From an optimization exercise on the open Yosys and OpenROAD flow, aimed at small area; shortcuts taken in it are not production practice. Where RTL was checked, it was by simulation tests only, not by an equivalence proof against the original. Not every run is shown, and edits may drop behaviour that the tests do not exercise. Function not checked in runs 1 and 14: the RTL went through the layout flow alone.

--- flow/design.v ---
module fa
(
	input logic a, b, ci,
	output logic s, co
);
	assign s = a ^ b ^ ci;
	assign co = (a & b) | (a & ci) | (b & ci);
endmodule
module ha
(
	input logic a, b,
	output logic s, co
);
	assign s = a ^ b;
	assign co = a & b;
endmodule
module booth_enc
(
	input logic [31:0] a,
	output logic [15:0] one, two, neg, nz
);
	integer k, i;
	logic x2, x1, x0;
	always_comb begin
		for (k = 0; k < 4; k = k + 1) begin
			for (i = 0; i < 4; i = i + 1) begin
				x2 = a[8*k + 2*i + 1];
				x1 = a[8*k + 2*i];
				x0 = (i == 0) ? 1'b0 : a[8*k + 2*i - 1];
				one[4*k + i] = x1 ^ x0;
				two[4*k + i] = (x2 & ~x1 & ~x0) | (~x2 & x1 & x0);
				neg[4*k + i] = x2 & ~(x1 & x0);
				nz[4*k + i] = one[4*k + i] | two[4*k + i];
			end
		end
	end
endmodule
module booth_negsum
(
	input logic [31:0] a,
	output logic [8:0] n
);
	integer k, i;
	logic x2, x1, x0;
	always_comb begin
		n = 9'd0;
		for (k = 0; k < 4; k = k + 1) begin
			for (i = 0; i < 4; i = i + 1) begin
				x2 = a[8*k + 2*i + 1];
				x1 = a[8*k + 2*i];
				x0 = (i == 0) ? 1'b0 : a[8*k + 2*i - 1];
				n = n + ({8'd0, x2 & ~(x1 & x0)} << (2*i));
			end
		end
	end
endmodule
module dot_lo
(
	input logic [15:0] one, two, neg, nz,
	input logic [31:0] w,
	input logic [19:0] acc,
	input logic [8:0] n,
	output logic [19:0] s
);
  wire [7:0] t0_0 = w[0 +: 8] ^ {8{neg[0]}};
  wire p0_0_0 = (one[0] & t0_0[0]) | (two[0] & neg[0]);
  wire p0_0_1 = (one[0] & t0_0[1]) | (two[0] & t0_0[0]);
  wire p0_0_2 = (one[0] & t0_0[2]) | (two[0] & t0_0[1]);
  wire p0_0_3 = (one[0] & t0_0[3]) | (two[0] & t0_0[2]);
  wire p0_0_4 = (one[0] & t0_0[4]) | (two[0] & t0_0[3]);
  wire p0_0_5 = (one[0] & t0_0[5]) | (two[0] & t0_0[4]);
  wire p0_0_6 = (one[0] & t0_0[6]) | (two[0] & t0_0[5]);
  wire p0_0_7 = (one[0] & t0_0[7]) | (two[0] & t0_0[6]);
  wire p0_0_8 = ~(nz[0] & t0_0[7]);
  wire [7:0] t0_1 = w[0 +: 8] ^ {8{neg[1]}};
  wire p0_1_0 = (one[1] & t0_1[0]) | (two[1] & neg[1]);
  wire p0_1_1 = (one[1] & t0_1[1]) | (two[1] & t0_1[0]);
  wire p0_1_2 = (one[1] & t0_1[2]) | (two[1] & t0_1[1]);
  wire p0_1_3 = (one[1] & t0_1[3]) | (two[1] & t0_1[2]);
  wire p0_1_4 = (one[1] & t0_1[4]) | (two[1] & t0_1[3]);
  wire p0_1_5 = (one[1] & t0_1[5]) | (two[1] & t0_1[4]);
  wire p0_1_6 = (one[1] & t0_1[6]) | (two[1] & t0_1[5]);
  wire p0_1_7 = (one[1] & t0_1[7]) | (two[1] & t0_1[6]);
  wire p0_1_8 = ~(nz[1] & t0_1[7]);
  wire [7:0] t0_2 = w[0 +: 8] ^ {8{neg[2]}};
  wire p0_2_0 = (one[2] & t0_2[0]) | (two[2] & neg[2]);
  wire p0_2_1 = (one[2] & t0_2[1]) | (two[2] & t0_2[0]);
  wire p0_2_2 = (one[2] & t0_2[2]) | (two[2] & t0_2[1]);
  wire p0_2_3 = (one[2] & t0_2[3]) | (two[2] & t0_2[2]);
  wire p0_2_4 = (one[2] & t0_2[4]) | (two[2] & t0_2[3]);
  wire p0_2_5 = (one[2] & t0_2[5]) | (two[2] & t0_2[4]);
  wire p0_2_6 = (one[2] & t0_2[6]) | (two[2] & t0_2[5]);
  wire p0_2_7 = (one[2] & t0_2[7]) | (two[2] & t0_2[6]);
  wire p0_2_8 = ~(nz[2] & t0_2[7]);
  wire [7:0] t0_3 = w[0 +: 8] ^ {8{neg[3]}};
  wire p0_3_0 = (one[3] & t0_3[0]) | (two[3] & neg[3]);
  wire p0_3_1 = (one[3] & t0_3[1]) | (two[3] & t0_3[0]);
  wire p0_3_2 = (one[3] & t0_3[2]) | (two[3] & t0_3[1]);
  wire p0_3_3 = (one[3] & t0_3[3]) | (two[3] & t0_3[2]);
  wire p0_3_4 = (one[3] & t0_3[4]) | (two[3] & t0_3[3]);
  wire p0_3_5 = (one[3] & t0_3[5]) | (two[3] & t0_3[4]);
  wire p0_3_6 = (one[3] & t0_3[6]) | (two[3] & t0_3[5]);
  wire p0_3_7 = (one[3] & t0_3[7]) | (two[3] & t0_3[6]);
  wire p0_3_8 = ~(nz[3] & t0_3[7]);
  wire [7:0] t1_0 = w[8 +: 8] ^ {8{neg[4]}};
  wire p1_0_0 = (one[4] & t1_0[0]) | (two[4] & neg[4]);
  wire p1_0_1 = (one[4] & t1_0[1]) | (two[4] & t1_0[0]);
  wire p1_0_2 = (one[4] & t1_0[2]) | (two[4] & t1_0[1]);
  wire p1_0_3 = (one[4] & t1_0[3]) | (two[4] & t1_0[2]);
  wire p1_0_4 = (one[4] & t1_0[4]) | (two[4] & t1_0[3]);
  wire p1_0_5 = (one[4] & t1_0[5]) | (two[4] & t1_0[4]);
  wire p1_0_6 = (one[4] & t1_0[6]) | (two[4] & t1_0[5]);
  wire p1_0_7 = (one[4] & t1_0[7]) | (two[4] & t1_0[6]);
  wire p1_0_8 = ~(nz[4] & t1_0[7]);
  wire [7:0] t1_1 = w[8 +: 8] ^ {8{neg[5]}};
  wire p1_1_0 = (one[5] & t1_1[0]) | (two[5] & neg[5]);
  wire p1_1_1 = (one[5] & t1_1[1]) | (two[5] & t1_1[0]);
  wire p1_1_2 = (one[5] & t1_1[2]) | (two[5] & t1_1[1]);
  wire p1_1_3 = (one[5] & t1_1[3]) | (two[5] & t1_1[2]);
  wire p1_1_4 = (one[5] & t1_1[4]) | (two[5] & t1_1[3]);
  wire p1_1_5 = (one[5] & t1_1[5]) | (two[5] & t1_1[4]);
  wire p1_1_6 = (one[5] & t1_1[6]) | (two[5] & t1_1[5]);
  wire p1_1_7 = (one[5] & t1_1[7]) | (two[5] & t1_1[6]);
  wire p1_1_8 = ~(nz[5] & t1_1[7]);
  wire [7:0] t1_2 = w[8 +: 8] ^ {8{neg[6]}};
  wire p1_2_0 = (one[6] & t1_2[0]) | (two[6] & neg[6]);
  wire p1_2_1 = (one[6] & t1_2[1]) | (two[6] & t1_2[0]);
  wire p1_2_2 = (one[6] & t1_2[2]) | (two[6] & t1_2[1]);
  wire p1_2_3 = (one[6] & t1_2[3]) | (two[6] & t1_2[2]);
  wire p1_2_4 = (one[6] & t1_2[4]) | (two[6] & t1_2[3]);
  wire p1_2_5 = (one[6] & t1_2[5]) | (two[6] & t1_2[4]);
  wire p1_2_6 = (one[6] & t1_2[6]) | (two[6] & t1_2[5]);
  wire p1_2_7 = (one[6] & t1_2[7]) | (two[6] & t1_2[6]);
  wire p1_2_8 = ~(nz[6] & t1_2[7]);
  wire [7:0] t1_3 = w[8 +: 8] ^ {8{neg[7]}};
  wire p1_3_0 = (one[7] & t1_3[0]) | (two[7] & neg[7]);
  wire p1_3_1 = (one[7] & t1_3[1]) | (two[7] & t1_3[0]);
  wire p1_3_2 = (one[7] & t1_3[2]) | (two[7] & t1_3[1]);
  wire p1_3_3 = (one[7] & t1_3[3]) | (two[7] & t1_3[2]);
  wire p1_3_4 = (one[7] & t1_3[4]) | (two[7] & t1_3[3]);
  wire p1_3_5 = (one[7] & t1_3[5]) | (two[7] & t1_3[4]);
  wire p1_3_6 = (one[7] & t1_3[6]) | (two[7] & t1_3[5]);
  wire p1_3_7 = (one[7] & t1_3[7]) | (two[7] & t1_3[6]);
  wire p1_3_8 = ~(nz[7] & t1_3[7]);
  wire [7:0] t2_0 = w[16 +: 8] ^ {8{neg[8]}};
  wire p2_0_0 = (one[8] & t2_0[0]) | (two[8] & neg[8]);
  wire p2_0_1 = (one[8] & t2_0[1]) | (two[8] & t2_0[0]);
  wire p2_0_2 = (one[8] & t2_0[2]) | (two[8] & t2_0[1]);
  wire p2_0_3 = (one[8] & t2_0[3]) | (two[8] & t2_0[2]);
  wire p2_0_4 = (one[8] & t2_0[4]) | (two[8] & t2_0[3]);
  wire p2_0_5 = (one[8] & t2_0[5]) | (two[8] & t2_0[4]);
  wire p2_0_6 = (one[8] & t2_0[6]) | (two[8] & t2_0[5]);
  wire p2_0_7 = (one[8] & t2_0[7]) | (two[8] & t2_0[6]);
  wire p2_0_8 = ~(nz[8] & t2_0[7]);
  wire [7:0] t2_1 = w[16 +: 8] ^ {8{neg[9]}};
  wire p2_1_0 = (one[9] & t2_1[0]) | (two[9] & neg[9]);
  wire p2_1_1 = (one[9] & t2_1[1]) | (two[9] & t2_1[0]);
  wire p2_1_2 = (one[9] & t2_1[2]) | (two[9] & t2_1[1]);
  wire p2_1_3 = (one[9] & t2_1[3]) | (two[9] & t2_1[2]);
  wire p2_1_4 = (one[9] & t2_1[4]) | (two[9] & t2_1[3]);
  wire p2_1_5 = (one[9] & t2_1[5]) | (two[9] & t2_1[4]);
  wire p2_1_6 = (one[9] & t2_1[6]) | (two[9] & t2_1[5]);
  wire p2_1_7 = (one[9] & t2_1[7]) | (two[9] & t2_1[6]);
  wire p2_1_8 = ~(nz[9] & t2_1[7]);
  wire [7:0] t2_2 = w[16 +: 8] ^ {8{neg[10]}};
  wire p2_2_0 = (one[10] & t2_2[0]) | (two[10] & neg[10]);
  wire p2_2_1 = (one[10] & t2_2[1]) | (two[10] & t2_2[0]);
  wire p2_2_2 = (one[10] & t2_2[2]) | (two[10] & t2_2[1]);
  wire p2_2_3 = (one[10] & t2_2[3]) | (two[10] & t2_2[2]);
  wire p2_2_4 = (one[10] & t2_2[4]) | (two[10] & t2_2[3]);
  wire p2_2_5 = (one[10] & t2_2[5]) | (two[10] & t2_2[4]);
  wire p2_2_6 = (one[10] & t2_2[6]) | (two[10] & t2_2[5]);
  wire p2_2_7 = (one[10] & t2_2[7]) | (two[10] & t2_2[6]);
  wire p2_2_8 = ~(nz[10] & t2_2[7]);
  wire [7:0] t2_3 = w[16 +: 8] ^ {8{neg[11]}};
  wire p2_3_0 = (one[11] & t2_3[0]) | (two[11] & neg[11]);
  wire p2_3_1 = (one[11] & t2_3[1]) | (two[11] & t2_3[0]);
  wire p2_3_2 = (one[11] & t2_3[2]) | (two[11] & t2_3[1]);
  wire p2_3_3 = (one[11] & t2_3[3]) | (two[11] & t2_3[2]);
  wire p2_3_4 = (one[11] & t2_3[4]) | (two[11] & t2_3[3]);
  wire p2_3_5 = (one[11] & t2_3[5]) | (two[11] & t2_3[4]);
  wire p2_3_6 = (one[11] & t2_3[6]) | (two[11] & t2_3[5]);
  wire p2_3_7 = (one[11] & t2_3[7]) | (two[11] & t2_3[6]);
  wire p2_3_8 = ~(nz[11] & t2_3[7]);
  wire [7:0] t3_0 = w[24 +: 8] ^ {8{neg[12]}};
  wire p3_0_0 = (one[12] & t3_0[0]) | (two[12] & neg[12]);
  wire p3_0_1 = (one[12] & t3_0[1]) | (two[12] & t3_0[0]);
  wire p3_0_2 = (one[12] & t3_0[2]) | (two[12] & t3_0[1]);
  wire p3_0_3 = (one[12] & t3_0[3]) | (two[12] & t3_0[2]);
  wire p3_0_4 = (one[12] & t3_0[4]) | (two[12] & t3_0[3]);
  wire p3_0_5 = (one[12] & t3_0[5]) | (two[12] & t3_0[4]);
  wire p3_0_6 = (one[12] & t3_0[6]) | (two[12] & t3_0[5]);
  wire p3_0_7 = (one[12] & t3_0[7]) | (two[12] & t3_0[6]);
  wire p3_0_8 = ~(nz[12] & t3_0[7]);
  wire [7:0] t3_1 = w[24 +: 8] ^ {8{neg[13]}};
  wire p3_1_0 = (one[13] & t3_1[0]) | (two[13] & neg[13]);
  wire p3_1_1 = (one[13] & t3_1[1]) | (two[13] & t3_1[0]);
  wire p3_1_2 = (one[13] & t3_1[2]) | (two[13] & t3_1[1]);
  wire p3_1_3 = (one[13] & t3_1[3]) | (two[13] & t3_1[2]);
  wire p3_1_4 = (one[13] & t3_1[4]) | (two[13] & t3_1[3]);
  wire p3_1_5 = (one[13] & t3_1[5]) | (two[13] & t3_1[4]);
  wire p3_1_6 = (one[13] & t3_1[6]) | (two[13] & t3_1[5]);
  wire p3_1_7 = (one[13] & t3_1[7]) | (two[13] & t3_1[6]);
  wire p3_1_8 = ~(nz[13] & t3_1[7]);
  wire [7:0] t3_2 = w[24 +: 8] ^ {8{neg[14]}};
  wire p3_2_0 = (one[14] & t3_2[0]) | (two[14] & neg[14]);
  wire p3_2_1 = (one[14] & t3_2[1]) | (two[14] & t3_2[0]);
  wire p3_2_2 = (one[14] & t3_2[2]) | (two[14] & t3_2[1]);
  wire p3_2_3 = (one[14] & t3_2[3]) | (two[14] & t3_2[2]);
  wire p3_2_4 = (one[14] & t3_2[4]) | (two[14] & t3_2[3]);
  wire p3_2_5 = (one[14] & t3_2[5]) | (two[14] & t3_2[4]);
  wire p3_2_6 = (one[14] & t3_2[6]) | (two[14] & t3_2[5]);
  wire p3_2_7 = (one[14] & t3_2[7]) | (two[14] & t3_2[6]);
  wire p3_2_8 = ~(nz[14] & t3_2[7]);
  wire [7:0] t3_3 = w[24 +: 8] ^ {8{neg[15]}};
  wire p3_3_0 = (one[15] & t3_3[0]) | (two[15] & neg[15]);
  wire p3_3_1 = (one[15] & t3_3[1]) | (two[15] & t3_3[0]);
  wire p3_3_2 = (one[15] & t3_3[2]) | (two[15] & t3_3[1]);
  wire p3_3_3 = (one[15] & t3_3[3]) | (two[15] & t3_3[2]);
  wire p3_3_4 = (one[15] & t3_3[4]) | (two[15] & t3_3[3]);
  wire p3_3_5 = (one[15] & t3_3[5]) | (two[15] & t3_3[4]);
  wire p3_3_6 = (one[15] & t3_3[6]) | (two[15] & t3_3[5]);
  wire p3_3_7 = (one[15] & t3_3[7]) | (two[15] & t3_3[6]);
  wire p3_3_8 = ~(nz[15] & t3_3[7]);
  wire i11_0 = ~acc[11];
  wire i12_0 = ~acc[12];
  wire i14_0 = ~acc[14];
  wire i16_0 = ~acc[16];
  wire i18_0 = ~acc[18];
  wire i19_0 = ~acc[19];
  wire hs1, hc1;
  ha h1 (.a(n[4]), .b(acc[4]), .s(hs1), .co(hc1));
  wire s1, c1;
  fa f1 (.a(n[5]), .b(acc[5]), .ci(p0_0_5), .s(s1), .co(c1));
  wire s2, c2;
  fa f2 (.a(n[6]), .b(acc[6]), .ci(p0_0_6), .s(s2), .co(c2));
  wire s3, c3;
  fa f3 (.a(p0_1_4), .b(p0_2_2), .ci(p0_3_0), .s(s3), .co(c3));
  wire s4, c4;
  fa f4 (.a(p1_0_6), .b(p1_1_4), .ci(p1_2_2), .s(s4), .co(c4));
  wire s5, c5;
  fa f5 (.a(n[7]), .b(acc[7]), .ci(p0_0_7), .s(s5), .co(c5));
  wire s6, c6;
  fa f6 (.a(p0_1_5), .b(p0_2_3), .ci(p0_3_1), .s(s6), .co(c6));
  wire s7, c7;
  fa f7 (.a(p1_0_7), .b(p1_1_5), .ci(p1_2_3), .s(s7), .co(c7));
  wire s8, c8;
  fa f8 (.a(p1_3_1), .b(p2_0_7), .ci(p2_1_5), .s(s8), .co(c8));
  wire s9, c9;
  fa f9 (.a(n[8]), .b(acc[8]), .ci(p0_0_8), .s(s9), .co(c9));
  wire s10, c10;
  fa f10 (.a(p0_1_6), .b(p0_2_4), .ci(p0_3_2), .s(s10), .co(c10));
  wire s11, c11;
  fa f11 (.a(p1_0_8), .b(p1_1_6), .ci(p1_2_4), .s(s11), .co(c11));
  wire s12, c12;
  fa f12 (.a(p1_3_2), .b(p2_0_8), .ci(p2_1_6), .s(s12), .co(c12));
  wire hs2, hc2;
  ha h2 (.a(p2_2_4), .b(p2_3_2), .s(hs2), .co(hc2));
  wire s13, c13;
  fa f13 (.a(acc[9]), .b(p0_1_7), .ci(p0_2_5), .s(s13), .co(c13));
  wire s14, c14;
  fa f14 (.a(p0_3_3), .b(p1_1_7), .ci(p1_2_5), .s(s14), .co(c14));
  wire hs3, hc3;
  ha h3 (.a(p1_3_3), .b(p2_1_7), .s(hs3), .co(hc3));
  wire s15, c15;
  fa f15 (.a(acc[10]), .b(p0_1_8), .ci(p0_2_6), .s(s15), .co(c15));
  wire hs4, hc4;
  ha h4 (.a(p0_3_4), .b(p1_1_8), .s(hs4), .co(hc4));
  wire hs5, hc5;
  ha h5 (.a(n[2]), .b(acc[2]), .s(hs5), .co(hc5));
  wire s16, c16;
  fa f16 (.a(n[3]), .b(acc[3]), .ci(p0_0_3), .s(s16), .co(c16));
  wire s17, c17;
  fa f17 (.a(p0_0_4), .b(p0_1_2), .ci(p0_2_0), .s(s17), .co(c17));
  wire s18, c18;
  fa f18 (.a(p1_0_4), .b(p1_1_2), .ci(p1_2_0), .s(s18), .co(c18));
  wire hs6, hc6;
  ha h6 (.a(p2_0_4), .b(p2_1_2), .s(hs6), .co(hc6));
  wire s19, c19;
  fa f19 (.a(p0_1_3), .b(p0_2_1), .ci(p1_0_5), .s(s19), .co(c19));
  wire s20, c20;
  fa f20 (.a(p1_1_3), .b(p1_2_1), .ci(p2_0_5), .s(s20), .co(c20));
  wire s21, c21;
  fa f21 (.a(p2_1_3), .b(p2_2_1), .ci(p3_0_5), .s(s21), .co(c21));
  wire hs7, hc7;
  ha h7 (.a(p3_1_3), .b(p3_2_1), .s(hs7), .co(hc7));
  wire s22, c22;
  fa f22 (.a(p1_3_0), .b(p2_0_6), .ci(p2_1_4), .s(s22), .co(c22));
  wire s23, c23;
  fa f23 (.a(p2_2_2), .b(p2_3_0), .ci(p3_0_6), .s(s23), .co(c23));
  wire s24, c24;
  fa f24 (.a(p3_1_4), .b(p3_2_2), .ci(p3_3_0), .s(s24), .co(c24));
  wire s25, c25;
  fa f25 (.a(c1), .b(s2), .ci(s3), .s(s25), .co(c25));
  wire s26, c26;
  fa f26 (.a(p2_2_3), .b(p2_3_1), .ci(p3_0_7), .s(s26), .co(c26));
  wire s27, c27;
  fa f27 (.a(p3_1_5), .b(p3_2_3), .ci(p3_3_1), .s(s27), .co(c27));
  wire s28, c28;
  fa f28 (.a(c2), .b(c3), .ci(c4), .s(s28), .co(c28));
  wire s29, c29;
  fa f29 (.a(s5), .b(s6), .ci(s7), .s(s29), .co(c29));
  wire s30, c30;
  fa f30 (.a(p3_0_8), .b(p3_1_6), .ci(p3_2_4), .s(s30), .co(c30));
  wire s31, c31;
  fa f31 (.a(p3_3_2), .b(hs2), .ci(c5), .s(s31), .co(c31));
  wire s32, c32;
  fa f32 (.a(c6), .b(c7), .ci(c8), .s(s32), .co(c32));
  wire s33, c33;
  fa f33 (.a(s9), .b(s10), .ci(s11), .s(s33), .co(c33));
  wire s34, c34;
  fa f34 (.a(p2_2_5), .b(p2_3_3), .ci(p3_1_7), .s(s34), .co(c34));
  wire s35, c35;
  fa f35 (.a(p3_2_5), .b(p3_3_3), .ci(hc2), .s(s35), .co(c35));
  wire s36, c36;
  fa f36 (.a(hs3), .b(c10), .ci(c11), .s(s36), .co(c36));
  wire s37, c37;
  fa f37 (.a(c12), .b(c9), .ci(s13), .s(s37), .co(c37));
  wire s38, c38;
  fa f38 (.a(p1_2_6), .b(p1_3_4), .ci(p2_1_8), .s(s38), .co(c38));
  wire s39, c39;
  fa f39 (.a(p2_2_6), .b(p2_3_4), .ci(p3_1_8), .s(s39), .co(c39));
  wire s40, c40;
  fa f40 (.a(p3_2_6), .b(p3_3_4), .ci(hc3), .s(s40), .co(c40));
  wire s41, c41;
  fa f41 (.a(hs4), .b(c13), .ci(c14), .s(s41), .co(c41));
  wire s42, c42;
  fa f42 (.a(i11_0), .b(p0_2_7), .ci(p0_3_5), .s(s42), .co(c42));
  wire s43, c43;
  fa f43 (.a(p1_2_7), .b(p1_3_5), .ci(p2_2_7), .s(s43), .co(c43));
  wire s44, c44;
  fa f44 (.a(p2_3_5), .b(p3_2_7), .ci(p3_3_5), .s(s44), .co(c44));
  wire s45, c45;
  fa f45 (.a(acc[11]), .b(i12_0), .ci(p0_2_8), .s(s45), .co(c45));
  wire s46, c46;
  fa f46 (.a(p0_3_6), .b(p1_2_8), .ci(p1_3_6), .s(s46), .co(c46));
  wire s47, c47;
  fa f47 (.a(p0_0_2), .b(p0_1_0), .ci(p1_0_2), .s(s47), .co(c47));
  wire hs8, hc8;
  ha h8 (.a(p1_1_0), .b(p2_0_2), .s(hs8), .co(hc8));
  wire s48, c48;
  fa f48 (.a(p0_1_1), .b(p1_0_3), .ci(p1_1_1), .s(s48), .co(c48));
  wire s49, c49;
  fa f49 (.a(p2_0_3), .b(p2_1_1), .ci(p3_0_3), .s(s49), .co(c49));
  wire hs9, hc9;
  ha h9 (.a(p3_1_1), .b(hc5), .s(hs9), .co(hc9));
  wire s50, c50;
  fa f50 (.a(p2_2_0), .b(p3_0_4), .ci(p3_1_2), .s(s50), .co(c50));
  wire s51, c51;
  fa f51 (.a(p3_2_0), .b(hs1), .ci(hs6), .s(s51), .co(c51));
  wire s52, c52;
  fa f52 (.a(c16), .b(s17), .ci(s18), .s(s52), .co(c52));
  wire s53, c53;
  fa f53 (.a(hc1), .b(hc6), .ci(hs7), .s(s53), .co(c53));
  wire s54, c54;
  fa f54 (.a(c17), .b(c18), .ci(s1), .s(s54), .co(c54));
  wire s55, c55;
  fa f55 (.a(s19), .b(s20), .ci(s21), .s(s55), .co(c55));
  wire s56, c56;
  fa f56 (.a(hc7), .b(c19), .ci(c20), .s(s56), .co(c56));
  wire s57, c57;
  fa f57 (.a(c21), .b(s22), .ci(s23), .s(s57), .co(c57));
  wire s58, c58;
  fa f58 (.a(s24), .b(s4), .ci(s25), .s(s58), .co(c58));
  wire s59, c59;
  fa f59 (.a(c22), .b(c23), .ci(c24), .s(s59), .co(c59));
  wire s60, c60;
  fa f60 (.a(s26), .b(s27), .ci(s8), .s(s60), .co(c60));
  wire s61, c61;
  fa f61 (.a(c25), .b(s28), .ci(s29), .s(s61), .co(c61));
  wire s62, c62;
  fa f62 (.a(c26), .b(c27), .ci(s12), .s(s62), .co(c62));
  wire s63, c63;
  fa f63 (.a(s30), .b(c28), .ci(s31), .s(s63), .co(c63));
  wire s64, c64;
  fa f64 (.a(c29), .b(s32), .ci(s33), .s(s64), .co(c64));
  wire s65, c65;
  fa f65 (.a(c30), .b(s14), .ci(s34), .s(s65), .co(c65));
  wire s66, c66;
  fa f66 (.a(s35), .b(c31), .ci(c32), .s(s66), .co(c66));
  wire s67, c67;
  fa f67 (.a(c33), .b(s36), .ci(s37), .s(s67), .co(c67));
  wire s68, c68;
  fa f68 (.a(c34), .b(s15), .ci(s38), .s(s68), .co(c68));
  wire s69, c69;
  fa f69 (.a(s39), .b(c35), .ci(s40), .s(s69), .co(c69));
  wire s70, c70;
  fa f70 (.a(c36), .b(c37), .ci(s41), .s(s70), .co(c70));
  wire s71, c71;
  fa f71 (.a(hc4), .b(c15), .ci(c38), .s(s71), .co(c71));
  wire s72, c72;
  fa f72 (.a(c39), .b(s42), .ci(s43), .s(s72), .co(c72));
  wire s73, c73;
  fa f73 (.a(s44), .b(c40), .ci(c41), .s(s73), .co(c73));
  wire s74, c74;
  fa f74 (.a(p2_2_8), .b(p2_3_6), .ci(p3_2_8), .s(s74), .co(c74));
  wire s75, c75;
  fa f75 (.a(p3_3_6), .b(c42), .ci(c43), .s(s75), .co(c75));
  wire s76, c76;
  fa f76 (.a(c44), .b(s45), .ci(s46), .s(s76), .co(c76));
  wire s77, c77;
  fa f77 (.a(acc[12]), .b(acc[13]), .ci(p0_3_7), .s(s77), .co(c77));
  wire s78, c78;
  fa f78 (.a(p1_3_7), .b(p2_3_7), .ci(p3_3_7), .s(s78), .co(c78));
  wire hs10, hc10;
  ha h10 (.a(c45), .b(c46), .s(hs10), .co(hc10));
  wire s79, c79;
  fa f79 (.a(i14_0), .b(p0_3_8), .ci(p1_3_8), .s(s79), .co(c79));
  wire s80, c80;
  fa f80 (.a(n[0]), .b(acc[0]), .ci(p0_0_0), .s(s80), .co(c80));
  wire s81, c81;
  fa f81 (.a(n[1]), .b(acc[1]), .ci(p0_0_1), .s(s81), .co(c81));
  wire hs11, hc11;
  ha h11 (.a(p1_0_1), .b(p2_0_1), .s(hs11), .co(hc11));
  wire s82, c82;
  fa f82 (.a(p2_1_0), .b(p3_0_2), .ci(p3_1_0), .s(s82), .co(c82));
  wire s83, c83;
  fa f83 (.a(hs5), .b(hs8), .ci(s47), .s(s83), .co(c83));
  wire s84, c84;
  fa f84 (.a(hc8), .b(c47), .ci(hs9), .s(s84), .co(c84));
  wire s85, c85;
  fa f85 (.a(s16), .b(s48), .ci(s49), .s(s85), .co(c85));
  wire s86, c86;
  fa f86 (.a(c48), .b(c49), .ci(hc9), .s(s86), .co(c86));
  wire s87, c87;
  fa f87 (.a(s50), .b(s51), .ci(s52), .s(s87), .co(c87));
  wire s88, c88;
  fa f88 (.a(c50), .b(c51), .ci(s53), .s(s88), .co(c88));
  wire s89, c89;
  fa f89 (.a(c52), .b(s54), .ci(s55), .s(s89), .co(c89));
  wire s90, c90;
  fa f90 (.a(c53), .b(c54), .ci(c55), .s(s90), .co(c90));
  wire s91, c91;
  fa f91 (.a(s56), .b(s57), .ci(s58), .s(s91), .co(c91));
  wire s92, c92;
  fa f92 (.a(c56), .b(c57), .ci(s59), .s(s92), .co(c92));
  wire s93, c93;
  fa f93 (.a(s60), .b(c58), .ci(s61), .s(s93), .co(c93));
  wire s94, c94;
  fa f94 (.a(c59), .b(c60), .ci(s62), .s(s94), .co(c94));
  wire s95, c95;
  fa f95 (.a(s63), .b(c61), .ci(s64), .s(s95), .co(c95));
  wire s96, c96;
  fa f96 (.a(c62), .b(s65), .ci(c63), .s(s96), .co(c96));
  wire s97, c97;
  fa f97 (.a(s66), .b(c64), .ci(s67), .s(s97), .co(c97));
  wire s98, c98;
  fa f98 (.a(c65), .b(s68), .ci(c66), .s(s98), .co(c98));
  wire s99, c99;
  fa f99 (.a(s69), .b(c67), .ci(s70), .s(s99), .co(c99));
  wire s100, c100;
  fa f100 (.a(c68), .b(s71), .ci(s72), .s(s100), .co(c100));
  wire s101, c101;
  fa f101 (.a(c69), .b(s73), .ci(c70), .s(s101), .co(c101));
  wire s102, c102;
  fa f102 (.a(s74), .b(c71), .ci(c72), .s(s102), .co(c102));
  wire s103, c103;
  fa f103 (.a(s75), .b(s76), .ci(c73), .s(s103), .co(c103));
  wire s104, c104;
  fa f104 (.a(c74), .b(s77), .ci(s78), .s(s104), .co(c104));
  wire s105, c105;
  fa f105 (.a(hs10), .b(c75), .ci(c76), .s(s105), .co(c105));
  wire s106, c106;
  fa f106 (.a(p2_3_8), .b(p3_3_8), .ci(c77), .s(s106), .co(c106));
  wire s107, c107;
  fa f107 (.a(c78), .b(s79), .ci(hc10), .s(s107), .co(c107));
  wire hs12, hc12;
  ha h12 (.a(acc[14]), .b(acc[15]), .s(hs12), .co(hc12));
  wire hs13, hc13;
  ha h13 (.a(p1_0_0), .b(p2_0_0), .s(hs13), .co(hc13));
  wire s108, c108;
  fa f108 (.a(p3_0_1), .b(hs11), .ci(c80), .s(s108), .co(c108));
  wire s109, c109;
  fa f109 (.a(hc11), .b(c81), .ci(s82), .s(s109), .co(c109));
  wire s110, c110;
  fa f110 (.a(c82), .b(c83), .ci(s84), .s(s110), .co(c110));
  wire s111, c111;
  fa f111 (.a(c84), .b(c85), .ci(s86), .s(s111), .co(c111));
  wire s112, c112;
  fa f112 (.a(c86), .b(s88), .ci(c87), .s(s112), .co(c112));
  wire s113, c113;
  fa f113 (.a(c88), .b(s90), .ci(c89), .s(s113), .co(c113));
  wire s114, c114;
  fa f114 (.a(c90), .b(s92), .ci(c91), .s(s114), .co(c114));
  wire s115, c115;
  fa f115 (.a(c92), .b(s94), .ci(c93), .s(s115), .co(c115));
  wire s116, c116;
  fa f116 (.a(c94), .b(s96), .ci(c95), .s(s116), .co(c116));
  wire s117, c117;
  fa f117 (.a(c96), .b(s98), .ci(c97), .s(s117), .co(c117));
  wire s118, c118;
  fa f118 (.a(s100), .b(c98), .ci(s101), .s(s118), .co(c118));
  wire s119, c119;
  fa f119 (.a(s102), .b(c100), .ci(s103), .s(s119), .co(c119));
  wire s120, c120;
  fa f120 (.a(s104), .b(c102), .ci(s105), .s(s120), .co(c120));
  wire s121, c121;
  fa f121 (.a(s106), .b(c104), .ci(s107), .s(s121), .co(c121));
  wire s122, c122;
  fa f122 (.a(hs12), .b(c79), .ci(c106), .s(s122), .co(c122));
  wire hs14, hc14;
  ha h14 (.a(p3_0_0), .b(hs13), .s(hs14), .co(hc14));
  wire s123, c123;
  fa f123 (.a(hc13), .b(s81), .ci(s108), .s(s123), .co(c123));
  wire s124, c124;
  fa f124 (.a(c108), .b(s109), .ci(s83), .s(s124), .co(c124));
  wire s125, c125;
  fa f125 (.a(c109), .b(s85), .ci(s110), .s(s125), .co(c125));
  wire s126, c126;
  fa f126 (.a(c110), .b(s111), .ci(s87), .s(s126), .co(c126));
  wire s127, c127;
  fa f127 (.a(c111), .b(s89), .ci(s112), .s(s127), .co(c127));
  wire s128, c128;
  fa f128 (.a(c112), .b(s113), .ci(s91), .s(s128), .co(c128));
  wire s129, c129;
  fa f129 (.a(c113), .b(s93), .ci(s114), .s(s129), .co(c129));
  wire s130, c130;
  fa f130 (.a(s95), .b(c114), .ci(s115), .s(s130), .co(c130));
  wire s131, c131;
  fa f131 (.a(s97), .b(c115), .ci(s116), .s(s131), .co(c131));
  wire s132, c132;
  fa f132 (.a(s99), .b(c116), .ci(s117), .s(s132), .co(c132));
  wire s133, c133;
  fa f133 (.a(c99), .b(c117), .ci(s118), .s(s133), .co(c133));
  wire s134, c134;
  fa f134 (.a(c101), .b(s119), .ci(c118), .s(s134), .co(c134));
  wire s135, c135;
  fa f135 (.a(c103), .b(s120), .ci(c119), .s(s135), .co(c135));
  wire s136, c136;
  fa f136 (.a(c105), .b(s121), .ci(c120), .s(s136), .co(c136));
  wire s137, c137;
  fa f137 (.a(c107), .b(s122), .ci(c121), .s(s137), .co(c137));
  wire s138, c138;
  fa f138 (.a(i16_0), .b(hc12), .ci(c122), .s(s138), .co(c138));
  wire hs15, hc15;
  ha h15 (.a(acc[16]), .b(acc[17]), .s(hs15), .co(hc15));
  wire [19:0] ra = {acc[18], hc15, c138, c137, c136, c135, c134, c133, c132, c131, c130, c129, c128, c127, c126, c125, c124, c123, hc14, hs14};
  wire [19:0] rb = {i19_0, i18_0, hs15, s138, s137, s136, s135, s134, s133, s132, s131, s130, s129, s128, s127, s126, s125, s124, s123, s80};
  assign s = ra + rb;
endmodule
module dot_hi
(
	input logic [15:0] one, two, neg, nz,
	input logic [31:0] w,
	input logic [19:0] acc,
	input logic [8:0] n,
	output logic [19:0] s
);
  wire [7:0] t0_0 = w[0 +: 8] ^ {8{neg[0]}};
  wire p0_0_0 = (one[0] & t0_0[0]) | (two[0] & neg[0]);
  wire p0_0_1 = (one[0] & t0_0[1]) | (two[0] & t0_0[0]);
  wire p0_0_2 = (one[0] & t0_0[2]) | (two[0] & t0_0[1]);
  wire p0_0_3 = (one[0] & t0_0[3]) | (two[0] & t0_0[2]);
  wire p0_0_4 = (one[0] & t0_0[4]) | (two[0] & t0_0[3]);
  wire p0_0_5 = (one[0] & t0_0[5]) | (two[0] & t0_0[4]);
  wire p0_0_6 = (one[0] & t0_0[6]) | (two[0] & t0_0[5]);
  wire p0_0_7 = (one[0] & t0_0[7]) | (two[0] & t0_0[6]);
  wire p0_0_8 = ~(nz[0] & t0_0[7]);
  wire [7:0] t0_1 = w[0 +: 8] ^ {8{neg[1]}};
  wire p0_1_0 = (one[1] & t0_1[0]) | (two[1] & neg[1]);
  wire p0_1_1 = (one[1] & t0_1[1]) | (two[1] & t0_1[0]);
  wire p0_1_2 = (one[1] & t0_1[2]) | (two[1] & t0_1[1]);
  wire p0_1_3 = (one[1] & t0_1[3]) | (two[1] & t0_1[2]);
  wire p0_1_4 = (one[1] & t0_1[4]) | (two[1] & t0_1[3]);
  wire p0_1_5 = (one[1] & t0_1[5]) | (two[1] & t0_1[4]);
  wire p0_1_6 = (one[1] & t0_1[6]) | (two[1] & t0_1[5]);
  wire p0_1_7 = (one[1] & t0_1[7]) | (two[1] & t0_1[6]);
  wire p0_1_8 = ~(nz[1] & t0_1[7]);
  wire [7:0] t0_2 = w[0 +: 8] ^ {8{neg[2]}};
  wire p0_2_0 = (one[2] & t0_2[0]) | (two[2] & neg[2]);
  wire p0_2_1 = (one[2] & t0_2[1]) | (two[2] & t0_2[0]);
  wire p0_2_2 = (one[2] & t0_2[2]) | (two[2] & t0_2[1]);
  wire p0_2_3 = (one[2] & t0_2[3]) | (two[2] & t0_2[2]);
  wire p0_2_4 = (one[2] & t0_2[4]) | (two[2] & t0_2[3]);
  wire p0_2_5 = (one[2] & t0_2[5]) | (two[2] & t0_2[4]);
  wire p0_2_6 = (one[2] & t0_2[6]) | (two[2] & t0_2[5]);
  wire p0_2_7 = (one[2] & t0_2[7]) | (two[2] & t0_2[6]);
  wire p0_2_8 = ~(nz[2] & t0_2[7]);
  wire [7:0] t0_3 = w[0 +: 8] ^ {8{neg[3]}};
  wire p0_3_0 = (one[3] & t0_3[0]) | (two[3] & neg[3]);
  wire p0_3_1 = (one[3] & t0_3[1]) | (two[3] & t0_3[0]);
  wire p0_3_2 = (one[3] & t0_3[2]) | (two[3] & t0_3[1]);
  wire p0_3_3 = (one[3] & t0_3[3]) | (two[3] & t0_3[2]);
  wire p0_3_4 = (one[3] & t0_3[4]) | (two[3] & t0_3[3]);
  wire p0_3_5 = (one[3] & t0_3[5]) | (two[3] & t0_3[4]);
  wire p0_3_6 = (one[3] & t0_3[6]) | (two[3] & t0_3[5]);
  wire p0_3_7 = (one[3] & t0_3[7]) | (two[3] & t0_3[6]);
  wire p0_3_8 = ~(nz[3] & t0_3[7]);
  wire [7:0] t1_0 = w[8 +: 8] ^ {8{neg[4]}};
  wire p1_0_0 = (one[4] & t1_0[0]) | (two[4] & neg[4]);
  wire p1_0_1 = (one[4] & t1_0[1]) | (two[4] & t1_0[0]);
  wire p1_0_2 = (one[4] & t1_0[2]) | (two[4] & t1_0[1]);
  wire p1_0_3 = (one[4] & t1_0[3]) | (two[4] & t1_0[2]);
  wire p1_0_4 = (one[4] & t1_0[4]) | (two[4] & t1_0[3]);
  wire p1_0_5 = (one[4] & t1_0[5]) | (two[4] & t1_0[4]);
  wire p1_0_6 = (one[4] & t1_0[6]) | (two[4] & t1_0[5]);
  wire p1_0_7 = (one[4] & t1_0[7]) | (two[4] & t1_0[6]);
  wire p1_0_8 = ~(nz[4] & t1_0[7]);
  wire [7:0] t1_1 = w[8 +: 8] ^ {8{neg[5]}};
  wire p1_1_0 = (one[5] & t1_1[0]) | (two[5] & neg[5]);
  wire p1_1_1 = (one[5] & t1_1[1]) | (two[5] & t1_1[0]);
  wire p1_1_2 = (one[5] & t1_1[2]) | (two[5] & t1_1[1]);
  wire p1_1_3 = (one[5] & t1_1[3]) | (two[5] & t1_1[2]);
  wire p1_1_4 = (one[5] & t1_1[4]) | (two[5] & t1_1[3]);
  wire p1_1_5 = (one[5] & t1_1[5]) | (two[5] & t1_1[4]);
  wire p1_1_6 = (one[5] & t1_1[6]) | (two[5] & t1_1[5]);
  wire p1_1_7 = (one[5] & t1_1[7]) | (two[5] & t1_1[6]);
  wire p1_1_8 = ~(nz[5] & t1_1[7]);
  wire [7:0] t1_2 = w[8 +: 8] ^ {8{neg[6]}};
  wire p1_2_0 = (one[6] & t1_2[0]) | (two[6] & neg[6]);
  wire p1_2_1 = (one[6] & t1_2[1]) | (two[6] & t1_2[0]);
  wire p1_2_2 = (one[6] & t1_2[2]) | (two[6] & t1_2[1]);
  wire p1_2_3 = (one[6] & t1_2[3]) | (two[6] & t1_2[2]);
  wire p1_2_4 = (one[6] & t1_2[4]) | (two[6] & t1_2[3]);
  wire p1_2_5 = (one[6] & t1_2[5]) | (two[6] & t1_2[4]);
  wire p1_2_6 = (one[6] & t1_2[6]) | (two[6] & t1_2[5]);
  wire p1_2_7 = (one[6] & t1_2[7]) | (two[6] & t1_2[6]);
  wire p1_2_8 = ~(nz[6] & t1_2[7]);
  wire [7:0] t1_3 = w[8 +: 8] ^ {8{neg[7]}};
  wire p1_3_0 = (one[7] & t1_3[0]) | (two[7] & neg[7]);
  wire p1_3_1 = (one[7] & t1_3[1]) | (two[7] & t1_3[0]);
  wire p1_3_2 = (one[7] & t1_3[2]) | (two[7] & t1_3[1]);
  wire p1_3_3 = (one[7] & t1_3[3]) | (two[7] & t1_3[2]);
  wire p1_3_4 = (one[7] & t1_3[4]) | (two[7] & t1_3[3]);
  wire p1_3_5 = (one[7] & t1_3[5]) | (two[7] & t1_3[4]);
  wire p1_3_6 = (one[7] & t1_3[6]) | (two[7] & t1_3[5]);
  wire p1_3_7 = (one[7] & t1_3[7]) | (two[7] & t1_3[6]);
  wire p1_3_8 = ~(nz[7] & t1_3[7]);
  wire [7:0] t2_0 = w[16 +: 8] ^ {8{neg[8]}};
  wire p2_0_0 = (one[8] & t2_0[0]) | (two[8] & neg[8]);
  wire p2_0_1 = (one[8] & t2_0[1]) | (two[8] & t2_0[0]);
  wire p2_0_2 = (one[8] & t2_0[2]) | (two[8] & t2_0[1]);
  wire p2_0_3 = (one[8] & t2_0[3]) | (two[8] & t2_0[2]);
  wire p2_0_4 = (one[8] & t2_0[4]) | (two[8] & t2_0[3]);
  wire p2_0_5 = (one[8] & t2_0[5]) | (two[8] & t2_0[4]);
  wire p2_0_6 = (one[8] & t2_0[6]) | (two[8] & t2_0[5]);
  wire p2_0_7 = (one[8] & t2_0[7]) | (two[8] & t2_0[6]);
  wire p2_0_8 = ~(nz[8] & t2_0[7]);
  wire [7:0] t2_1 = w[16 +: 8] ^ {8{neg[9]}};
  wire p2_1_0 = (one[9] & t2_1[0]) | (two[9] & neg[9]);
  wire p2_1_1 = (one[9] & t2_1[1]) | (two[9] & t2_1[0]);
  wire p2_1_2 = (one[9] & t2_1[2]) | (two[9] & t2_1[1]);
  wire p2_1_3 = (one[9] & t2_1[3]) | (two[9] & t2_1[2]);
  wire p2_1_4 = (one[9] & t2_1[4]) | (two[9] & t2_1[3]);
  wire p2_1_5 = (one[9] & t2_1[5]) | (two[9] & t2_1[4]);
  wire p2_1_6 = (one[9] & t2_1[6]) | (two[9] & t2_1[5]);
  wire p2_1_7 = (one[9] & t2_1[7]) | (two[9] & t2_1[6]);
  wire p2_1_8 = ~(nz[9] & t2_1[7]);
  wire [7:0] t2_2 = w[16 +: 8] ^ {8{neg[10]}};
  wire p2_2_0 = (one[10] & t2_2[0]) | (two[10] & neg[10]);
  wire p2_2_1 = (one[10] & t2_2[1]) | (two[10] & t2_2[0]);
  wire p2_2_2 = (one[10] & t2_2[2]) | (two[10] & t2_2[1]);
  wire p2_2_3 = (one[10] & t2_2[3]) | (two[10] & t2_2[2]);
  wire p2_2_4 = (one[10] & t2_2[4]) | (two[10] & t2_2[3]);
  wire p2_2_5 = (one[10] & t2_2[5]) | (two[10] & t2_2[4]);
  wire p2_2_6 = (one[10] & t2_2[6]) | (two[10] & t2_2[5]);
  wire p2_2_7 = (one[10] & t2_2[7]) | (two[10] & t2_2[6]);
  wire p2_2_8 = ~(nz[10] & t2_2[7]);
  wire [7:0] t2_3 = w[16 +: 8] ^ {8{neg[11]}};
  wire p2_3_0 = (one[11] & t2_3[0]) | (two[11] & neg[11]);
  wire p2_3_1 = (one[11] & t2_3[1]) | (two[11] & t2_3[0]);
  wire p2_3_2 = (one[11] & t2_3[2]) | (two[11] & t2_3[1]);
  wire p2_3_3 = (one[11] & t2_3[3]) | (two[11] & t2_3[2]);
  wire p2_3_4 = (one[11] & t2_3[4]) | (two[11] & t2_3[3]);
  wire p2_3_5 = (one[11] & t2_3[5]) | (two[11] & t2_3[4]);
  wire p2_3_6 = (one[11] & t2_3[6]) | (two[11] & t2_3[5]);
  wire p2_3_7 = (one[11] & t2_3[7]) | (two[11] & t2_3[6]);
  wire p2_3_8 = ~(nz[11] & t2_3[7]);
  wire [7:0] t3_0 = w[24 +: 8] ^ {8{neg[12]}};
  wire p3_0_0 = (one[12] & t3_0[0]) | (two[12] & neg[12]);
  wire p3_0_1 = (one[12] & t3_0[1]) | (two[12] & t3_0[0]);
  wire p3_0_2 = (one[12] & t3_0[2]) | (two[12] & t3_0[1]);
  wire p3_0_3 = (one[12] & t3_0[3]) | (two[12] & t3_0[2]);
  wire p3_0_4 = (one[12] & t3_0[4]) | (two[12] & t3_0[3]);
  wire p3_0_5 = (one[12] & t3_0[5]) | (two[12] & t3_0[4]);
  wire p3_0_6 = (one[12] & t3_0[6]) | (two[12] & t3_0[5]);
  wire p3_0_7 = (one[12] & t3_0[7]) | (two[12] & t3_0[6]);
  wire p3_0_8 = ~(nz[12] & t3_0[7]);
  wire [7:0] t3_1 = w[24 +: 8] ^ {8{neg[13]}};
  wire p3_1_0 = (one[13] & t3_1[0]) | (two[13] & neg[13]);
  wire p3_1_1 = (one[13] & t3_1[1]) | (two[13] & t3_1[0]);
  wire p3_1_2 = (one[13] & t3_1[2]) | (two[13] & t3_1[1]);
  wire p3_1_3 = (one[13] & t3_1[3]) | (two[13] & t3_1[2]);
  wire p3_1_4 = (one[13] & t3_1[4]) | (two[13] & t3_1[3]);
  wire p3_1_5 = (one[13] & t3_1[5]) | (two[13] & t3_1[4]);
  wire p3_1_6 = (one[13] & t3_1[6]) | (two[13] & t3_1[5]);
  wire p3_1_7 = (one[13] & t3_1[7]) | (two[13] & t3_1[6]);
  wire p3_1_8 = ~(nz[13] & t3_1[7]);
  wire [7:0] t3_2 = w[24 +: 8] ^ {8{neg[14]}};
  wire p3_2_0 = (one[14] & t3_2[0]) | (two[14] & neg[14]);
  wire p3_2_1 = (one[14] & t3_2[1]) | (two[14] & t3_2[0]);
  wire p3_2_2 = (one[14] & t3_2[2]) | (two[14] & t3_2[1]);
  wire p3_2_3 = (one[14] & t3_2[3]) | (two[14] & t3_2[2]);
  wire p3_2_4 = (one[14] & t3_2[4]) | (two[14] & t3_2[3]);
  wire p3_2_5 = (one[14] & t3_2[5]) | (two[14] & t3_2[4]);
  wire p3_2_6 = (one[14] & t3_2[6]) | (two[14] & t3_2[5]);
  wire p3_2_7 = (one[14] & t3_2[7]) | (two[14] & t3_2[6]);
  wire p3_2_8 = ~(nz[14] & t3_2[7]);
  wire [7:0] t3_3 = w[24 +: 8] ^ {8{neg[15]}};
  wire p3_3_0 = (one[15] & t3_3[0]) | (two[15] & neg[15]);
  wire p3_3_1 = (one[15] & t3_3[1]) | (two[15] & t3_3[0]);
  wire p3_3_2 = (one[15] & t3_3[2]) | (two[15] & t3_3[1]);
  wire p3_3_3 = (one[15] & t3_3[3]) | (two[15] & t3_3[2]);
  wire p3_3_4 = (one[15] & t3_3[4]) | (two[15] & t3_3[3]);
  wire p3_3_5 = (one[15] & t3_3[5]) | (two[15] & t3_3[4]);
  wire p3_3_6 = (one[15] & t3_3[6]) | (two[15] & t3_3[5]);
  wire p3_3_7 = (one[15] & t3_3[7]) | (two[15] & t3_3[6]);
  wire p3_3_8 = ~(nz[15] & t3_3[7]);
  wire hs1, hc1;
  ha h1 (.a(acc[4]), .b(n[4]), .s(hs1), .co(hc1));
  wire s1, c1;
  fa f1 (.a(acc[5]), .b(n[5]), .ci(p0_0_5), .s(s1), .co(c1));
  wire s2, c2;
  fa f2 (.a(acc[6]), .b(n[6]), .ci(p0_0_6), .s(s2), .co(c2));
  wire s3, c3;
  fa f3 (.a(p0_1_4), .b(p0_2_2), .ci(p0_3_0), .s(s3), .co(c3));
  wire s4, c4;
  fa f4 (.a(p1_0_6), .b(p1_1_4), .ci(p1_2_2), .s(s4), .co(c4));
  wire s5, c5;
  fa f5 (.a(acc[7]), .b(n[7]), .ci(p0_0_7), .s(s5), .co(c5));
  wire s6, c6;
  fa f6 (.a(p0_1_5), .b(p0_2_3), .ci(p0_3_1), .s(s6), .co(c6));
  wire s7, c7;
  fa f7 (.a(p1_0_7), .b(p1_1_5), .ci(p1_2_3), .s(s7), .co(c7));
  wire s8, c8;
  fa f8 (.a(p1_3_1), .b(p2_0_7), .ci(p2_1_5), .s(s8), .co(c8));
  wire s9, c9;
  fa f9 (.a(acc[8]), .b(n[8]), .ci(p0_0_8), .s(s9), .co(c9));
  wire s10, c10;
  fa f10 (.a(p0_1_6), .b(p0_2_4), .ci(p0_3_2), .s(s10), .co(c10));
  wire s11, c11;
  fa f11 (.a(p1_0_8), .b(p1_1_6), .ci(p1_2_4), .s(s11), .co(c11));
  wire s12, c12;
  fa f12 (.a(p1_3_2), .b(p2_0_8), .ci(p2_1_6), .s(s12), .co(c12));
  wire hs2, hc2;
  ha h2 (.a(p2_2_4), .b(p2_3_2), .s(hs2), .co(hc2));
  wire s13, c13;
  fa f13 (.a(acc[9]), .b(p0_1_7), .ci(p0_2_5), .s(s13), .co(c13));
  wire s14, c14;
  fa f14 (.a(p0_3_3), .b(p1_1_7), .ci(p1_2_5), .s(s14), .co(c14));
  wire hs3, hc3;
  ha h3 (.a(p1_3_3), .b(p2_1_7), .s(hs3), .co(hc3));
  wire s15, c15;
  fa f15 (.a(acc[10]), .b(p0_1_8), .ci(p0_2_6), .s(s15), .co(c15));
  wire hs4, hc4;
  ha h4 (.a(p0_3_4), .b(p1_1_8), .s(hs4), .co(hc4));
  wire hs5, hc5;
  ha h5 (.a(acc[2]), .b(n[2]), .s(hs5), .co(hc5));
  wire s16, c16;
  fa f16 (.a(acc[3]), .b(n[3]), .ci(p0_0_3), .s(s16), .co(c16));
  wire s17, c17;
  fa f17 (.a(hs1), .b(p0_0_4), .ci(p0_1_2), .s(s17), .co(c17));
  wire s18, c18;
  fa f18 (.a(p0_2_0), .b(p1_0_4), .ci(p1_1_2), .s(s18), .co(c18));
  wire hs6, hc6;
  ha h6 (.a(p1_2_0), .b(p2_0_4), .s(hs6), .co(hc6));
  wire s19, c19;
  fa f19 (.a(hc1), .b(p0_1_3), .ci(p0_2_1), .s(s19), .co(c19));
  wire s20, c20;
  fa f20 (.a(p1_0_5), .b(p1_1_3), .ci(p1_2_1), .s(s20), .co(c20));
  wire s21, c21;
  fa f21 (.a(p2_0_5), .b(p2_1_3), .ci(p2_2_1), .s(s21), .co(c21));
  wire hs7, hc7;
  ha h7 (.a(p3_0_5), .b(p3_1_3), .s(hs7), .co(hc7));
  wire s22, c22;
  fa f22 (.a(p1_3_0), .b(p2_0_6), .ci(p2_1_4), .s(s22), .co(c22));
  wire s23, c23;
  fa f23 (.a(p2_2_2), .b(p2_3_0), .ci(p3_0_6), .s(s23), .co(c23));
  wire s24, c24;
  fa f24 (.a(p3_1_4), .b(p3_2_2), .ci(p3_3_0), .s(s24), .co(c24));
  wire s25, c25;
  fa f25 (.a(c1), .b(s2), .ci(s3), .s(s25), .co(c25));
  wire s26, c26;
  fa f26 (.a(p2_2_3), .b(p2_3_1), .ci(p3_0_7), .s(s26), .co(c26));
  wire s27, c27;
  fa f27 (.a(p3_1_5), .b(p3_2_3), .ci(p3_3_1), .s(s27), .co(c27));
  wire s28, c28;
  fa f28 (.a(c2), .b(c3), .ci(c4), .s(s28), .co(c28));
  wire s29, c29;
  fa f29 (.a(s5), .b(s6), .ci(s7), .s(s29), .co(c29));
  wire s30, c30;
  fa f30 (.a(p3_0_8), .b(p3_1_6), .ci(p3_2_4), .s(s30), .co(c30));
  wire s31, c31;
  fa f31 (.a(p3_3_2), .b(hs2), .ci(c5), .s(s31), .co(c31));
  wire s32, c32;
  fa f32 (.a(c6), .b(c7), .ci(c8), .s(s32), .co(c32));
  wire s33, c33;
  fa f33 (.a(s9), .b(s10), .ci(s11), .s(s33), .co(c33));
  wire s34, c34;
  fa f34 (.a(p2_2_5), .b(p2_3_3), .ci(p3_1_7), .s(s34), .co(c34));
  wire s35, c35;
  fa f35 (.a(p3_2_5), .b(p3_3_3), .ci(hc2), .s(s35), .co(c35));
  wire s36, c36;
  fa f36 (.a(hs3), .b(c10), .ci(c11), .s(s36), .co(c36));
  wire s37, c37;
  fa f37 (.a(c12), .b(c9), .ci(s13), .s(s37), .co(c37));
  wire s38, c38;
  fa f38 (.a(p1_2_6), .b(p1_3_4), .ci(p2_1_8), .s(s38), .co(c38));
  wire s39, c39;
  fa f39 (.a(p2_2_6), .b(p2_3_4), .ci(p3_1_8), .s(s39), .co(c39));
  wire s40, c40;
  fa f40 (.a(p3_2_6), .b(p3_3_4), .ci(hc3), .s(s40), .co(c40));
  wire s41, c41;
  fa f41 (.a(hs4), .b(c13), .ci(c14), .s(s41), .co(c41));
  wire s42, c42;
  fa f42 (.a(acc[11]), .b(p0_2_7), .ci(p0_3_5), .s(s42), .co(c42));
  wire s43, c43;
  fa f43 (.a(p1_2_7), .b(p1_3_5), .ci(p2_2_7), .s(s43), .co(c43));
  wire s44, c44;
  fa f44 (.a(p2_3_5), .b(p3_2_7), .ci(p3_3_5), .s(s44), .co(c44));
  wire s45, c45;
  fa f45 (.a(acc[12]), .b(p0_2_8), .ci(p0_3_6), .s(s45), .co(c45));
  wire hs8, hc8;
  ha h8 (.a(p1_2_8), .b(p1_3_6), .s(hs8), .co(hc8));
  wire s46, c46;
  fa f46 (.a(hs5), .b(p0_0_2), .ci(p0_1_0), .s(s46), .co(c46));
  wire hs9, hc9;
  ha h9 (.a(p1_0_2), .b(p1_1_0), .s(hs9), .co(hc9));
  wire s47, c47;
  fa f47 (.a(hc5), .b(p0_1_1), .ci(p1_0_3), .s(s47), .co(c47));
  wire s48, c48;
  fa f48 (.a(p1_1_1), .b(p2_0_3), .ci(p2_1_1), .s(s48), .co(c48));
  wire hs10, hc10;
  ha h10 (.a(p3_0_3), .b(p3_1_1), .s(hs10), .co(hc10));
  wire s49, c49;
  fa f49 (.a(p2_1_2), .b(p2_2_0), .ci(p3_0_4), .s(s49), .co(c49));
  wire s50, c50;
  fa f50 (.a(p3_1_2), .b(p3_2_0), .ci(hs6), .s(s50), .co(c50));
  wire s51, c51;
  fa f51 (.a(c16), .b(s17), .ci(s18), .s(s51), .co(c51));
  wire s52, c52;
  fa f52 (.a(p3_2_1), .b(hc6), .ci(hs7), .s(s52), .co(c52));
  wire s53, c53;
  fa f53 (.a(c17), .b(c18), .ci(s1), .s(s53), .co(c53));
  wire s54, c54;
  fa f54 (.a(s19), .b(s20), .ci(s21), .s(s54), .co(c54));
  wire s55, c55;
  fa f55 (.a(hc7), .b(c19), .ci(c20), .s(s55), .co(c55));
  wire s56, c56;
  fa f56 (.a(c21), .b(s22), .ci(s23), .s(s56), .co(c56));
  wire s57, c57;
  fa f57 (.a(s24), .b(s4), .ci(s25), .s(s57), .co(c57));
  wire s58, c58;
  fa f58 (.a(c22), .b(c23), .ci(c24), .s(s58), .co(c58));
  wire s59, c59;
  fa f59 (.a(s26), .b(s27), .ci(s8), .s(s59), .co(c59));
  wire s60, c60;
  fa f60 (.a(c25), .b(s28), .ci(s29), .s(s60), .co(c60));
  wire s61, c61;
  fa f61 (.a(c26), .b(c27), .ci(s12), .s(s61), .co(c61));
  wire s62, c62;
  fa f62 (.a(s30), .b(c28), .ci(s31), .s(s62), .co(c62));
  wire s63, c63;
  fa f63 (.a(c29), .b(s32), .ci(s33), .s(s63), .co(c63));
  wire s64, c64;
  fa f64 (.a(c30), .b(s14), .ci(s34), .s(s64), .co(c64));
  wire s65, c65;
  fa f65 (.a(s35), .b(c31), .ci(c32), .s(s65), .co(c65));
  wire s66, c66;
  fa f66 (.a(c33), .b(s36), .ci(s37), .s(s66), .co(c66));
  wire s67, c67;
  fa f67 (.a(c34), .b(s15), .ci(s38), .s(s67), .co(c67));
  wire s68, c68;
  fa f68 (.a(s39), .b(c35), .ci(s40), .s(s68), .co(c68));
  wire s69, c69;
  fa f69 (.a(c36), .b(c37), .ci(s41), .s(s69), .co(c69));
  wire s70, c70;
  fa f70 (.a(hc4), .b(c15), .ci(c38), .s(s70), .co(c70));
  wire s71, c71;
  fa f71 (.a(c39), .b(s42), .ci(s43), .s(s71), .co(c71));
  wire s72, c72;
  fa f72 (.a(s44), .b(c40), .ci(c41), .s(s72), .co(c72));
  wire s73, c73;
  fa f73 (.a(p2_2_8), .b(p2_3_6), .ci(p3_2_8), .s(s73), .co(c73));
  wire s74, c74;
  fa f74 (.a(p3_3_6), .b(hs8), .ci(c42), .s(s74), .co(c74));
  wire s75, c75;
  fa f75 (.a(c43), .b(c44), .ci(s45), .s(s75), .co(c75));
  wire s76, c76;
  fa f76 (.a(acc[13]), .b(p0_3_7), .ci(p1_3_7), .s(s76), .co(c76));
  wire s77, c77;
  fa f77 (.a(p2_3_7), .b(p3_3_7), .ci(hc8), .s(s77), .co(c77));
  wire hs11, hc11;
  ha h11 (.a(acc[14]), .b(p0_3_8), .s(hs11), .co(hc11));
  wire s78, c78;
  fa f78 (.a(acc[0]), .b(n[0]), .ci(p0_0_0), .s(s78), .co(c78));
  wire s79, c79;
  fa f79 (.a(acc[1]), .b(n[1]), .ci(p0_0_1), .s(s79), .co(c79));
  wire hs12, hc12;
  ha h12 (.a(p1_0_1), .b(p2_0_1), .s(hs12), .co(hc12));
  wire s80, c80;
  fa f80 (.a(p2_0_2), .b(p2_1_0), .ci(p3_0_2), .s(s80), .co(c80));
  wire s81, c81;
  fa f81 (.a(p3_1_0), .b(hs9), .ci(s46), .s(s81), .co(c81));
  wire s82, c82;
  fa f82 (.a(hc9), .b(hs10), .ci(c46), .s(s82), .co(c82));
  wire s83, c83;
  fa f83 (.a(s16), .b(s47), .ci(s48), .s(s83), .co(c83));
  wire s84, c84;
  fa f84 (.a(hc10), .b(c47), .ci(c48), .s(s84), .co(c84));
  wire s85, c85;
  fa f85 (.a(s49), .b(s50), .ci(s51), .s(s85), .co(c85));
  wire s86, c86;
  fa f86 (.a(c49), .b(c50), .ci(s52), .s(s86), .co(c86));
  wire s87, c87;
  fa f87 (.a(c51), .b(s53), .ci(s54), .s(s87), .co(c87));
  wire s88, c88;
  fa f88 (.a(c52), .b(c53), .ci(c54), .s(s88), .co(c88));
  wire s89, c89;
  fa f89 (.a(s55), .b(s56), .ci(s57), .s(s89), .co(c89));
  wire s90, c90;
  fa f90 (.a(c55), .b(c56), .ci(s58), .s(s90), .co(c90));
  wire s91, c91;
  fa f91 (.a(s59), .b(c57), .ci(s60), .s(s91), .co(c91));
  wire s92, c92;
  fa f92 (.a(c58), .b(c59), .ci(s61), .s(s92), .co(c92));
  wire s93, c93;
  fa f93 (.a(s62), .b(c60), .ci(s63), .s(s93), .co(c93));
  wire s94, c94;
  fa f94 (.a(c61), .b(s64), .ci(c62), .s(s94), .co(c94));
  wire s95, c95;
  fa f95 (.a(s65), .b(c63), .ci(s66), .s(s95), .co(c95));
  wire s96, c96;
  fa f96 (.a(c64), .b(s67), .ci(c65), .s(s96), .co(c96));
  wire s97, c97;
  fa f97 (.a(s68), .b(c66), .ci(s69), .s(s97), .co(c97));
  wire s98, c98;
  fa f98 (.a(c67), .b(s70), .ci(s71), .s(s98), .co(c98));
  wire s99, c99;
  fa f99 (.a(c68), .b(s72), .ci(c69), .s(s99), .co(c99));
  wire s100, c100;
  fa f100 (.a(s73), .b(c70), .ci(s74), .s(s100), .co(c100));
  wire s101, c101;
  fa f101 (.a(c71), .b(s75), .ci(c72), .s(s101), .co(c101));
  wire s102, c102;
  fa f102 (.a(c45), .b(c73), .ci(s76), .s(s102), .co(c102));
  wire s103, c103;
  fa f103 (.a(s77), .b(c74), .ci(c75), .s(s103), .co(c103));
  wire s104, c104;
  fa f104 (.a(p1_3_8), .b(p2_3_8), .ci(p3_3_8), .s(s104), .co(c104));
  wire s105, c105;
  fa f105 (.a(hs11), .b(c76), .ci(c77), .s(s105), .co(c105));
  wire hs13, hc13;
  ha h13 (.a(p1_0_0), .b(p2_0_0), .s(hs13), .co(hc13));
  wire s106, c106;
  fa f106 (.a(p3_0_1), .b(hs12), .ci(c78), .s(s106), .co(c106));
  wire s107, c107;
  fa f107 (.a(hc12), .b(c79), .ci(s80), .s(s107), .co(c107));
  wire s108, c108;
  fa f108 (.a(c80), .b(s82), .ci(c81), .s(s108), .co(c108));
  wire s109, c109;
  fa f109 (.a(c82), .b(c83), .ci(s84), .s(s109), .co(c109));
  wire s110, c110;
  fa f110 (.a(c84), .b(s86), .ci(c85), .s(s110), .co(c110));
  wire s111, c111;
  fa f111 (.a(c86), .b(s88), .ci(c87), .s(s111), .co(c111));
  wire s112, c112;
  fa f112 (.a(c88), .b(s90), .ci(c89), .s(s112), .co(c112));
  wire s113, c113;
  fa f113 (.a(c90), .b(s92), .ci(c91), .s(s113), .co(c113));
  wire s114, c114;
  fa f114 (.a(c92), .b(s94), .ci(c93), .s(s114), .co(c114));
  wire s115, c115;
  fa f115 (.a(c94), .b(s96), .ci(c95), .s(s115), .co(c115));
  wire s116, c116;
  fa f116 (.a(s98), .b(c96), .ci(s99), .s(s116), .co(c116));
  wire s117, c117;
  fa f117 (.a(s100), .b(c98), .ci(s101), .s(s117), .co(c117));
  wire s118, c118;
  fa f118 (.a(s102), .b(c100), .ci(s103), .s(s118), .co(c118));
  wire s119, c119;
  fa f119 (.a(s104), .b(c102), .ci(s105), .s(s119), .co(c119));
  wire s120, c120;
  fa f120 (.a(acc[15]), .b(hc11), .ci(c104), .s(s120), .co(c120));
  wire hs14, hc14;
  ha h14 (.a(p3_0_0), .b(hs13), .s(hs14), .co(hc14));
  wire s121, c121;
  fa f121 (.a(hc13), .b(s79), .ci(s106), .s(s121), .co(c121));
  wire s122, c122;
  fa f122 (.a(c106), .b(s107), .ci(s81), .s(s122), .co(c122));
  wire s123, c123;
  fa f123 (.a(c107), .b(s83), .ci(s108), .s(s123), .co(c123));
  wire s124, c124;
  fa f124 (.a(c108), .b(s109), .ci(s85), .s(s124), .co(c124));
  wire s125, c125;
  fa f125 (.a(c109), .b(s87), .ci(s110), .s(s125), .co(c125));
  wire s126, c126;
  fa f126 (.a(c110), .b(s111), .ci(s89), .s(s126), .co(c126));
  wire s127, c127;
  fa f127 (.a(c111), .b(s91), .ci(s112), .s(s127), .co(c127));
  wire s128, c128;
  fa f128 (.a(s93), .b(c112), .ci(s113), .s(s128), .co(c128));
  wire s129, c129;
  fa f129 (.a(s95), .b(c113), .ci(s114), .s(s129), .co(c129));
  wire s130, c130;
  fa f130 (.a(s97), .b(c114), .ci(s115), .s(s130), .co(c130));
  wire s131, c131;
  fa f131 (.a(c97), .b(c115), .ci(s116), .s(s131), .co(c131));
  wire s132, c132;
  fa f132 (.a(c99), .b(s117), .ci(c116), .s(s132), .co(c132));
  wire s133, c133;
  fa f133 (.a(c101), .b(s118), .ci(c117), .s(s133), .co(c133));
  wire s134, c134;
  fa f134 (.a(c103), .b(s119), .ci(c118), .s(s134), .co(c134));
  wire s135, c135;
  fa f135 (.a(s120), .b(c105), .ci(c119), .s(s135), .co(c135));
  wire hs15, hc15;
  ha h15 (.a(acc[16]), .b(c120), .s(hs15), .co(hc15));
  wire [19:0] ra = {acc[19], acc[18], hc15, c135, c134, c133, c132, c131, c130, c129, c128, c127, c126, c125, c124, c123, c122, c121, hc14, hs14};
  wire [19:0] rb = {1'b0, 1'b0, acc[17], hs15, s135, s134, s133, s132, s131, s130, s129, s128, s127, s126, s125, s124, s123, s122, s121, s78};
  assign s = ra + rb;
endmodule
module multiply_matrix
(
    input clk,
    input load,
	input load_w,
	input [159:0] c,
    input [63:0] a,
	input [63:0] b,
    output logic [159:0] out
);
	logic [63:0] w [0:7];
	logic [63:0] a1, a2;
	logic [31:0] a3;
	logic [8:0] n2, n3;
	logic [159:0] s [0:7];
	logic [15:0] one_lo, two_lo, neg_lo, nz_lo;
	logic [15:0] one_hi, two_hi, neg_hi, nz_hi;
	booth_enc enc_lo (.a(a2[31:0]), .one(one_lo), .two(two_lo), .neg(neg_lo), .nz(nz_lo));
	booth_enc enc_hi (.a(a3), .one(one_hi), .two(two_hi), .neg(neg_hi), .nz(nz_hi));
	logic [8:0] n_lo, n_hi;
	booth_negsum ns_lo (.a(a1[31:0]), .n(n_lo));
	booth_negsum ns_hi (.a(a2[63:32]), .n(n_hi));
	logic [159:0] sum_lo, sum_hi;
	genvar j;
	generate
		for (j = 0; j < 8; j = j + 1) begin : g_dot
			dot_lo dl (.one(one_lo), .two(two_lo), .neg(neg_lo), .nz(nz_lo), .w(w[j][31:0]),
				.acc(c[20*j +: 20]), .n(n2), .s(sum_lo[20*j +: 20]));
			dot_hi dh (.one(one_hi), .two(two_hi), .neg(neg_hi), .nz(nz_hi), .w(w[j][63:32]),
				.acc(s[0][20*j +: 20]), .n(n3), .s(sum_hi[20*j +: 20]));
		end
	endgenerate
	integer i;
	always @(posedge clk) begin
		if (load_w) begin
			w[0] <= b;
			for (i = 1; i < 8; i = i + 1)
				w[i] <= w[i-1];
		end
		if (load) begin
			a1 <= a;
			a2 <= a1;
			a3 <= a2[63:32];
			n2 <= n_lo;
			n3 <= n_hi;
			s[0] <= sum_lo;
			s[1] <= sum_hi;
			for (i = 2; i < 8; i = i + 1)
				s[i] <= s[i-1];
		end
	end
	assign out = s[7];
endmodule
--- flow/constraint.sdc ---
create_clock -name core_clock -period 5.0 [get_ports {clk}]
set_input_delay 1.0000 -clock core_clock [delete_from_list [all_inputs] [get_ports {clk}]]
set_output_delay 1.0000 -clock core_clock [all_outputs]
set_load 0.01 [all_outputs]
--- flow/run.sh ---
#!/bin/bash
# synth_recipe.tcl (not shown) runs the flow's synth.tcl, then flattens the netlist and writes it again
# the make line also repeats each setting of config.mk as NAME=value (left out here)
make -C /OpenROAD-flow-scripts/flow DESIGN_CONFIG=/design/flow/config.mk WORK_HOME=/design/flow/orfs CLKGATE_MAP_FILE= SYNTH_SCRIPT=/design/flow/synth_recipe.tcl finish
--- flow/config.mk ---
export PLATFORM = sky130hd
export DESIGN_NAME = multiply_matrix
export DESIGN_NICKNAME = multiply_matrix
export VERILOG_FILES = /design/flow/design.v
export SDC_FILE = /design/flow/constraint.sdc
export NUM_CORES = 8
export LEC_CHECK = 0
export ABC_AREA = 1
export CAP_MARGIN = 20
export CORE_MARGIN = 2
export CORE_UTILIZATION = 40
export SLEW_MARGIN = 20
export SYNTH_HIERARCHICAL = 1
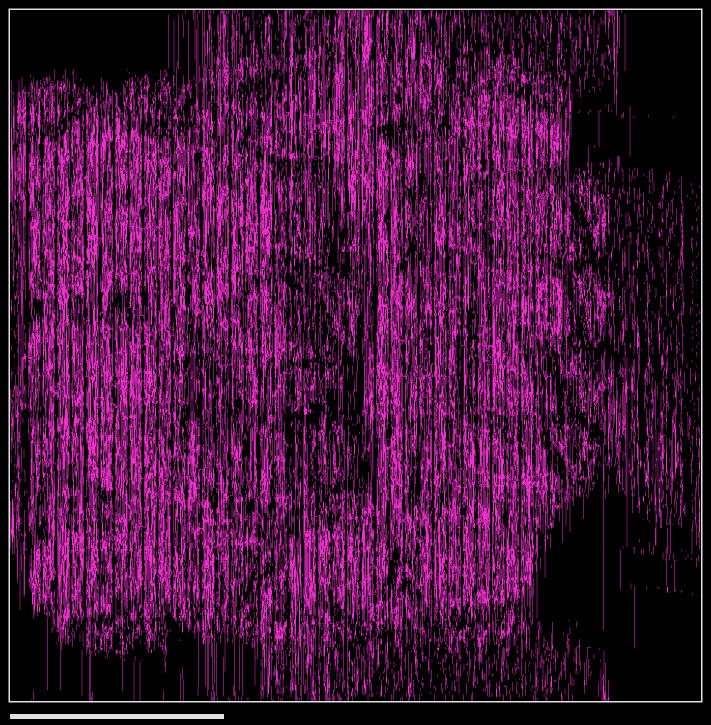
(run_1/layer_met2.png)
Scale bar: 200 µm.
The layer holds 43% of the routed length. 18291 nets have wire on it. The wires run mostly vertical. The layer carries 272 mm of wire. The longest straight run is 232 µm.

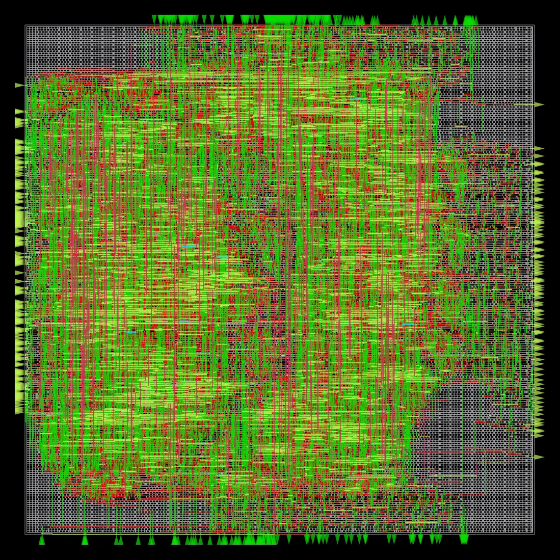
(run_1/routing.png)
Highest Signal Layer: met5
overall routing resource usage: 30.0%

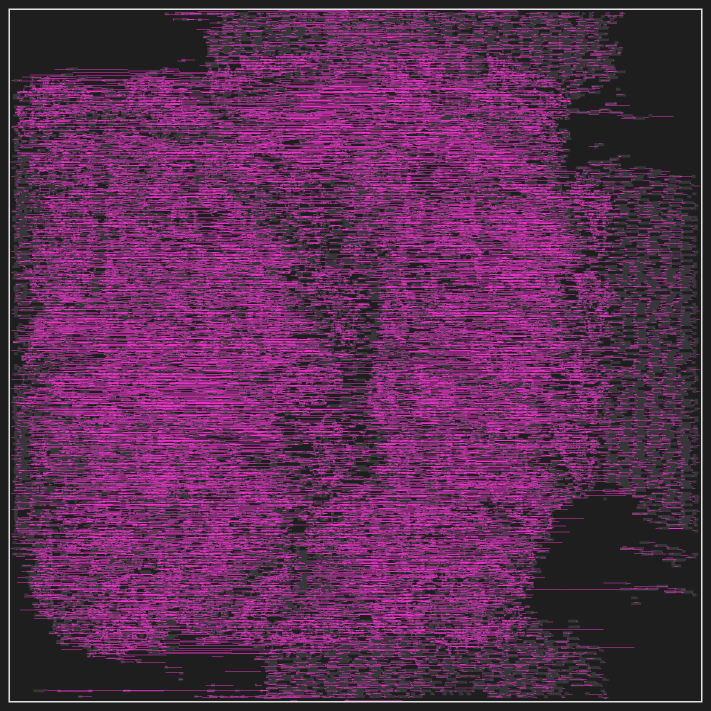
(run_1/layer_met1.png)
Cells faint in the background.
19958 nets have wire on it. The layer holds 43% of the routed length. The wires run mostly horizontal. The layer carries 270 mm of wire.

-- run 1: cells by family after synthesis --
family	count (synthesis)
compound gates	2406
buf+inv	2236
fa+ha+maj	2786
simple gates	2892
flops	1970
xor+xnor	2214
-- run 1: layout by cell type (no fill, tap or decap), types with 59 or more instances in the layout --
cell type        Yosys  routed
ha_4                 0     104
buf_12               0     284
o22ai_2              0     145
nand3_2             32      59
xnor2_2              0     113
fa_2                 0     229
nor2_1             312     233
buf_4               16    3345
a21oi_2              8      78
nand3_1            326     298
o22ai_1           1792    1644
inv_1             1440    1407
nand2_2             72     134
xor2_1             142     136
fa_1              2208    1979
edfxtp_1          1970    1970
ha_1               578     457
clkbuf_16            0     230
a21oi_1            248     170
o21ai_0            304     283
xnor2_1           2072    1946
nand2_1           2004    1913
clkdlybuf4s50_1      0     448
-- run 1: metal layers --
metal  global-route usage, %  part of all wire, %  wire length [µm]  up-vias
li1                        -                    -                 -    56400
met2                    44.6                   43            272000     5517
met1                    42.3                   43            270000    63000
met4                    13.6                  5.7             35900       12
met5                       0                0.012                74        -
met3                    5.95                  9.0             57100     1097
-- run 1: per-module statistics from Yosys (local to each module, per instance) --
module / flip-flops and latches / cell area, µm² / cells inside
fa: 0 / 20.0 / 1
booth_enc: 0 / 671 / 128
booth_negsum: 0 / 472 / 71
ha: 0 / 12.5 / 1
dot_hi: 0 / 3520 / 600
dot_lo: 0 / 3610 / 614
multiply_matrix: 1970 / 59200 / 1970
-- run 1: worst min path at each step --
stage | cells after the start | start | endpoint | slack (ns)
global route | 0 | s[2][20] | s[3][20] | 0.37
floorplan | 0 | a1[0] | a2[0] | 0.40
global placement | 0 | s[3][100] | s[4][100] | 0.40
detailed placement | 0 | s[1][123] | s[2][123] | 0.40
finish | 0 | s[2][20] | s[3][20] | 0.37
CTS | 0 | s[2][20] | s[3][20] | 0.34
-- run 1: worst max-delay path, delay by kind of cell (launching register included) --
kind / cells / cell delay (ns)
fa+ha+maj: 7 / 3.22
simple gates: 8 / 0.71
xor+xnor: 1 / 0.21
compound gates: 1 / 0.13
flops: 1 / 0.44
buf+inv: 6 / 0.75
-- run 1: final cells by class --
| type | instances | area share, % |
|---|---|---|
| multi-input cells | 10300 | 47.1 |
| flip-flops and latches | 1970 | 27.1 |
| repair buffers | 4154 | 16.7 |
| well taps | 5474 | 3.14 |
| clock buffers | 258 | 2.66 |
| inverters | 1452 | 2.51 |
| clock inverters | 156 | 0.738 |
| diodes | 13 | 0.0149 |
-- run 1: what timing repair did --
action                     4_1_cts  5_1_grt
setup buffers                   88       43
hold endpoints to repair         0        0
setup endpoints to repair      242      250
cloned                          13        3
pin swaps                      137      173
gates resized for setup        550      406
-- run 1: through the flow --
stage               cells  setup slack, ns
floorplan           14500           -0.192
global placement    23200           -0.997
detailed placement  23200            -1.05
CTS                 23700           -0.738
global route        23800           -0.952
finish              23800           -0.778
-- run 1: flip-flops by register name, indices dropped and copies added, names as in the netlist --
register	count
n3	9
n2	9
a3	32
w	512
a1	64
s	1280
a2	64
==> summary.md, run 1 <==
| Metric | Value |
|---|---|
| Seq/Total Area, Yosys | `between 30% and 40%` |
| Synth Area in XOR/XNOR | `11.7%` |
| Most instantiated cells after synthesis | `2208 x fa_1, 2072 x xnor2_1, 2004 x nand2_1` |
| Synth top area share | `35.8%` |
| Post-synth EDFFs | `1970` |
| SO Viols | `negative setup slack` |
| Netlist cell types | `31` |
| Vias after detailed routing | `126000` |
| Sequential cell area | `just under 60000 µm²` |
| Fill cell total of the finished layout | `36100` |
| Hpwl dp | `527000 µm` |
| Synth-to-layout area growth | `32.0%` |
| Reg-to-Reg End | `s[1][138]` |
| 1st-pass router iterations | `19` |
| Sum Neg Setup Slack | `-144.35 ns` |
| Avg WL per Cell | `between 20 and 30 µm` |
| Top FF cell, synth | `edfxtp_1` |
| Worst clock skew | `0.100 ns` |
| Post-Route WL | `634000 µm` |
| CP peak stage delay | `0.60 ns` |
| Worst path cell trace | `inv_2, buf_6, nor2_4, buf_12, buf_12, buf_16, buf_4, xnor2_1, o22ai_1, fa_1, fa_2, fa_1, fa_1, fa_1, fa_1, ha_4, nand2_1, nor2_1, nand3_1, nand3_2, nand2_1, nand3_1, nand2_1` |
| Post-route setup slack | `-0.778 ns` |
| Worst path required time | `5.70 ns` |
| Cell Area, Synth | `165000 µm²` |
| Outcome | `complete, but fails checks` |
| #FFs+latches synth | `around 2000` |
| Final Setup Violations | `240` |
| First-pass GRT wire length | `890000 µm` |
| Vias in the first global route | `between 100k and 150k` |
==> run_1/clocks.png <==
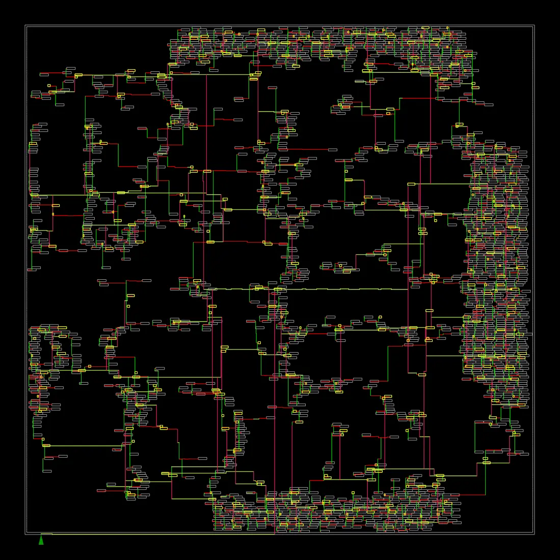

--- run 2 (changed files replaced; the others as in run 1) ---
removed: flow/run.sh
==> flow/design.v <==
module booth_sel
(
	input logic onen, twon, negn, nzn,
	input logic [7:0] w,
	output logic [8:0] p
);
	logic [7:0] tn;
	assign tn = w ^ {8{negn}};
	assign p[0] = ~((onen | tn[0]) & (twon | negn));
	genvar b;
	generate
		for (b = 1; b < 8; b = b + 1) begin : g_b
			assign p[b] = ~((onen | tn[b]) & (twon | tn[b-1]));
		end
	endgenerate
	assign p[8] = nzn | tn[7];
endmodule
module fa
(
	input logic a, b, ci,
	output logic s, co
);
	assign s = a ^ b ^ ci;
	assign co = (a & b) | (a & ci) | (b & ci);
endmodule
module fac
(
	input logic a, b,
	output logic s, co
);
	assign s = ~(a ^ b);
	assign co = a | b;
endmodule
module ha
(
	input logic a, b,
	output logic s, co
);
	assign s = a ^ b;
	assign co = a & b;
endmodule
module booth_enc
(
	input logic [31:0] a,
	output logic [47:0] e
);
	integer k, i;
	logic x2, x1, x0;
	always_comb begin
		for (k = 0; k < 4; k = k + 1) begin
			for (i = 0; i < 4; i = i + 1) begin
				x2 = a[8*k + 2*i + 1];
				x1 = a[8*k + 2*i];
				x0 = (i == 0) ? 1'b0 : a[8*k + 2*i - 1];
				e[4*k + i] = ~(x1 ^ x0);
				e[16 + 4*k + i] = ~((x2 & ~x1 & ~x0) | (~x2 & x1 & x0));
				e[32 + 4*k + i] = ~(x2 & ~(x1 & x0));
			end
		end
	end
endmodule
module negsum
(
	input logic [63:0] a,
	output logic [9:0] n
);
	integer k, i;
	logic x2, x1, x0;
	always_comb begin
		n = 10'd0;
		for (k = 0; k < 8; k = k + 1) begin
			for (i = 0; i < 4; i = i + 1) begin
				x2 = a[8*k + 2*i + 1];
				x1 = a[8*k + 2*i];
				x0 = (i == 0) ? 1'b0 : a[8*k + 2*i - 1];
				n = n + ({9'd0, x2 & ~(x1 & x0)} << (2*i));
			end
		end
	end
endmodule
module dot_lo
(
	input logic [15:0] onen, twon, negn, nzn,
	input logic [31:0] w,
	input logic [19:0] acc0,
	input logic [9:0] n,
	output logic [19:0] sa,
	output logic [13:0] sb,
	output logic sc
);
  wire [8:0] p0_0;
  booth_sel b0_0 (.onen(onen[0]), .twon(twon[0]), .negn(negn[0]), .nzn(nzn[0]), .w(w[0 +: 8]), .p(p0_0));
  wire [8:0] p0_1;
  booth_sel b0_1 (.onen(onen[1]), .twon(twon[1]), .negn(negn[1]), .nzn(nzn[1]), .w(w[0 +: 8]), .p(p0_1));
  wire [8:0] p0_2;
  booth_sel b0_2 (.onen(onen[2]), .twon(twon[2]), .negn(negn[2]), .nzn(nzn[2]), .w(w[0 +: 8]), .p(p0_2));
  wire [8:0] p0_3;
  booth_sel b0_3 (.onen(onen[3]), .twon(twon[3]), .negn(negn[3]), .nzn(nzn[3]), .w(w[0 +: 8]), .p(p0_3));
  wire [8:0] p1_0;
  booth_sel b1_0 (.onen(onen[4]), .twon(twon[4]), .negn(negn[4]), .nzn(nzn[4]), .w(w[8 +: 8]), .p(p1_0));
  wire [8:0] p1_1;
  booth_sel b1_1 (.onen(onen[5]), .twon(twon[5]), .negn(negn[5]), .nzn(nzn[5]), .w(w[8 +: 8]), .p(p1_1));
  wire [8:0] p1_2;
  booth_sel b1_2 (.onen(onen[6]), .twon(twon[6]), .negn(negn[6]), .nzn(nzn[6]), .w(w[8 +: 8]), .p(p1_2));
  wire [8:0] p1_3;
  booth_sel b1_3 (.onen(onen[7]), .twon(twon[7]), .negn(negn[7]), .nzn(nzn[7]), .w(w[8 +: 8]), .p(p1_3));
  wire [8:0] p2_0;
  booth_sel b2_0 (.onen(onen[8]), .twon(twon[8]), .negn(negn[8]), .nzn(nzn[8]), .w(w[16 +: 8]), .p(p2_0));
  wire [8:0] p2_1;
  booth_sel b2_1 (.onen(onen[9]), .twon(twon[9]), .negn(negn[9]), .nzn(nzn[9]), .w(w[16 +: 8]), .p(p2_1));
  wire [8:0] p2_2;
  booth_sel b2_2 (.onen(onen[10]), .twon(twon[10]), .negn(negn[10]), .nzn(nzn[10]), .w(w[16 +: 8]), .p(p2_2));
  wire [8:0] p2_3;
  booth_sel b2_3 (.onen(onen[11]), .twon(twon[11]), .negn(negn[11]), .nzn(nzn[11]), .w(w[16 +: 8]), .p(p2_3));
  wire [8:0] p3_0;
  booth_sel b3_0 (.onen(onen[12]), .twon(twon[12]), .negn(negn[12]), .nzn(nzn[12]), .w(w[24 +: 8]), .p(p3_0));
  wire [8:0] p3_1;
  booth_sel b3_1 (.onen(onen[13]), .twon(twon[13]), .negn(negn[13]), .nzn(nzn[13]), .w(w[24 +: 8]), .p(p3_1));
  wire [8:0] p3_2;
  booth_sel b3_2 (.onen(onen[14]), .twon(twon[14]), .negn(negn[14]), .nzn(nzn[14]), .w(w[24 +: 8]), .p(p3_2));
  wire [8:0] p3_3;
  booth_sel b3_3 (.onen(onen[15]), .twon(twon[15]), .negn(negn[15]), .nzn(nzn[15]), .w(w[24 +: 8]), .p(p3_3));
  wire ks1, kc1;
  fac k1 (.a(p0_2[7]), .b(p0_3[5]), .s(ks1), .co(kc1));
  wire ks2, kc2;
  fac k2 (.a(p0_2[8]), .b(p0_3[6]), .s(ks2), .co(kc2));
  wire ks3, kc3;
  fac k3 (.a(p0_3[8]), .b(p1_3[8]), .s(ks3), .co(kc3));
  wire i16_0 = ~acc0[16];
  wire i18_0 = ~acc0[18];
  wire ks4, kc4;
  fac k4 (.a(acc0[18]), .b(acc0[19]), .s(ks4), .co(kc4));
  wire s1, c1;
  fa f1 (.a(n[4]), .b(p0_0[4]), .ci(p0_1[2]), .s(s1), .co(c1));
  wire s2, c2;
  fa f2 (.a(n[5]), .b(p0_0[5]), .ci(p0_1[3]), .s(s2), .co(c2));
  wire s3, c3;
  fa f3 (.a(n[6]), .b(p0_0[6]), .ci(p0_1[4]), .s(s3), .co(c3));
  wire s4, c4;
  fa f4 (.a(p0_2[2]), .b(p0_3[0]), .ci(p1_0[6]), .s(s4), .co(c4));
  wire s5, c5;
  fa f5 (.a(p1_1[4]), .b(p1_2[2]), .ci(p1_3[0]), .s(s5), .co(c5));
  wire s6, c6;
  fa f6 (.a(n[7]), .b(p0_0[7]), .ci(p0_1[5]), .s(s6), .co(c6));
  wire s7, c7;
  fa f7 (.a(p0_2[3]), .b(p0_3[1]), .ci(p1_0[7]), .s(s7), .co(c7));
  wire s8, c8;
  fa f8 (.a(p1_1[5]), .b(p1_2[3]), .ci(p1_3[1]), .s(s8), .co(c8));
  wire s9, c9;
  fa f9 (.a(p2_0[7]), .b(p2_1[5]), .ci(p2_2[3]), .s(s9), .co(c9));
  wire s10, c10;
  fa f10 (.a(n[8]), .b(p0_0[8]), .ci(p0_1[6]), .s(s10), .co(c10));
  wire s11, c11;
  fa f11 (.a(p0_2[4]), .b(p0_3[2]), .ci(p1_0[8]), .s(s11), .co(c11));
  wire s12, c12;
  fa f12 (.a(p1_1[6]), .b(p1_2[4]), .ci(p1_3[2]), .s(s12), .co(c12));
  wire s13, c13;
  fa f13 (.a(p2_0[8]), .b(p2_1[6]), .ci(p2_2[4]), .s(s13), .co(c13));
  wire s14, c14;
  fa f14 (.a(p2_3[2]), .b(p3_0[8]), .ci(p3_1[6]), .s(s14), .co(c14));
  wire s15, c15;
  fa f15 (.a(n[9]), .b(p0_1[7]), .ci(p0_2[5]), .s(s15), .co(c15));
  wire s16, c16;
  fa f16 (.a(p0_3[3]), .b(p1_1[7]), .ci(p1_2[5]), .s(s16), .co(c16));
  wire s17, c17;
  fa f17 (.a(p1_3[3]), .b(p2_1[7]), .ci(p2_2[5]), .s(s17), .co(c17));
  wire s18, c18;
  fa f18 (.a(p0_1[8]), .b(p0_2[6]), .ci(p0_3[4]), .s(s18), .co(c18));
  wire s19, c19;
  fa f19 (.a(p1_1[8]), .b(p1_2[6]), .ci(p1_3[4]), .s(s19), .co(c19));
  wire s20, c20;
  fa f20 (.a(n[2]), .b(p0_0[2]), .ci(p0_1[0]), .s(s20), .co(c20));
  wire s21, c21;
  fa f21 (.a(n[3]), .b(p0_0[3]), .ci(p0_1[1]), .s(s21), .co(c21));
  wire s22, c22;
  fa f22 (.a(p0_2[0]), .b(p1_0[4]), .ci(p1_1[2]), .s(s22), .co(c22));
  wire s23, c23;
  fa f23 (.a(p1_2[0]), .b(p2_0[4]), .ci(p2_1[2]), .s(s23), .co(c23));
  wire s24, c24;
  fa f24 (.a(p0_2[1]), .b(p1_0[5]), .ci(p1_1[3]), .s(s24), .co(c24));
  wire s25, c25;
  fa f25 (.a(p1_2[1]), .b(p2_0[5]), .ci(p2_1[3]), .s(s25), .co(c25));
  wire s26, c26;
  fa f26 (.a(p2_2[1]), .b(p3_0[5]), .ci(p3_1[3]), .s(s26), .co(c26));
  wire s27, c27;
  fa f27 (.a(p2_0[6]), .b(p2_1[4]), .ci(p2_2[2]), .s(s27), .co(c27));
  wire s28, c28;
  fa f28 (.a(p2_3[0]), .b(p3_0[6]), .ci(p3_1[4]), .s(s28), .co(c28));
  wire s29, c29;
  fa f29 (.a(p3_2[2]), .b(p3_3[0]), .ci(acc0[6]), .s(s29), .co(c29));
  wire s30, c30;
  fa f30 (.a(c2), .b(s3), .ci(s4), .s(s30), .co(c30));
  wire s31, c31;
  fa f31 (.a(p2_3[1]), .b(p3_0[7]), .ci(p3_1[5]), .s(s31), .co(c31));
  wire s32, c32;
  fa f32 (.a(p3_2[3]), .b(p3_3[1]), .ci(acc0[7]), .s(s32), .co(c32));
  wire s33, c33;
  fa f33 (.a(c3), .b(c4), .ci(c5), .s(s33), .co(c33));
  wire s34, c34;
  fa f34 (.a(s6), .b(s7), .ci(s8), .s(s34), .co(c34));
  wire s35, c35;
  fa f35 (.a(p3_2[4]), .b(p3_3[2]), .ci(acc0[8]), .s(s35), .co(c35));
  wire s36, c36;
  fa f36 (.a(c6), .b(c7), .ci(c8), .s(s36), .co(c36));
  wire s37, c37;
  fa f37 (.a(c9), .b(s10), .ci(s11), .s(s37), .co(c37));
  wire s38, c38;
  fa f38 (.a(s12), .b(s13), .ci(s14), .s(s38), .co(c38));
  wire s39, c39;
  fa f39 (.a(p2_3[3]), .b(p3_1[7]), .ci(p3_2[5]), .s(s39), .co(c39));
  wire s40, c40;
  fa f40 (.a(p3_3[3]), .b(acc0[9]), .ci(c10), .s(s40), .co(c40));
  wire s41, c41;
  fa f41 (.a(c11), .b(c12), .ci(c13), .s(s41), .co(c41));
  wire s42, c42;
  fa f42 (.a(c14), .b(s15), .ci(s16), .s(s42), .co(c42));
  wire s43, c43;
  fa f43 (.a(p2_1[8]), .b(p2_2[6]), .ci(p2_3[4]), .s(s43), .co(c43));
  wire s44, c44;
  fa f44 (.a(p3_1[8]), .b(p3_2[6]), .ci(p3_3[4]), .s(s44), .co(c44));
  wire s45, c45;
  fa f45 (.a(acc0[10]), .b(c15), .ci(c16), .s(s45), .co(c45));
  wire s46, c46;
  fa f46 (.a(c17), .b(s18), .ci(s19), .s(s46), .co(c46));
  wire s47, c47;
  fa f47 (.a(p1_2[7]), .b(p1_3[5]), .ci(p2_2[7]), .s(s47), .co(c47));
  wire s48, c48;
  fa f48 (.a(p2_3[5]), .b(p3_2[7]), .ci(p3_3[5]), .s(s48), .co(c48));
  wire s49, c49;
  fa f49 (.a(ks1), .b(acc0[11]), .ci(c18), .s(s49), .co(c49));
  wire s50, c50;
  fa f50 (.a(p1_2[8]), .b(p1_3[6]), .ci(p2_2[8]), .s(s50), .co(c50));
  wire s51, c51;
  fa f51 (.a(p2_3[6]), .b(p3_2[8]), .ci(p3_3[6]), .s(s51), .co(c51));
  wire s52, c52;
  fa f52 (.a(p1_0[2]), .b(p1_1[0]), .ci(p2_0[2]), .s(s52), .co(c52));
  wire s53, c53;
  fa f53 (.a(p1_0[3]), .b(p1_1[1]), .ci(p2_0[3]), .s(s53), .co(c53));
  wire s54, c54;
  fa f54 (.a(p2_1[1]), .b(p3_0[3]), .ci(p3_1[1]), .s(s54), .co(c54));
  wire s55, c55;
  fa f55 (.a(p2_2[0]), .b(p3_0[4]), .ci(p3_1[2]), .s(s55), .co(c55));
  wire s56, c56;
  fa f56 (.a(p3_2[0]), .b(acc0[4]), .ci(c21), .s(s56), .co(c56));
  wire s57, c57;
  fa f57 (.a(s1), .b(s22), .ci(s23), .s(s57), .co(c57));
  wire s58, c58;
  fa f58 (.a(p3_2[1]), .b(acc0[5]), .ci(c1), .s(s58), .co(c58));
  wire s59, c59;
  fa f59 (.a(c22), .b(c23), .ci(s2), .s(s59), .co(c59));
  wire s60, c60;
  fa f60 (.a(s24), .b(s25), .ci(s26), .s(s60), .co(c60));
  wire s61, c61;
  fa f61 (.a(c24), .b(c25), .ci(c26), .s(s61), .co(c61));
  wire s62, c62;
  fa f62 (.a(s27), .b(s28), .ci(s5), .s(s62), .co(c62));
  wire hs5, hc5;
  ha h5 (.a(s29), .b(s30), .s(hs5), .co(hc5));
  wire s63, c63;
  fa f63 (.a(c27), .b(c28), .ci(s31), .s(s63), .co(c63));
  wire s64, c64;
  fa f64 (.a(s9), .b(c29), .ci(s32), .s(s64), .co(c64));
  wire s65, c65;
  fa f65 (.a(c30), .b(s33), .ci(s34), .s(s65), .co(c65));
  wire s66, c66;
  fa f66 (.a(c31), .b(c32), .ci(s35), .s(s66), .co(c66));
  wire s67, c67;
  fa f67 (.a(c33), .b(c34), .ci(s36), .s(s67), .co(c67));
  wire hs6, hc6;
  ha h6 (.a(s37), .b(s38), .s(hs6), .co(hc6));
  wire s68, c68;
  fa f68 (.a(s17), .b(s39), .ci(c35), .s(s68), .co(c68));
  wire s69, c69;
  fa f69 (.a(c36), .b(s40), .ci(c37), .s(s69), .co(c69));
  wire s70, c70;
  fa f70 (.a(c38), .b(s41), .ci(s42), .s(s70), .co(c70));
  wire s71, c71;
  fa f71 (.a(c39), .b(s43), .ci(s44), .s(s71), .co(c71));
  wire s72, c72;
  fa f72 (.a(c40), .b(c41), .ci(c42), .s(s72), .co(c72));
  wire hs7, hc7;
  ha h7 (.a(s45), .b(s46), .s(hs7), .co(hc7));
  wire s73, c73;
  fa f73 (.a(c19), .b(c43), .ci(c44), .s(s73), .co(c73));
  wire s74, c74;
  fa f74 (.a(s47), .b(s48), .ci(c45), .s(s74), .co(c74));
  wire hs8, hc8;
  ha h8 (.a(s49), .b(c46), .s(hs8), .co(hc8));
  wire s75, c75;
  fa f75 (.a(kc1), .b(ks2), .ci(acc0[12]), .s(s75), .co(c75));
  wire s76, c76;
  fa f76 (.a(c47), .b(c48), .ci(s50), .s(s76), .co(c76));
  wire hs9, hc9;
  ha h9 (.a(s51), .b(c49), .s(hs9), .co(hc9));
  wire s77, c77;
  fa f77 (.a(p0_3[7]), .b(p1_3[7]), .ci(p2_3[7]), .s(s77), .co(c77));
  wire s78, c78;
  fa f78 (.a(p3_3[7]), .b(kc2), .ci(acc0[13]), .s(s78), .co(c78));
  wire hs10, hc10;
  ha h10 (.a(c50), .b(c51), .s(hs10), .co(hc10));
  wire s79, c79;
  fa f79 (.a(p2_3[8]), .b(p3_3[8]), .ci(ks3), .s(s79), .co(c79));
  wire s80, c80;
  fa f80 (.a(n[0]), .b(p0_0[0]), .ci(p1_0[0]), .s(s80), .co(c80));
  wire s81, c81;
  fa f81 (.a(n[1]), .b(p0_0[1]), .ci(p1_0[1]), .s(s81), .co(c81));
  wire s82, c82;
  fa f82 (.a(p2_0[1]), .b(p3_0[1]), .ci(acc0[1]), .s(s82), .co(c82));
  wire s83, c83;
  fa f83 (.a(p2_1[0]), .b(p3_0[2]), .ci(p3_1[0]), .s(s83), .co(c83));
  wire s84, c84;
  fa f84 (.a(acc0[2]), .b(s20), .ci(s52), .s(s84), .co(c84));
  wire s85, c85;
  fa f85 (.a(acc0[3]), .b(c20), .ci(c52), .s(s85), .co(c85));
  wire s86, c86;
  fa f86 (.a(s21), .b(s53), .ci(s54), .s(s86), .co(c86));
  wire s87, c87;
  fa f87 (.a(c53), .b(c54), .ci(s55), .s(s87), .co(c87));
  wire hs11, hc11;
  ha h11 (.a(s56), .b(s57), .s(hs11), .co(hc11));
  wire s88, c88;
  fa f88 (.a(c55), .b(c56), .ci(s58), .s(s88), .co(c88));
  wire s89, c89;
  fa f89 (.a(c57), .b(s59), .ci(s60), .s(s89), .co(c89));
  wire s90, c90;
  fa f90 (.a(c58), .b(c59), .ci(c60), .s(s90), .co(c90));
  wire s91, c91;
  fa f91 (.a(s61), .b(s62), .ci(hs5), .s(s91), .co(c91));
  wire s92, c92;
  fa f92 (.a(c61), .b(c62), .ci(s63), .s(s92), .co(c92));
  wire s93, c93;
  fa f93 (.a(s64), .b(hc5), .ci(s65), .s(s93), .co(c93));
  wire s94, c94;
  fa f94 (.a(c63), .b(c64), .ci(s66), .s(s94), .co(c94));
  wire s95, c95;
  fa f95 (.a(hs6), .b(c65), .ci(s67), .s(s95), .co(c95));
  wire s96, c96;
  fa f96 (.a(s68), .b(c66), .ci(c67), .s(s96), .co(c96));
  wire s97, c97;
  fa f97 (.a(hc6), .b(s69), .ci(s70), .s(s97), .co(c97));
  wire s98, c98;
  fa f98 (.a(s71), .b(c68), .ci(c69), .s(s98), .co(c98));
  wire s99, c99;
  fa f99 (.a(hs7), .b(s72), .ci(c70), .s(s99), .co(c99));
  wire s100, c100;
  fa f100 (.a(c71), .b(s73), .ci(hs8), .s(s100), .co(c100));
  wire s101, c101;
  fa f101 (.a(s74), .b(c72), .ci(hc7), .s(s101), .co(c101));
  wire s102, c102;
  fa f102 (.a(c73), .b(s75), .ci(s76), .s(s102), .co(c102));
  wire s103, c103;
  fa f103 (.a(hs9), .b(c74), .ci(hc8), .s(s103), .co(c103));
  wire s104, c104;
  fa f104 (.a(s77), .b(hs10), .ci(c75), .s(s104), .co(c104));
  wire s105, c105;
  fa f105 (.a(s78), .b(c76), .ci(hc9), .s(s105), .co(c105));
  wire s106, c106;
  fa f106 (.a(acc0[14]), .b(c77), .ci(hc10), .s(s106), .co(c106));
  wire hs12, hc12;
  ha h12 (.a(c78), .b(s79), .s(hs12), .co(hc12));
  wire s107, c107;
  fa f107 (.a(kc3), .b(acc0[15]), .ci(c79), .s(s107), .co(c107));
  wire s108, c108;
  fa f108 (.a(p2_0[0]), .b(p3_0[0]), .ci(acc0[0]), .s(s108), .co(c108));
  wire s109, c109;
  fa f109 (.a(c80), .b(s81), .ci(s82), .s(s109), .co(c109));
  wire s110, c110;
  fa f110 (.a(c81), .b(s83), .ci(c82), .s(s110), .co(c110));
  wire s111, c111;
  fa f111 (.a(c83), .b(c84), .ci(s85), .s(s111), .co(c111));
  wire s112, c112;
  fa f112 (.a(c85), .b(c86), .ci(s87), .s(s112), .co(c112));
  wire s113, c113;
  fa f113 (.a(c87), .b(hc11), .ci(s88), .s(s113), .co(c113));
  wire s114, c114;
  fa f114 (.a(c88), .b(c89), .ci(s90), .s(s114), .co(c114));
  wire s115, c115;
  fa f115 (.a(c90), .b(s92), .ci(c91), .s(s115), .co(c115));
  wire s116, c116;
  fa f116 (.a(c92), .b(s94), .ci(c93), .s(s116), .co(c116));
  wire s117, c117;
  fa f117 (.a(c94), .b(s96), .ci(c95), .s(s117), .co(c117));
  wire s118, c118;
  fa f118 (.a(c96), .b(s98), .ci(c97), .s(s118), .co(c118));
  wire s119, c119;
  fa f119 (.a(s100), .b(c98), .ci(c99), .s(s119), .co(c119));
  wire s120, c120;
  fa f120 (.a(s102), .b(c100), .ci(c101), .s(s120), .co(c120));
  wire s121, c121;
  fa f121 (.a(s104), .b(c102), .ci(s105), .s(s121), .co(c121));
  wire s122, c122;
  fa f122 (.a(hs12), .b(c104), .ci(s106), .s(s122), .co(c122));
  wire s123, c123;
  fa f123 (.a(hc12), .b(c106), .ci(s107), .s(s123), .co(c123));
  wire s124, c124;
  fa f124 (.a(s84), .b(s110), .ci(c109), .s(s124), .co(c124));
  wire s125, c125;
  fa f125 (.a(s86), .b(c110), .ci(s111), .s(s125), .co(c125));
  wire s126, c126;
  fa f126 (.a(c111), .b(hs11), .ci(s112), .s(s126), .co(c126));
  wire s127, c127;
  fa f127 (.a(c112), .b(s89), .ci(s113), .s(s127), .co(c127));
  wire s128, c128;
  fa f128 (.a(c113), .b(s91), .ci(s114), .s(s128), .co(c128));
  wire s129, c129;
  fa f129 (.a(c114), .b(s93), .ci(s115), .s(s129), .co(c129));
  wire s130, c130;
  fa f130 (.a(s95), .b(c115), .ci(s116), .s(s130), .co(c130));
  wire s131, c131;
  fa f131 (.a(s97), .b(c116), .ci(s117), .s(s131), .co(c131));
  wire s132, c132;
  fa f132 (.a(s99), .b(c117), .ci(s118), .s(s132), .co(c132));
  wire s133, c133;
  fa f133 (.a(s101), .b(c118), .ci(s119), .s(s133), .co(c133));
  wire s134, c134;
  fa f134 (.a(s103), .b(s120), .ci(c119), .s(s134), .co(c134));
  wire s135, c135;
  fa f135 (.a(c103), .b(s121), .ci(c120), .s(s135), .co(c135));
  wire s136, c136;
  fa f136 (.a(c105), .b(s122), .ci(c121), .s(s136), .co(c136));
  wire hs13, hc13;
  ha h13 (.a(c122), .b(s123), .s(hs13), .co(hc13));
  wire s137, c137;
  fa f137 (.a(i16_0), .b(c107), .ci(c123), .s(s137), .co(c137));
  wire hs14, hc14;
  ha h14 (.a(acc0[16]), .b(acc0[17]), .s(hs14), .co(hc14));
  wire rs15, rc15;
  ha r15 (.a(i18_0), .b(hc14), .s(rs15), .co(rc15));
  wire rs16, rc16;
  ha r16 (.a(ks4), .b(rc15), .s(rs16), .co(rc16));
  wire rs17, rc17;
  ha r17 (.a(s80), .b(s108), .s(rs17), .co(rc17));
  wire s138, c138;
  fa f138 (.a(c108), .b(rc17), .ci(s109), .s(s138), .co(c138));
  wire rs18, rc18;
  ha r18 (.a(c138), .b(s124), .s(rs18), .co(rc18));
  wire s139, c139;
  fa f139 (.a(c124), .b(s125), .ci(rc18), .s(s139), .co(c139));
  assign sa = {rs16, rs15, c137, hc13, c136, c135, c134, c133, c132, c131, c130, c129, c128, c127, c126, c125, s139, rs18, s138, rs17};
  assign sb = {hs14, s137, hs13, s136, s135, s134, s133, s132, s131, s130, s129, s128, s127, s126};
  assign sc = c139;
endmodule
module dot_hi
(
	input logic [15:0] onen, twon, negn, nzn,
	input logic [31:0] w,
	input logic [19:0] acc0,
	input logic [13:0] acc1,
	input logic [0:0] acc2,
	output logic [19:0] sa,
	output logic [11:0] sb,
	output logic sc
);
  wire [8:0] p0_0;
  booth_sel b0_0 (.onen(onen[0]), .twon(twon[0]), .negn(negn[0]), .nzn(nzn[0]), .w(w[0 +: 8]), .p(p0_0));
  wire [8:0] p0_1;
  booth_sel b0_1 (.onen(onen[1]), .twon(twon[1]), .negn(negn[1]), .nzn(nzn[1]), .w(w[0 +: 8]), .p(p0_1));
  wire [8:0] p0_2;
  booth_sel b0_2 (.onen(onen[2]), .twon(twon[2]), .negn(negn[2]), .nzn(nzn[2]), .w(w[0 +: 8]), .p(p0_2));
  wire [8:0] p0_3;
  booth_sel b0_3 (.onen(onen[3]), .twon(twon[3]), .negn(negn[3]), .nzn(nzn[3]), .w(w[0 +: 8]), .p(p0_3));
  wire [8:0] p1_0;
  booth_sel b1_0 (.onen(onen[4]), .twon(twon[4]), .negn(negn[4]), .nzn(nzn[4]), .w(w[8 +: 8]), .p(p1_0));
  wire [8:0] p1_1;
  booth_sel b1_1 (.onen(onen[5]), .twon(twon[5]), .negn(negn[5]), .nzn(nzn[5]), .w(w[8 +: 8]), .p(p1_1));
  wire [8:0] p1_2;
  booth_sel b1_2 (.onen(onen[6]), .twon(twon[6]), .negn(negn[6]), .nzn(nzn[6]), .w(w[8 +: 8]), .p(p1_2));
  wire [8:0] p1_3;
  booth_sel b1_3 (.onen(onen[7]), .twon(twon[7]), .negn(negn[7]), .nzn(nzn[7]), .w(w[8 +: 8]), .p(p1_3));
  wire [8:0] p2_0;
  booth_sel b2_0 (.onen(onen[8]), .twon(twon[8]), .negn(negn[8]), .nzn(nzn[8]), .w(w[16 +: 8]), .p(p2_0));
  wire [8:0] p2_1;
  booth_sel b2_1 (.onen(onen[9]), .twon(twon[9]), .negn(negn[9]), .nzn(nzn[9]), .w(w[16 +: 8]), .p(p2_1));
  wire [8:0] p2_2;
  booth_sel b2_2 (.onen(onen[10]), .twon(twon[10]), .negn(negn[10]), .nzn(nzn[10]), .w(w[16 +: 8]), .p(p2_2));
  wire [8:0] p2_3;
  booth_sel b2_3 (.onen(onen[11]), .twon(twon[11]), .negn(negn[11]), .nzn(nzn[11]), .w(w[16 +: 8]), .p(p2_3));
  wire [8:0] p3_0;
  booth_sel b3_0 (.onen(onen[12]), .twon(twon[12]), .negn(negn[12]), .nzn(nzn[12]), .w(w[24 +: 8]), .p(p3_0));
  wire [8:0] p3_1;
  booth_sel b3_1 (.onen(onen[13]), .twon(twon[13]), .negn(negn[13]), .nzn(nzn[13]), .w(w[24 +: 8]), .p(p3_1));
  wire [8:0] p3_2;
  booth_sel b3_2 (.onen(onen[14]), .twon(twon[14]), .negn(negn[14]), .nzn(nzn[14]), .w(w[24 +: 8]), .p(p3_2));
  wire [8:0] p3_3;
  booth_sel b3_3 (.onen(onen[15]), .twon(twon[15]), .negn(negn[15]), .nzn(nzn[15]), .w(w[24 +: 8]), .p(p3_3));
  wire s1, c1;
  fa f1 (.a(acc0[4]), .b(acc1[0]), .ci(acc2[0]), .s(s1), .co(c1));
  wire s2, c2;
  fa f2 (.a(acc0[5]), .b(acc1[1]), .ci(p0_0[5]), .s(s2), .co(c2));
  wire s3, c3;
  fa f3 (.a(acc0[6]), .b(acc1[2]), .ci(p0_0[6]), .s(s3), .co(c3));
  wire s4, c4;
  fa f4 (.a(p0_1[4]), .b(p0_2[2]), .ci(p0_3[0]), .s(s4), .co(c4));
  wire s5, c5;
  fa f5 (.a(p1_0[6]), .b(p1_1[4]), .ci(p1_2[2]), .s(s5), .co(c5));
  wire s6, c6;
  fa f6 (.a(acc0[7]), .b(acc1[3]), .ci(p0_0[7]), .s(s6), .co(c6));
  wire s7, c7;
  fa f7 (.a(p0_1[5]), .b(p0_2[3]), .ci(p0_3[1]), .s(s7), .co(c7));
  wire s8, c8;
  fa f8 (.a(p1_0[7]), .b(p1_1[5]), .ci(p1_2[3]), .s(s8), .co(c8));
  wire s9, c9;
  fa f9 (.a(p1_3[1]), .b(p2_0[7]), .ci(p2_1[5]), .s(s9), .co(c9));
  wire s10, c10;
  fa f10 (.a(acc0[8]), .b(acc1[4]), .ci(p0_0[8]), .s(s10), .co(c10));
  wire s11, c11;
  fa f11 (.a(p0_1[6]), .b(p0_2[4]), .ci(p0_3[2]), .s(s11), .co(c11));
  wire s12, c12;
  fa f12 (.a(p1_0[8]), .b(p1_1[6]), .ci(p1_2[4]), .s(s12), .co(c12));
  wire s13, c13;
  fa f13 (.a(p1_3[2]), .b(p2_0[8]), .ci(p2_1[6]), .s(s13), .co(c13));
  wire s14, c14;
  fa f14 (.a(p2_2[4]), .b(p2_3[2]), .ci(p3_0[8]), .s(s14), .co(c14));
  wire s15, c15;
  fa f15 (.a(acc0[9]), .b(acc1[5]), .ci(p0_1[7]), .s(s15), .co(c15));
  wire s16, c16;
  fa f16 (.a(p0_2[5]), .b(p0_3[3]), .ci(p1_1[7]), .s(s16), .co(c16));
  wire s17, c17;
  fa f17 (.a(p1_2[5]), .b(p1_3[3]), .ci(p2_1[7]), .s(s17), .co(c17));
  wire s18, c18;
  fa f18 (.a(acc0[10]), .b(acc1[6]), .ci(p0_1[8]), .s(s18), .co(c18));
  wire s19, c19;
  fa f19 (.a(p0_2[6]), .b(p0_3[4]), .ci(p1_1[8]), .s(s19), .co(c19));
  wire s20, c20;
  fa f20 (.a(p0_0[4]), .b(p0_1[2]), .ci(p0_2[0]), .s(s20), .co(c20));
  wire s21, c21;
  fa f21 (.a(p1_0[4]), .b(p1_1[2]), .ci(p1_2[0]), .s(s21), .co(c21));
  wire s22, c22;
  fa f22 (.a(p0_1[3]), .b(p0_2[1]), .ci(p1_0[5]), .s(s22), .co(c22));
  wire s23, c23;
  fa f23 (.a(p1_1[3]), .b(p1_2[1]), .ci(p2_0[5]), .s(s23), .co(c23));
  wire s24, c24;
  fa f24 (.a(p2_1[3]), .b(p2_2[1]), .ci(p3_0[5]), .s(s24), .co(c24));
  wire s25, c25;
  fa f25 (.a(p1_3[0]), .b(p2_0[6]), .ci(p2_1[4]), .s(s25), .co(c25));
  wire s26, c26;
  fa f26 (.a(p2_2[2]), .b(p2_3[0]), .ci(p3_0[6]), .s(s26), .co(c26));
  wire s27, c27;
  fa f27 (.a(p3_1[4]), .b(p3_2[2]), .ci(p3_3[0]), .s(s27), .co(c27));
  wire s28, c28;
  fa f28 (.a(c2), .b(s3), .ci(s4), .s(s28), .co(c28));
  wire s29, c29;
  fa f29 (.a(p2_2[3]), .b(p2_3[1]), .ci(p3_0[7]), .s(s29), .co(c29));
  wire s30, c30;
  fa f30 (.a(p3_1[5]), .b(p3_2[3]), .ci(p3_3[1]), .s(s30), .co(c30));
  wire s31, c31;
  fa f31 (.a(c3), .b(c4), .ci(c5), .s(s31), .co(c31));
  wire s32, c32;
  fa f32 (.a(s6), .b(s7), .ci(s8), .s(s32), .co(c32));
  wire s33, c33;
  fa f33 (.a(p3_1[6]), .b(p3_2[4]), .ci(p3_3[2]), .s(s33), .co(c33));
  wire s34, c34;
  fa f34 (.a(c6), .b(c7), .ci(c8), .s(s34), .co(c34));
  wire s35, c35;
  fa f35 (.a(c9), .b(s10), .ci(s11), .s(s35), .co(c35));
  wire s36, c36;
  fa f36 (.a(s12), .b(s13), .ci(s14), .s(s36), .co(c36));
  wire s37, c37;
  fa f37 (.a(p2_2[5]), .b(p2_3[3]), .ci(p3_1[7]), .s(s37), .co(c37));
  wire s38, c38;
  fa f38 (.a(p3_2[5]), .b(p3_3[3]), .ci(c10), .s(s38), .co(c38));
  wire s39, c39;
  fa f39 (.a(c11), .b(c12), .ci(c13), .s(s39), .co(c39));
  wire s40, c40;
  fa f40 (.a(c14), .b(s15), .ci(s16), .s(s40), .co(c40));
  wire s41, c41;
  fa f41 (.a(p1_2[6]), .b(p1_3[4]), .ci(p2_1[8]), .s(s41), .co(c41));
  wire s42, c42;
  fa f42 (.a(p2_2[6]), .b(p2_3[4]), .ci(p3_1[8]), .s(s42), .co(c42));
  wire s43, c43;
  fa f43 (.a(p3_2[6]), .b(p3_3[4]), .ci(c15), .s(s43), .co(c43));
  wire s44, c44;
  fa f44 (.a(c16), .b(c17), .ci(s18), .s(s44), .co(c44));
  wire s45, c45;
  fa f45 (.a(acc0[11]), .b(acc1[7]), .ci(p0_2[7]), .s(s45), .co(c45));
  wire s46, c46;
  fa f46 (.a(p0_3[5]), .b(p1_2[7]), .ci(p1_3[5]), .s(s46), .co(c46));
  wire s47, c47;
  fa f47 (.a(p2_2[7]), .b(p2_3[5]), .ci(p3_2[7]), .s(s47), .co(c47));
  wire s48, c48;
  fa f48 (.a(p3_3[5]), .b(c18), .ci(c19), .s(s48), .co(c48));
  wire s49, c49;
  fa f49 (.a(acc0[12]), .b(acc1[8]), .ci(p0_2[8]), .s(s49), .co(c49));
  wire s50, c50;
  fa f50 (.a(p0_3[6]), .b(p1_2[8]), .ci(p1_3[6]), .s(s50), .co(c50));
  wire s51, c51;
  fa f51 (.a(p2_2[8]), .b(p2_3[6]), .ci(p3_2[8]), .s(s51), .co(c51));
  wire s52, c52;
  fa f52 (.a(acc0[2]), .b(p0_0[2]), .ci(p0_1[0]), .s(s52), .co(c52));
  wire s53, c53;
  fa f53 (.a(p1_0[2]), .b(p1_1[0]), .ci(p2_0[2]), .s(s53), .co(c53));
  wire s54, c54;
  fa f54 (.a(acc0[3]), .b(p0_0[3]), .ci(p0_1[1]), .s(s54), .co(c54));
  wire s55, c55;
  fa f55 (.a(p1_0[3]), .b(p1_1[1]), .ci(p2_0[3]), .s(s55), .co(c55));
  wire s56, c56;
  fa f56 (.a(p2_1[1]), .b(p3_0[3]), .ci(p3_1[1]), .s(s56), .co(c56));
  wire s57, c57;
  fa f57 (.a(p2_0[4]), .b(p2_1[2]), .ci(p2_2[0]), .s(s57), .co(c57));
  wire s58, c58;
  fa f58 (.a(p3_0[4]), .b(p3_1[2]), .ci(p3_2[0]), .s(s58), .co(c58));
  wire s59, c59;
  fa f59 (.a(s1), .b(s20), .ci(s21), .s(s59), .co(c59));
  wire s60, c60;
  fa f60 (.a(p3_1[3]), .b(p3_2[1]), .ci(c1), .s(s60), .co(c60));
  wire s61, c61;
  fa f61 (.a(c20), .b(c21), .ci(s2), .s(s61), .co(c61));
  wire s62, c62;
  fa f62 (.a(s22), .b(s23), .ci(s24), .s(s62), .co(c62));
  wire s63, c63;
  fa f63 (.a(c22), .b(c23), .ci(c24), .s(s63), .co(c63));
  wire s64, c64;
  fa f64 (.a(s25), .b(s26), .ci(s27), .s(s64), .co(c64));
  wire hs1, hc1;
  ha h1 (.a(s5), .b(s28), .s(hs1), .co(hc1));
  wire s65, c65;
  fa f65 (.a(c25), .b(c26), .ci(c27), .s(s65), .co(c65));
  wire s66, c66;
  fa f66 (.a(s29), .b(s30), .ci(s9), .s(s66), .co(c66));
  wire s67, c67;
  fa f67 (.a(c28), .b(s31), .ci(s32), .s(s67), .co(c67));
  wire s68, c68;
  fa f68 (.a(c29), .b(c30), .ci(s33), .s(s68), .co(c68));
  wire s69, c69;
  fa f69 (.a(c31), .b(c32), .ci(s34), .s(s69), .co(c69));
  wire hs2, hc2;
  ha h2 (.a(s35), .b(s36), .s(hs2), .co(hc2));
  wire s70, c70;
  fa f70 (.a(c33), .b(s17), .ci(s37), .s(s70), .co(c70));
  wire s71, c71;
  fa f71 (.a(c34), .b(s38), .ci(c35), .s(s71), .co(c71));
  wire s72, c72;
  fa f72 (.a(c36), .b(s39), .ci(s40), .s(s72), .co(c72));
  wire s73, c73;
  fa f73 (.a(c37), .b(s19), .ci(s41), .s(s73), .co(c73));
  wire s74, c74;
  fa f74 (.a(s42), .b(c38), .ci(c39), .s(s74), .co(c74));
  wire s75, c75;
  fa f75 (.a(s43), .b(c40), .ci(s44), .s(s75), .co(c75));
  wire s76, c76;
  fa f76 (.a(c41), .b(c42), .ci(s45), .s(s76), .co(c76));
  wire s77, c77;
  fa f77 (.a(s46), .b(s47), .ci(c43), .s(s77), .co(c77));
  wire hs3, hc3;
  ha h3 (.a(c44), .b(s48), .s(hs3), .co(hc3));
  wire s78, c78;
  fa f78 (.a(p3_3[6]), .b(c45), .ci(c46), .s(s78), .co(c78));
  wire s79, c79;
  fa f79 (.a(c47), .b(s49), .ci(s50), .s(s79), .co(c79));
  wire hs4, hc4;
  ha h4 (.a(s51), .b(c48), .s(hs4), .co(hc4));
  wire s80, c80;
  fa f80 (.a(acc0[13]), .b(acc1[9]), .ci(p0_3[7]), .s(s80), .co(c80));
  wire s81, c81;
  fa f81 (.a(p1_3[7]), .b(p2_3[7]), .ci(p3_3[7]), .s(s81), .co(c81));
  wire s82, c82;
  fa f82 (.a(c49), .b(c50), .ci(c51), .s(s82), .co(c82));
  wire s83, c83;
  fa f83 (.a(acc0[14]), .b(acc1[10]), .ci(p0_3[8]), .s(s83), .co(c83));
  wire s84, c84;
  fa f84 (.a(p1_3[8]), .b(p2_3[8]), .ci(p3_3[8]), .s(s84), .co(c84));
  wire s85, c85;
  fa f85 (.a(acc0[0]), .b(p0_0[0]), .ci(p1_0[0]), .s(s85), .co(c85));
  wire s86, c86;
  fa f86 (.a(acc0[1]), .b(p0_0[1]), .ci(p1_0[1]), .s(s86), .co(c86));
  wire s87, c87;
  fa f87 (.a(p2_1[0]), .b(p3_0[2]), .ci(p3_1[0]), .s(s87), .co(c87));
  wire s88, c88;
  fa f88 (.a(c52), .b(c53), .ci(s54), .s(s88), .co(c88));
  wire s89, c89;
  fa f89 (.a(c54), .b(c55), .ci(c56), .s(s89), .co(c89));
  wire s90, c90;
  fa f90 (.a(s57), .b(s58), .ci(s59), .s(s90), .co(c90));
  wire s91, c91;
  fa f91 (.a(c57), .b(c58), .ci(s60), .s(s91), .co(c91));
  wire s92, c92;
  fa f92 (.a(c59), .b(s61), .ci(s62), .s(s92), .co(c92));
  wire s93, c93;
  fa f93 (.a(c60), .b(c61), .ci(c62), .s(s93), .co(c93));
  wire s94, c94;
  fa f94 (.a(s63), .b(s64), .ci(hs1), .s(s94), .co(c94));
  wire s95, c95;
  fa f95 (.a(c63), .b(c64), .ci(s65), .s(s95), .co(c95));
  wire s96, c96;
  fa f96 (.a(s66), .b(hc1), .ci(s67), .s(s96), .co(c96));
  wire s97, c97;
  fa f97 (.a(c65), .b(c66), .ci(s68), .s(s97), .co(c97));
  wire s98, c98;
  fa f98 (.a(hs2), .b(c67), .ci(s69), .s(s98), .co(c98));
  wire s99, c99;
  fa f99 (.a(c68), .b(s70), .ci(c69), .s(s99), .co(c99));
  wire s100, c100;
  fa f100 (.a(hc2), .b(s71), .ci(s72), .s(s100), .co(c100));
  wire s101, c101;
  fa f101 (.a(c70), .b(s73), .ci(c71), .s(s101), .co(c101));
  wire s102, c102;
  fa f102 (.a(s74), .b(c72), .ci(s75), .s(s102), .co(c102));
  wire s103, c103;
  fa f103 (.a(c73), .b(s76), .ci(c74), .s(s103), .co(c103));
  wire s104, c104;
  fa f104 (.a(hs3), .b(s77), .ci(c75), .s(s104), .co(c104));
  wire s105, c105;
  fa f105 (.a(c76), .b(s78), .ci(s79), .s(s105), .co(c105));
  wire s106, c106;
  fa f106 (.a(hs4), .b(c77), .ci(hc3), .s(s106), .co(c106));
  wire s107, c107;
  fa f107 (.a(s80), .b(s81), .ci(c78), .s(s107), .co(c107));
  wire s108, c108;
  fa f108 (.a(c79), .b(s82), .ci(hc4), .s(s108), .co(c108));
  wire s109, c109;
  fa f109 (.a(c80), .b(c81), .ci(s83), .s(s109), .co(c109));
  wire hs5, hc5;
  ha h5 (.a(s84), .b(c82), .s(hs5), .co(hc5));
  wire s110, c110;
  fa f110 (.a(acc0[15]), .b(acc1[11]), .ci(c83), .s(s110), .co(c110));
  wire s111, c111;
  fa f111 (.a(p2_0[1]), .b(p3_0[1]), .ci(c85), .s(s111), .co(c111));
  wire s112, c112;
  fa f112 (.a(c86), .b(s52), .ci(s53), .s(s112), .co(c112));
  wire s113, c113;
  fa f113 (.a(c87), .b(s55), .ci(s56), .s(s113), .co(c113));
  wire s114, c114;
  fa f114 (.a(c88), .b(s89), .ci(s90), .s(s114), .co(c114));
  wire s115, c115;
  fa f115 (.a(c89), .b(s91), .ci(c90), .s(s115), .co(c115));
  wire s116, c116;
  fa f116 (.a(c91), .b(s93), .ci(c92), .s(s116), .co(c116));
  wire s117, c117;
  fa f117 (.a(c93), .b(s95), .ci(c94), .s(s117), .co(c117));
  wire s118, c118;
  fa f118 (.a(c95), .b(s97), .ci(c96), .s(s118), .co(c118));
  wire s119, c119;
  fa f119 (.a(c97), .b(s99), .ci(c98), .s(s119), .co(c119));
  wire s120, c120;
  fa f120 (.a(c99), .b(s101), .ci(c100), .s(s120), .co(c120));
  wire s121, c121;
  fa f121 (.a(s103), .b(c101), .ci(s104), .s(s121), .co(c121));
  wire s122, c122;
  fa f122 (.a(s105), .b(c103), .ci(c104), .s(s122), .co(c122));
  wire s123, c123;
  fa f123 (.a(s107), .b(c105), .ci(s108), .s(s123), .co(c123));
  wire s124, c124;
  fa f124 (.a(s109), .b(hs5), .ci(c107), .s(s124), .co(c124));
  wire s125, c125;
  fa f125 (.a(c84), .b(c109), .ci(s110), .s(s125), .co(c125));
  wire s126, c126;
  fa f126 (.a(acc0[16]), .b(acc1[12]), .ci(c110), .s(s126), .co(c126));
  wire s127, c127;
  fa f127 (.a(p2_0[0]), .b(p3_0[0]), .ci(s85), .s(s127), .co(c127));
  wire hs6, hc6;
  ha h6 (.a(s86), .b(s111), .s(hs6), .co(hc6));
  wire s128, c128;
  fa f128 (.a(s87), .b(c111), .ci(s112), .s(s128), .co(c128));
  wire s129, c129;
  fa f129 (.a(c112), .b(s88), .ci(s113), .s(s129), .co(c129));
  wire hs7, hc7;
  ha h7 (.a(c113), .b(s114), .s(hs7), .co(hc7));
  wire s130, c130;
  fa f130 (.a(s92), .b(c114), .ci(s115), .s(s130), .co(c130));
  wire s131, c131;
  fa f131 (.a(s94), .b(c115), .ci(s116), .s(s131), .co(c131));
  wire s132, c132;
  fa f132 (.a(c116), .b(s96), .ci(s117), .s(s132), .co(c132));
  wire s133, c133;
  fa f133 (.a(s98), .b(c117), .ci(s118), .s(s133), .co(c133));
  wire s134, c134;
  fa f134 (.a(s100), .b(c118), .ci(s119), .s(s134), .co(c134));
  wire s135, c135;
  fa f135 (.a(s102), .b(c119), .ci(s120), .s(s135), .co(c135));
  wire s136, c136;
  fa f136 (.a(c102), .b(c120), .ci(s121), .s(s136), .co(c136));
  wire s137, c137;
  fa f137 (.a(s106), .b(c121), .ci(s122), .s(s137), .co(c137));
  wire s138, c138;
  fa f138 (.a(c106), .b(s123), .ci(c122), .s(s138), .co(c138));
  wire s139, c139;
  fa f139 (.a(c108), .b(s124), .ci(c123), .s(s139), .co(c139));
  wire s140, c140;
  fa f140 (.a(hc5), .b(s125), .ci(c124), .s(s140), .co(c140));
  wire hs8, hc8;
  ha h8 (.a(c125), .b(s126), .s(hs8), .co(hc8));
  wire s141, c141;
  fa f141 (.a(acc0[17]), .b(acc1[13]), .ci(c126), .s(s141), .co(c141));
  wire rs9, rc9;
  ha r9 (.a(hc8), .b(s141), .s(rs9), .co(rc9));
  wire s142, c142;
  fa f142 (.a(acc0[18]), .b(c141), .ci(rc9), .s(s142), .co(c142));
  wire rs10, rc10;
  ha r10 (.a(acc0[19]), .b(c142), .s(rs10), .co(rc10));
  wire rs11, rc11;
  ha r11 (.a(c127), .b(hs6), .s(rs11), .co(rc11));
  wire s143, c143;
  fa f143 (.a(hc6), .b(rc11), .ci(s128), .s(s143), .co(c143));
  wire s144, c144;
  fa f144 (.a(c128), .b(s129), .ci(c143), .s(s144), .co(c144));
  wire s145, c145;
  fa f145 (.a(c129), .b(hs7), .ci(c144), .s(s145), .co(c145));
  assign sa = {rs10, s142, rs9, c140, c139, c138, c137, c136, c135, c134, c133, c132, c131, c130, hc7, s145, s144, s143, rs11, s127};
  assign sb = {hs8, s140, s139, s138, s137, s136, s135, s134, s133, s132, s131, s130};
  assign sc = c145;
endmodule
module cpa20
(
	input logic [19:0] a,
	input logic [11:0] b,
	input logic ci,
	output logic [19:0] s
);
  wire [19:0] r, g;
  assign s[4:0] = a[4:0];
  fa f5 (.a(a[5]), .b(b[0]), .ci(ci), .s(r[5]), .co(g[5]));
  fa f6 (.a(a[6]), .b(b[1]), .ci(g[5]), .s(r[6]), .co(g[6]));
  fa f7 (.a(a[7]), .b(b[2]), .ci(g[6]), .s(r[7]), .co(g[7]));
  fa f8 (.a(a[8]), .b(b[3]), .ci(g[7]), .s(r[8]), .co(g[8]));
  fa f9 (.a(a[9]), .b(b[4]), .ci(g[8]), .s(r[9]), .co(g[9]));
  fa f10 (.a(a[10]), .b(b[5]), .ci(g[9]), .s(r[10]), .co(g[10]));
  fa f11 (.a(a[11]), .b(b[6]), .ci(g[10]), .s(r[11]), .co(g[11]));
  assign s[11:5] = r[11:5];
  wire c1 = g[11];
  ha h12 (.a(a[12]), .b(b[7]), .s(r[12]), .co(g[12]));
  fa f13 (.a(a[13]), .b(b[8]), .ci(g[12]), .s(r[13]), .co(g[13]));
  fa f14 (.a(a[14]), .b(b[9]), .ci(g[13]), .s(r[14]), .co(g[14]));
  fa f15 (.a(a[15]), .b(b[10]), .ci(g[14]), .s(r[15]), .co(g[15]));
  fa f16 (.a(a[16]), .b(b[11]), .ci(g[15]), .s(r[16]), .co(g[16]));
  ha h17 (.a(a[17]), .b(g[16]), .s(r[17]), .co(g[17]));
  ha h18 (.a(a[18]), .b(g[17]), .s(r[18]), .co(g[18]));
  wire [7:0] p1;
  assign p1[0] = 1'b1;
  assign p1[1] = p1[0] & r[12];
  assign s[12] = r[12] ^ (c1 & p1[0]);
  assign p1[2] = p1[1] & r[13];
  assign s[13] = r[13] ^ (c1 & p1[1]);
  assign p1[3] = p1[2] & r[14];
  assign s[14] = r[14] ^ (c1 & p1[2]);
  assign p1[4] = p1[3] & r[15];
  assign s[15] = r[15] ^ (c1 & p1[3]);
  assign p1[5] = p1[4] & r[16];
  assign s[16] = r[16] ^ (c1 & p1[4]);
  assign p1[6] = p1[5] & r[17];
  assign s[17] = r[17] ^ (c1 & p1[5]);
  assign p1[7] = p1[6] & r[18];
  assign s[18] = r[18] ^ (c1 & p1[6]);
  wire c2 = g[18] | (c1 & p1[7]);
  assign r[19] = a[19];
  assign g[19] = 1'b0;
  wire [1:0] p2;
  assign p2[0] = 1'b1;
  assign p2[1] = p2[0] & r[19];
  assign s[19] = r[19] ^ (c2 & p2[0]);
endmodule
module multiply_matrix
(
    input clk,
    input load,
	input load_w,
	input [159:0] c,
    input [63:0] a,
	input [63:0] b,
    output logic [159:0] out
);
	logic [63:0] w [0:7];
	logic [63:0] a1;
	logic [31:0] a2;
	logic [47:0] e2, e3;
	logic [9:0] n2;
	logic [159:0] s0a, s1a;
	logic [111:0] s0b;
	logic [95:0] s1b;
	logic [7:0] s0c, s1c;
	logic [159:0] s [2:7];
	logic [47:0] e_lo, e_hi;
	logic [9:0] n1;
	booth_enc enc_lo (.a(a1[31:0]), .e(e_lo));
	booth_enc enc_hi (.a(a2), .e(e_hi));
	negsum ns (.a(a1), .n(n1));
	logic [15:0] nzn2, nzn3;
	assign nzn2 = e2[15:0] & e2[31:16];
	assign nzn3 = e3[15:0] & e3[31:16];
	logic [159:0] t0a, t1a, sum;
	logic [111:0] t0b;
	logic [95:0] t1b;
	logic [7:0] t0c, t1c;
	genvar j;
	generate
		for (j = 0; j < 8; j = j + 1) begin : g_dot
			dot_lo dl (.onen(e2[15:0]), .twon(e2[31:16]), .negn(e2[47:32]), .nzn(nzn2), .w(w[j][31:0]),
				.acc0(c[20*j +: 20]), .n(n2),
				.sa(t0a[20*j +: 20]), .sb(t0b[14*j +: 14]), .sc(t0c[j]));
			dot_hi dh (.onen(e3[15:0]), .twon(e3[31:16]), .negn(e3[47:32]), .nzn(nzn3), .w(w[j][63:32]),
				.acc0(s0a[20*j +: 20]), .acc1(s0b[14*j +: 14]), .acc2(s0c[j]),
				.sa(t1a[20*j +: 20]), .sb(t1b[12*j +: 12]), .sc(t1c[j]));
			cpa20 ad (.a(s1a[20*j +: 20]), .b(s1b[12*j +: 12]), .ci(s1c[j]), .s(sum[20*j +: 20]));
		end
	endgenerate
	integer i;
	always @(posedge clk) begin
		if (load_w) begin
			w[0] <= b;
			for (i = 1; i < 8; i = i + 1)
				w[i] <= w[i-1];
		end
		if (load) begin
			a1 <= a;
			e2 <= e_lo;
			n2 <= n1;
			a2 <= a1[63:32];
			e3 <= e_hi;
			s0a <= t0a;
			s0b <= t0b;
			s0c <= t0c;
			s1a <= t1a;
			s1b <= t1b;
			s1c <= t1c;
			s[2] <= sum;
			for (i = 3; i < 8; i = i + 1)
				s[i] <= s[i-1];
		end
	end
	assign out = s[7];
endmodule
==> flow/flow/run.sh <==
#!/bin/bash
# Layout: the standard flow (standard.sh, unchanged synthesis and steps),
# with the input and output port buffers made of sky130_fd_sc_hd__buf_1.
set -euo pipefail
export BUFFER_PORTS_ARGS="-buffer_cell sky130_fd_sc_hd__buf_1"
bash standard.sh > standard_flow.log 2>&1
==> flow/standard.sh <==
#!/bin/bash
# synth_recipe.tcl (not shown) runs the flow's synth.tcl, then flattens the netlist and writes it again
# the make line also repeats each setting of config.mk as NAME=value (left out here)
make -C /OpenROAD-flow-scripts/flow DESIGN_CONFIG=/design/flow/config.mk WORK_HOME=/design/flow/orfs CLKGATE_MAP_FILE= SYNTH_SCRIPT=/design/flow/synth_recipe.tcl "${@:-finish}"
==> flow/config.mk <==
export PLATFORM = sky130hd
export DESIGN_NAME = multiply_matrix
export DESIGN_NICKNAME = multiply_matrix
export VERILOG_FILES = /design/flow/design.v
export SDC_FILE = /design/flow/constraint.sdc
export NUM_CORES = 8
export LEC_CHECK = 0
export CAP_MARGIN = 20
export CORE_MARGIN = 2
export CORE_UTILIZATION = 50
export CTS_BUF_LIST = sky130_fd_sc_hd__clkbuf_8 sky130_fd_sc_hd__clkbuf_16
export CTS_CLUSTER_DIAMETER = 60
export CTS_CLUSTER_SIZE = 20
export PLACE_DENSITY = 0.65
export SLEW_MARGIN = 20
export SYNTH_HIERARCHICAL = 1
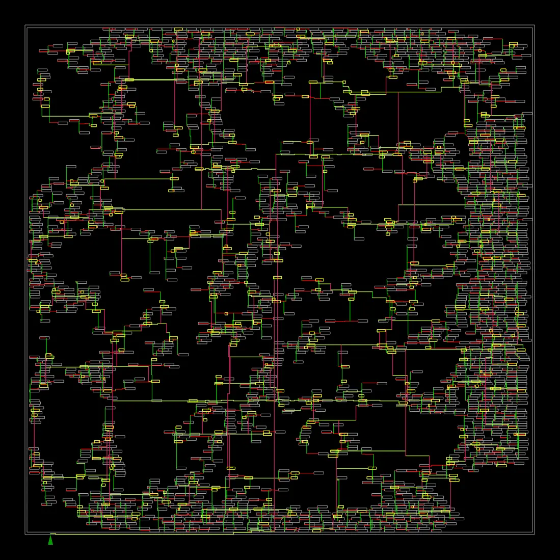
(run_2/clocks.png)
num sequential: 2218
worst clock skew: 0.0696 ns
clk sink count: 2218
TritonCTS buffer count: 228

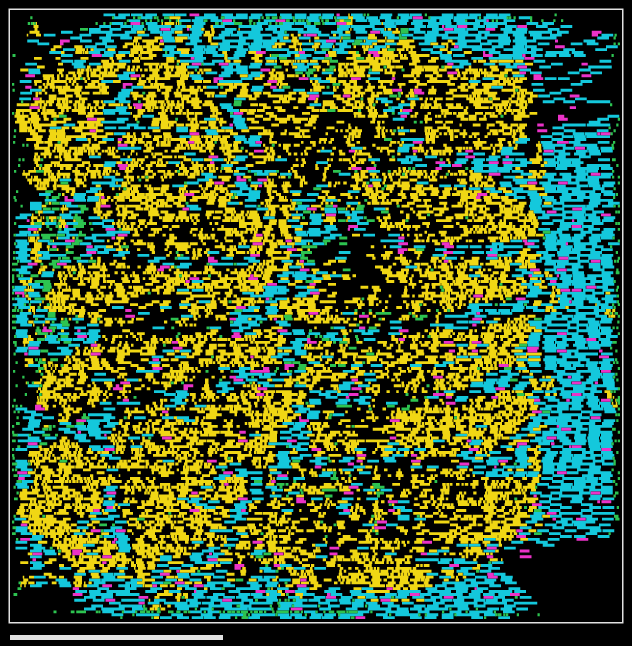
(run_2/placement_by_type.png)
Scale bar: 200 µm.
Magenta shows clock drivers and dummy loads, cells 406, share of their area 4.8%. Yellow shows combinational and other logic, cells 7541, share of their area 52%. Cyan shows flops, cells 2218, share of their area 40%. Green shows other buffers and delay cells, cells 876, share of their area 4.1%.

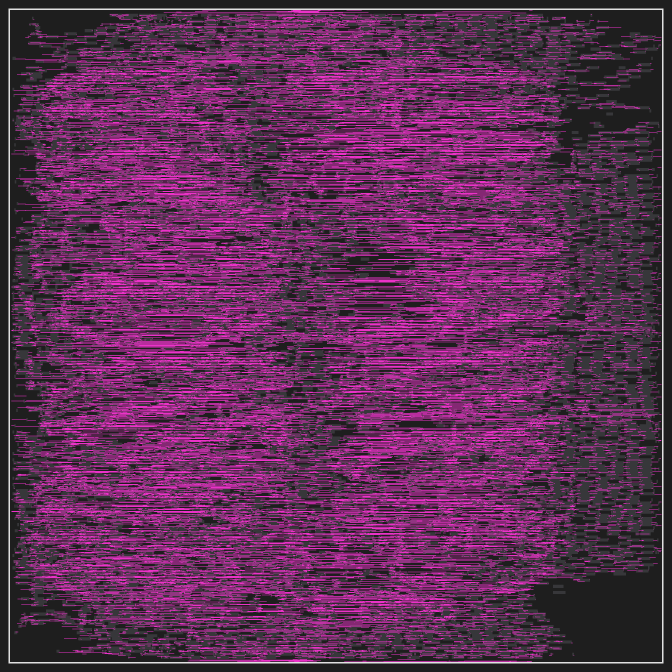
(run_2/layer_met1.png)
Cells faint in the background.
vias after detailed routing: 96800
Post-Route WL: 564000 µm
met1 GRT Util: 47.8%

==> run 2 against run 1 <==
Now clean on timing, DRC and antenna; highest routed layer unchanged; critical path type unchanged; sequential share of layout area up 11 points; sequential cell count up 248; wire length down 11%; core utilization up 0.65 points; setup slack better by 0.92 ns; clock skew down 0.031 ns.
==> summary.md, run 2 <==
| Metric | Value |
|---|---|
| Outcome | `finished clean (was complete, but fails checks)` |
| Initial antenna violation count | `42 (unchanged)` |
| DRC viols | `0 (unchanged)` |
| Grt total ovfl | `0 (unchanged)` |
| Overall routing resource usage | `34.3% (was 30.0%)` |
| Max reg flops | `960 (was 1280)` |
| Placed cell count | `15000 (was 23200)` |
| Core area | `324000 µm² (was 412000 µm²)` |
| Synth-to-layout area growth | `6.70% (was 32.0%)` |
| Reg-to-Reg End | `s1b[39] (was s[1][138])` |
| Final Setup Violations | `0 (was 240)` |
| Post-layout instance count excluding filler cells | `15400 (was 23800)` |
| Initial DRC Count | `13100 (was 13200)` |
| Sum Neg Setup Slack | `0 ns (was -144.35 ns)` |
| Vias in the first global route | `100000 (was 125000)` |
| Avg WL per Cell | `36.6 µm (was 26.7 µm)` |
| Cell Area, Synth | `163000 µm² (was 165000 µm²)` |
| First-pass GRT wire length | `784000 µm (was 890000 µm)` |
| Most common cell after layout, fill and taps aside | `fa_1 (was buf_4)` |
| H-tree Lvls | `4 (unchanged)` |
| Post-CTS sizing | `0 (was 550)` |
| Max-slew violations | `0 (unchanged)` |
| Hold Path Sink | `w[0][32] (was s[3][20])` |
| Hold Startpoint | `b[32] (was s[2][20])` |
| Worst Hold Depth | `1 (was 0)` |
| Largest Register | `s (unchanged)` |
| Setup Fix Bufs, Post-CTS | `0 (was 88)` |
| Post-route setup slack | `0.139 ns (was -0.778 ns)` |
| Worst path required time | `5.72 ns (was 5.70 ns)` |
| Worst setup path startpoint | `e3[32] (was a3[5])` |
| Most frequent cells in the layout | `2377 x fa_1, 2218 x edfxtp_1, 2064 x xor2_1 (was 3345 x buf_4, 1979 x fa_1, 1970 x edfxtp_1)` |
| Hpwl dp | `431000 µm (was 527000 µm)` |
| Worst R2R Setup Slack | `0.14 ns (was -0.78 ns)` |
| Biggest regs | `s (960), w (512) (was s (1280), w (512))` |
| 1st-pass router iterations | `25 (was 19)` |
==> run 2: how the worst max path moves through the flow <==
| stage | end | slack, ns | cells past startpoint |
|---|---|---|---|
| 2_1_floorplan | s1b[17] | 0.76 | 10 |
| 3_3_place_gp | s1b[63] | 0.22 | 9 |
| 3_5_place_dp | s1b[63] | 0.24 | 9 |
| 4_1_cts | s1b[63] | 0.26 | 9 |
| 5_1_grt | s1b[63] | 0.11 | 9 |
| 6_report | s1b[39] | 0.14 | 10 |
==> run 2: layout make-up <==
cell class                 instances  area [µm²]
fill                           26500      150000
multi-input combinational       7342       85800
tap                             4325        5410
antenna                           61         153
timing repair buffer             876        6810
inverter                         199         747
clock buffer                     228        5710
sequential                      2218       66600
clock inverter                   178        2350
==> run 2: layer usage <==
metal	GRT usage [%]	routed length, µm
met1	47.8	227000
met2	47.0	229000
met4	14.8	29100
met3	14.1	79300
met5	0.301	282
==> run 2: worst max-delay path: stages, from the launching register on <==
cell and delay [ns]:
edfxtp_1 0.39, buf_12 0.30, xor2_1 0.68, buf_4 0.22, o22ai_1 0.08, fa_1 0.56, fa_1 0.52, fa_1 0.52
fa_1 0.40, fa_1 0.53, fa_1 0.42
==> run_2/logic_types.png <==
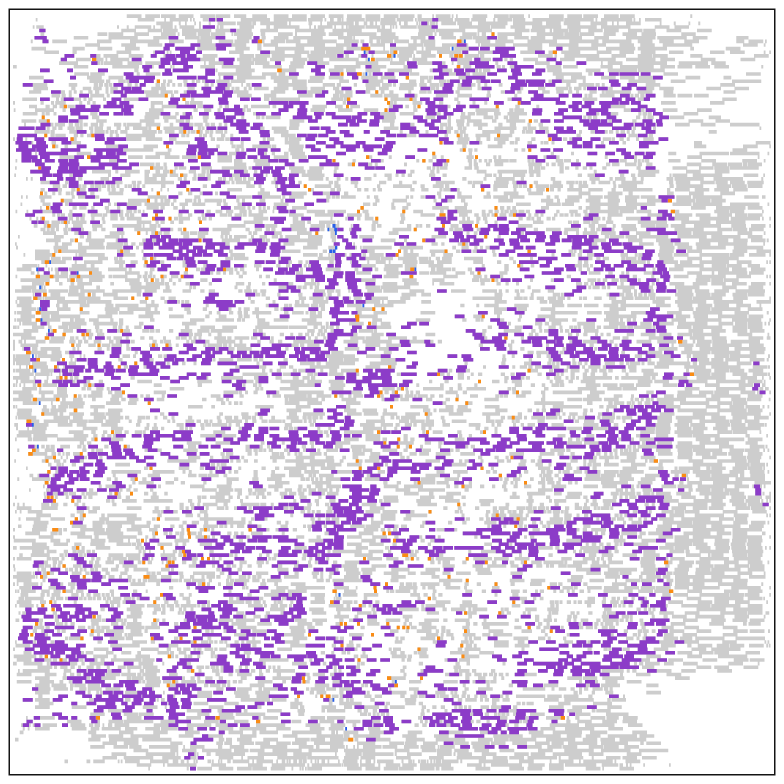

==> run 3, diff against run 2 <==
--- a/flow/config.mk
+++ b/flow/config.mk
@@ -7,10 +7,10 @@
 export LEC_CHECK = 0
 export CAP_MARGIN = 20
 export CORE_MARGIN = 2
-export CORE_UTILIZATION = 50
+export CORE_UTILIZATION = 60
 export CTS_BUF_LIST = sky130_fd_sc_hd__clkbuf_8 sky130_fd_sc_hd__clkbuf_16
 export CTS_CLUSTER_DIAMETER = 60
 export CTS_CLUSTER_SIZE = 20
-export PLACE_DENSITY = 0.65
+export PLACE_DENSITY = 0.72
 export SLEW_MARGIN = 20
 export SYNTH_HIERARCHICAL = 1
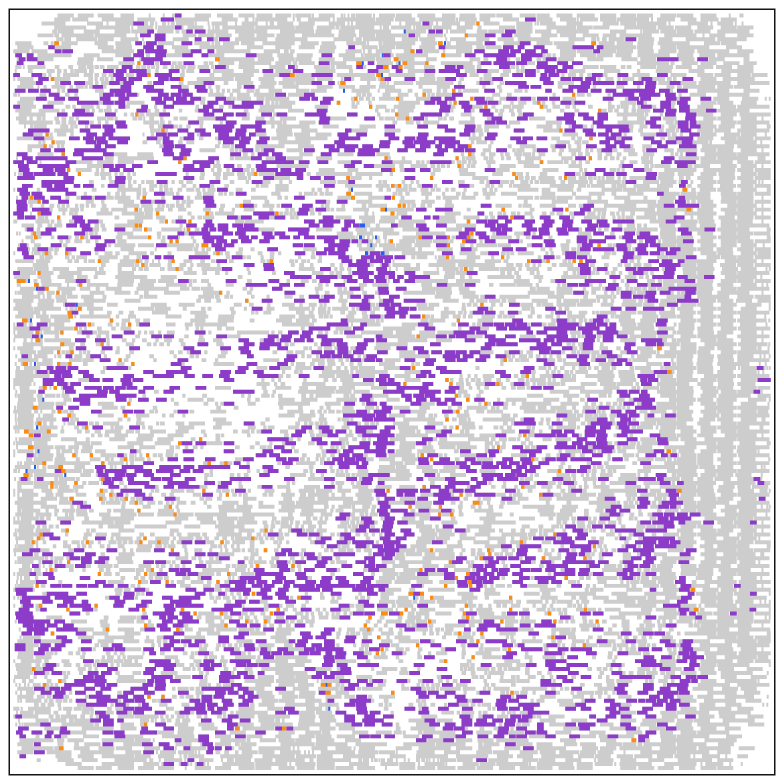
(run_3/logic_types.png)
Purple shows adder and majority cells, cells 2687, most used fa_1, where spread over the die. Orange shows AND and OR gates, cells 344, most used or2_1, where spread over the die. Blue shows NOR gates, cells 31, most used nor2_1.

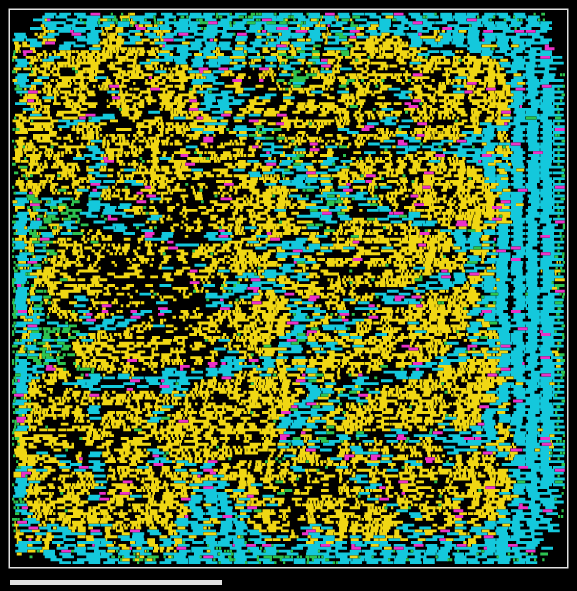
(run_3/placement_by_type.png)
Scale bar: 200 µm.
Green shows other buffers and delay cells, cells 856, share of their area 3.9%. Yellow shows combinational and other logic, cells 7541, share of their area 52%. Magenta shows clock drivers and dummy loads, cells 318, share of their area 3.9%. Cyan shows flops, cells 2218, share of their area 40%.

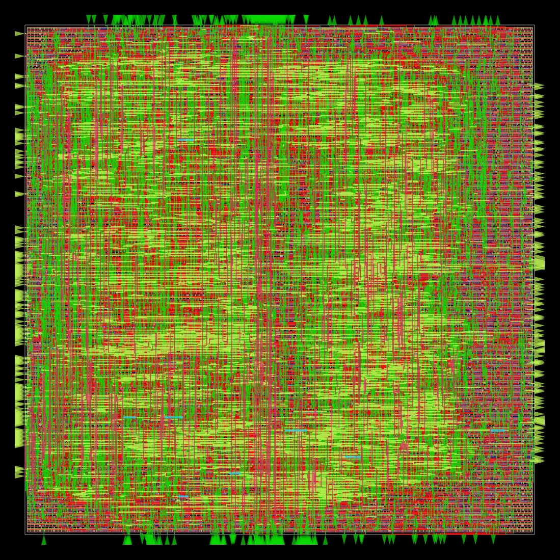
(run_3/routing.png)
Avg WL per Cell: 37.2 µm
vias after detailed routing: 97600

==> run 3 against run 2 <==
Sequential share of layout area is 0.62 points higher; setup slack worse by 0.080 ns; synthesized cell count did not move; clock skew fell by 0.011 ns; hold slack improved by 0.051 ns; first-iteration DRC count is 4.7% higher; die area down 17%; area after synthesis did not move; count of clock-buffer cells in the layout is 34 lower; still clean on timing, DRC and antenna.
==> summary.md, run 3 <==
| Metric | Value |
|---|---|
| Vias in the first global route | `101000 (was 100000)` |
| CTS tree | `done (unchanged)` |
| Largest Register | `s (unchanged)` |
| Max reg flops | `960 (unchanged)` |
| Most common cell after layout, fill and taps aside | `fa_1 (unchanged)` |
| TritonCTS buffer count | `192 (was 228)` |
| Worst path required time | `5.67 ns (was 5.72 ns)` |
| Post-CTS sizing | `0 (unchanged)` |
| Initial antenna violation count | `41 (was 42)` |
| Final Setup Violations | `0 (unchanged)` |
| Overall routing resource usage | `39.6% (was 34.3%)` |
| Worst Tran Pin Value | `1.20 ns (was 1.15 ns)` |
| Reg-to-Reg End | `s1a[19] (was s1b[39])` |
| First-pass GRT wire length | `761000 µm (was 784000 µm)` |
| Final worst path period need | `4.94 ns (was 4.86 ns)` |
| RePlAce Congestion | `1.05 (was 1.02)` |
| Grt total ovfl | `0 (unchanged)` |
| Core area | `270000 µm² (was 324000 µm²)` |
| Max-slew violations | `0 (unchanged)` |
| Post-Route WL | `542000 µm (was 564000 µm)` |
| R2r startpoint | `e3[35] (was e3[32])` |
| Hold Startpoint | `a[29] (was b[32])` |
| Worst R2R Setup Slack | `0.06 ns (was 0.14 ns)` |
| 1st-pass router iterations | `8 (was 25)` |
| Hold Path Sink | `a1[29] (was w[0][32])` |
| Initial DRC Count | `13700 (was 13100)` |
| Fill cell total of the finished layout | `19900 (was 26500)` |
| Outcome | `finished clean (unchanged)` |
| Worst Hold Depth | `1 (unchanged)` |
| Cell Area, Synth | `163000 µm² (unchanged)` |
| Setup Fix Bufs, Post-CTS | `0 (unchanged)` |
| Most frequent cells in the layout | `2377 x fa_1, 2218 x edfxtp_1, 2064 x xor2_1 (unchanged)` |
| DRC viols | `0 (unchanged)` |
| Sum Neg Setup Slack | `0 ns (unchanged)` |
| Synth-to-layout area growth | `5.01% (was 6.70%)` |
| Clk sink count | `2218 (unchanged)` |
| Worst hold path class | `primary input to flip-flop (unchanged)` |
| Hpwl dp | `412000 µm (was 431000 µm)` |
| Port Buffers | `450 (unchanged)` |
| H-tree Lvls | `4 (unchanged)` |
| Worst clock skew | `0.0582 ns (was 0.0696 ns)` |
| CP arrival | `5.61 ns (was 5.58 ns)` |
| Biggest regs | `s (960), w (512) (unchanged)` |
[run 3: final cells by class]
cell class | count | area [µm²] | share of cell area [%]
antenna | 48 | 120 | 0.0703
clock buffer | 194 | 4850 | 2.84
clock inverter | 124 | 1670 | 0.977
inverter | 199 | 747 | 0.437
multi-input combinational | 7342 | 85800 | 50.2
sequential | 2218 | 66600 | 39.0
tap | 3570 | 4470 | 2.61
timing repair buffer | 856 | 6560 | 3.84
[run 3: how the worst max path moves through the flow]
stage                     to  depth (start not counted)  startpoint
floorplan            s1b[17]                         10      e3[36]
global placement    s1a[159]                         10      e3[35]
detailed placement  s1a[159]                         10      e3[35]
CTS                  s0a[91]                          9      e2[41]
global route         s1a[19]                         10      e3[35]
finish               s1a[19]                         10      e3[35]
[run 3: layer usage]
metal | global-route usage [%] | vias up | wire length (µm)
met5 | 0.173 | - | 104
met4 | 19.3 | 16 | 32000
met3 | 15.8 | 1344 | 77200
met2 | 54.5 | 7192 | 223000
met1 | 54.7 | 50600 | 209000
li1 | - | 38400 | -
[run 3: through the flow]
stage               setup slack [ns]  hold slack (ns)  area [µm²]  std cells
CTS                            0.240            0.200      171000      14500
detailed placement             0.302            0.405      164000      14200
floorplan                      0.762            0.400      163000      11200
global route                  0.0256            0.240      171000      14500
finish                        0.0584            0.234      171000      14600
global placement               0.184            0.400      164000      14200
[run 3: worst max-delay path, stage by stage, from the launching register on]
cell and delay (ns):
edfxtp_1 0.37, buf_12 0.27, xor2_1 0.78, o22ai_1 0.60, fa_1 0.57, fa_1 0.46
fa_1 0.47, ha_1 0.23, ha_1 0.21, fa_1 0.37, ha_1 0.28
==> run_3/layer_met2.png <==
Scale bar: 200 µm.
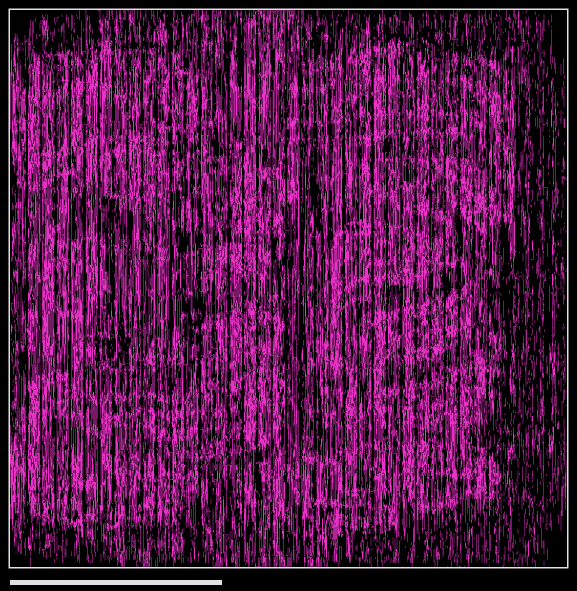

==> run 4, diff against run 3 <==
==> flow/flow/run.sh (replaced) <==
#!/bin/bash
# Layout: the standard flow (standard.sh, unchanged synthesis and steps),
# with the input and output port buffers made of sky130_fd_sc_hd__buf_1 and
# clock tree synthesis without dummy loads and with larger sink clusters.
set -euo pipefail
export BUFFER_PORTS_ARGS="-buffer_cell sky130_fd_sc_hd__buf_1"
export CTS_ARGS="-sink_clustering_enable -repair_clock_nets -dont_use_dummy_load -sink_clustering_size 30 -sink_clustering_max_diameter 80 -buf_list sky130_fd_sc_hd__clkbuf_16"
bash standard.sh > standard_flow.log 2>&1
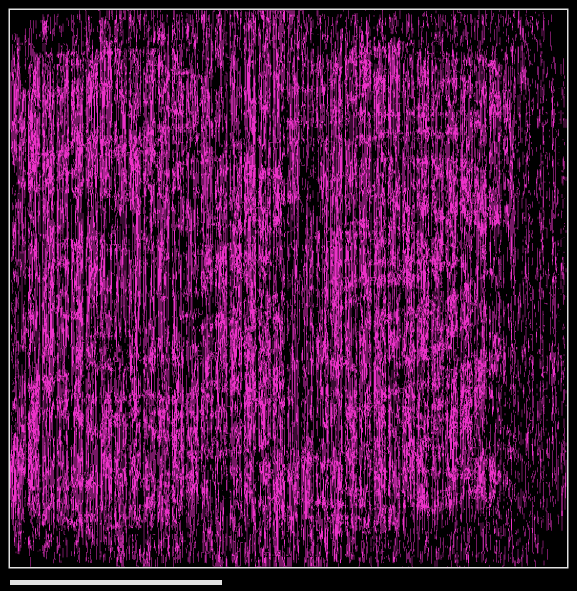
(run_4/layer_met2.png)
Scale bar: 200 µm.
vias after detailed routing: 96900
Post-Route WL: 539000 µm

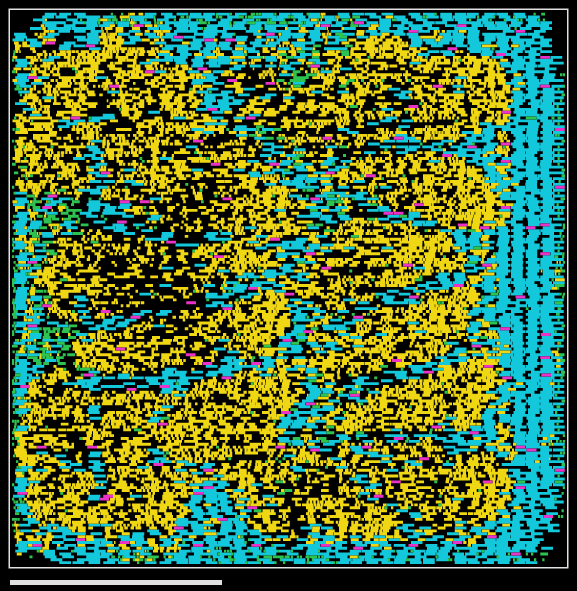
(run_4/placement_by_type.png)
Scale bar: 200 µm.
Green shows other buffers and delay cells, cells 856, share of their area 4.0%. Yellow shows combinational and other logic, cells 7541, share of their area 53%. Magenta shows clock drivers, cells 141, share of their area 2.2%. Cyan shows flops, cells 2218, share of their area 41%.

==> run 4 against run 3 <==
Still clean; die area did not move; first-iteration DRC count rose by 2.5%; wire length fell by 0.46%; critical endpoint is now s1a[159]; design area fell by 1.8%; highest routed layer unchanged; fmax rose by 1.0%.
==> summary.md, run 4 <==
| Metric | Value |
|---|---|
| Outcome | `finished clean (unchanged)` |
| RePlAce Congestion | `1.05 (unchanged)` |
| H-tree Lvls | `4 (unchanged)` |
| CTS tree | `done (unchanged)` |
| Core area | `270000 µm² (unchanged)` |
| Reg-to-Reg End | `s1a[159] (was s1a[19])` |
| Hpwl dp | `412000 µm (unchanged)` |
| Initial antenna violation count | `45 (was 41)` |
| 1st-pass router iterations | `6 (was 8)` |
| R2r startpoint | `e3[35] (unchanged)` |
| DRC viols | `0 (unchanged)` |
| Most common cell after layout, fill and taps aside | `fa_1 (unchanged)` |
| Overall routing resource usage | `39.4% (was 39.6%)` |
| Biggest regs | `s (960), w (512) (unchanged)` |
| First-pass GRT wire length | `757000 µm (was 761000 µm)` |
| Synth-to-layout area growth | `3.16% (was 5.01%)` |
| Clk sink count | `2218 (unchanged)` |
| Largest Register | `s (unchanged)` |
| Final worst path period need | `4.89 ns (was 4.94 ns)` |
| Grt total ovfl | `0 (unchanged)` |
| CP arrival | `5.51 ns (was 5.61 ns)` |
| Sum Neg Setup Slack | `0 ns (unchanged)` |
| Worst hold path class | `primary input to flip-flop (unchanged)` |
| Port Buffers | `450 (unchanged)` |
| Worst clock skew | `0.0937 ns (was 0.0582 ns)` |
| Vias in the first global route | `100000 (was 101000)` |
| Hold Startpoint | `b[34] (was a[29])` |
| Worst Tran Pin Value | `1.21 ns (was 1.20 ns)` |
| Cell Area, Synth | `163000 µm² (unchanged)` |
| Worst Hold Depth | `1 (unchanged)` |
| Post-layout instance count excluding filler cells | `14400 (was 14600)` |
| TritonCTS buffer count | `141 (was 192)` |
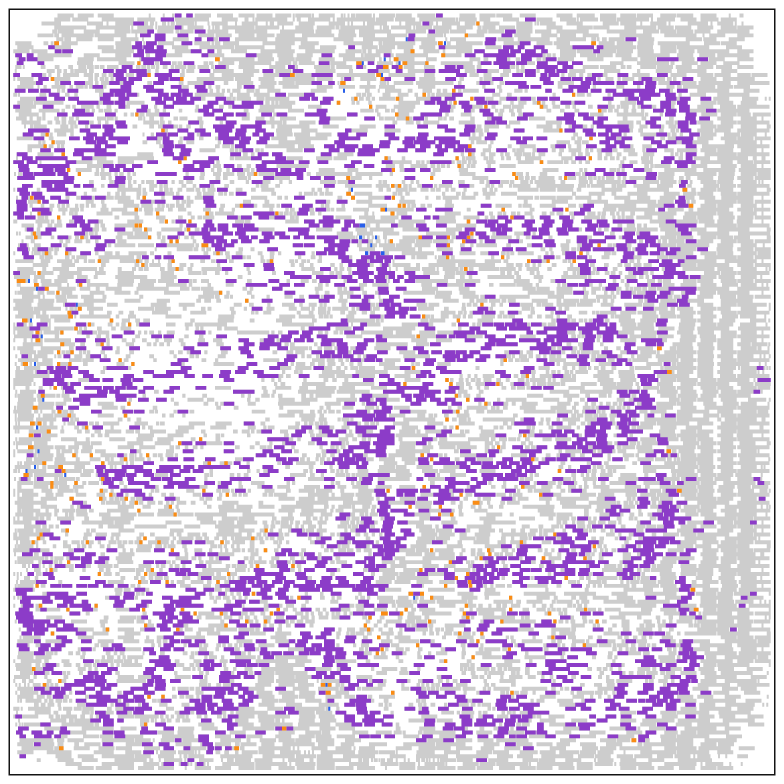
(run_4/logic_types.png)
Purple shows adder and majority cells, cells 2687, most used fa_1, where spread over the die. Blue shows NOR gates, cells 31, most used nor2_1. Orange shows AND and OR gates, cells 344, most used or2_1, where spread over the die.

-- run 4: metal layers --
metal	up-vias	share of wire [%]	track usage [%]	routed length (µm)
li1	38100	-	-	-
met1	50500	39	54.9	209000
met2	7076	41	54.3	222000
met3	1257	14	15.3	76100
met4	16	5.8	19.0	31400
met5	-	0.025	0.173	136
-- run 4: what timing repair did --
item                                    4_1_cts  5_1_grt
gates resized for setup                       0        1
setup buffers                                 0        0
hold buffers                                  0        0
endpoints found under the setup margin        0        1
-- run 4: worst max path at each step --
stage | startpoint | endpoint | depth (start not counted)
after floorplan | e3[36] | s1b[17] | 10
after global placement | e3[35] | s1a[159] | 10
after detailed placement | e3[35] | s1a[159] | 10
after CTS | e3[35] | s1a[19] | 10
after global routing | e3[35] | s1a[159] | 10
final | e3[35] | s1a[159] | 10
-- run 4: cell type report --
type | count | area (µm²)
fillers | 20200 | 102000
diodes | 42 | 105
inverters | 199 | 747
repair buffers | 856 | 6560
well taps | 3570 | 4470
flip-flops and latches | 2218 | 66600
clock buffers | 141 | 3530
multi-input cells | 7342 | 85800
-- run 4: per-stage QoR --
stage | util [%] | setup slack (ns)
3_5_place_dp | 60.7 | 0.302
6_report | 62.1 | 0.109
5_1_grt | 62.1 | 0.104
3_3_place_gp | 60.7 | 0.184
2_1_floorplan | - | 0.762
4_1_cts | 62.1 | 0.266
-- run 4: worst max-delay path, stage by stage, from the launching register on --
cell and delay [ns]:
edfxtp_1 0.37, buf_12 0.27, xor2_1 0.79, o22ai_1 0.67, fa_1 0.61, fa_1 0.45
fa_1 0.41, ha_1 0.21, ha_1 0.21, fa_1 0.36, ha_1 0.28
==> run_4/routing.png <==
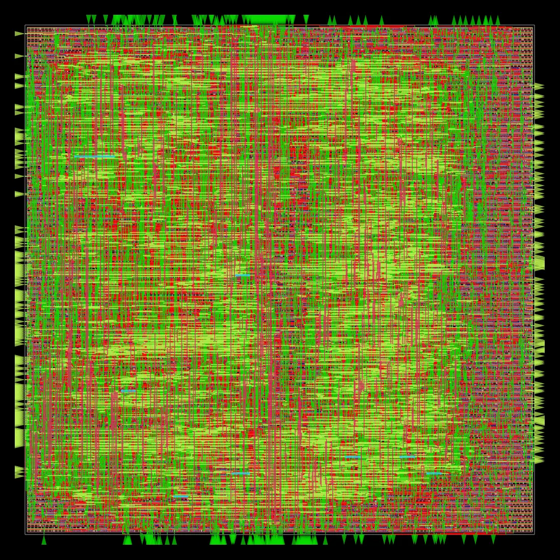

==> run 5, diff against run 4 <==
--- a/flow/config.mk
+++ b/flow/config.mk
@@ -11,6 +11,7 @@
 export CTS_BUF_LIST = sky130_fd_sc_hd__clkbuf_8 sky130_fd_sc_hd__clkbuf_16
 export CTS_CLUSTER_DIAMETER = 60
 export CTS_CLUSTER_SIZE = 20
+export GPL_TIMING_DRIVEN = 0
 export PLACE_DENSITY = 0.72
 export SLEW_MARGIN = 20
 export SYNTH_HIERARCHICAL = 1
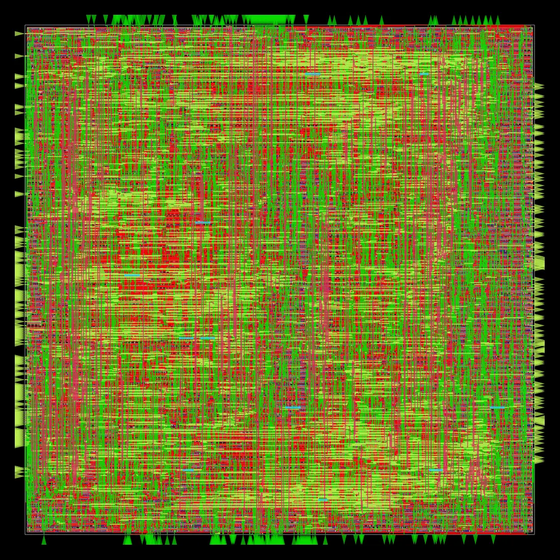
(run_5/routing.png)
Avg WL per Cell: 35.7 µm
met3 WL: 67800 µm
DR WL met2: 233000 µm
vias after detailed routing: 102000
overall routing resource usage: 40.7%

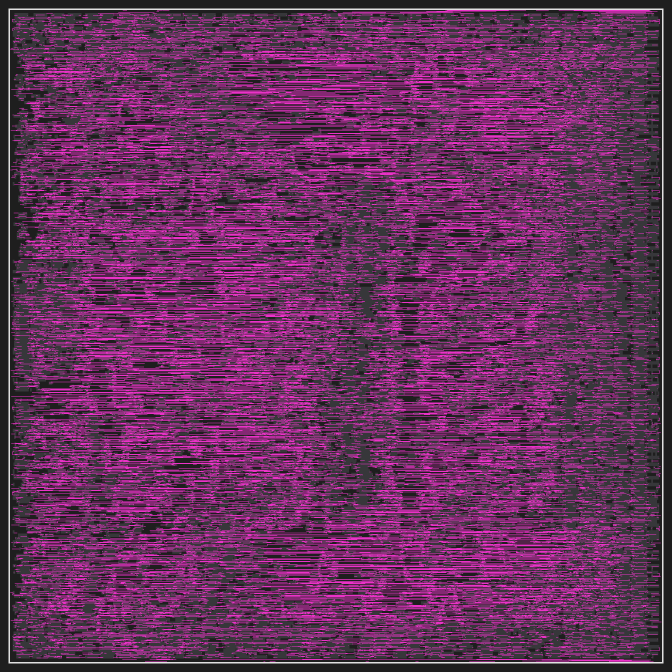
(run_5/layer_met1.png)
Cells faint in the background.
Post-Route WL: 560000 µm
met1 GRT Util: 57.9%

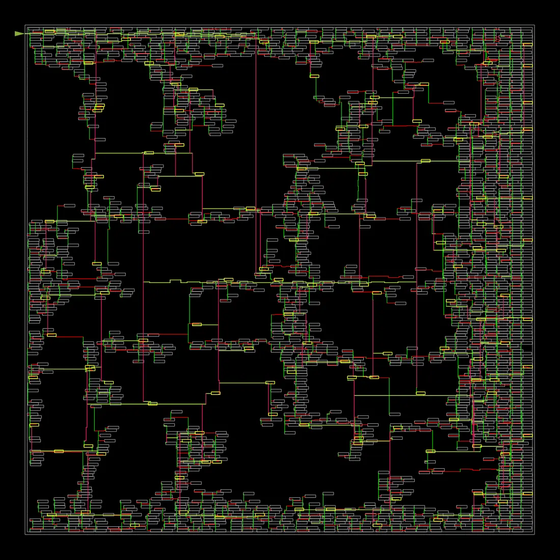
(run_5/clocks.png)
Layout clock buffers: 134

==> run 5 against run 4 <==
Now fails the layout checks on negative setup slack; final cell count rose by 9.3%; design area grew 5.7%; non-clock buffer count up 1312; wire length up 3.9%; setup slack lost 0.30 ns; critical path type unchanged; highest routed layer unchanged.
==> summary.md, run 5 <==
| Metric | Value |
|---|---|
| Port Buffers | `450 (unchanged)` |
| CTS Hold Bufs | `0 (unchanged)` |
| Initial antenna violation count | `55 (was 45)` |
| Clk sink count | `2218 (unchanged)` |
| Max-slew violations | `0 (unchanged)` |
| Most frequent cells in the layout | `2374 x fa_1, 2218 x edfxtp_1, 2063 x xor2_1 (was 2377 x fa_1, 2218 x edfxtp_1, 2063 x xor2_1)` |
| Post-route setup slack | `-0.190 ns (was 0.109 ns)` |
| CP arrival | `5.82 ns (was 5.51 ns)` |
| Sum Neg Setup Slack | `-1.09 ns (was 0 ns)` |
| DRC viols | `0 (unchanged)` |
| Outcome | `complete, but fails checks (was finished clean)` |
| Place WS | `-1.03 ns (was 0.302 ns)` |
| TritonCTS buffer count | `134 (was 141)` |
| 1st-pass router iterations | `7 (was 6)` |
| Grt total ovfl | `0 (unchanged)` |
| Final Setup Violations | `15 (was 0)` |
| Vias in the first global route | `102000 (was 100000)` |
| SO Viols | `negative setup slack` |
| Hpwl dp | `457000 µm (was 412000 µm)` |
| Synth-to-layout area growth | `9.03% (was 3.16%)` |
| Core area | `270000 µm² (unchanged)` |
## run 5: repair_timing
action,in CTS,in global routing
buffers inserted,117,32
setup endpoints to repair,307,232
endpoints found under the hold margin,0,0
resized for setup,20,11
gates cloned,0,2
## run 5: area by class of cell
cell class / instances / area, µm²
plain buffers: 1400 / 9530
fillers: 18700 / 92900
inverters: 199 / 747
diodes: 72 / 180
well taps: 3570 / 4470
multi-input cells: 7342 / 85900
repair buffers: 768 / 6620
clock buffers: 134 / 3350
flip-flops and latches: 2218 / 66600
## run 5: critical path: stages, from the launching register on
cell      delay, ns
edfxtp_1       1.02
and2_1         1.06
or2_1          0.46
fa_1           0.29
fa_1           0.46
fa_1           0.54
fa_1           0.45
fa_1           0.46
buf_4          0.14
## run 5: worst paths after layout
path	startpoint	to	slack (ns)	cells past startpoint
max reg2reg	e3[10]	s1b[92]	-0.19	8
min reg2reg	s[4][136]	s[5][136]	0.39	0
min	a[50]	a1[50]	0.26	1
max	e3[10]	s1b[92]	-0.19	8
## run 5: metal layers
metal  track usage [%]  part of all wire [%]
met5                 0                 0.023
met4              21.4                   6.7
met3              11.5                    12
met2              57.2                    42
met1              57.9                    40
==> run_5/layer_met2.png <==
Scale bar: 200 µm.
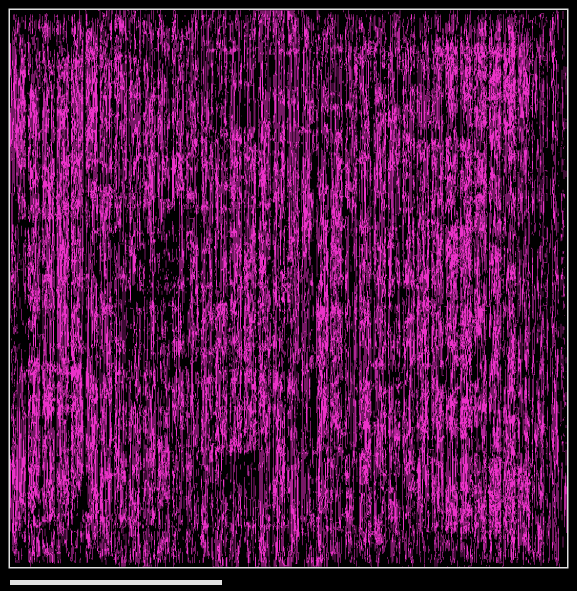

==> run 6, diff against run 5 <==
--- a/flow/config.mk
+++ b/flow/config.mk
@@ -11,7 +11,6 @@
 export CTS_BUF_LIST = sky130_fd_sc_hd__clkbuf_8 sky130_fd_sc_hd__clkbuf_16
 export CTS_CLUSTER_DIAMETER = 60
 export CTS_CLUSTER_SIZE = 20
-export GPL_TIMING_DRIVEN = 0
-export PLACE_DENSITY = 0.72
+export PLACE_DENSITY = 0.8
 export SLEW_MARGIN = 20
 export SYNTH_HIERARCHICAL = 1
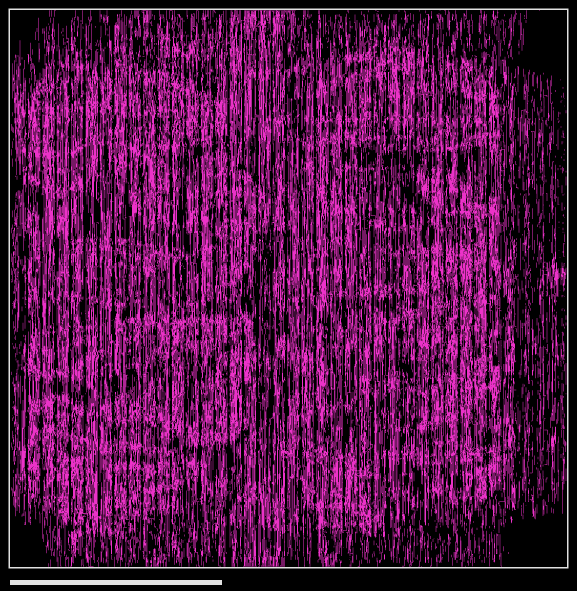
(run_6/layer_met2.png)
Scale bar: 200 µm.
12438 nets have wire on it. The longest straight run is 336 µm.

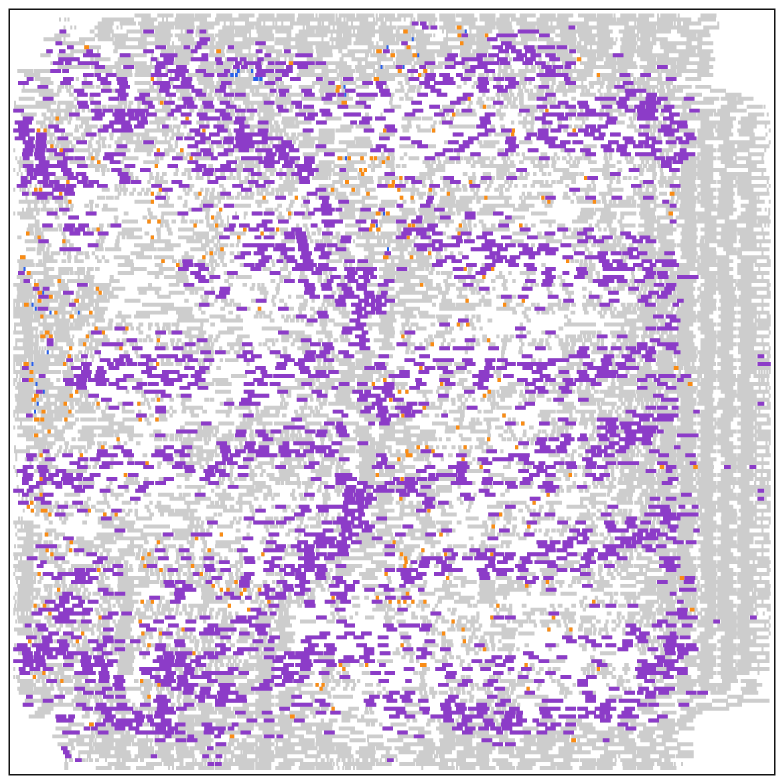
(run_6/logic_types.png)
Purple shows adder and majority cells, cells 2687, most used fa_1, where spread over the die. Blue shows NOR gates, cells 31, most used nor2_1. Orange shows AND and OR gates, cells 344, most used or2_1, where spread over the die.

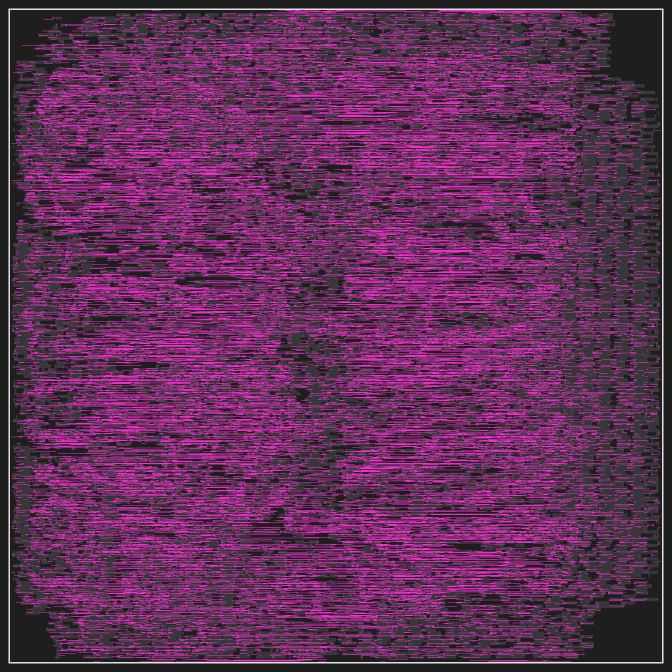
(run_6/layer_met1.png)
Cells faint in the background.
met1 GRT Util: 55.0%
Post-Route WL: 547000 µm

==> run 6 against run 5 <==
Global-route usage shrank 0.75 points; largest cell class unchanged; sequential share of layout area rose by 2.0 points; first-iteration DRC count down 1.6%; count of clock-buffer cells in the layout is 12 higher; the run now finishes clean; non-clock buffer count down 1249; design area fell by 5.0%.
==> summary.md, run 6 <==
| Metric | Value |
|---|---|
| Worst hold path class | `primary input to flip-flop (unchanged)` |
| Biggest regs | `s (960), w (512) (unchanged)` |
| RePlAce Congestion | `1.06 (was 1.02)` |
| Max reg flops | `960 (unchanged)` |
| Hold Path Sink | `w[0][48] (was a1[50])` |
| CP arrival | `5.37 ns (was 5.82 ns)` |
| Outcome | `finished clean (was complete, but fails checks)` |
| TritonCTS buffer count | `146 (was 134)` |
| Reg2Reg Depth | `10 (was 8)` |
| Grt total ovfl | `0 (unchanged)` |
| R2r startpoint | `e2[39] (was e3[10])` |
| Worst path most repeated cell | `fa_1 (unchanged)` |
| Max-slew violations | `0 (unchanged)` |
| Worst R2R Setup Slack | `0.19 ns (was -0.19 ns)` |
| Initial antenna violation count | `32 (was 55)` |
| Cell Area, Synth | `163000 µm² (unchanged)` |
| Place WS | `0.152 ns (was -1.03 ns)` |
| Met2 GRT Util | `54.6% (was 57.2%)` |
| Synth-to-layout area growth | `3.57% (was 9.03%)` |
| Final Setup Violations | `0 (was 15)` |
| Worst path required time | `5.56 ns (was 5.63 ns)` |
| First-pass GRT wire length | `766000 µm (was 770000 µm)` |
| Most common cell after layout, fill and taps aside | `fa_1 (unchanged)` |
| Fill cell total of the finished layout | `19900 (was 18700)` |
| DRC viols | `0 (unchanged)` |
| Sequential cell area | `66600 µm² (unchanged)` |
| Worst path cell trace | `buf_12, buf_4, xor2_1, o22ai_1, fa_1, fa_1, fa_1, fa_1, fa_1, fa_1 (was and2_1, or2_1, fa_1, fa_1, fa_1, fa_1, fa_1, buf_4)` |
| Met3 Track Usage GR | `16.0% (was 11.5%)` |
| CP peak stage delay | `0.55 ns (was 1.06 ns)` |
| Vias after detailed routing | `97800 (was 102000)` |
| Largest Register | `s (unchanged)` |
| Hold slack | `0.233 ns (was 0.256 ns)` |
| CTS tree | `done (unchanged)` |
| Overall routing resource usage | `39.9% (was 40.7%)` |
| Worst clock skew | `0.0983 ns (was 0.141 ns)` |
| CTS Hold Bufs | `0 (unchanged)` |
| Initial DRC Count | `14400 (was 14600)` |
| Final worst path period need | `4.81 ns (was 5.19 ns)` |
| Post-CTS sizing | `0 (was 20)` |
| Hpwl dp | `418000 µm (was 457000 µm)` |
| Most frequent cells in the layout | `2377 x fa_1, 2218 x edfxtp_1, 2063 x xor2_1 (was 2374 x fa_1, 2218 x edfxtp_1, 2063 x xor2_1)` |
| GR peak layer | `met1 (unchanged)` |
| Post-route setup slack | `0.189 ns (was -0.190 ns)` |
| 1st-pass router iterations | `9 (was 7)` |
| CP max stage cell | `fa_1 (was and2_1)` |
| Avg WL per Cell | `37.9 µm (was 35.7 µm)` |
| Clk sink count | `2218 (unchanged)` |
| Port Buffers | `450 (unchanged)` |
| Setup Fix Bufs, Post-CTS | `0 (was 117)` |
| Worst Hold Depth | `1 (unchanged)` |
| Core area | `270000 µm² (unchanged)` |
| Multi-input logic area | `85800 µm² (was 85900 µm²)` |
[run 6: per-layer routing]
metal / vias to the layer above / part of all wire [%]
met2: 7627 / 41
li1: 38300 / -
met1: 50400 / 38
met3: 1495 / 15
met4: 26 / 6.4
met5: - / 0.067
[run 6: final cells by class]
type | instances | area share (%)
Antenna cell | 30 | 0.0446
Clock buffer | 146 | 2.17
Inverter | 199 | 0.443
Multi-Input combinational cell | 7342 | 50.9
Sequential cell | 2218 | 39.5
Tap cell | 3570 | 2.65
Timing Repair Buffer | 919 | 4.23
[run 6: critical path: cells and delay by family, from the launching register on]
family | cells | cell delay [ns]
xor gates and xnor gates | 1 | 0.28
adders and majority gates | 6 | 2.97
AOI/OAI and AO/OA | 1 | 0.17
buffers and inverters | 2 | 0.56
DFF | 1 | 0.40
[run 6: how the worst max path moves through the flow]
| stage | slack [ns] | end | from | cells after the start |
|---|---|---|---|---|
| 6_report | 0.19 | s0b[46] | e2[39] | 10 |
| 5_1_grt | 0.16 | s0b[46] | e2[33] | 9 |
| 4_1_cts | 0.19 | s1b[75] | e3[32] | 9 |
| 3_5_place_dp | 0.15 | s1b[75] | e3[32] | 9 |
| 3_3_place_gp | 0.19 | s1b[75] | e3[32] | 9 |
| 2_1_floorplan | 0.76 | s1b[17] | e3[36] | 10 |
[run 6: stage by stage]
step | instances | instance area (µm²) | utilization (%)
global route | 14400 | 168000 | 62.3
CTS | 14400 | 168000 | 62.3
finish | 14400 | 168000 | 62.3
floorplan | 11200 | 163000 | -
global placement | 14200 | 165000 | 61.0
detailed placement | 14200 | 165000 | 61.0
==> run_6/clocks.png <==
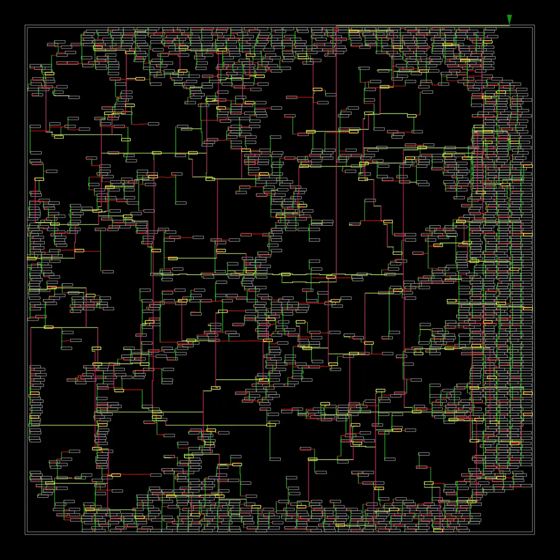

==> run 7, diff against run 6 <==
--- a/flow/config.mk
+++ b/flow/config.mk
@@ -11,6 +11,6 @@
 export CTS_BUF_LIST = sky130_fd_sc_hd__clkbuf_8 sky130_fd_sc_hd__clkbuf_16
 export CTS_CLUSTER_DIAMETER = 60
 export CTS_CLUSTER_SIZE = 20
-export PLACE_DENSITY = 0.8
+export PLACE_DENSITY = 0.65
 export SLEW_MARGIN = 20
 export SYNTH_HIERARCHICAL = 1
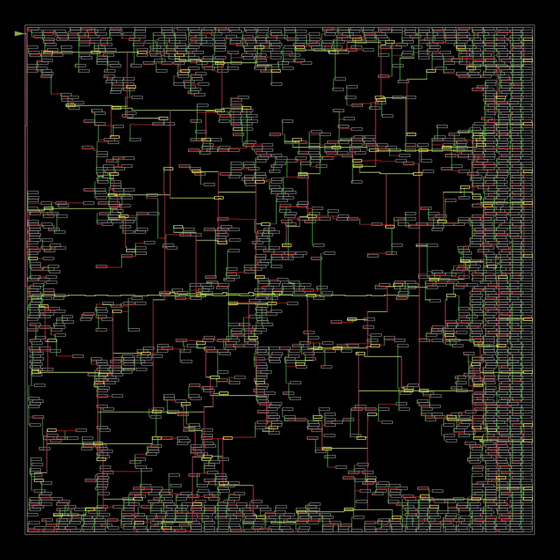
(run_7/clocks.png)
TritonCTS buffer count: 144
worst clock skew: 0.102 ns

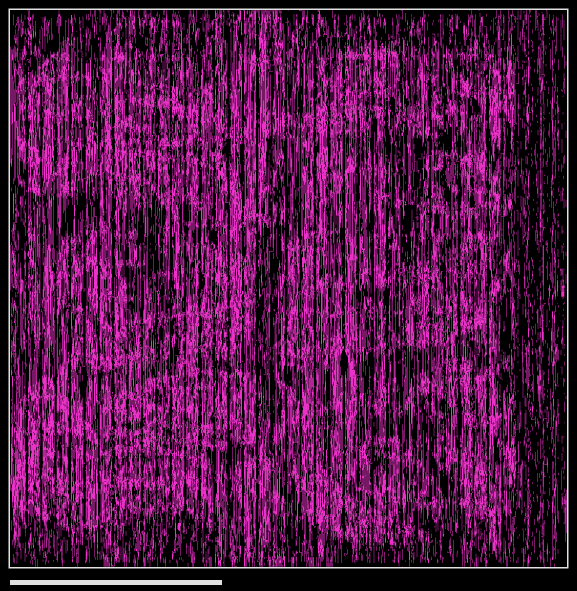
(run_7/layer_met2.png)
Scale bar: 200 µm.
The layer carries 225 mm of wire. The longest straight run is 134 µm. The layer holds 41% of the routed length.

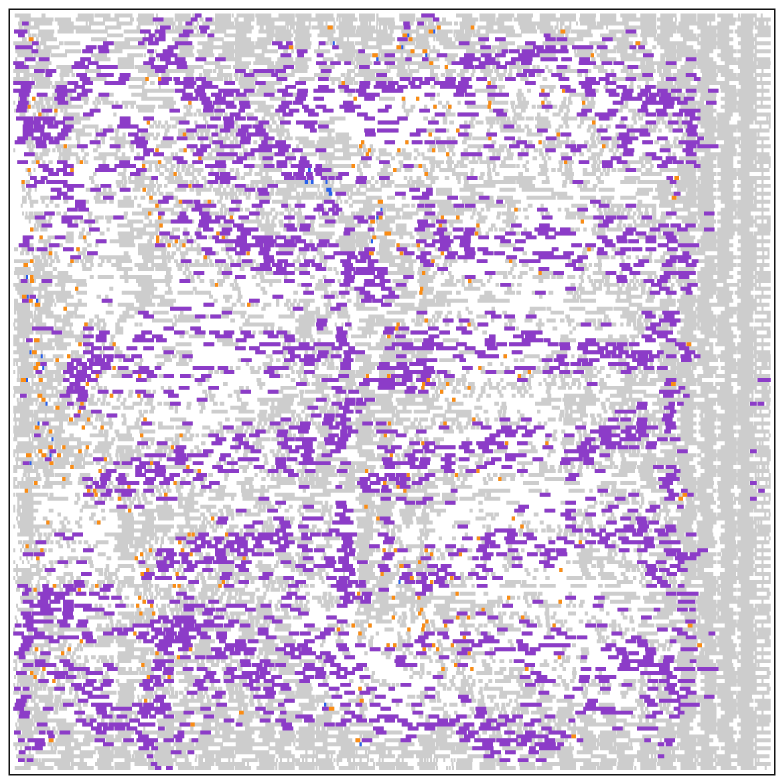
(run_7/logic_types.png)
Purple shows adder and majority cells, cells 2687, most used fa_1, where spread over the die. Orange shows AND and OR gates, cells 344, most used or2_1, where spread over the die. Blue shows NOR gates, cells 31, most used nor2_1.

==> run 7 against run 6 <==
Critical path type unchanged; sequential share of layout area fell by 0.11 points; area after synthesis unchanged; register-to-register slack barely moved; clock skew is 0.0035 ns higher; largest cell class unchanged; non-clock buffer count is 49 higher.
==> summary.md, run 7 <==
| Metric | Value |
|---|---|
| Outcome | `finished clean (unchanged)` |
| Worst R2R Setup Slack | `0.18 ns (was 0.19 ns)` |
| Port Buffers | `450 (unchanged)` |
| Biggest regs | `s (960), w (512) (unchanged)` |
| Worst Tran Pin Value | `1.15 ns (was 1.25 ns)` |
| Synth-to-layout area growth | `3.86% (was 3.57%)` |
| Worst hold path class | `primary input to flip-flop (unchanged)` |
| Worst path most repeated cell | `fa_1 (unchanged)` |
| Vias after detailed routing | `97500 (was 97800)` |
| Hold Path Sink | `a1[34] (was w[0][48])` |
| CP peak stage delay | `0.60 ns (was 0.55 ns)` |
| RePlAce Congestion | `1.05 (was 1.06)` |
| Initial antenna violation count | `35 (was 32)` |
| Final worst path period need | `4.82 ns (was 4.81 ns)` |
| Post-Route WL | `553000 µm (was 547000 µm)` |
| Max-slew violations | `0 (unchanged)` |
| Hold Startpoint | `a[34] (was b[48])` |
| Post-CTS sizing | `0 (unchanged)` |
| Initial DRC Count | `14000 (was 14400)` |
| Number of cells on the critical path | `10 (unchanged)` |
| Reg-to-Reg End | `s1b[39] (was s0b[46])` |
| Clk sink count | `2218 (unchanged)` |
| Most common cell after layout, fill and taps aside | `fa_1 (unchanged)` |
| Placed cell count | `14300 (was 14200)` |
| Core area | `270000 µm² (unchanged)` |
| H-tree Lvls | `4 (unchanged)` |
| Hpwl dp | `426000 µm (was 418000 µm)` |
| Post-layout instance count excluding filler cells | `14500 (was 14400)` |
| Most frequent cells in the layout | `2377 x fa_1, 2218 x edfxtp_1, 2064 x xor2_1 (was 2377 x fa_1, 2218 x edfxtp_1, 2063 x xor2_1)` |
| DRC viols | `0 (unchanged)` |
| R2r startpoint | `e3[33] (was e2[39])` |
| Largest Register | `s (unchanged)` |
| Reg2Reg Depth | `10 (unchanged)` |
| 1st-pass router iterations | `6 (was 9)` |
| Setup Fix Bufs, Post-CTS | `0 (unchanged)` |
| Max reg flops | `960 (unchanged)` |
| Overall routing resource usage | `40.4% (was 39.9%)` |
| Worst path cell trace | `buf_12, buf_4, xor2_1, o22ai_1, fa_1, fa_1, fa_1, fa_1, fa_1, fa_1 (unchanged)` |
## run 7: area by class of cell
| type | count | area, µm² |
|---|---|---|
| multi-input cells | 7342 | 85800 |
| repair buffers | 968 | 7660 |
| diodes | 26 | 65.1 |
| well taps | 3570 | 4470 |
| clock buffers | 144 | 3600 |
| inverters | 199 | 747 |
| flip-flops and latches | 2218 | 66600 |
| fillers | 19900 | 101000 |
## run 7: per-layer routing
layer	global-route usage, %	share of wire, %	up-vias
li1	-	-	38400
met1	56.8	39	50500
met2	55.1	41	7283
met3	16.2	14	1313
met4	18.8	5.8	22
met5	0	0.039	-
## run 7: worst max path at each step
stage	endpoint	slack [ns]	from
2_1_floorplan	s1b[17]	0.76	e3[36]
3_3_place_gp	s1b[27]	0.27	e3[35]
3_5_place_dp	s1b[27]	0.29	e3[35]
4_1_cts	s1b[29]	0.29	e3[35]
5_1_grt	s1b[29]	0.12	e3[35]
6_report	s1b[39]	0.18	e3[33]
## run 7: through the flow
stage	setup slack, ns	hold slack (ns)	area [µm²]	util [%]
global route	0.124	0.269	169000	62.5
finish	0.182	0.268	169000	62.5
detailed placement	0.293	0.405	165000	61.2
CTS	0.294	0.229	169000	62.5
floorplan	0.762	0.400	163000	-
global placement	0.266	0.400	165000	61.2
## run 7: worst register-to-register path, cell delays in order (launching register included)
cell and delay (ns):
edfxtp_1 0.47, buf_12 0.21, buf_4 0.25, xor2_1 0.42, o22ai_1 0.24, fa_1 0.60
fa_1 0.44, fa_1 0.52, fa_1 0.41, fa_1 0.53, fa_1 0.46
==> run_7/routing.png <==
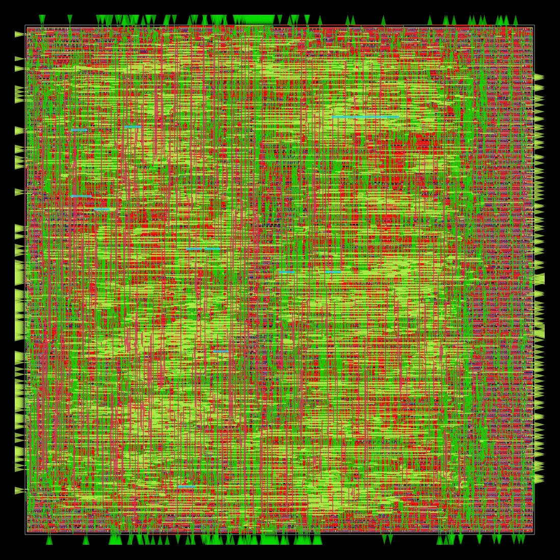

==> run 8, diff against run 7 <==
--- a/flow/config.mk
+++ b/flow/config.mk
@@ -7,10 +7,10 @@
 export LEC_CHECK = 0
 export CAP_MARGIN = 20
 export CORE_MARGIN = 2
-export CORE_UTILIZATION = 60
+export CORE_UTILIZATION = 66
 export CTS_BUF_LIST = sky130_fd_sc_hd__clkbuf_8 sky130_fd_sc_hd__clkbuf_16
 export CTS_CLUSTER_DIAMETER = 60
 export CTS_CLUSTER_SIZE = 20
-export PLACE_DENSITY = 0.65
+export PLACE_DENSITY = 0.78
 export SLEW_MARGIN = 20
 export SYNTH_HIERARCHICAL = 1
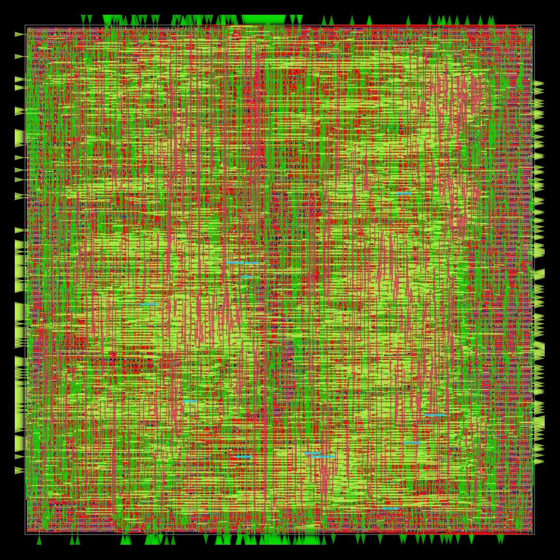
(run_8/routing.png)
DR WL met2: 228000 µm
Post-Route WL: 557000 µm
overall routing resource usage: 44.9%
vias after detailed routing: 101000

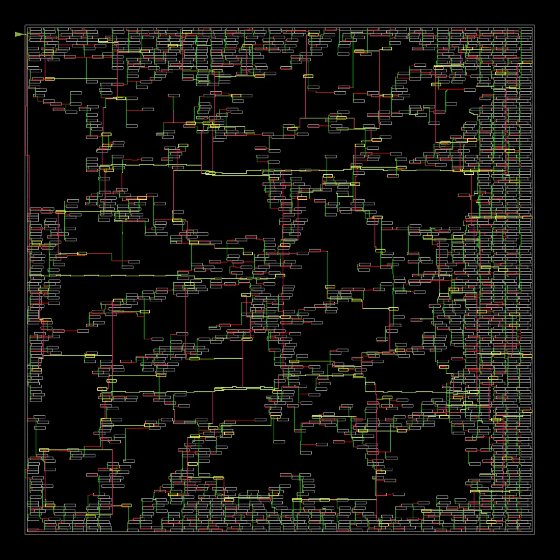
(run_8/clocks.png)
later-pin clock latency in the skew report: 0.88 ns
TritonCTS buffer count: 137
worst clock skew: 0.125 ns

==> run 8 against run 7 <==
Non-clock buffer count decreased by 73; final cell count decreased by 2.8%; hold slack improved by 0.038 ns; die area decreased by 9.0%; critical path type unchanged; largest cell class unchanged.
==> summary.md, run 8 <==
| Metric | Value |
|---|---|
| Reg-to-Reg End | `s1b[90] (was s1b[39])` |
| Max reg flops | `960 (unchanged)` |
| Placed cell count | `13900 (was 14300)` |
| Outcome | `finished clean (unchanged)` |
| Vias in the first global route | `104000 (was 101000)` |
| Worst hold path class | `primary input to flip-flop (unchanged)` |
| Biggest regs | `s (960), w (512) (unchanged)` |
| Synth-to-layout area growth | `3.02% (was 3.86%)` |
| Hold Startpoint | `b[46] (was a[34])` |
| Cell Area, Synth | `163000 µm² (unchanged)` |
| Reg2Reg Depth | `10 (unchanged)` |
| Cell Area, Placed | `164000 µm² (was 165000 µm²)` |
| Grt total ovfl | `0 (unchanged)` |
| Hold Path Sink | `w[0][46] (was a1[34])` |
| R2r startpoint | `e3[43] (was e3[33])` |
| Post-CTS sizing | `0 (unchanged)` |
| Avg WL per Cell | `39.6 µm (was 38.2 µm)` |
| DRC viols | `0 (unchanged)` |
| Setup Fix Bufs, Post-CTS | `0 (unchanged)` |
| Initial DRC Count | `16800 (was 14000)` |
| Hold slack | `0.306 ns (was 0.268 ns)` |
| RePlAce Congestion | `1.04 (was 1.05)` |
| Sum Neg Setup Slack | `0 ns (unchanged)` |
| Most frequent cells in the layout | `2377 x fa_1, 2218 x edfxtp_1, 2064 x xor2_1 (unchanged)` |
| Sequential cell area | `66600 µm² (unchanged)` |
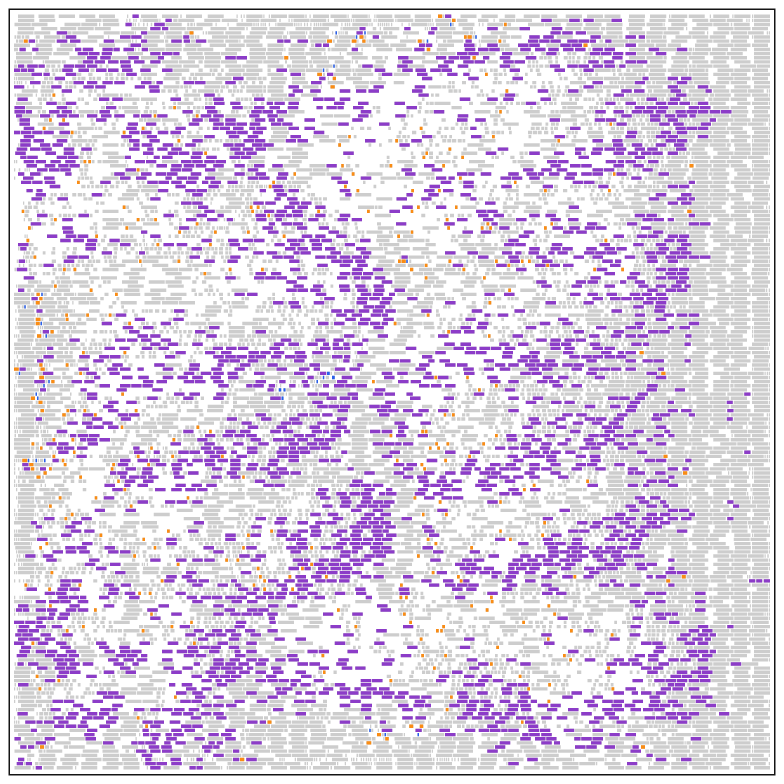
(run_8/logic_types.png)
multi-input combinational area share: 51.2%
most common cell after layout, fill and taps aside: fa_1
post-layout instance count excluding filler cells: 14100

-- run 8: cell types whose count changed in the layout (fill, tap and decap cells not counted), sizes merged --
cell    before  now
buf        966  893
diode       26   57
clkbuf     146  139
-- run 8: per-stage QoR --
step	worst slack [ns]	utilization (%)
3_5_place_dp	0.387	66.8
4_1_cts	0.374	68.2
5_1_grt	0.273	68.2
2_1_floorplan	0.762	-
6_report	0.275	68.3
3_3_place_gp	0.392	66.8
-- run 8: how the worst max path moves through the flow --
stage           start  endpoint  slack (ns)
3_3_place_gp   e3[43]   s1b[89]        0.39
6_report       e3[43]   s1b[90]        0.28
5_1_grt        e3[32]   s1b[64]        0.27
4_1_cts        e3[43]   s1b[90]        0.37
3_5_place_dp   e3[43]   s1b[90]        0.39
2_1_floorplan  e3[36]   s1b[17]        0.76
-- run 8: critical path: stages (launching register included) --
cell and delay, ns:
edfxtp_1 0.38, buf_12 0.28, buf_4 0.33, xor2_1 0.39
o22ai_1 0.19, fa_1 0.53, fa_1 0.60, fa_1 0.44
fa_1 0.40, fa_1 0.44, fa_1 0.48
-- run 8: layer usage --
metal  vias to the layer above  GRT usage, %  share of wire (%)
met1                     51200          60.9                 36
met2                      9247          61.7                 41
met3                      2118          18.9                 16
met5                         -        0.0772              0.029
li1                      38200             -                  -
met4                        24          24.0                7.2
-- run 8: area by class of cell --
| type | instances | share of cell area, % |
|---|---|---|
| sequential | 2218 | 39.7 |
| clock buffer | 137 | 2.05 |
| multi-input combinational | 7342 | 51.2 |
| timing repair buffer | 895 | 4.08 |
| antenna | 57 | 0.0851 |
| tap | 3220 | 2.40 |
| inverter | 199 | 0.446 |
==> run_8/placement_by_type.png <==
Scale bar: 200 µm.
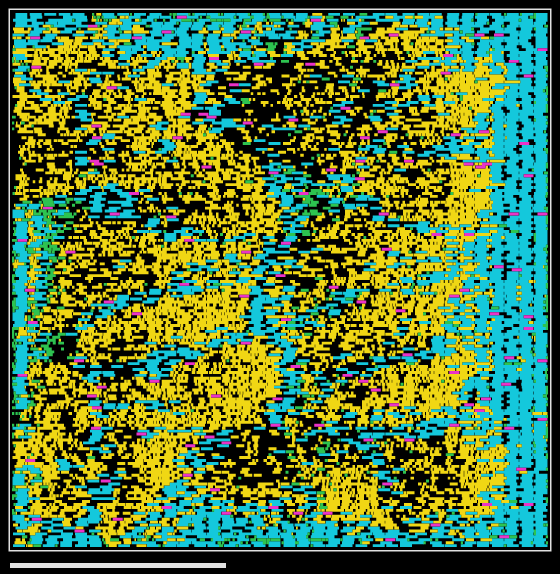

==> run 9, diff against run 8 <==
==> flow/config.mk (replaced) <==
export PLATFORM = sky130hd
export DESIGN_NAME = multiply_matrix
export DESIGN_NICKNAME = multiply_matrix
export VERILOG_FILES = /design/flow/design.v
export SDC_FILE = /design/flow/constraint.sdc
export NUM_CORES = 8
export LEC_CHECK = 0
export CAP_MARGIN = 5
export CORE_MARGIN = 2
export CORE_UTILIZATION = 60
export CTS_BUF_LIST = sky130_fd_sc_hd__clkbuf_8 sky130_fd_sc_hd__clkbuf_16
export CTS_CLUSTER_DIAMETER = 60
export CTS_CLUSTER_SIZE = 20
export PLACE_DENSITY = 0.72
export SLEW_MARGIN = 5
export SYNTH_HIERARCHICAL = 1
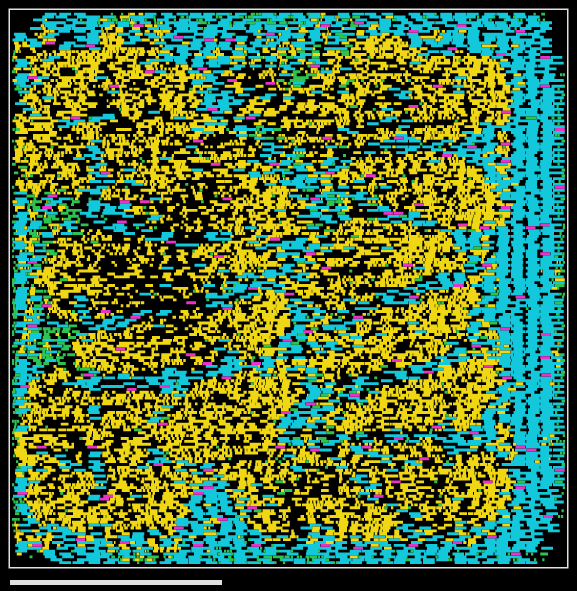
(run_9/placement_by_type.png)
Scale bar: 200 µm.
Finished Cell Area: 168000 µm²
sequential cell area share: 39.7%

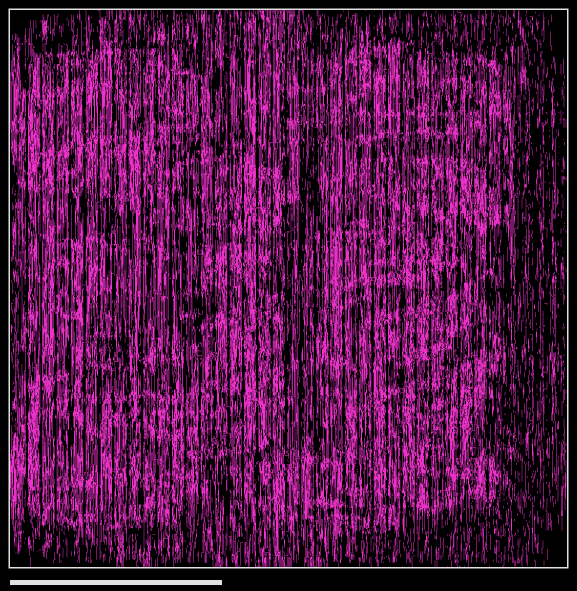
(run_9/layer_met2.png)
Scale bar: 200 µm.
The longest straight run is 213 µm. The layer carries 222 mm of wire. The wires run mostly vertical. The layer holds 41% of the routed length. 12375 nets have wire on it.

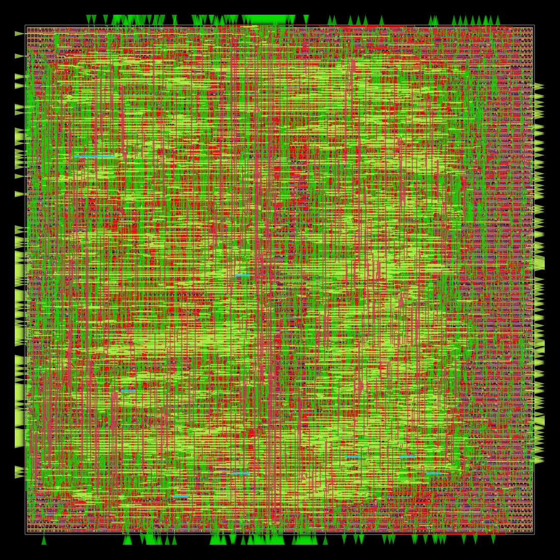
(run_9/routing.png)
vias after detailed routing: 96900
met1 wire length: 209000 µm

==> run 9 against run 8 <==
Still clean; synthesized cell count stayed put; hold slack worse by 0.058 ns; first-iteration DRC count is 16% lower.
==> summary.md, run 9 <==
| Metric | Value |
|---|---|
| Later-pin clock latency in the skew report | `0.90 ns (was 0.88 ns)` |
| Max-slew violations | `0 (unchanged)` |
| Worst Tran Pin Value | `1.42 ns (was 1.21 ns)` |
| Post-Route WL | `539000 µm (was 557000 µm)` |
| Sum Neg Setup Slack | `0 ns (unchanged)` |
| Clk sink count | `2218 (unchanged)` |
| Most common cell after layout, fill and taps aside | `fa_1 (unchanged)` |
| Hold slack | `0.248 ns (was 0.306 ns)` |
| Max reg flops | `960 (unchanged)` |
| Largest Register | `s (unchanged)` |
| Most frequent cells in the layout | `2377 x fa_1, 2218 x edfxtp_1, 2063 x xor2_1 (was 2377 x fa_1, 2218 x edfxtp_1, 2064 x xor2_1)` |
| Final design utilization | `62.1% (was 68.3%)` |
| DRC viols | `0 (unchanged)` |
| Worst path required time | `5.62 ns (was 5.53 ns)` |
| CP arrival | `5.51 ns (was 5.26 ns)` |
| Vias in the first global route | `100000 (was 104000)` |
| Biggest regs | `s (960), w (512) (unchanged)` |
| Final Setup Violations | `0 (unchanged)` |
| Post-route setup slack | `0.109 ns (was 0.275 ns)` |
| Overall routing resource usage | `39.4% (was 44.9%)` |
| Outcome | `finished clean (unchanged)` |
| Place WS | `0.287 ns (was 0.387 ns)` |
| Avg WL per Cell | `37.5 µm (was 39.6 µm)` |
| Final worst path period need | `4.89 ns (was 4.72 ns)` |
| RePlAce Congestion | `1.05 (was 1.04)` |
| Grt total ovfl | `0 (unchanged)` |
| Initial antenna violation count | `45 (was 36)` |
| Hpwl dp | `412000 µm (was 417000 µm)` |
| CTS tree | `done (unchanged)` |
| Core area | `270000 µm² (was 245000 µm²)` |
| Worst hold path class | `primary input to flip-flop (unchanged)` |
| Worst clock skew | `0.0939 ns (was 0.125 ns)` |
run 9: worst paths after layout:
check | to | start | cells after the start
setup / recovery | s1a[159] | e3[35] | 10
hold / removal | w[0][34] | b[34] | 1
setup reg to reg | s1a[159] | e3[35] | 10
hold reg to reg | s[4][19] | s[3][19] | 0
run 9: critical path, stage by stage, from the launching register on:
cell,delay (ns)
edfxtp_1,0.37
buf_12,0.27
xor2_1,0.79
o22ai_1,0.67
fa_1,0.61
fa_1,0.45
fa_1,0.41
ha_1,0.21
ha_1,0.21
fa_1,0.36
ha_1,0.28
run 9: final cells by class:
cell class	instances	area, µm²
repair buffers	856	6560
well taps	3570	4470
multi-input cells	7342	85800
inverters	199	747
diodes	46	115
clock buffers	141	3530
flip-flops and latches	2218	66600
fillers	20200	102000
run 9: metrics by stage:
stage | area, µm² | std cells
finish | 168000 | 14400
global route | 168000 | 14300
CTS | 168000 | 14300
detailed placement | 164000 | 14200
global placement | 164000 | 14200
floorplan | 163000 | 11200
run 9: what timing repair did:
| item | CTS | global route |
|---|---|---|
| hold buffers | 0 | 0 |
| gates resized for setup | 0 | 1 |
| endpoints found under the setup margin | 0 | 1 |
run 9: per-layer routing:
metal	GRT usage, %	vias up	wire (µm)
met1	54.9	50400	209000
met5	0.173	-	136
met4	19.0	16	31400
met3	15.3	1269	76400
met2	54.3	7059	222000
li1	-	38200	-
==> run_9/clocks.png <==
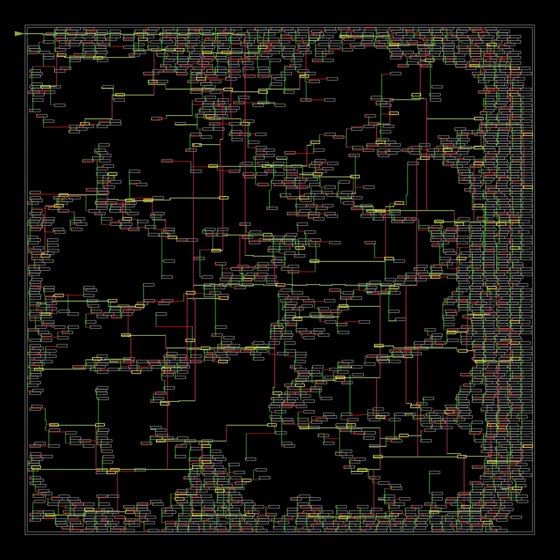

==> run 10, diff against run 9 <==
==> flow/flow/run.sh (replaced) <==
#!/bin/bash
# Layout: the standard flow (standard.sh, unchanged synthesis and steps),
# with the input and output port buffers made of sky130_fd_sc_hd__buf_1 and
# clock tree synthesis without dummy loads and with larger sink clusters.
set -euo pipefail
export BUFFER_PORTS_ARGS="-buffer_cell sky130_fd_sc_hd__buf_1"
export CTS_ARGS="-sink_clustering_enable -repair_clock_nets -dont_use_dummy_load -sink_clustering_size 30 -sink_clustering_max_diameter 90 -buf_list sky130_fd_sc_hd__clkbuf_16"
bash standard.sh > standard_flow.log 2>&1
--- a/flow/config.mk
+++ b/flow/config.mk
@@ -5,12 +5,12 @@
 export SDC_FILE = /design/flow/constraint.sdc
 export NUM_CORES = 8
 export LEC_CHECK = 0
-export CAP_MARGIN = 5
+export CAP_MARGIN = 20
 export CORE_MARGIN = 2
 export CORE_UTILIZATION = 60
 export CTS_BUF_LIST = sky130_fd_sc_hd__clkbuf_8 sky130_fd_sc_hd__clkbuf_16
 export CTS_CLUSTER_DIAMETER = 60
 export CTS_CLUSTER_SIZE = 20
 export PLACE_DENSITY = 0.72
-export SLEW_MARGIN = 5
+export SLEW_MARGIN = 20
 export SYNTH_HIERARCHICAL = 1
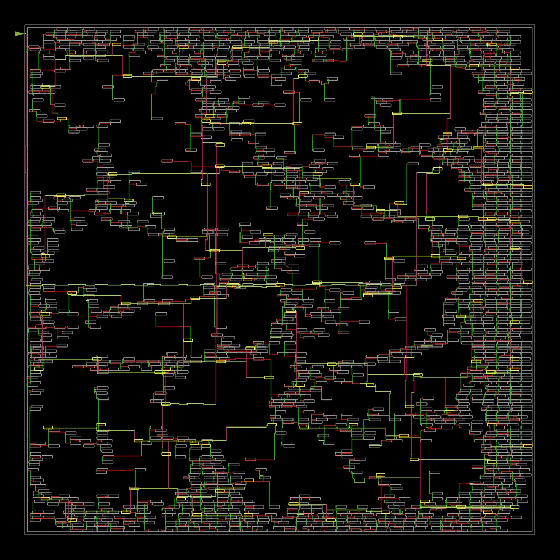
(run_10/clocks.png)
TritonCTS buffer count: 125
later-pin clock latency in the skew report: 0.96 ns
worst clock skew: 0.0865 ns
Layout clock buffers: 125

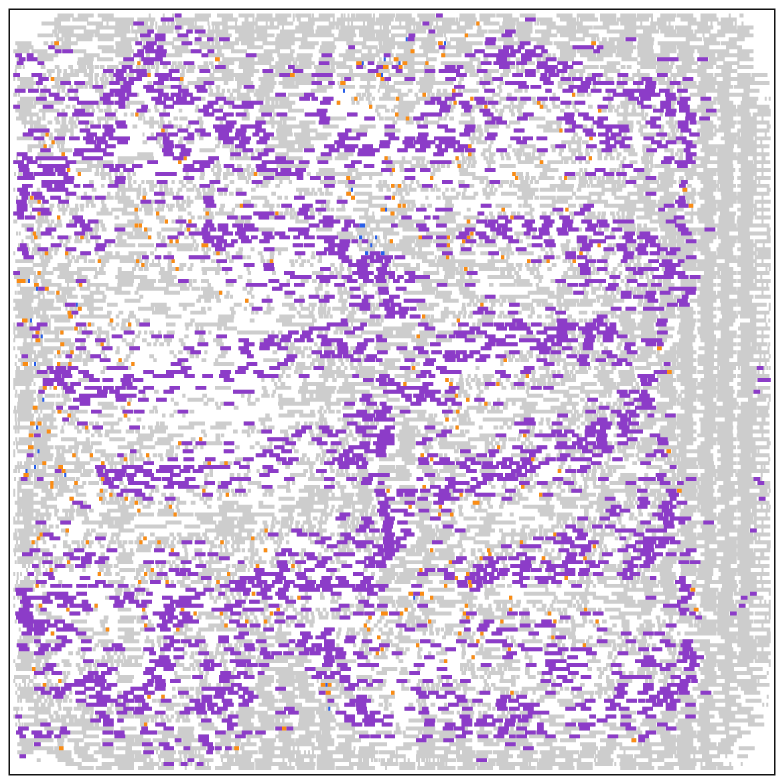
(run_10/logic_types.png)
Orange shows AND and OR gates, cells 344, most used or2_1, where spread over the die. Purple shows adder and majority cells, cells 2687, most used fa_1, where spread over the die. Blue shows NOR gates, cells 31, most used nor2_1.

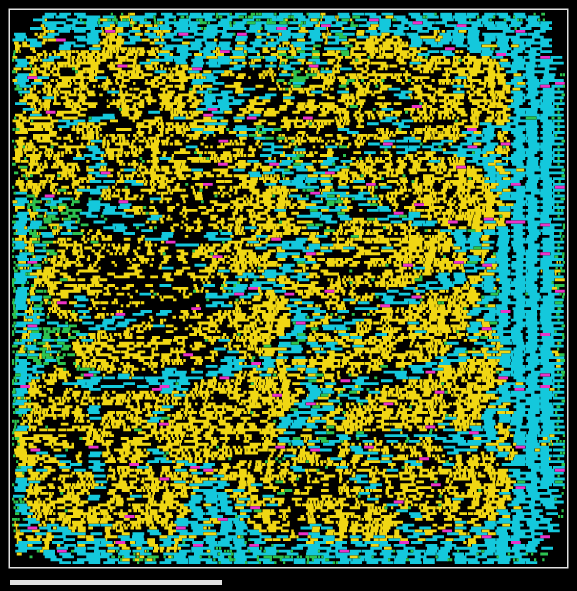
(run_10/placement_by_type.png)
Scale bar: 200 µm.
Cyan shows flops, cells 2218, share of their area 41%. Yellow shows combinational and other logic, cells 7541, share of their area 53%. Green shows other buffers and delay cells, cells 856, share of their area 4.0%. Magenta shows clock drivers, cells 125, share of their area 1.9%.

==> run 10 against run 9 <==
Count of clock-buffer cells in the layout down 16; fmax up 0.54%; synthesized cell count unchanged; still clean.
==> summary.md, run 10 <==
| Metric | Value |
|---|---|
| Cell family with the largest share of critical-path delay | `adder cells (unchanged)` |
| Max-slew violations | `0 (unchanged)` |
| Final Setup Violations | `0 (unchanged)` |
| Outcome | `finished clean (unchanged)` |
| CP peak stage delay | `0.84 ns (was 0.79 ns)` |
| Finished Cell Area | `167000 µm² (was 168000 µm²)` |
| Avg WL per Cell | `37.5 µm (about the same)` |
| Worst path most repeated cell | `fa_1 (unchanged)` |
| Overall routing resource usage | `39.3% (was 39.4%)` |
| Initial antenna violation count | `41 (was 45)` |
| Vias after detailed routing | `97100 (was 96900)` |
| CP max stage cell | `edfxtp_1 (was xor2_1)` |
| Most frequent cells in the layout | `2377 x fa_1, 2218 x edfxtp_1, 2064 x xor2_1 (was 2377 x fa_1, 2218 x edfxtp_1, 2063 x xor2_1)` |
| RePlAce Congestion | `1.05 (unchanged)` |
| Grt total ovfl | `0 (unchanged)` |
| Sum Neg Setup Slack | `0 ns (unchanged)` |
| Post-layout instance count excluding filler cells | `14400 (about the same)` |
| Placed cell count | `14200 (unchanged)` |
| Cell Area, Synth | `163000 µm² (unchanged)` |
| Clk sink count | `2218 (unchanged)` |
| 1st-pass router iterations | `6 (unchanged)` |
| First-pass GRT wire length | `756000 µm (was 757000 µm)` |
| Final worst path period need | `4.86 ns (was 4.89 ns)` |
| Vias in the first global route | `100000 (about the same)` |
| Hold slack | `0.207 ns (was 0.248 ns)` |
| Hpwl dp | `412000 µm (about the same)` |
| Final design utilization | `62.0% (was 62.1%)` |
| Worst path cell trace | `buf_4, xor2_1, o22ai_1, fa_1, fa_1, fa_1, fa_1, fa_1, fa_1 (was buf_12, xor2_1, o22ai_1, fa_1, fa_1, fa_1, ha_1, ha_1, fa_1, ha_1)` |
| Cell Area, Placed | `164000 µm² (about the same)` |
| Largest Register | `s (unchanged)` |
[run 10: path summary, 6_finish.rpt]
check / startpoint / cells past startpoint / end
max: e2[41] / 9 / s0a[91]
min: b[34] / 1 / w[0][34]
max reg2reg: e2[41] / 9 / s0a[91]
min reg2reg: s1a[82] / 0 / s[2][82]
[run 10: metal layers]
metal / global-route usage, % / share of wire (%)
met1: 55.0 / 39
met2: 54.4 / 41
met3: 15.0 / 14
met4: 18.4 / 5.7
met5: 0.173 / 0.033
[run 10: final cells by class]
class	instances	area, µm²
well taps	3570	4470
fillers	20300	103000
diodes	48	120
repair buffers	856	6560
flip-flops and latches	2218	66600
inverters	199	747
clock buffers	125	3130
multi-input cells	7342	85800
==> run 11, diff against run 10 <==
--- a/flow/config.mk
+++ b/flow/config.mk
@@ -14,3 +14,4 @@
 export PLACE_DENSITY = 0.72
 export SLEW_MARGIN = 20
 export SYNTH_HIERARCHICAL = 1
+export TNS_END_PERCENT = 10
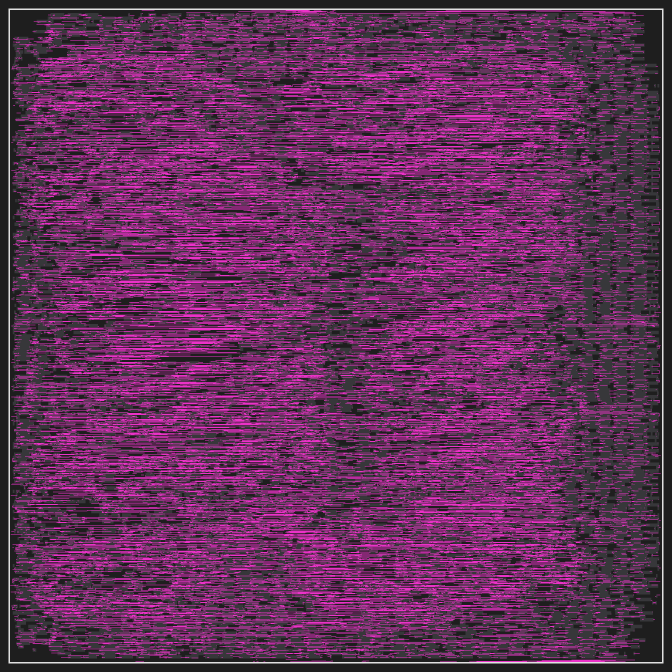
(run_11/layer_met1.png)
Cells faint in the background.
The layer carries 209 mm of wire. The layer holds 39% of the routed length.

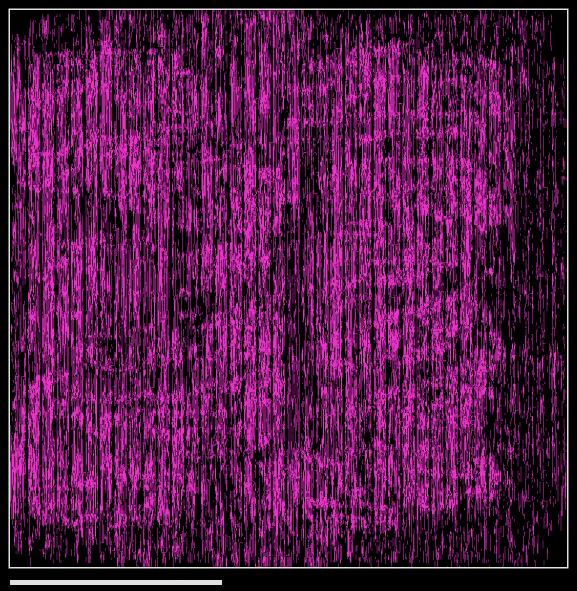
(run_11/layer_met2.png)
Scale bar: 200 µm.
The longest straight run is 134 µm. The layer carries 223 mm of wire. 12328 nets have wire on it. The wires run mostly vertical. The layer holds 41% of the routed length.

==> run 11 against run 10 <==
First-iteration DRC count is the same; via count did not move; setup slack is the same; die area unchanged; non-clock buffer count did not move; wire length stayed put; area after synthesis is the same; count of clock-buffer cells in the layout unchanged; register-to-register slack about the same; global-route usage unchanged; sequential cell count unchanged.
==> summary.md, run 11 <==
| Metric | Value |
|---|---|
| CTS tree | `done (unchanged)` |
| Core area | `270000 µm² (unchanged)` |
| Fill cell total of the finished layout | `20300 (unchanged)` |
| Multi-input logic area | `85800 µm² (unchanged)` |
| Worst hold path class | `primary input to flip-flop (unchanged)` |
| Sum Neg Setup Slack | `0 ns (unchanged)` |
| Most common cell after layout, fill and taps aside | `fa_1 (unchanged)` |
| CP max stage cell | `edfxtp_1 (unchanged)` |
| Most frequent cells in the layout | `2377 x fa_1, 2218 x edfxtp_1, 2064 x xor2_1 (unchanged)` |
| H-tree Lvls | `3 (unchanged)` |
| Post-CTS sizing | `0 (unchanged)` |
| Vias after detailed routing | `97100 (unchanged)` |
| Cell Area, Synth | `163000 µm² (unchanged)` |
| Place WS | `0.302 ns (unchanged)` |
| CP peak stage delay | `0.84 ns (about the same)` |
| Worst Tran Pin Value | `1.19 ns (unchanged)` |
| Final Setup Violations | `0 (unchanged)` |
| Later-pin clock latency in the skew report | `0.96 ns (about the same)` |
| 1st-pass router iterations | `6 (unchanged)` |
| Outcome | `finished clean (unchanged)` |
| Port Buffers | `450 (unchanged)` |
| Synth-to-layout area growth | `2.92% (unchanged)` |
| Biggest regs | `s (960), w (512) (unchanged)` |
| Largest Register | `s (unchanged)` |
| Initial antenna violation count | `41 (unchanged)` |
| TritonCTS buffer count | `125 (unchanged)` |
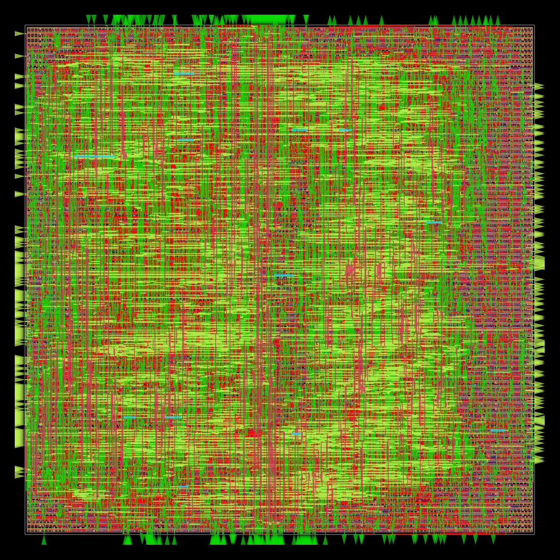
(run_11/routing.png)
Avg WL per Cell: 37.5 µm
DR WL met2: 223000 µm
overall routing resource usage: 39.3%

run 11: worst paths after layout:
path | start | to | slack (ns) | cells past startpoint
max reg2reg | e2[41] | s0a[91] | 0.14 | 9
min | b[34] | w[0][34] | 0.21 | 1
min reg2reg | s1a[82] | s[2][82] | 0.35 | 0
max | e2[41] | s0a[91] | 0.14 | 9
run 11: layout make-up:
class,instances,share of cell area [%]
tap,3570,2.67
multi-input combinational,7342,51.3
sequential,2218,39.8
inverter,199,0.446
clock buffer,125,1.87
timing repair buffer,856,3.92
antenna,48,0.0717
run 11: per-stage QoR:
stage	utilization (%)	area, µm²
CTS	61.9	167000
floorplan	-	163000
global placement	60.7	164000
global route	61.9	167000
finish	62.0	167000
detailed placement	60.7	164000
run 11: worst max-delay path, delay by kind of cell, from the launching register on:
family,cells,cell delay (ns)
XOR/XNOR,1,0.28
AO/OA/AOI/OAI,1,0.14
flip-flops,1,0.84
buffers and inverters,1,0.35
adder cells (fa/ha/maj),6,2.91
run 11: routing by layer:
metal / vias to the layer above / routed length (µm) / GRT usage (%) / part of all wire [%]
met5: - / 179 / 0.173 / 0.033
met4: 24 / 30500 / 18.4 / 5.7
met2: 7267 / 223000 / 54.4 / 41
li1: 38100 / - / - / -
met3: 1295 / 76100 / 15.0 / 14
met1: 50300 / 209000 / 55.0 / 39
==> run 12, diff against run 11 <==
==> flow/config.mk (replaced) <==
export PLATFORM = sky130hd
export DESIGN_NAME = multiply_matrix
export DESIGN_NICKNAME = multiply_matrix
export VERILOG_FILES = /design/flow/design.v
export SDC_FILE = /design/flow/constraint.sdc
export NUM_CORES = 8
export LEC_CHECK = 0
export CAP_MARGIN = 20
export CORE_MARGIN = 2
export CORE_UTILIZATION = 57
export PLACE_DENSITY = 0.7
export SLEW_MARGIN = 20
export SYNTH_HIERARCHICAL = 1
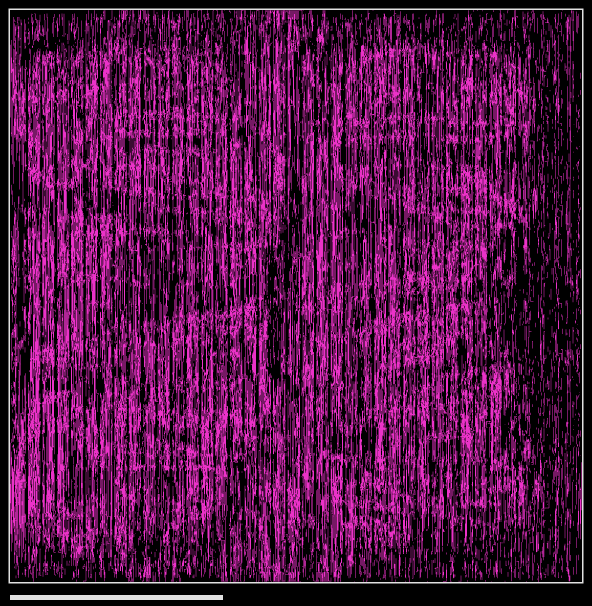
(run_12/layer_met2.png)
Scale bar: 200 µm.
The wires run mostly vertical. 12338 nets have wire on it. The layer carries 234 mm of wire. The longest straight run is 140 µm.

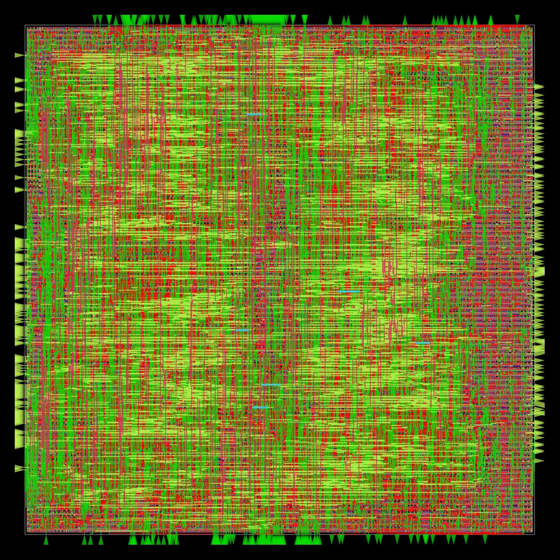
(run_12/routing.png)
vias after detailed routing: 96700
met3 WL: 75400 µm
Avg WL per Cell: 38.6 µm
met1 wire length: 224000 µm
DR WL met2: 234000 µm

==> run 12 against run 11 <==
Still clean on timing, DRC and antenna; first-iteration DRC count is 7.4% lower; synthesized cell count stayed put; non-clock buffer count is 22 higher; register-to-register slack hardly changed; wire length is 4.3% higher; global-route usage is 0.40 points lower; core utilization is 2.8 points lower; count of clock-buffer cells in the layout is 12 higher; fmax hardly changed; area after synthesis stayed put; critical endpoint is now s1b[64]; largest cell class unchanged; highest routed layer unchanged.
==> summary.md, run 12 <==
| Metric | Value |
|---|---|
| Outcome | `finished clean (unchanged)` |
| TritonCTS buffer count | `137 (was 125)` |
| H-tree Lvls | `4 (was 3)` |
| Later-pin clock latency in the skew report | `0.89 ns (was 0.96 ns)` |
| Initial antenna violation count | `36 (was 41)` |
| Post-layout instance count excluding filler cells | `14600 (was 14400)` |
| Worst R2R Setup Slack | `0.14 ns (about the same)` |
| Cell Area, Synth | `163000 µm² (unchanged)` |
| Post-CTS sizing | `0 (unchanged)` |
| Grt total ovfl | `0 (unchanged)` |
| Most common cell after layout, fill and taps aside | `fa_1 (unchanged)` |
| Reg-to-Reg End | `s1b[64] (was s0a[91])` |
| Synth-to-layout area growth | `3.45% (was 2.92%)` |
| Vias in the first global route | `100000 (about the same)` |
| Core area | `284000 µm² (was 270000 µm²)` |
| Hpwl dp | `430000 µm (was 412000 µm)` |
| Worst path cell trace | `buf_12, xor2_1, o22ai_1, fa_1, fa_1, fa_1, fa_1, fa_1, fa_1 (was buf_4, xor2_1, o22ai_1, fa_1, fa_1, fa_1, fa_1, fa_1, fa_1)` |
| DRC viols | `0 (unchanged)` |
| Sum Neg Setup Slack | `0 ns (unchanged)` |
| R2r startpoint | `e3[32] (was e2[41])` |
| First-pass GRT wire length | `779000 µm (was 756000 µm)` |
| Max-slew violations | `0 (unchanged)` |
| Hold Startpoint | `a[56] (was b[34])` |
| Worst Hold Depth | `1 (unchanged)` |
| Biggest regs | `s (960), w (512) (unchanged)` |
| Fill cell total of the finished layout | `22000 (was 20300)` |
| Placed cell count | `14400 (was 14200)` |
| Overall routing resource usage | `38.9% (was 39.3%)` |
| Hold Path Sink | `a1[56] (was w[0][34])` |
| CP max stage cell | `xor2_1 (was edfxtp_1)` |
| RePlAce Congestion | `1.02 (was 1.05)` |
| Worst hold path class | `primary input to flip-flop (unchanged)` |
| Max reg flops | `960 (unchanged)` |
| Final worst path period need | `4.86 ns (about the same)` |
| Reg2Reg Depth | `9 (unchanged)` |
| Post-Route WL | `562000 µm (was 539000 µm)` |
| Worst Tran Pin Value | `1.20 ns (was 1.19 ns)` |
| Worst clock skew | `0.0954 ns (was 0.0865 ns)` |
| Initial DRC Count | `13200 (was 14300)` |
| Worst path most repeated cell | `fa_1 (unchanged)` |
| CTS tree | `done (unchanged)` |
| Final Setup Violations | `0 (unchanged)` |
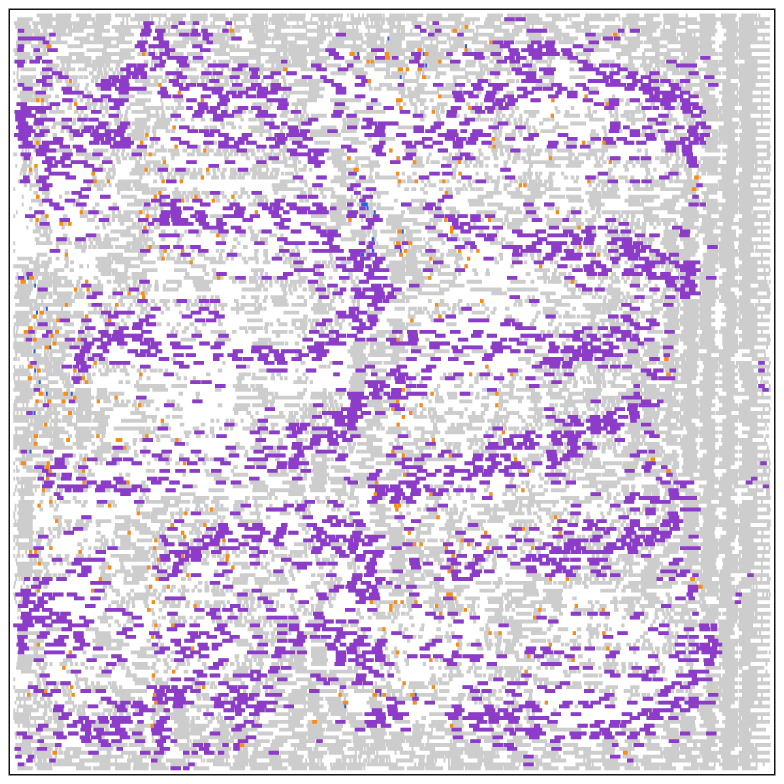
(run_12/logic_types.png)
Blue shows NOR gates, cells 31, most used nor2_1. Purple shows adder and majority cells, cells 2687, most used fa_1, where spread over the die. Orange shows AND and OR gates, cells 344, most used or2_1, where spread over the die.

[run 12: cell type report]
| type | count | area [µm²] | area share, % |
|---|---|---|---|
| well taps | 3762 | 4710 | 2.80 |
| multi-input cells | 7342 | 85800 | 51.0 |
| repair buffers | 878 | 6880 | 4.09 |
| flip-flops and latches | 2218 | 66600 | 39.6 |
| inverters | 199 | 747 | 0.444 |
| clock buffers | 137 | 3430 | 2.04 |
| diodes | 49 | 123 | 0.0729 |
[run 12: through the flow]
stage | worst slack, ns | utilization [%] | cell area (µm²)
2_1_floorplan | 0.762 | - | 163000
3_3_place_gp | 0.232 | 57.9 | 165000
3_5_place_dp | 0.276 | 57.9 | 165000
4_1_cts | 0.283 | 59.1 | 168000
5_1_grt | 0.0542 | 59.1 | 168000
6_report | 0.139 | 59.2 | 168000
[run 12: how the worst max path moves through the flow]
| stage | slack, ns | startpoint | to | cells after the start |
|---|---|---|---|---|
| CTS | 0.28 | e2[35] | s0b[76] | 9 |
| finish | 0.14 | e3[32] | s1b[64] | 9 |
| detailed placement | 0.28 | e3[32] | s1b[27] | 9 |
| floorplan | 0.76 | e3[36] | s1b[17] | 10 |
| global placement | 0.23 | e3[35] | s1a[19] | 10 |
| global route | 0.05 | e3[35] | s1a[159] | 10 |
[run 12: layer usage]
layer	global-route usage [%]	wire [µm]
met5	0	90
met4	16.5	28400
met3	14.6	75400
met2	54.3	234000
met1	54.8	224000
[run 12: critical path: cells and delay by family, from the launching register on]
kind,cells,cell delay [ns]
buffers and inverters,1,0.44
XOR/XNOR,1,0.63
flip-flops,1,0.41
adder cells (fa/ha/maj),6,2.94
AO/OA/AOI/OAI,1,0.18
==> run_12/clocks.png <==
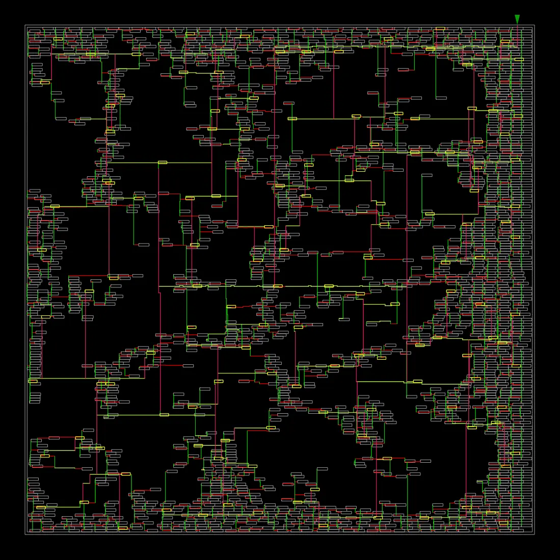

==> run 13, diff against run 12 <==
--- a/flow/config.mk
+++ b/flow/config.mk
@@ -7,7 +7,7 @@
 export LEC_CHECK = 0
 export CAP_MARGIN = 20
 export CORE_MARGIN = 2
-export CORE_UTILIZATION = 57
-export PLACE_DENSITY = 0.7
+export CORE_UTILIZATION = 64
+export PLACE_DENSITY = 0.76
 export SLEW_MARGIN = 20
 export SYNTH_HIERARCHICAL = 1
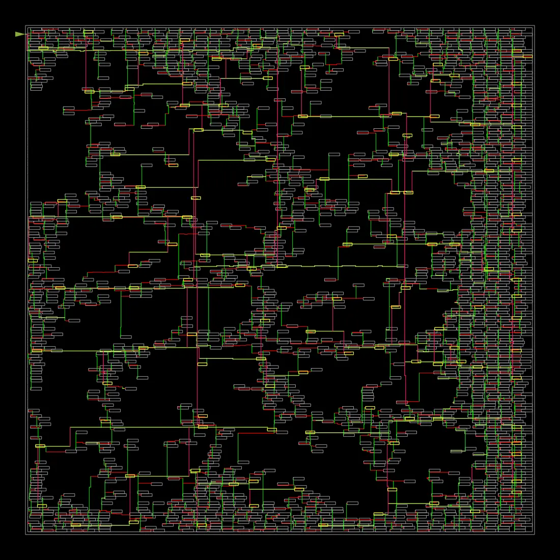
(run_13/clocks.png)
Layout clock buffers: 121

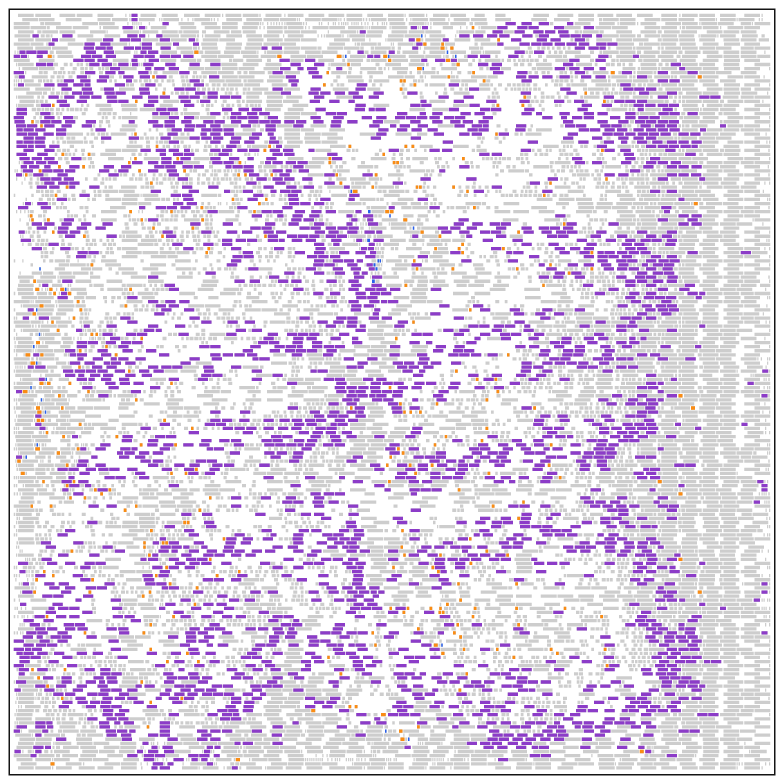
(run_13/logic_types.png)
Orange shows AND and OR gates, cells 344, most used or2_1, where spread over the die. Blue shows NOR gates, cells 31, most used nor2_1. Purple shows adder and majority cells, cells 2687, most used fa_1, where spread over the die.

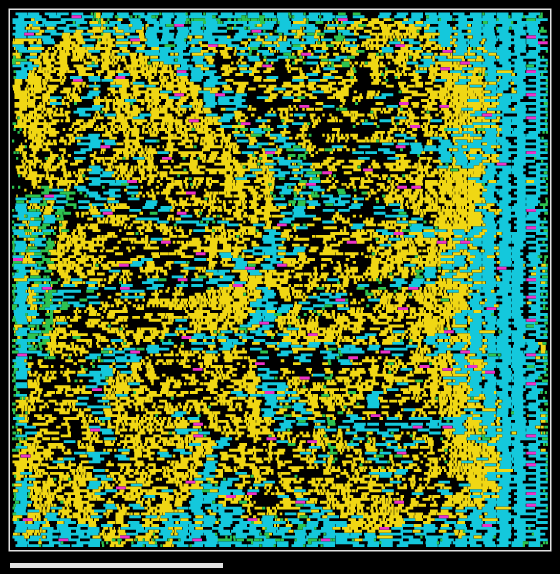
(run_13/placement_by_type.png)
Scale bar: 200 µm.
Cyan shows flops, cells 2218, share of their area 41%. Magenta shows clock drivers, cells 121, share of their area 1.9%. Green shows other buffers and delay cells, cells 899, share of their area 4.3%. Yellow shows combinational and other logic, cells 7541, share of their area 53%.

==> run 13 against run 12 <==
Via count increased by 3.3%; sequential cell count is the same; area after synthesis stayed put; design area decreased by 0.50%; largest cell class unchanged; clock skew decreased by 0.0064 ns.
==> summary.md, run 13 <==
| Metric | Value |
|---|---|
| CTS Hold Bufs | `0 (unchanged)` |
| Final design utilization | `66.1% (was 59.2%)` |
| Max-slew violations | `0 (unchanged)` |
| Multi-input logic area | `85800 µm² (about the same)` |
| Worst Tran Pin Value | `1.05 ns (was 1.20 ns)` |
| Core area | `253000 µm² (was 284000 µm²)` |
| Vias in the first global route | `104000 (was 100000)` |
| Most frequent cells in the layout | `2377 x fa_1, 2218 x edfxtp_1, 2064 x xor2_1 (unchanged)` |
| Final worst path period need | `4.82 ns (was 4.86 ns)` |
| Worst Hold Depth | `1 (unchanged)` |
| Cell family with the largest share of critical-path delay | `adder cells (unchanged)` |
| First-pass GRT wire length | `782000 µm (was 779000 µm)` |
| Initial antenna violation count | `31 (was 36)` |
| Outcome | `finished clean (unchanged)` |
| Number of cells on the critical path | `9 (unchanged)` |
| Post-CTS sizing | `0 (unchanged)` |
| Post-Route WL | `561000 µm (was 562000 µm)` |
| Fill cell total of the finished layout | `17600 (was 22000)` |
| Reg2Reg Depth | `9 (unchanged)` |
| Largest Register | `s (unchanged)` |
| Setup Fix Bufs, Post-CTS | `0 (unchanged)` |
| Worst path required time | `5.59 ns (was 5.62 ns)` |
| Worst clock skew | `0.0890 ns (was 0.0954 ns)` |
| Avg WL per Cell | `39.5 µm (was 38.6 µm)` |
| TritonCTS buffer count | `121 (was 137)` |
| Port Buffers | `450 (unchanged)` |
| Hpwl dp | `423000 µm (was 430000 µm)` |
| H-tree Lvls | `3 (was 4)` |
| Place WS | `0.304 ns (was 0.276 ns)` |
| Max reg flops | `960 (unchanged)` |
| Sequential cell area | `66600 µm² (unchanged)` |
| Vias after detailed routing | `99900 (was 96700)` |
run 13: layout make-up:
type / count / share of cell area [%]
multi-input cells: 7342 / 51.2
flip-flops and latches: 2218 / 39.8
repair buffers: 899 / 4.17
well taps: 3366 / 2.51
clock buffers: 121 / 1.81
inverters: 199 / 0.446
diodes: 28 / 0.0418
run 13: stage by stage:
step / instances / hold slack (ns)
floorplan: 11200 / 0.400
global placement: 14000 / 0.400
detailed placement: 14000 / 0.405
CTS: 14100 / 0.262
global route: 14200 / 0.301
finish: 14200 / 0.300
run 13: routing by layer:
layer  track usage (%)  vias up  wire (µm)
met4              22.2       22      36000
met3              18.2     1827      87200
met5             0.537        -        328
met1              59.5    51100     204000
met2              60.9     8725     233000
li1                  -    38200          -
run 13: path summary, 6_finish.rpt:
| kind | start | endpoint | slack (ns) |
|---|---|---|---|
| hold reg to reg | s[5][7] | s[6][7] | 0.38 |
| hold / removal | a[46] | a1[46] | 0.30 |
| setup / recovery | e3[32] | s1b[75] | 0.18 |
| setup reg to reg | e3[32] | s1b[75] | 0.18 |
==> run_13/routing.png <==
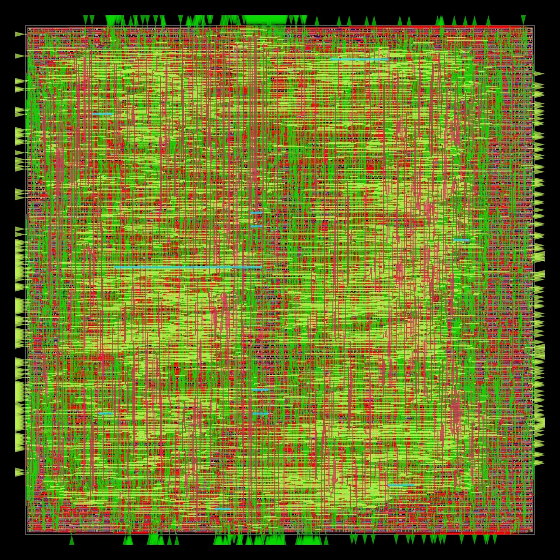

==> run 14, diff against run 13 <==
--- a/flow/design.v
+++ b/flow/design.v
@@ -1,11 +1,11 @@
 module booth_sel
 (
-	input logic onen, twon, negn, nzn,
+	input logic onen, twon, neg, negn, nzn,
 	input logic [7:0] w,
 	output logic [8:0] p
 );
 	logic [7:0] tn;
-	assign tn = w ^ {8{negn}};
+	assign tn = ~(w ^ {8{neg}});
 	assign p[0] = ~((onen | tn[0]) & (twon | negn));
 	genvar b;
 	generate
@@ -54,7 +54,7 @@
 				x0 = (i == 0) ? 1'b0 : a[8*k + 2*i - 1];
 				e[4*k + i] = ~(x1 ^ x0);
 				e[16 + 4*k + i] = ~((x2 & ~x1 & ~x0) | (~x2 & x1 & x0));
-				e[32 + 4*k + i] = ~(x2 & ~(x1 & x0));
+				e[32 + 4*k + i] = x2;
 			end
 		end
 	end
@@ -80,7 +80,7 @@
 endmodule
 module dot_lo
 (
-	input logic [15:0] onen, twon, negn, nzn,
+	input logic [15:0] onen, twon, neg, negn, nzn,
 	input logic [31:0] w,
 	input logic [19:0] acc0,
 	input logic [9:0] n,
@@ -89,37 +89,37 @@
 	output logic sc
 );
   wire [8:0] p0_0;
-  booth_sel b0_0 (.onen(onen[0]), .twon(twon[0]), .negn(negn[0]), .nzn(nzn[0]), .w(w[0 +: 8]), .p(p0_0));
+  booth_sel b0_0 (.onen(onen[0]), .twon(twon[0]), .neg(neg[0]), .negn(negn[0]), .nzn(nzn[0]), .w(w[0 +: 8]), .p(p0_0));
   wire [8:0] p0_1;
-  booth_sel b0_1 (.onen(onen[1]), .twon(twon[1]), .negn(negn[1]), .nzn(nzn[1]), .w(w[0 +: 8]), .p(p0_1));
+  booth_sel b0_1 (.onen(onen[1]), .twon(twon[1]), .neg(neg[1]), .negn(negn[1]), .nzn(nzn[1]), .w(w[0 +: 8]), .p(p0_1));
   wire [8:0] p0_2;
-  booth_sel b0_2 (.onen(onen[2]), .twon(twon[2]), .negn(negn[2]), .nzn(nzn[2]), .w(w[0 +: 8]), .p(p0_2));
+  booth_sel b0_2 (.onen(onen[2]), .twon(twon[2]), .neg(neg[2]), .negn(negn[2]), .nzn(nzn[2]), .w(w[0 +: 8]), .p(p0_2));
   wire [8:0] p0_3;
-  booth_sel b0_3 (.onen(onen[3]), .twon(twon[3]), .negn(negn[3]), .nzn(nzn[3]), .w(w[0 +: 8]), .p(p0_3));
+  booth_sel b0_3 (.onen(onen[3]), .twon(twon[3]), .neg(neg[3]), .negn(negn[3]), .nzn(nzn[3]), .w(w[0 +: 8]), .p(p0_3));
   wire [8:0] p1_0;
-  booth_sel b1_0 (.onen(onen[4]), .twon(twon[4]), .negn(negn[4]), .nzn(nzn[4]), .w(w[8 +: 8]), .p(p1_0));
+  booth_sel b1_0 (.onen(onen[4]), .twon(twon[4]), .neg(neg[4]), .negn(negn[4]), .nzn(nzn[4]), .w(w[8 +: 8]), .p(p1_0));
   wire [8:0] p1_1;
-  booth_sel b1_1 (.onen(onen[5]), .twon(twon[5]), .negn(negn[5]), .nzn(nzn[5]), .w(w[8 +: 8]), .p(p1_1));
+  booth_sel b1_1 (.onen(onen[5]), .twon(twon[5]), .neg(neg[5]), .negn(negn[5]), .nzn(nzn[5]), .w(w[8 +: 8]), .p(p1_1));
   wire [8:0] p1_2;
-  booth_sel b1_2 (.onen(onen[6]), .twon(twon[6]), .negn(negn[6]), .nzn(nzn[6]), .w(w[8 +: 8]), .p(p1_2));
+  booth_sel b1_2 (.onen(onen[6]), .twon(twon[6]), .neg(neg[6]), .negn(negn[6]), .nzn(nzn[6]), .w(w[8 +: 8]), .p(p1_2));
   wire [8:0] p1_3;
-  booth_sel b1_3 (.onen(onen[7]), .twon(twon[7]), .negn(negn[7]), .nzn(nzn[7]), .w(w[8 +: 8]), .p(p1_3));
+  booth_sel b1_3 (.onen(onen[7]), .twon(twon[7]), .neg(neg[7]), .negn(negn[7]), .nzn(nzn[7]), .w(w[8 +: 8]), .p(p1_3));
   wire [8:0] p2_0;
-  booth_sel b2_0 (.onen(onen[8]), .twon(twon[8]), .negn(negn[8]), .nzn(nzn[8]), .w(w[16 +: 8]), .p(p2_0));
+  booth_sel b2_0 (.onen(onen[8]), .twon(twon[8]), .neg(neg[8]), .negn(negn[8]), .nzn(nzn[8]), .w(w[16 +: 8]), .p(p2_0));
   wire [8:0] p2_1;
-  booth_sel b2_1 (.onen(onen[9]), .twon(twon[9]), .negn(negn[9]), .nzn(nzn[9]), .w(w[16 +: 8]), .p(p2_1));
+  booth_sel b2_1 (.onen(onen[9]), .twon(twon[9]), .neg(neg[9]), .negn(negn[9]), .nzn(nzn[9]), .w(w[16 +: 8]), .p(p2_1));
   wire [8:0] p2_2;
-  booth_sel b2_2 (.onen(onen[10]), .twon(twon[10]), .negn(negn[10]), .nzn(nzn[10]), .w(w[16 +: 8]), .p(p2_2));
+  booth_sel b2_2 (.onen(onen[10]), .twon(twon[10]), .neg(neg[10]), .negn(negn[10]), .nzn(nzn[10]), .w(w[16 +: 8]), .p(p2_2));
   wire [8:0] p2_3;
-  booth_sel b2_3 (.onen(onen[11]), .twon(twon[11]), .negn(negn[11]), .nzn(nzn[11]), .w(w[16 +: 8]), .p(p2_3));
+  booth_sel b2_3 (.onen(onen[11]), .twon(twon[11]), .neg(neg[11]), .negn(negn[11]), .nzn(nzn[11]), .w(w[16 +: 8]), .p(p2_3));
   wire [8:0] p3_0;
-  booth_sel b3_0 (.onen(onen[12]), .twon(twon[12]), .negn(negn[12]), .nzn(nzn[12]), .w(w[24 +: 8]), .p(p3_0));
+  booth_sel b3_0 (.onen(onen[12]), .twon(twon[12]), .neg(neg[12]), .negn(negn[12]), .nzn(nzn[12]), .w(w[24 +: 8]), .p(p3_0));
   wire [8:0] p3_1;
-  booth_sel b3_1 (.onen(onen[13]), .twon(twon[13]), .negn(negn[13]), .nzn(nzn[13]), .w(w[24 +: 8]), .p(p3_1));
+  booth_sel b3_1 (.onen(onen[13]), .twon(twon[13]), .neg(neg[13]), .negn(negn[13]), .nzn(nzn[13]), .w(w[24 +: 8]), .p(p3_1));
   wire [8:0] p3_2;
-  booth_sel b3_2 (.onen(onen[14]), .twon(twon[14]), .negn(negn[14]), .nzn(nzn[14]), .w(w[24 +: 8]), .p(p3_2));
+  booth_sel b3_2 (.onen(onen[14]), .twon(twon[14]), .neg(neg[14]), .negn(negn[14]), .nzn(nzn[14]), .w(w[24 +: 8]), .p(p3_2));
   wire [8:0] p3_3;
-  booth_sel b3_3 (.onen(onen[15]), .twon(twon[15]), .negn(negn[15]), .nzn(nzn[15]), .w(w[24 +: 8]), .p(p3_3));
+  booth_sel b3_3 (.onen(onen[15]), .twon(twon[15]), .neg(neg[15]), .negn(negn[15]), .nzn(nzn[15]), .w(w[24 +: 8]), .p(p3_3));
   wire ks1, kc1;
   fac k1 (.a(p0_2[7]), .b(p0_3[5]), .s(ks1), .co(kc1));
   wire ks2, kc2;
@@ -442,7 +442,7 @@
 endmodule
 module dot_hi
 (
-	input logic [15:0] onen, twon, negn, nzn,
+	input logic [15:0] onen, twon, neg, negn, nzn,
 	input logic [31:0] w,
 	input logic [19:0] acc0,
 	input logic [13:0] acc1,
@@ -452,37 +452,37 @@
 	output logic sc
 );
   wire [8:0] p0_0;
-  booth_sel b0_0 (.onen(onen[0]), .twon(twon[0]), .negn(negn[0]), .nzn(nzn[0]), .w(w[0 +: 8]), .p(p0_0));
+  booth_sel b0_0 (.onen(onen[0]), .twon(twon[0]), .neg(neg[0]), .negn(negn[0]), .nzn(nzn[0]), .w(w[0 +: 8]), .p(p0_0));
   wire [8:0] p0_1;
-  booth_sel b0_1 (.onen(onen[1]), .twon(twon[1]), .negn(negn[1]), .nzn(nzn[1]), .w(w[0 +: 8]), .p(p0_1));
+  booth_sel b0_1 (.onen(onen[1]), .twon(twon[1]), .neg(neg[1]), .negn(negn[1]), .nzn(nzn[1]), .w(w[0 +: 8]), .p(p0_1));
   wire [8:0] p0_2;
-  booth_sel b0_2 (.onen(onen[2]), .twon(twon[2]), .negn(negn[2]), .nzn(nzn[2]), .w(w[0 +: 8]), .p(p0_2));
+  booth_sel b0_2 (.onen(onen[2]), .twon(twon[2]), .neg(neg[2]), .negn(negn[2]), .nzn(nzn[2]), .w(w[0 +: 8]), .p(p0_2));
   wire [8:0] p0_3;
-  booth_sel b0_3 (.onen(onen[3]), .twon(twon[3]), .negn(negn[3]), .nzn(nzn[3]), .w(w[0 +: 8]), .p(p0_3));
+  booth_sel b0_3 (.onen(onen[3]), .twon(twon[3]), .neg(neg[3]), .negn(negn[3]), .nzn(nzn[3]), .w(w[0 +: 8]), .p(p0_3));
   wire [8:0] p1_0;
-  booth_sel b1_0 (.onen(onen[4]), .twon(twon[4]), .negn(negn[4]), .nzn(nzn[4]), .w(w[8 +: 8]), .p(p1_0));
+  booth_sel b1_0 (.onen(onen[4]), .twon(twon[4]), .neg(neg[4]), .negn(negn[4]), .nzn(nzn[4]), .w(w[8 +: 8]), .p(p1_0));
   wire [8:0] p1_1;
-  booth_sel b1_1 (.onen(onen[5]), .twon(twon[5]), .negn(negn[5]), .nzn(nzn[5]), .w(w[8 +: 8]), .p(p1_1));
+  booth_sel b1_1 (.onen(onen[5]), .twon(twon[5]), .neg(neg[5]), .negn(negn[5]), .nzn(nzn[5]), .w(w[8 +: 8]), .p(p1_1));
   wire [8:0] p1_2;
-  booth_sel b1_2 (.onen(onen[6]), .twon(twon[6]), .negn(negn[6]), .nzn(nzn[6]), .w(w[8 +: 8]), .p(p1_2));
+  booth_sel b1_2 (.onen(onen[6]), .twon(twon[6]), .neg(neg[6]), .negn(negn[6]), .nzn(nzn[6]), .w(w[8 +: 8]), .p(p1_2));
   wire [8:0] p1_3;
-  booth_sel b1_3 (.onen(onen[7]), .twon(twon[7]), .negn(negn[7]), .nzn(nzn[7]), .w(w[8 +: 8]), .p(p1_3));
+  booth_sel b1_3 (.onen(onen[7]), .twon(twon[7]), .neg(neg[7]), .negn(negn[7]), .nzn(nzn[7]), .w(w[8 +: 8]), .p(p1_3));
   wire [8:0] p2_0;
-  booth_sel b2_0 (.onen(onen[8]), .twon(twon[8]), .negn(negn[8]), .nzn(nzn[8]), .w(w[16 +: 8]), .p(p2_0));
+  booth_sel b2_0 (.onen(onen[8]), .twon(twon[8]), .neg(neg[8]), .negn(negn[8]), .nzn(nzn[8]), .w(w[16 +: 8]), .p(p2_0));
   wire [8:0] p2_1;
-  booth_sel b2_1 (.onen(onen[9]), .twon(twon[9]), .negn(negn[9]), .nzn(nzn[9]), .w(w[16 +: 8]), .p(p2_1));
+  booth_sel b2_1 (.onen(onen[9]), .twon(twon[9]), .neg(neg[9]), .negn(negn[9]), .nzn(nzn[9]), .w(w[16 +: 8]), .p(p2_1));
   wire [8:0] p2_2;
-  booth_sel b2_2 (.onen(onen[10]), .twon(twon[10]), .negn(negn[10]), .nzn(nzn[10]), .w(w[16 +: 8]), .p(p2_2));
+  booth_sel b2_2 (.onen(onen[10]), .twon(twon[10]), .neg(neg[10]), .negn(negn[10]), .nzn(nzn[10]), .w(w[16 +: 8]), .p(p2_2));
   wire [8:0] p2_3;
-  booth_sel b2_3 (.onen(onen[11]), .twon(twon[11]), .negn(negn[11]), .nzn(nzn[11]), .w(w[16 +: 8]), .p(p2_3));
+  booth_sel b2_3 (.onen(onen[11]), .twon(twon[11]), .neg(neg[11]), .negn(negn[11]), .nzn(nzn[11]), .w(w[16 +: 8]), .p(p2_3));
   wire [8:0] p3_0;
-  booth_sel b3_0 (.onen(onen[12]), .twon(twon[12]), .negn(negn[12]), .nzn(nzn[12]), .w(w[24 +: 8]), .p(p3_0));
+  booth_sel b3_0 (.onen(onen[12]), .twon(twon[12]), .neg(neg[12]), .negn(negn[12]), .nzn(nzn[12]), .w(w[24 +: 8]), .p(p3_0));
   wire [8:0] p3_1;
-  booth_sel b3_1 (.onen(onen[13]), .twon(twon[13]), .negn(negn[13]), .nzn(nzn[13]), .w(w[24 +: 8]), .p(p3_1));
+  booth_sel b3_1 (.onen(onen[13]), .twon(twon[13]), .neg(neg[13]), .negn(negn[13]), .nzn(nzn[13]), .w(w[24 +: 8]), .p(p3_1));
   wire [8:0] p3_2;
-  booth_sel b3_2 (.onen(onen[14]), .twon(twon[14]), .negn(negn[14]), .nzn(nzn[14]), .w(w[24 +: 8]), .p(p3_2));
+  booth_sel b3_2 (.onen(onen[14]), .twon(twon[14]), .neg(neg[14]), .negn(negn[14]), .nzn(nzn[14]), .w(w[24 +: 8]), .p(p3_2));
   wire [8:0] p3_3;
-  booth_sel b3_3 (.onen(onen[15]), .twon(twon[15]), .negn(negn[15]), .nzn(nzn[15]), .w(w[24 +: 8]), .p(p3_3));
+  booth_sel b3_3 (.onen(onen[15]), .twon(twon[15]), .neg(neg[15]), .negn(negn[15]), .nzn(nzn[15]), .w(w[24 +: 8]), .p(p3_3));
   wire s1, c1;
   fa f1 (.a(acc0[4]), .b(acc1[0]), .ci(acc2[0]), .s(s1), .co(c1));
   wire s2, c2;
@@ -859,8 +859,8 @@
     output logic [159:0] out
 );
 	logic [63:0] w [0:7];
-	logic [63:0] a1;
-	logic [31:0] a2;
+	logic [63:0] a1, a2;
+	logic [31:0] a3;
 	logic [47:0] e2, e3;
 	logic [9:0] n2;
 	logic [159:0] s0a, s1a;
@@ -868,14 +868,15 @@
 	logic [95:0] s1b;
 	logic [7:0] s0c, s1c;
 	logic [159:0] s [2:7];
-	logic [47:0] e_lo, e_hi;
 	logic [9:0] n1;
-	booth_enc enc_lo (.a(a1[31:0]), .e(e_lo));
-	booth_enc enc_hi (.a(a2), .e(e_hi));
+	booth_enc enc_lo (.a(a2[31:0]), .e(e2));
+	booth_enc enc_hi (.a(a3), .e(e3));
 	negsum ns (.a(a1), .n(n1));
-	logic [15:0] nzn2, nzn3;
+	logic [15:0] nzn2, nzn3, negn2, negn3;
 	assign nzn2 = e2[15:0] & e2[31:16];
 	assign nzn3 = e3[15:0] & e3[31:16];
+	assign negn2 = ~e2[47:32];
+	assign negn3 = ~e3[47:32];
 	logic [159:0] t0a, t1a, sum;
 	logic [111:0] t0b;
 	logic [95:0] t1b;
@@ -883,10 +884,10 @@
 	genvar j;
 	generate
 		for (j = 0; j < 8; j = j + 1) begin : g_dot
-			dot_lo dl (.onen(e2[15:0]), .twon(e2[31:16]), .negn(e2[47:32]), .nzn(nzn2), .w(w[j][31:0]),
+			dot_lo dl (.onen(e2[15:0]), .twon(e2[31:16]), .neg(e2[47:32]), .negn(negn2), .nzn(nzn2), .w(w[j][31:0]),
 				.acc0(c[20*j +: 20]), .n(n2),
 				.sa(t0a[20*j +: 20]), .sb(t0b[14*j +: 14]), .sc(t0c[j]));
-			dot_hi dh (.onen(e3[15:0]), .twon(e3[31:16]), .negn(e3[47:32]), .nzn(nzn3), .w(w[j][63:32]),
+			dot_hi dh (.onen(e3[15:0]), .twon(e3[31:16]), .neg(e3[47:32]), .negn(negn3), .nzn(nzn3), .w(w[j][63:32]),
 				.acc0(s0a[20*j +: 20]), .acc1(s0b[14*j +: 14]), .acc2(s0c[j]),
 				.sa(t1a[20*j +: 20]), .sb(t1b[12*j +: 12]), .sc(t1c[j]));
 			cpa20 ad (.a(s1a[20*j +: 20]), .b(s1b[12*j +: 12]), .ci(s1c[j]), .s(sum[20*j +: 20]));
@@ -901,10 +902,9 @@
 		end
 		if (load) begin
 			a1 <= a;
-			e2 <= e_lo;
+			a2 <= a1;
 			n2 <= n1;
-			a2 <= a1[63:32];
-			e3 <= e_hi;
+			a3 <= a2[63:32];
 			s0a <= t0a;
 			s0b <= t0b;
 			s0c <= t0c;
--- a/flow/config.mk
+++ b/flow/config.mk
@@ -7,7 +7,10 @@
 export LEC_CHECK = 0
 export CAP_MARGIN = 20
 export CORE_MARGIN = 2
-export CORE_UTILIZATION = 64
-export PLACE_DENSITY = 0.76
+export CORE_UTILIZATION = 60
+export CTS_BUF_LIST = sky130_fd_sc_hd__clkbuf_8 sky130_fd_sc_hd__clkbuf_16
+export CTS_CLUSTER_DIAMETER = 60
+export CTS_CLUSTER_SIZE = 20
+export PLACE_DENSITY = 0.72
 export SLEW_MARGIN = 20
 export SYNTH_HIERARCHICAL = 1
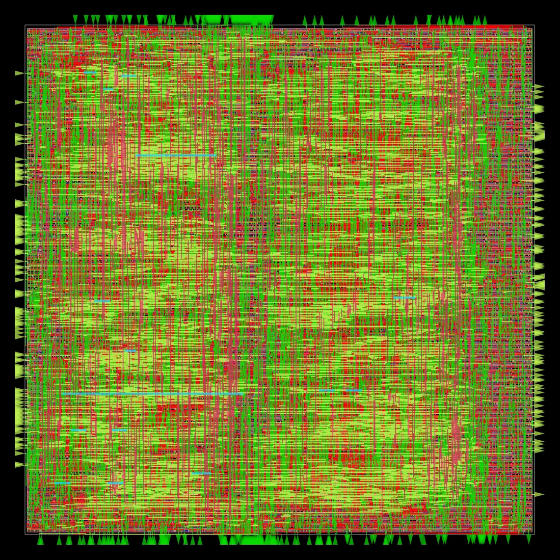
(run_14/routing.png)
vias after detailed routing: 102000
met1 wire length: 225000 µm
overall routing resource usage: 44.1%
DR WL met2: 239000 µm
Post-Route WL: 598000 µm

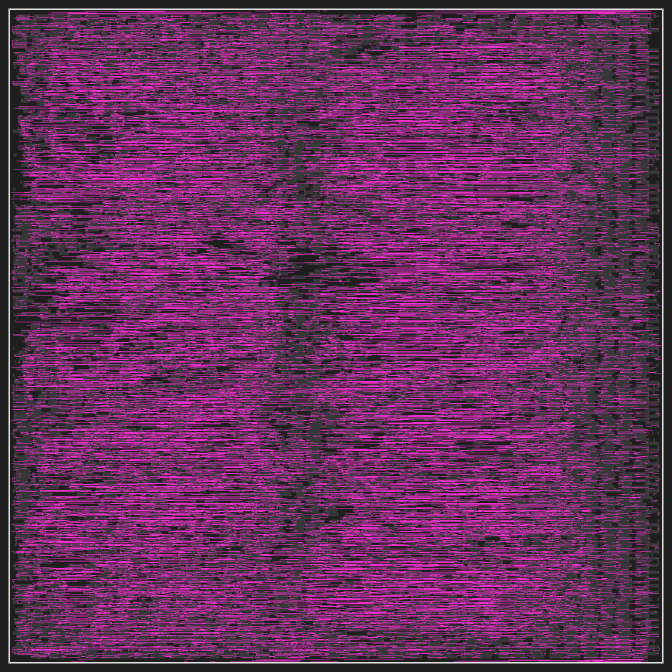
(run_14/layer_met1.png)
Cells faint in the background.
12935 nets have wire on it. The layer holds 38% of the routed length. The wires run mostly horizontal.

==> run 14 against run 13 <==
Sequential share of layout area is 1.2 points lower; register-to-register slack lost 0.12 ns; final cell count up 3.3%; first-iteration DRC count grew 1.1%; area after synthesis fell by 0.60%; critical path type unchanged; design area up 1.6%; setup slack lost 0.12 ns; via count up 1.8%; clock skew down 0.0026 ns; sequential cell count decreased by 32; global-route usage is 0.23 points higher.
==> summary.md, run 14 <==
| Metric | Value |
|---|---|
| Outcome | `finished clean (unchanged)` |
| Biggest regs | `s (960), w (512) (unchanged)` |
| Worst R2R Setup Slack | `0.06 ns (was 0.18 ns)` |
| Post-CTS sizing | `0 (unchanged)` |
| Max-slew violations | `0 (unchanged)` |
| Hold slack | `0.254 ns (was 0.300 ns)` |
| Worst Tran Pin Value | `1.23 ns (was 1.05 ns)` |
| Worst path most repeated cell | `fa_1 (unchanged)` |
| CTS Hold Bufs | `0 (unchanged)` |
| Worst path cell trace | `buf_12, buf_12, xnor2_1, o22ai_1, fa_1, fa_1, fa_1, ha_1, ha_1, fa_1, ha_1 (was buf_4, xor2_1, o22ai_1, fa_1, fa_1, fa_1, fa_1, fa_1, fa_1)` |
| Worst path required time | `5.63 ns (was 5.59 ns)` |
| CP max stage cell | `xnor2_1 (was fa_1)` |
| Final Setup Violations | `0 (unchanged)` |
| Port Buffers | `450 (unchanged)` |
| Most common cell after layout, fill and taps aside | `fa_1 (unchanged)` |
| Worst setup path endpoint | `s1a[19] (was s1b[75])` |
| Avg WL per Cell | `40.9 µm (was 39.5 µm)` |
| Grt total ovfl | `0 (unchanged)` |
| CTS tree | `done (unchanged)` |
| Worst hold path class | `primary input to flip-flop (unchanged)` |
| Initial antenna violation count | `33 (was 31)` |
| Later-pin clock latency in the skew report | `0.90 ns (was 0.86 ns)` |
| First-pass GRT wire length | `823000 µm (was 782000 µm)` |
| H-tree Lvls | `4 (was 3)` |
| Max reg flops | `960 (unchanged)` |
| Clk sink count | `2186 (was 2218)` |
| Largest Register | `s (unchanged)` |
| Cell Area, Synth | `162000 µm² (was 163000 µm²)` |
| Initial DRC Count | `15900 (was 15700)` |
| Synth-to-layout area growth | `5.21% (was 2.93%)` |
| Multi-input logic area | `86000 µm² (was 85800 µm²)` |
| Most frequent cells in the layout | `2377 x fa_1, 2186 x edfxtp_1, 2090 x xnor2_1 (was 2377 x fa_1, 2218 x edfxtp_1, 2064 x xor2_1)` |
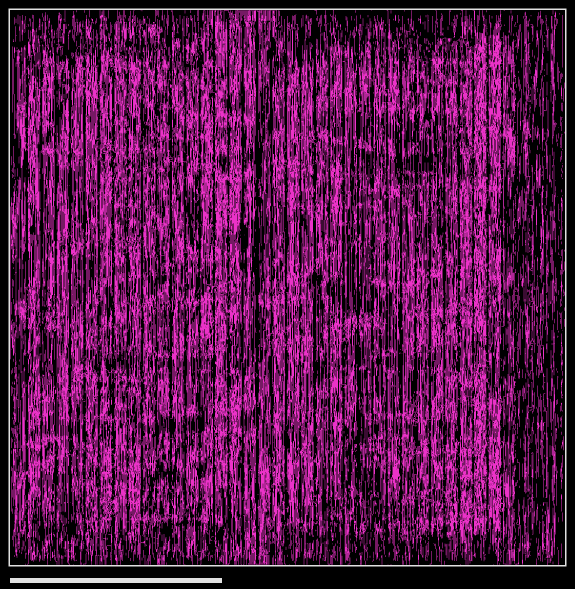
(run_14/layer_met2.png)
Scale bar: 200 µm.
The layer holds 40% of the routed length. The longest straight run is 228 µm. The wires run mostly vertical.

[run 14: cell type report]
type / instances / area share [%]
tap: 3552 / 2.61
multi-input combinational: 7318 / 50.6
sequential: 2186 / 38.6
clock buffer: 137 / 2.02
inverter: 199 / 0.439
antenna: 42 / 0.0618
timing repair buffer: 1200 / 5.73
[run 14: worst max-delay path: cells and delay by family, from the launching register on]
| kind | cells | cell delay, ns |
|---|---|---|
| flops | 1 | 0.43 |
| xor+xnor | 1 | 0.68 |
| compound gates | 1 | 0.58 |
| fa+ha+maj | 7 | 2.56 |
| buf+inv | 2 | 0.40 |
[run 14: worst min path at each step]
stage                  start       end  cells after the start
floorplan              a1[0]     a2[0]                      0
global placement    s[5][93]  s[6][93]                      0
detailed placement    a2[55]    a3[23]                      0
CTS                    b[25]  w[0][25]                      1
global route           b[41]  w[0][41]                      1
finish                 b[25]  w[0][25]                      1
[run 14: metal layers]
| metal | global-route usage, % | vias up | part of all wire, % |
|---|---|---|---|
| met5 | 0.970 | - | 0.073 |
| met4 | 22.6 | 30 | 6.6 |
| met3 | 19.5 | 1815 | 16 |
| met2 | 58.9 | 8887 | 40 |
| met1 | 60.8 | 52000 | 38 |
| li1 | - | 38800 | - |
[run 14: metrics by stage]
stage	area [µm²]	util, %	worst slack, ns	std cells
CTS	170000	63.5	0.153	14600
floorplan	162000	-	0.511	11100
global route	170000	63.5	0.0334	14600
global placement	167000	62.2	0.266	14500
detailed placement	167000	62.2	0.142	14500
finish	170000	63.5	0.0577	14600

==> notes/layouts.md <==
Pictures saved along the way, in no particular order.

Placed cells, one color a class.
Scale bar: 200 µm.
panel A
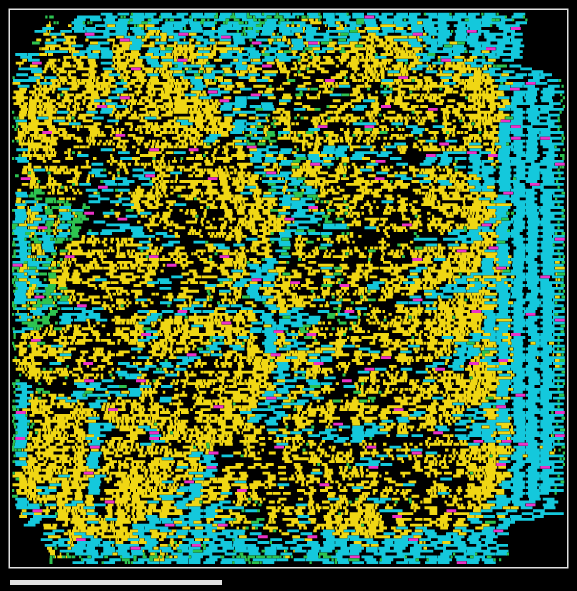
panel B
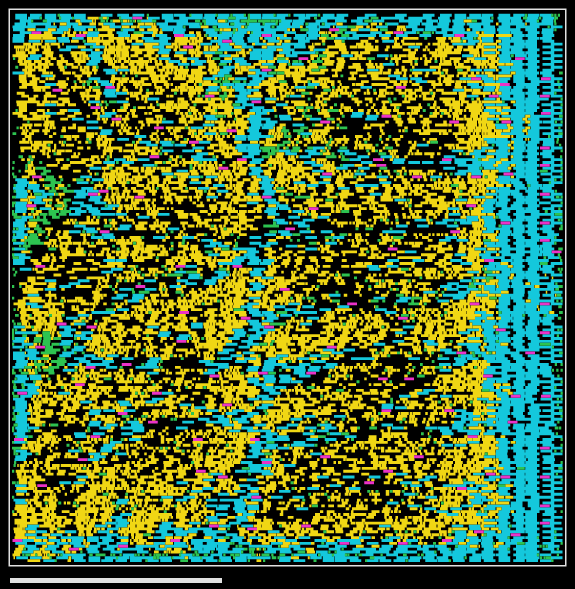
panel C
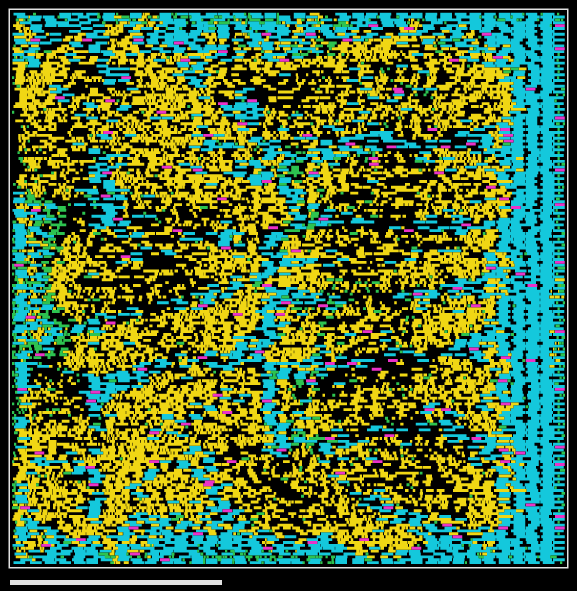
panel D
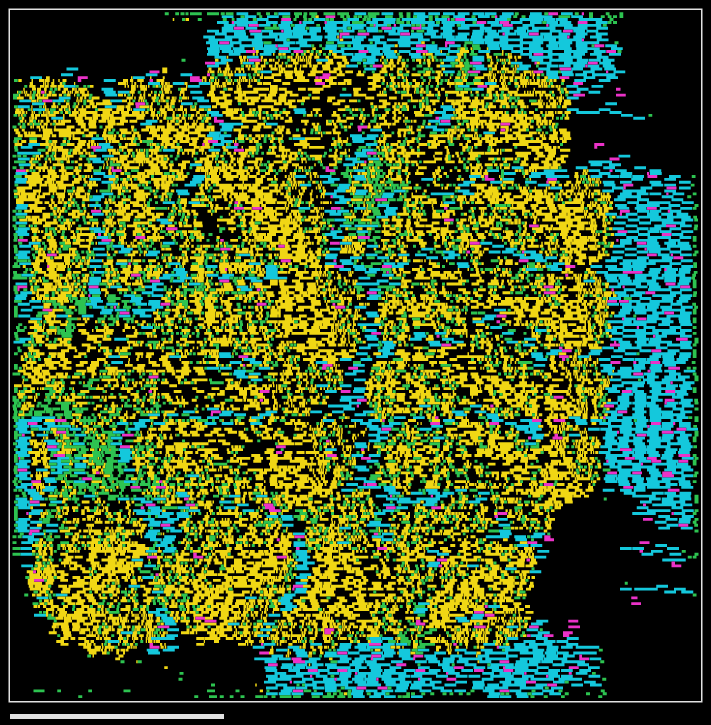
panel E
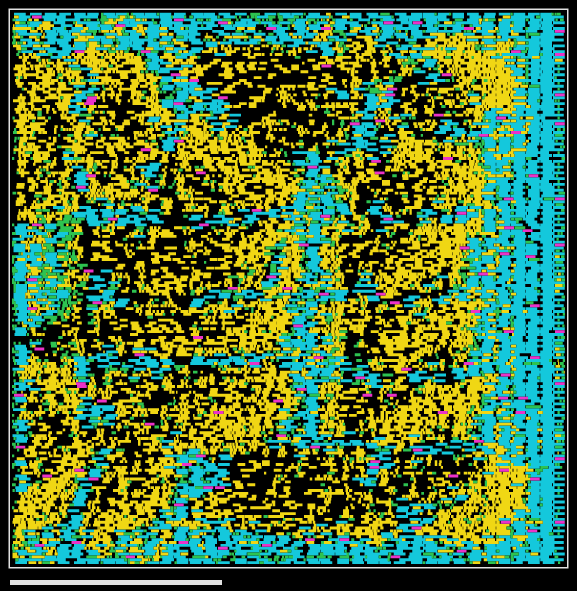
run 14 -> panel B
run 7 -> panel C
run 6 -> panel A
run 1 -> panel D
run 5 -> panel E
- most cells: panel D
- largest die: panel D


## Gallery

Met1 routing.
Cells faint in the background.
picture 1
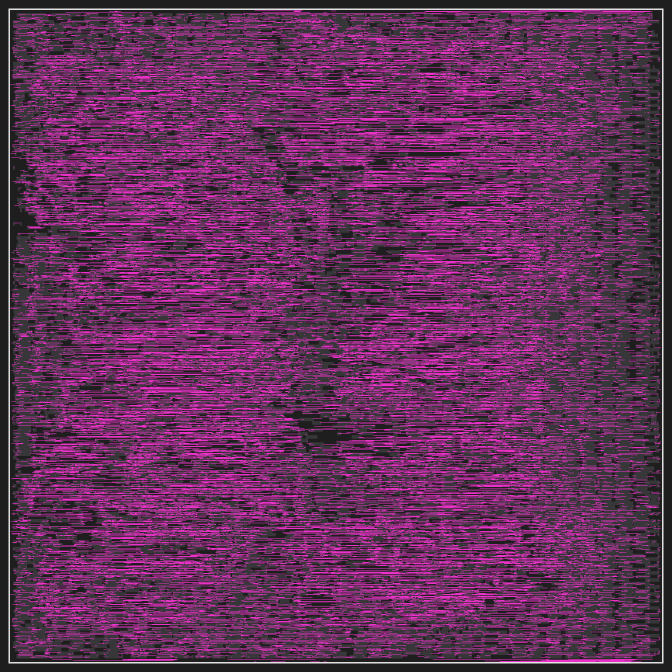
picture 2
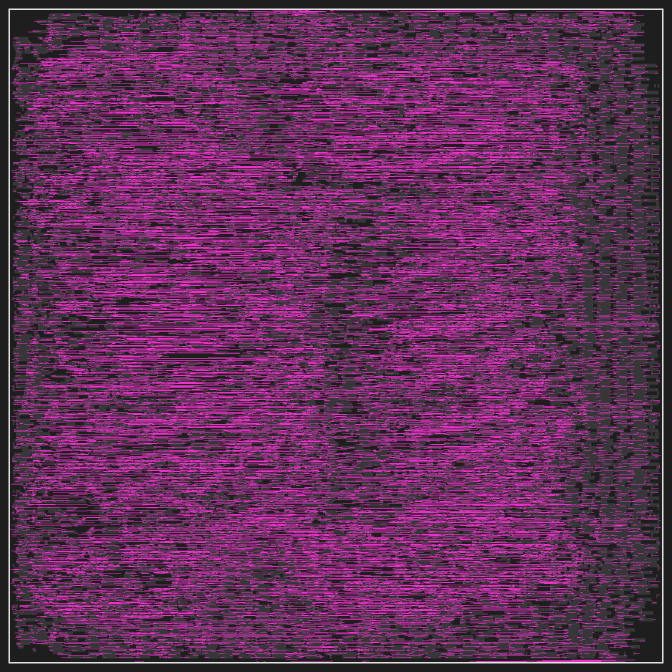
run 4: picture 2
run 13: picture 1

Key to picture 1:
The layer holds 36% of the routed length. The longest straight run is 152 µm.

separate check: timing with driven ports:
No port has a modelled driver above. Below, the same layouts with a new extraction and two added sets of constraints.
Step 1, drivers: a clkbuf_16 drives clk and a buf_2 each remaining input, both assumed.
Step 2 moves the port delays by t, midway between the first and last clock arrival at a register: inputs arrive t later, outputs are due t later. That takes back most of the time a late clock gives input paths.
a / b / c = no drivers / after step 1 / after step 2; a / b = the first two.
run	t (ns)	setup slack, ns	worst setup path at the end	clock arrival spread, ns	worst data-port slew with drivers (ns)
run 1	1.060	-0.778 / -0.778 / -0.858	input to register	0.110 / 0.110	0.27
run 2	1.054	0.139 / 0.139 / 0.139	register to register	0.073 / 0.073	0.13
run 3	1.015	0.058 / 0.058 / 0.058	register to register	0.058 / 0.058	0.08
run 4	0.974	0.109 / 0.109 / 0.109	register to register	0.100 / 0.100	0.08
run 5	0.950	-0.190 / -0.190 / -0.589	input to register	0.157 / 0.157	0.25
run 6	0.982	0.189 / 0.189 / 0.189	register to register	0.117 / 0.117	0.12
run 7	0.954	0.182 / 0.182 / 0.182	register to register	0.103 / 0.103	0.11
run 8	0.928	0.275 / 0.275 / 0.275	register to register	0.132 / 0.132	0.11
run 9	0.974	0.109 / 0.109 / 0.109	register to register	0.100 / 0.100	0.08
run 10	1.016	0.136 / 0.135 / 0.135	register to register	0.105 / 0.106	0.08
run 11	1.016	0.136 / 0.135 / 0.135	register to register	0.105 / 0.106	0.08
run 12	0.962	0.139 / 0.139 / 0.139	register to register	0.100 / 0.100	0.12
run 13	0.914	0.176 / 0.176 / 0.176	register to register	0.101 / 0.101	0.10
run 14	0.955	0.058 / 0.058 / 0.058	register to register	0.098 / 0.098	0.12
For run 5, which loses most, drivers alone change the setup slack by 0.000 ns; drivers and shift together by -0.399 ns.
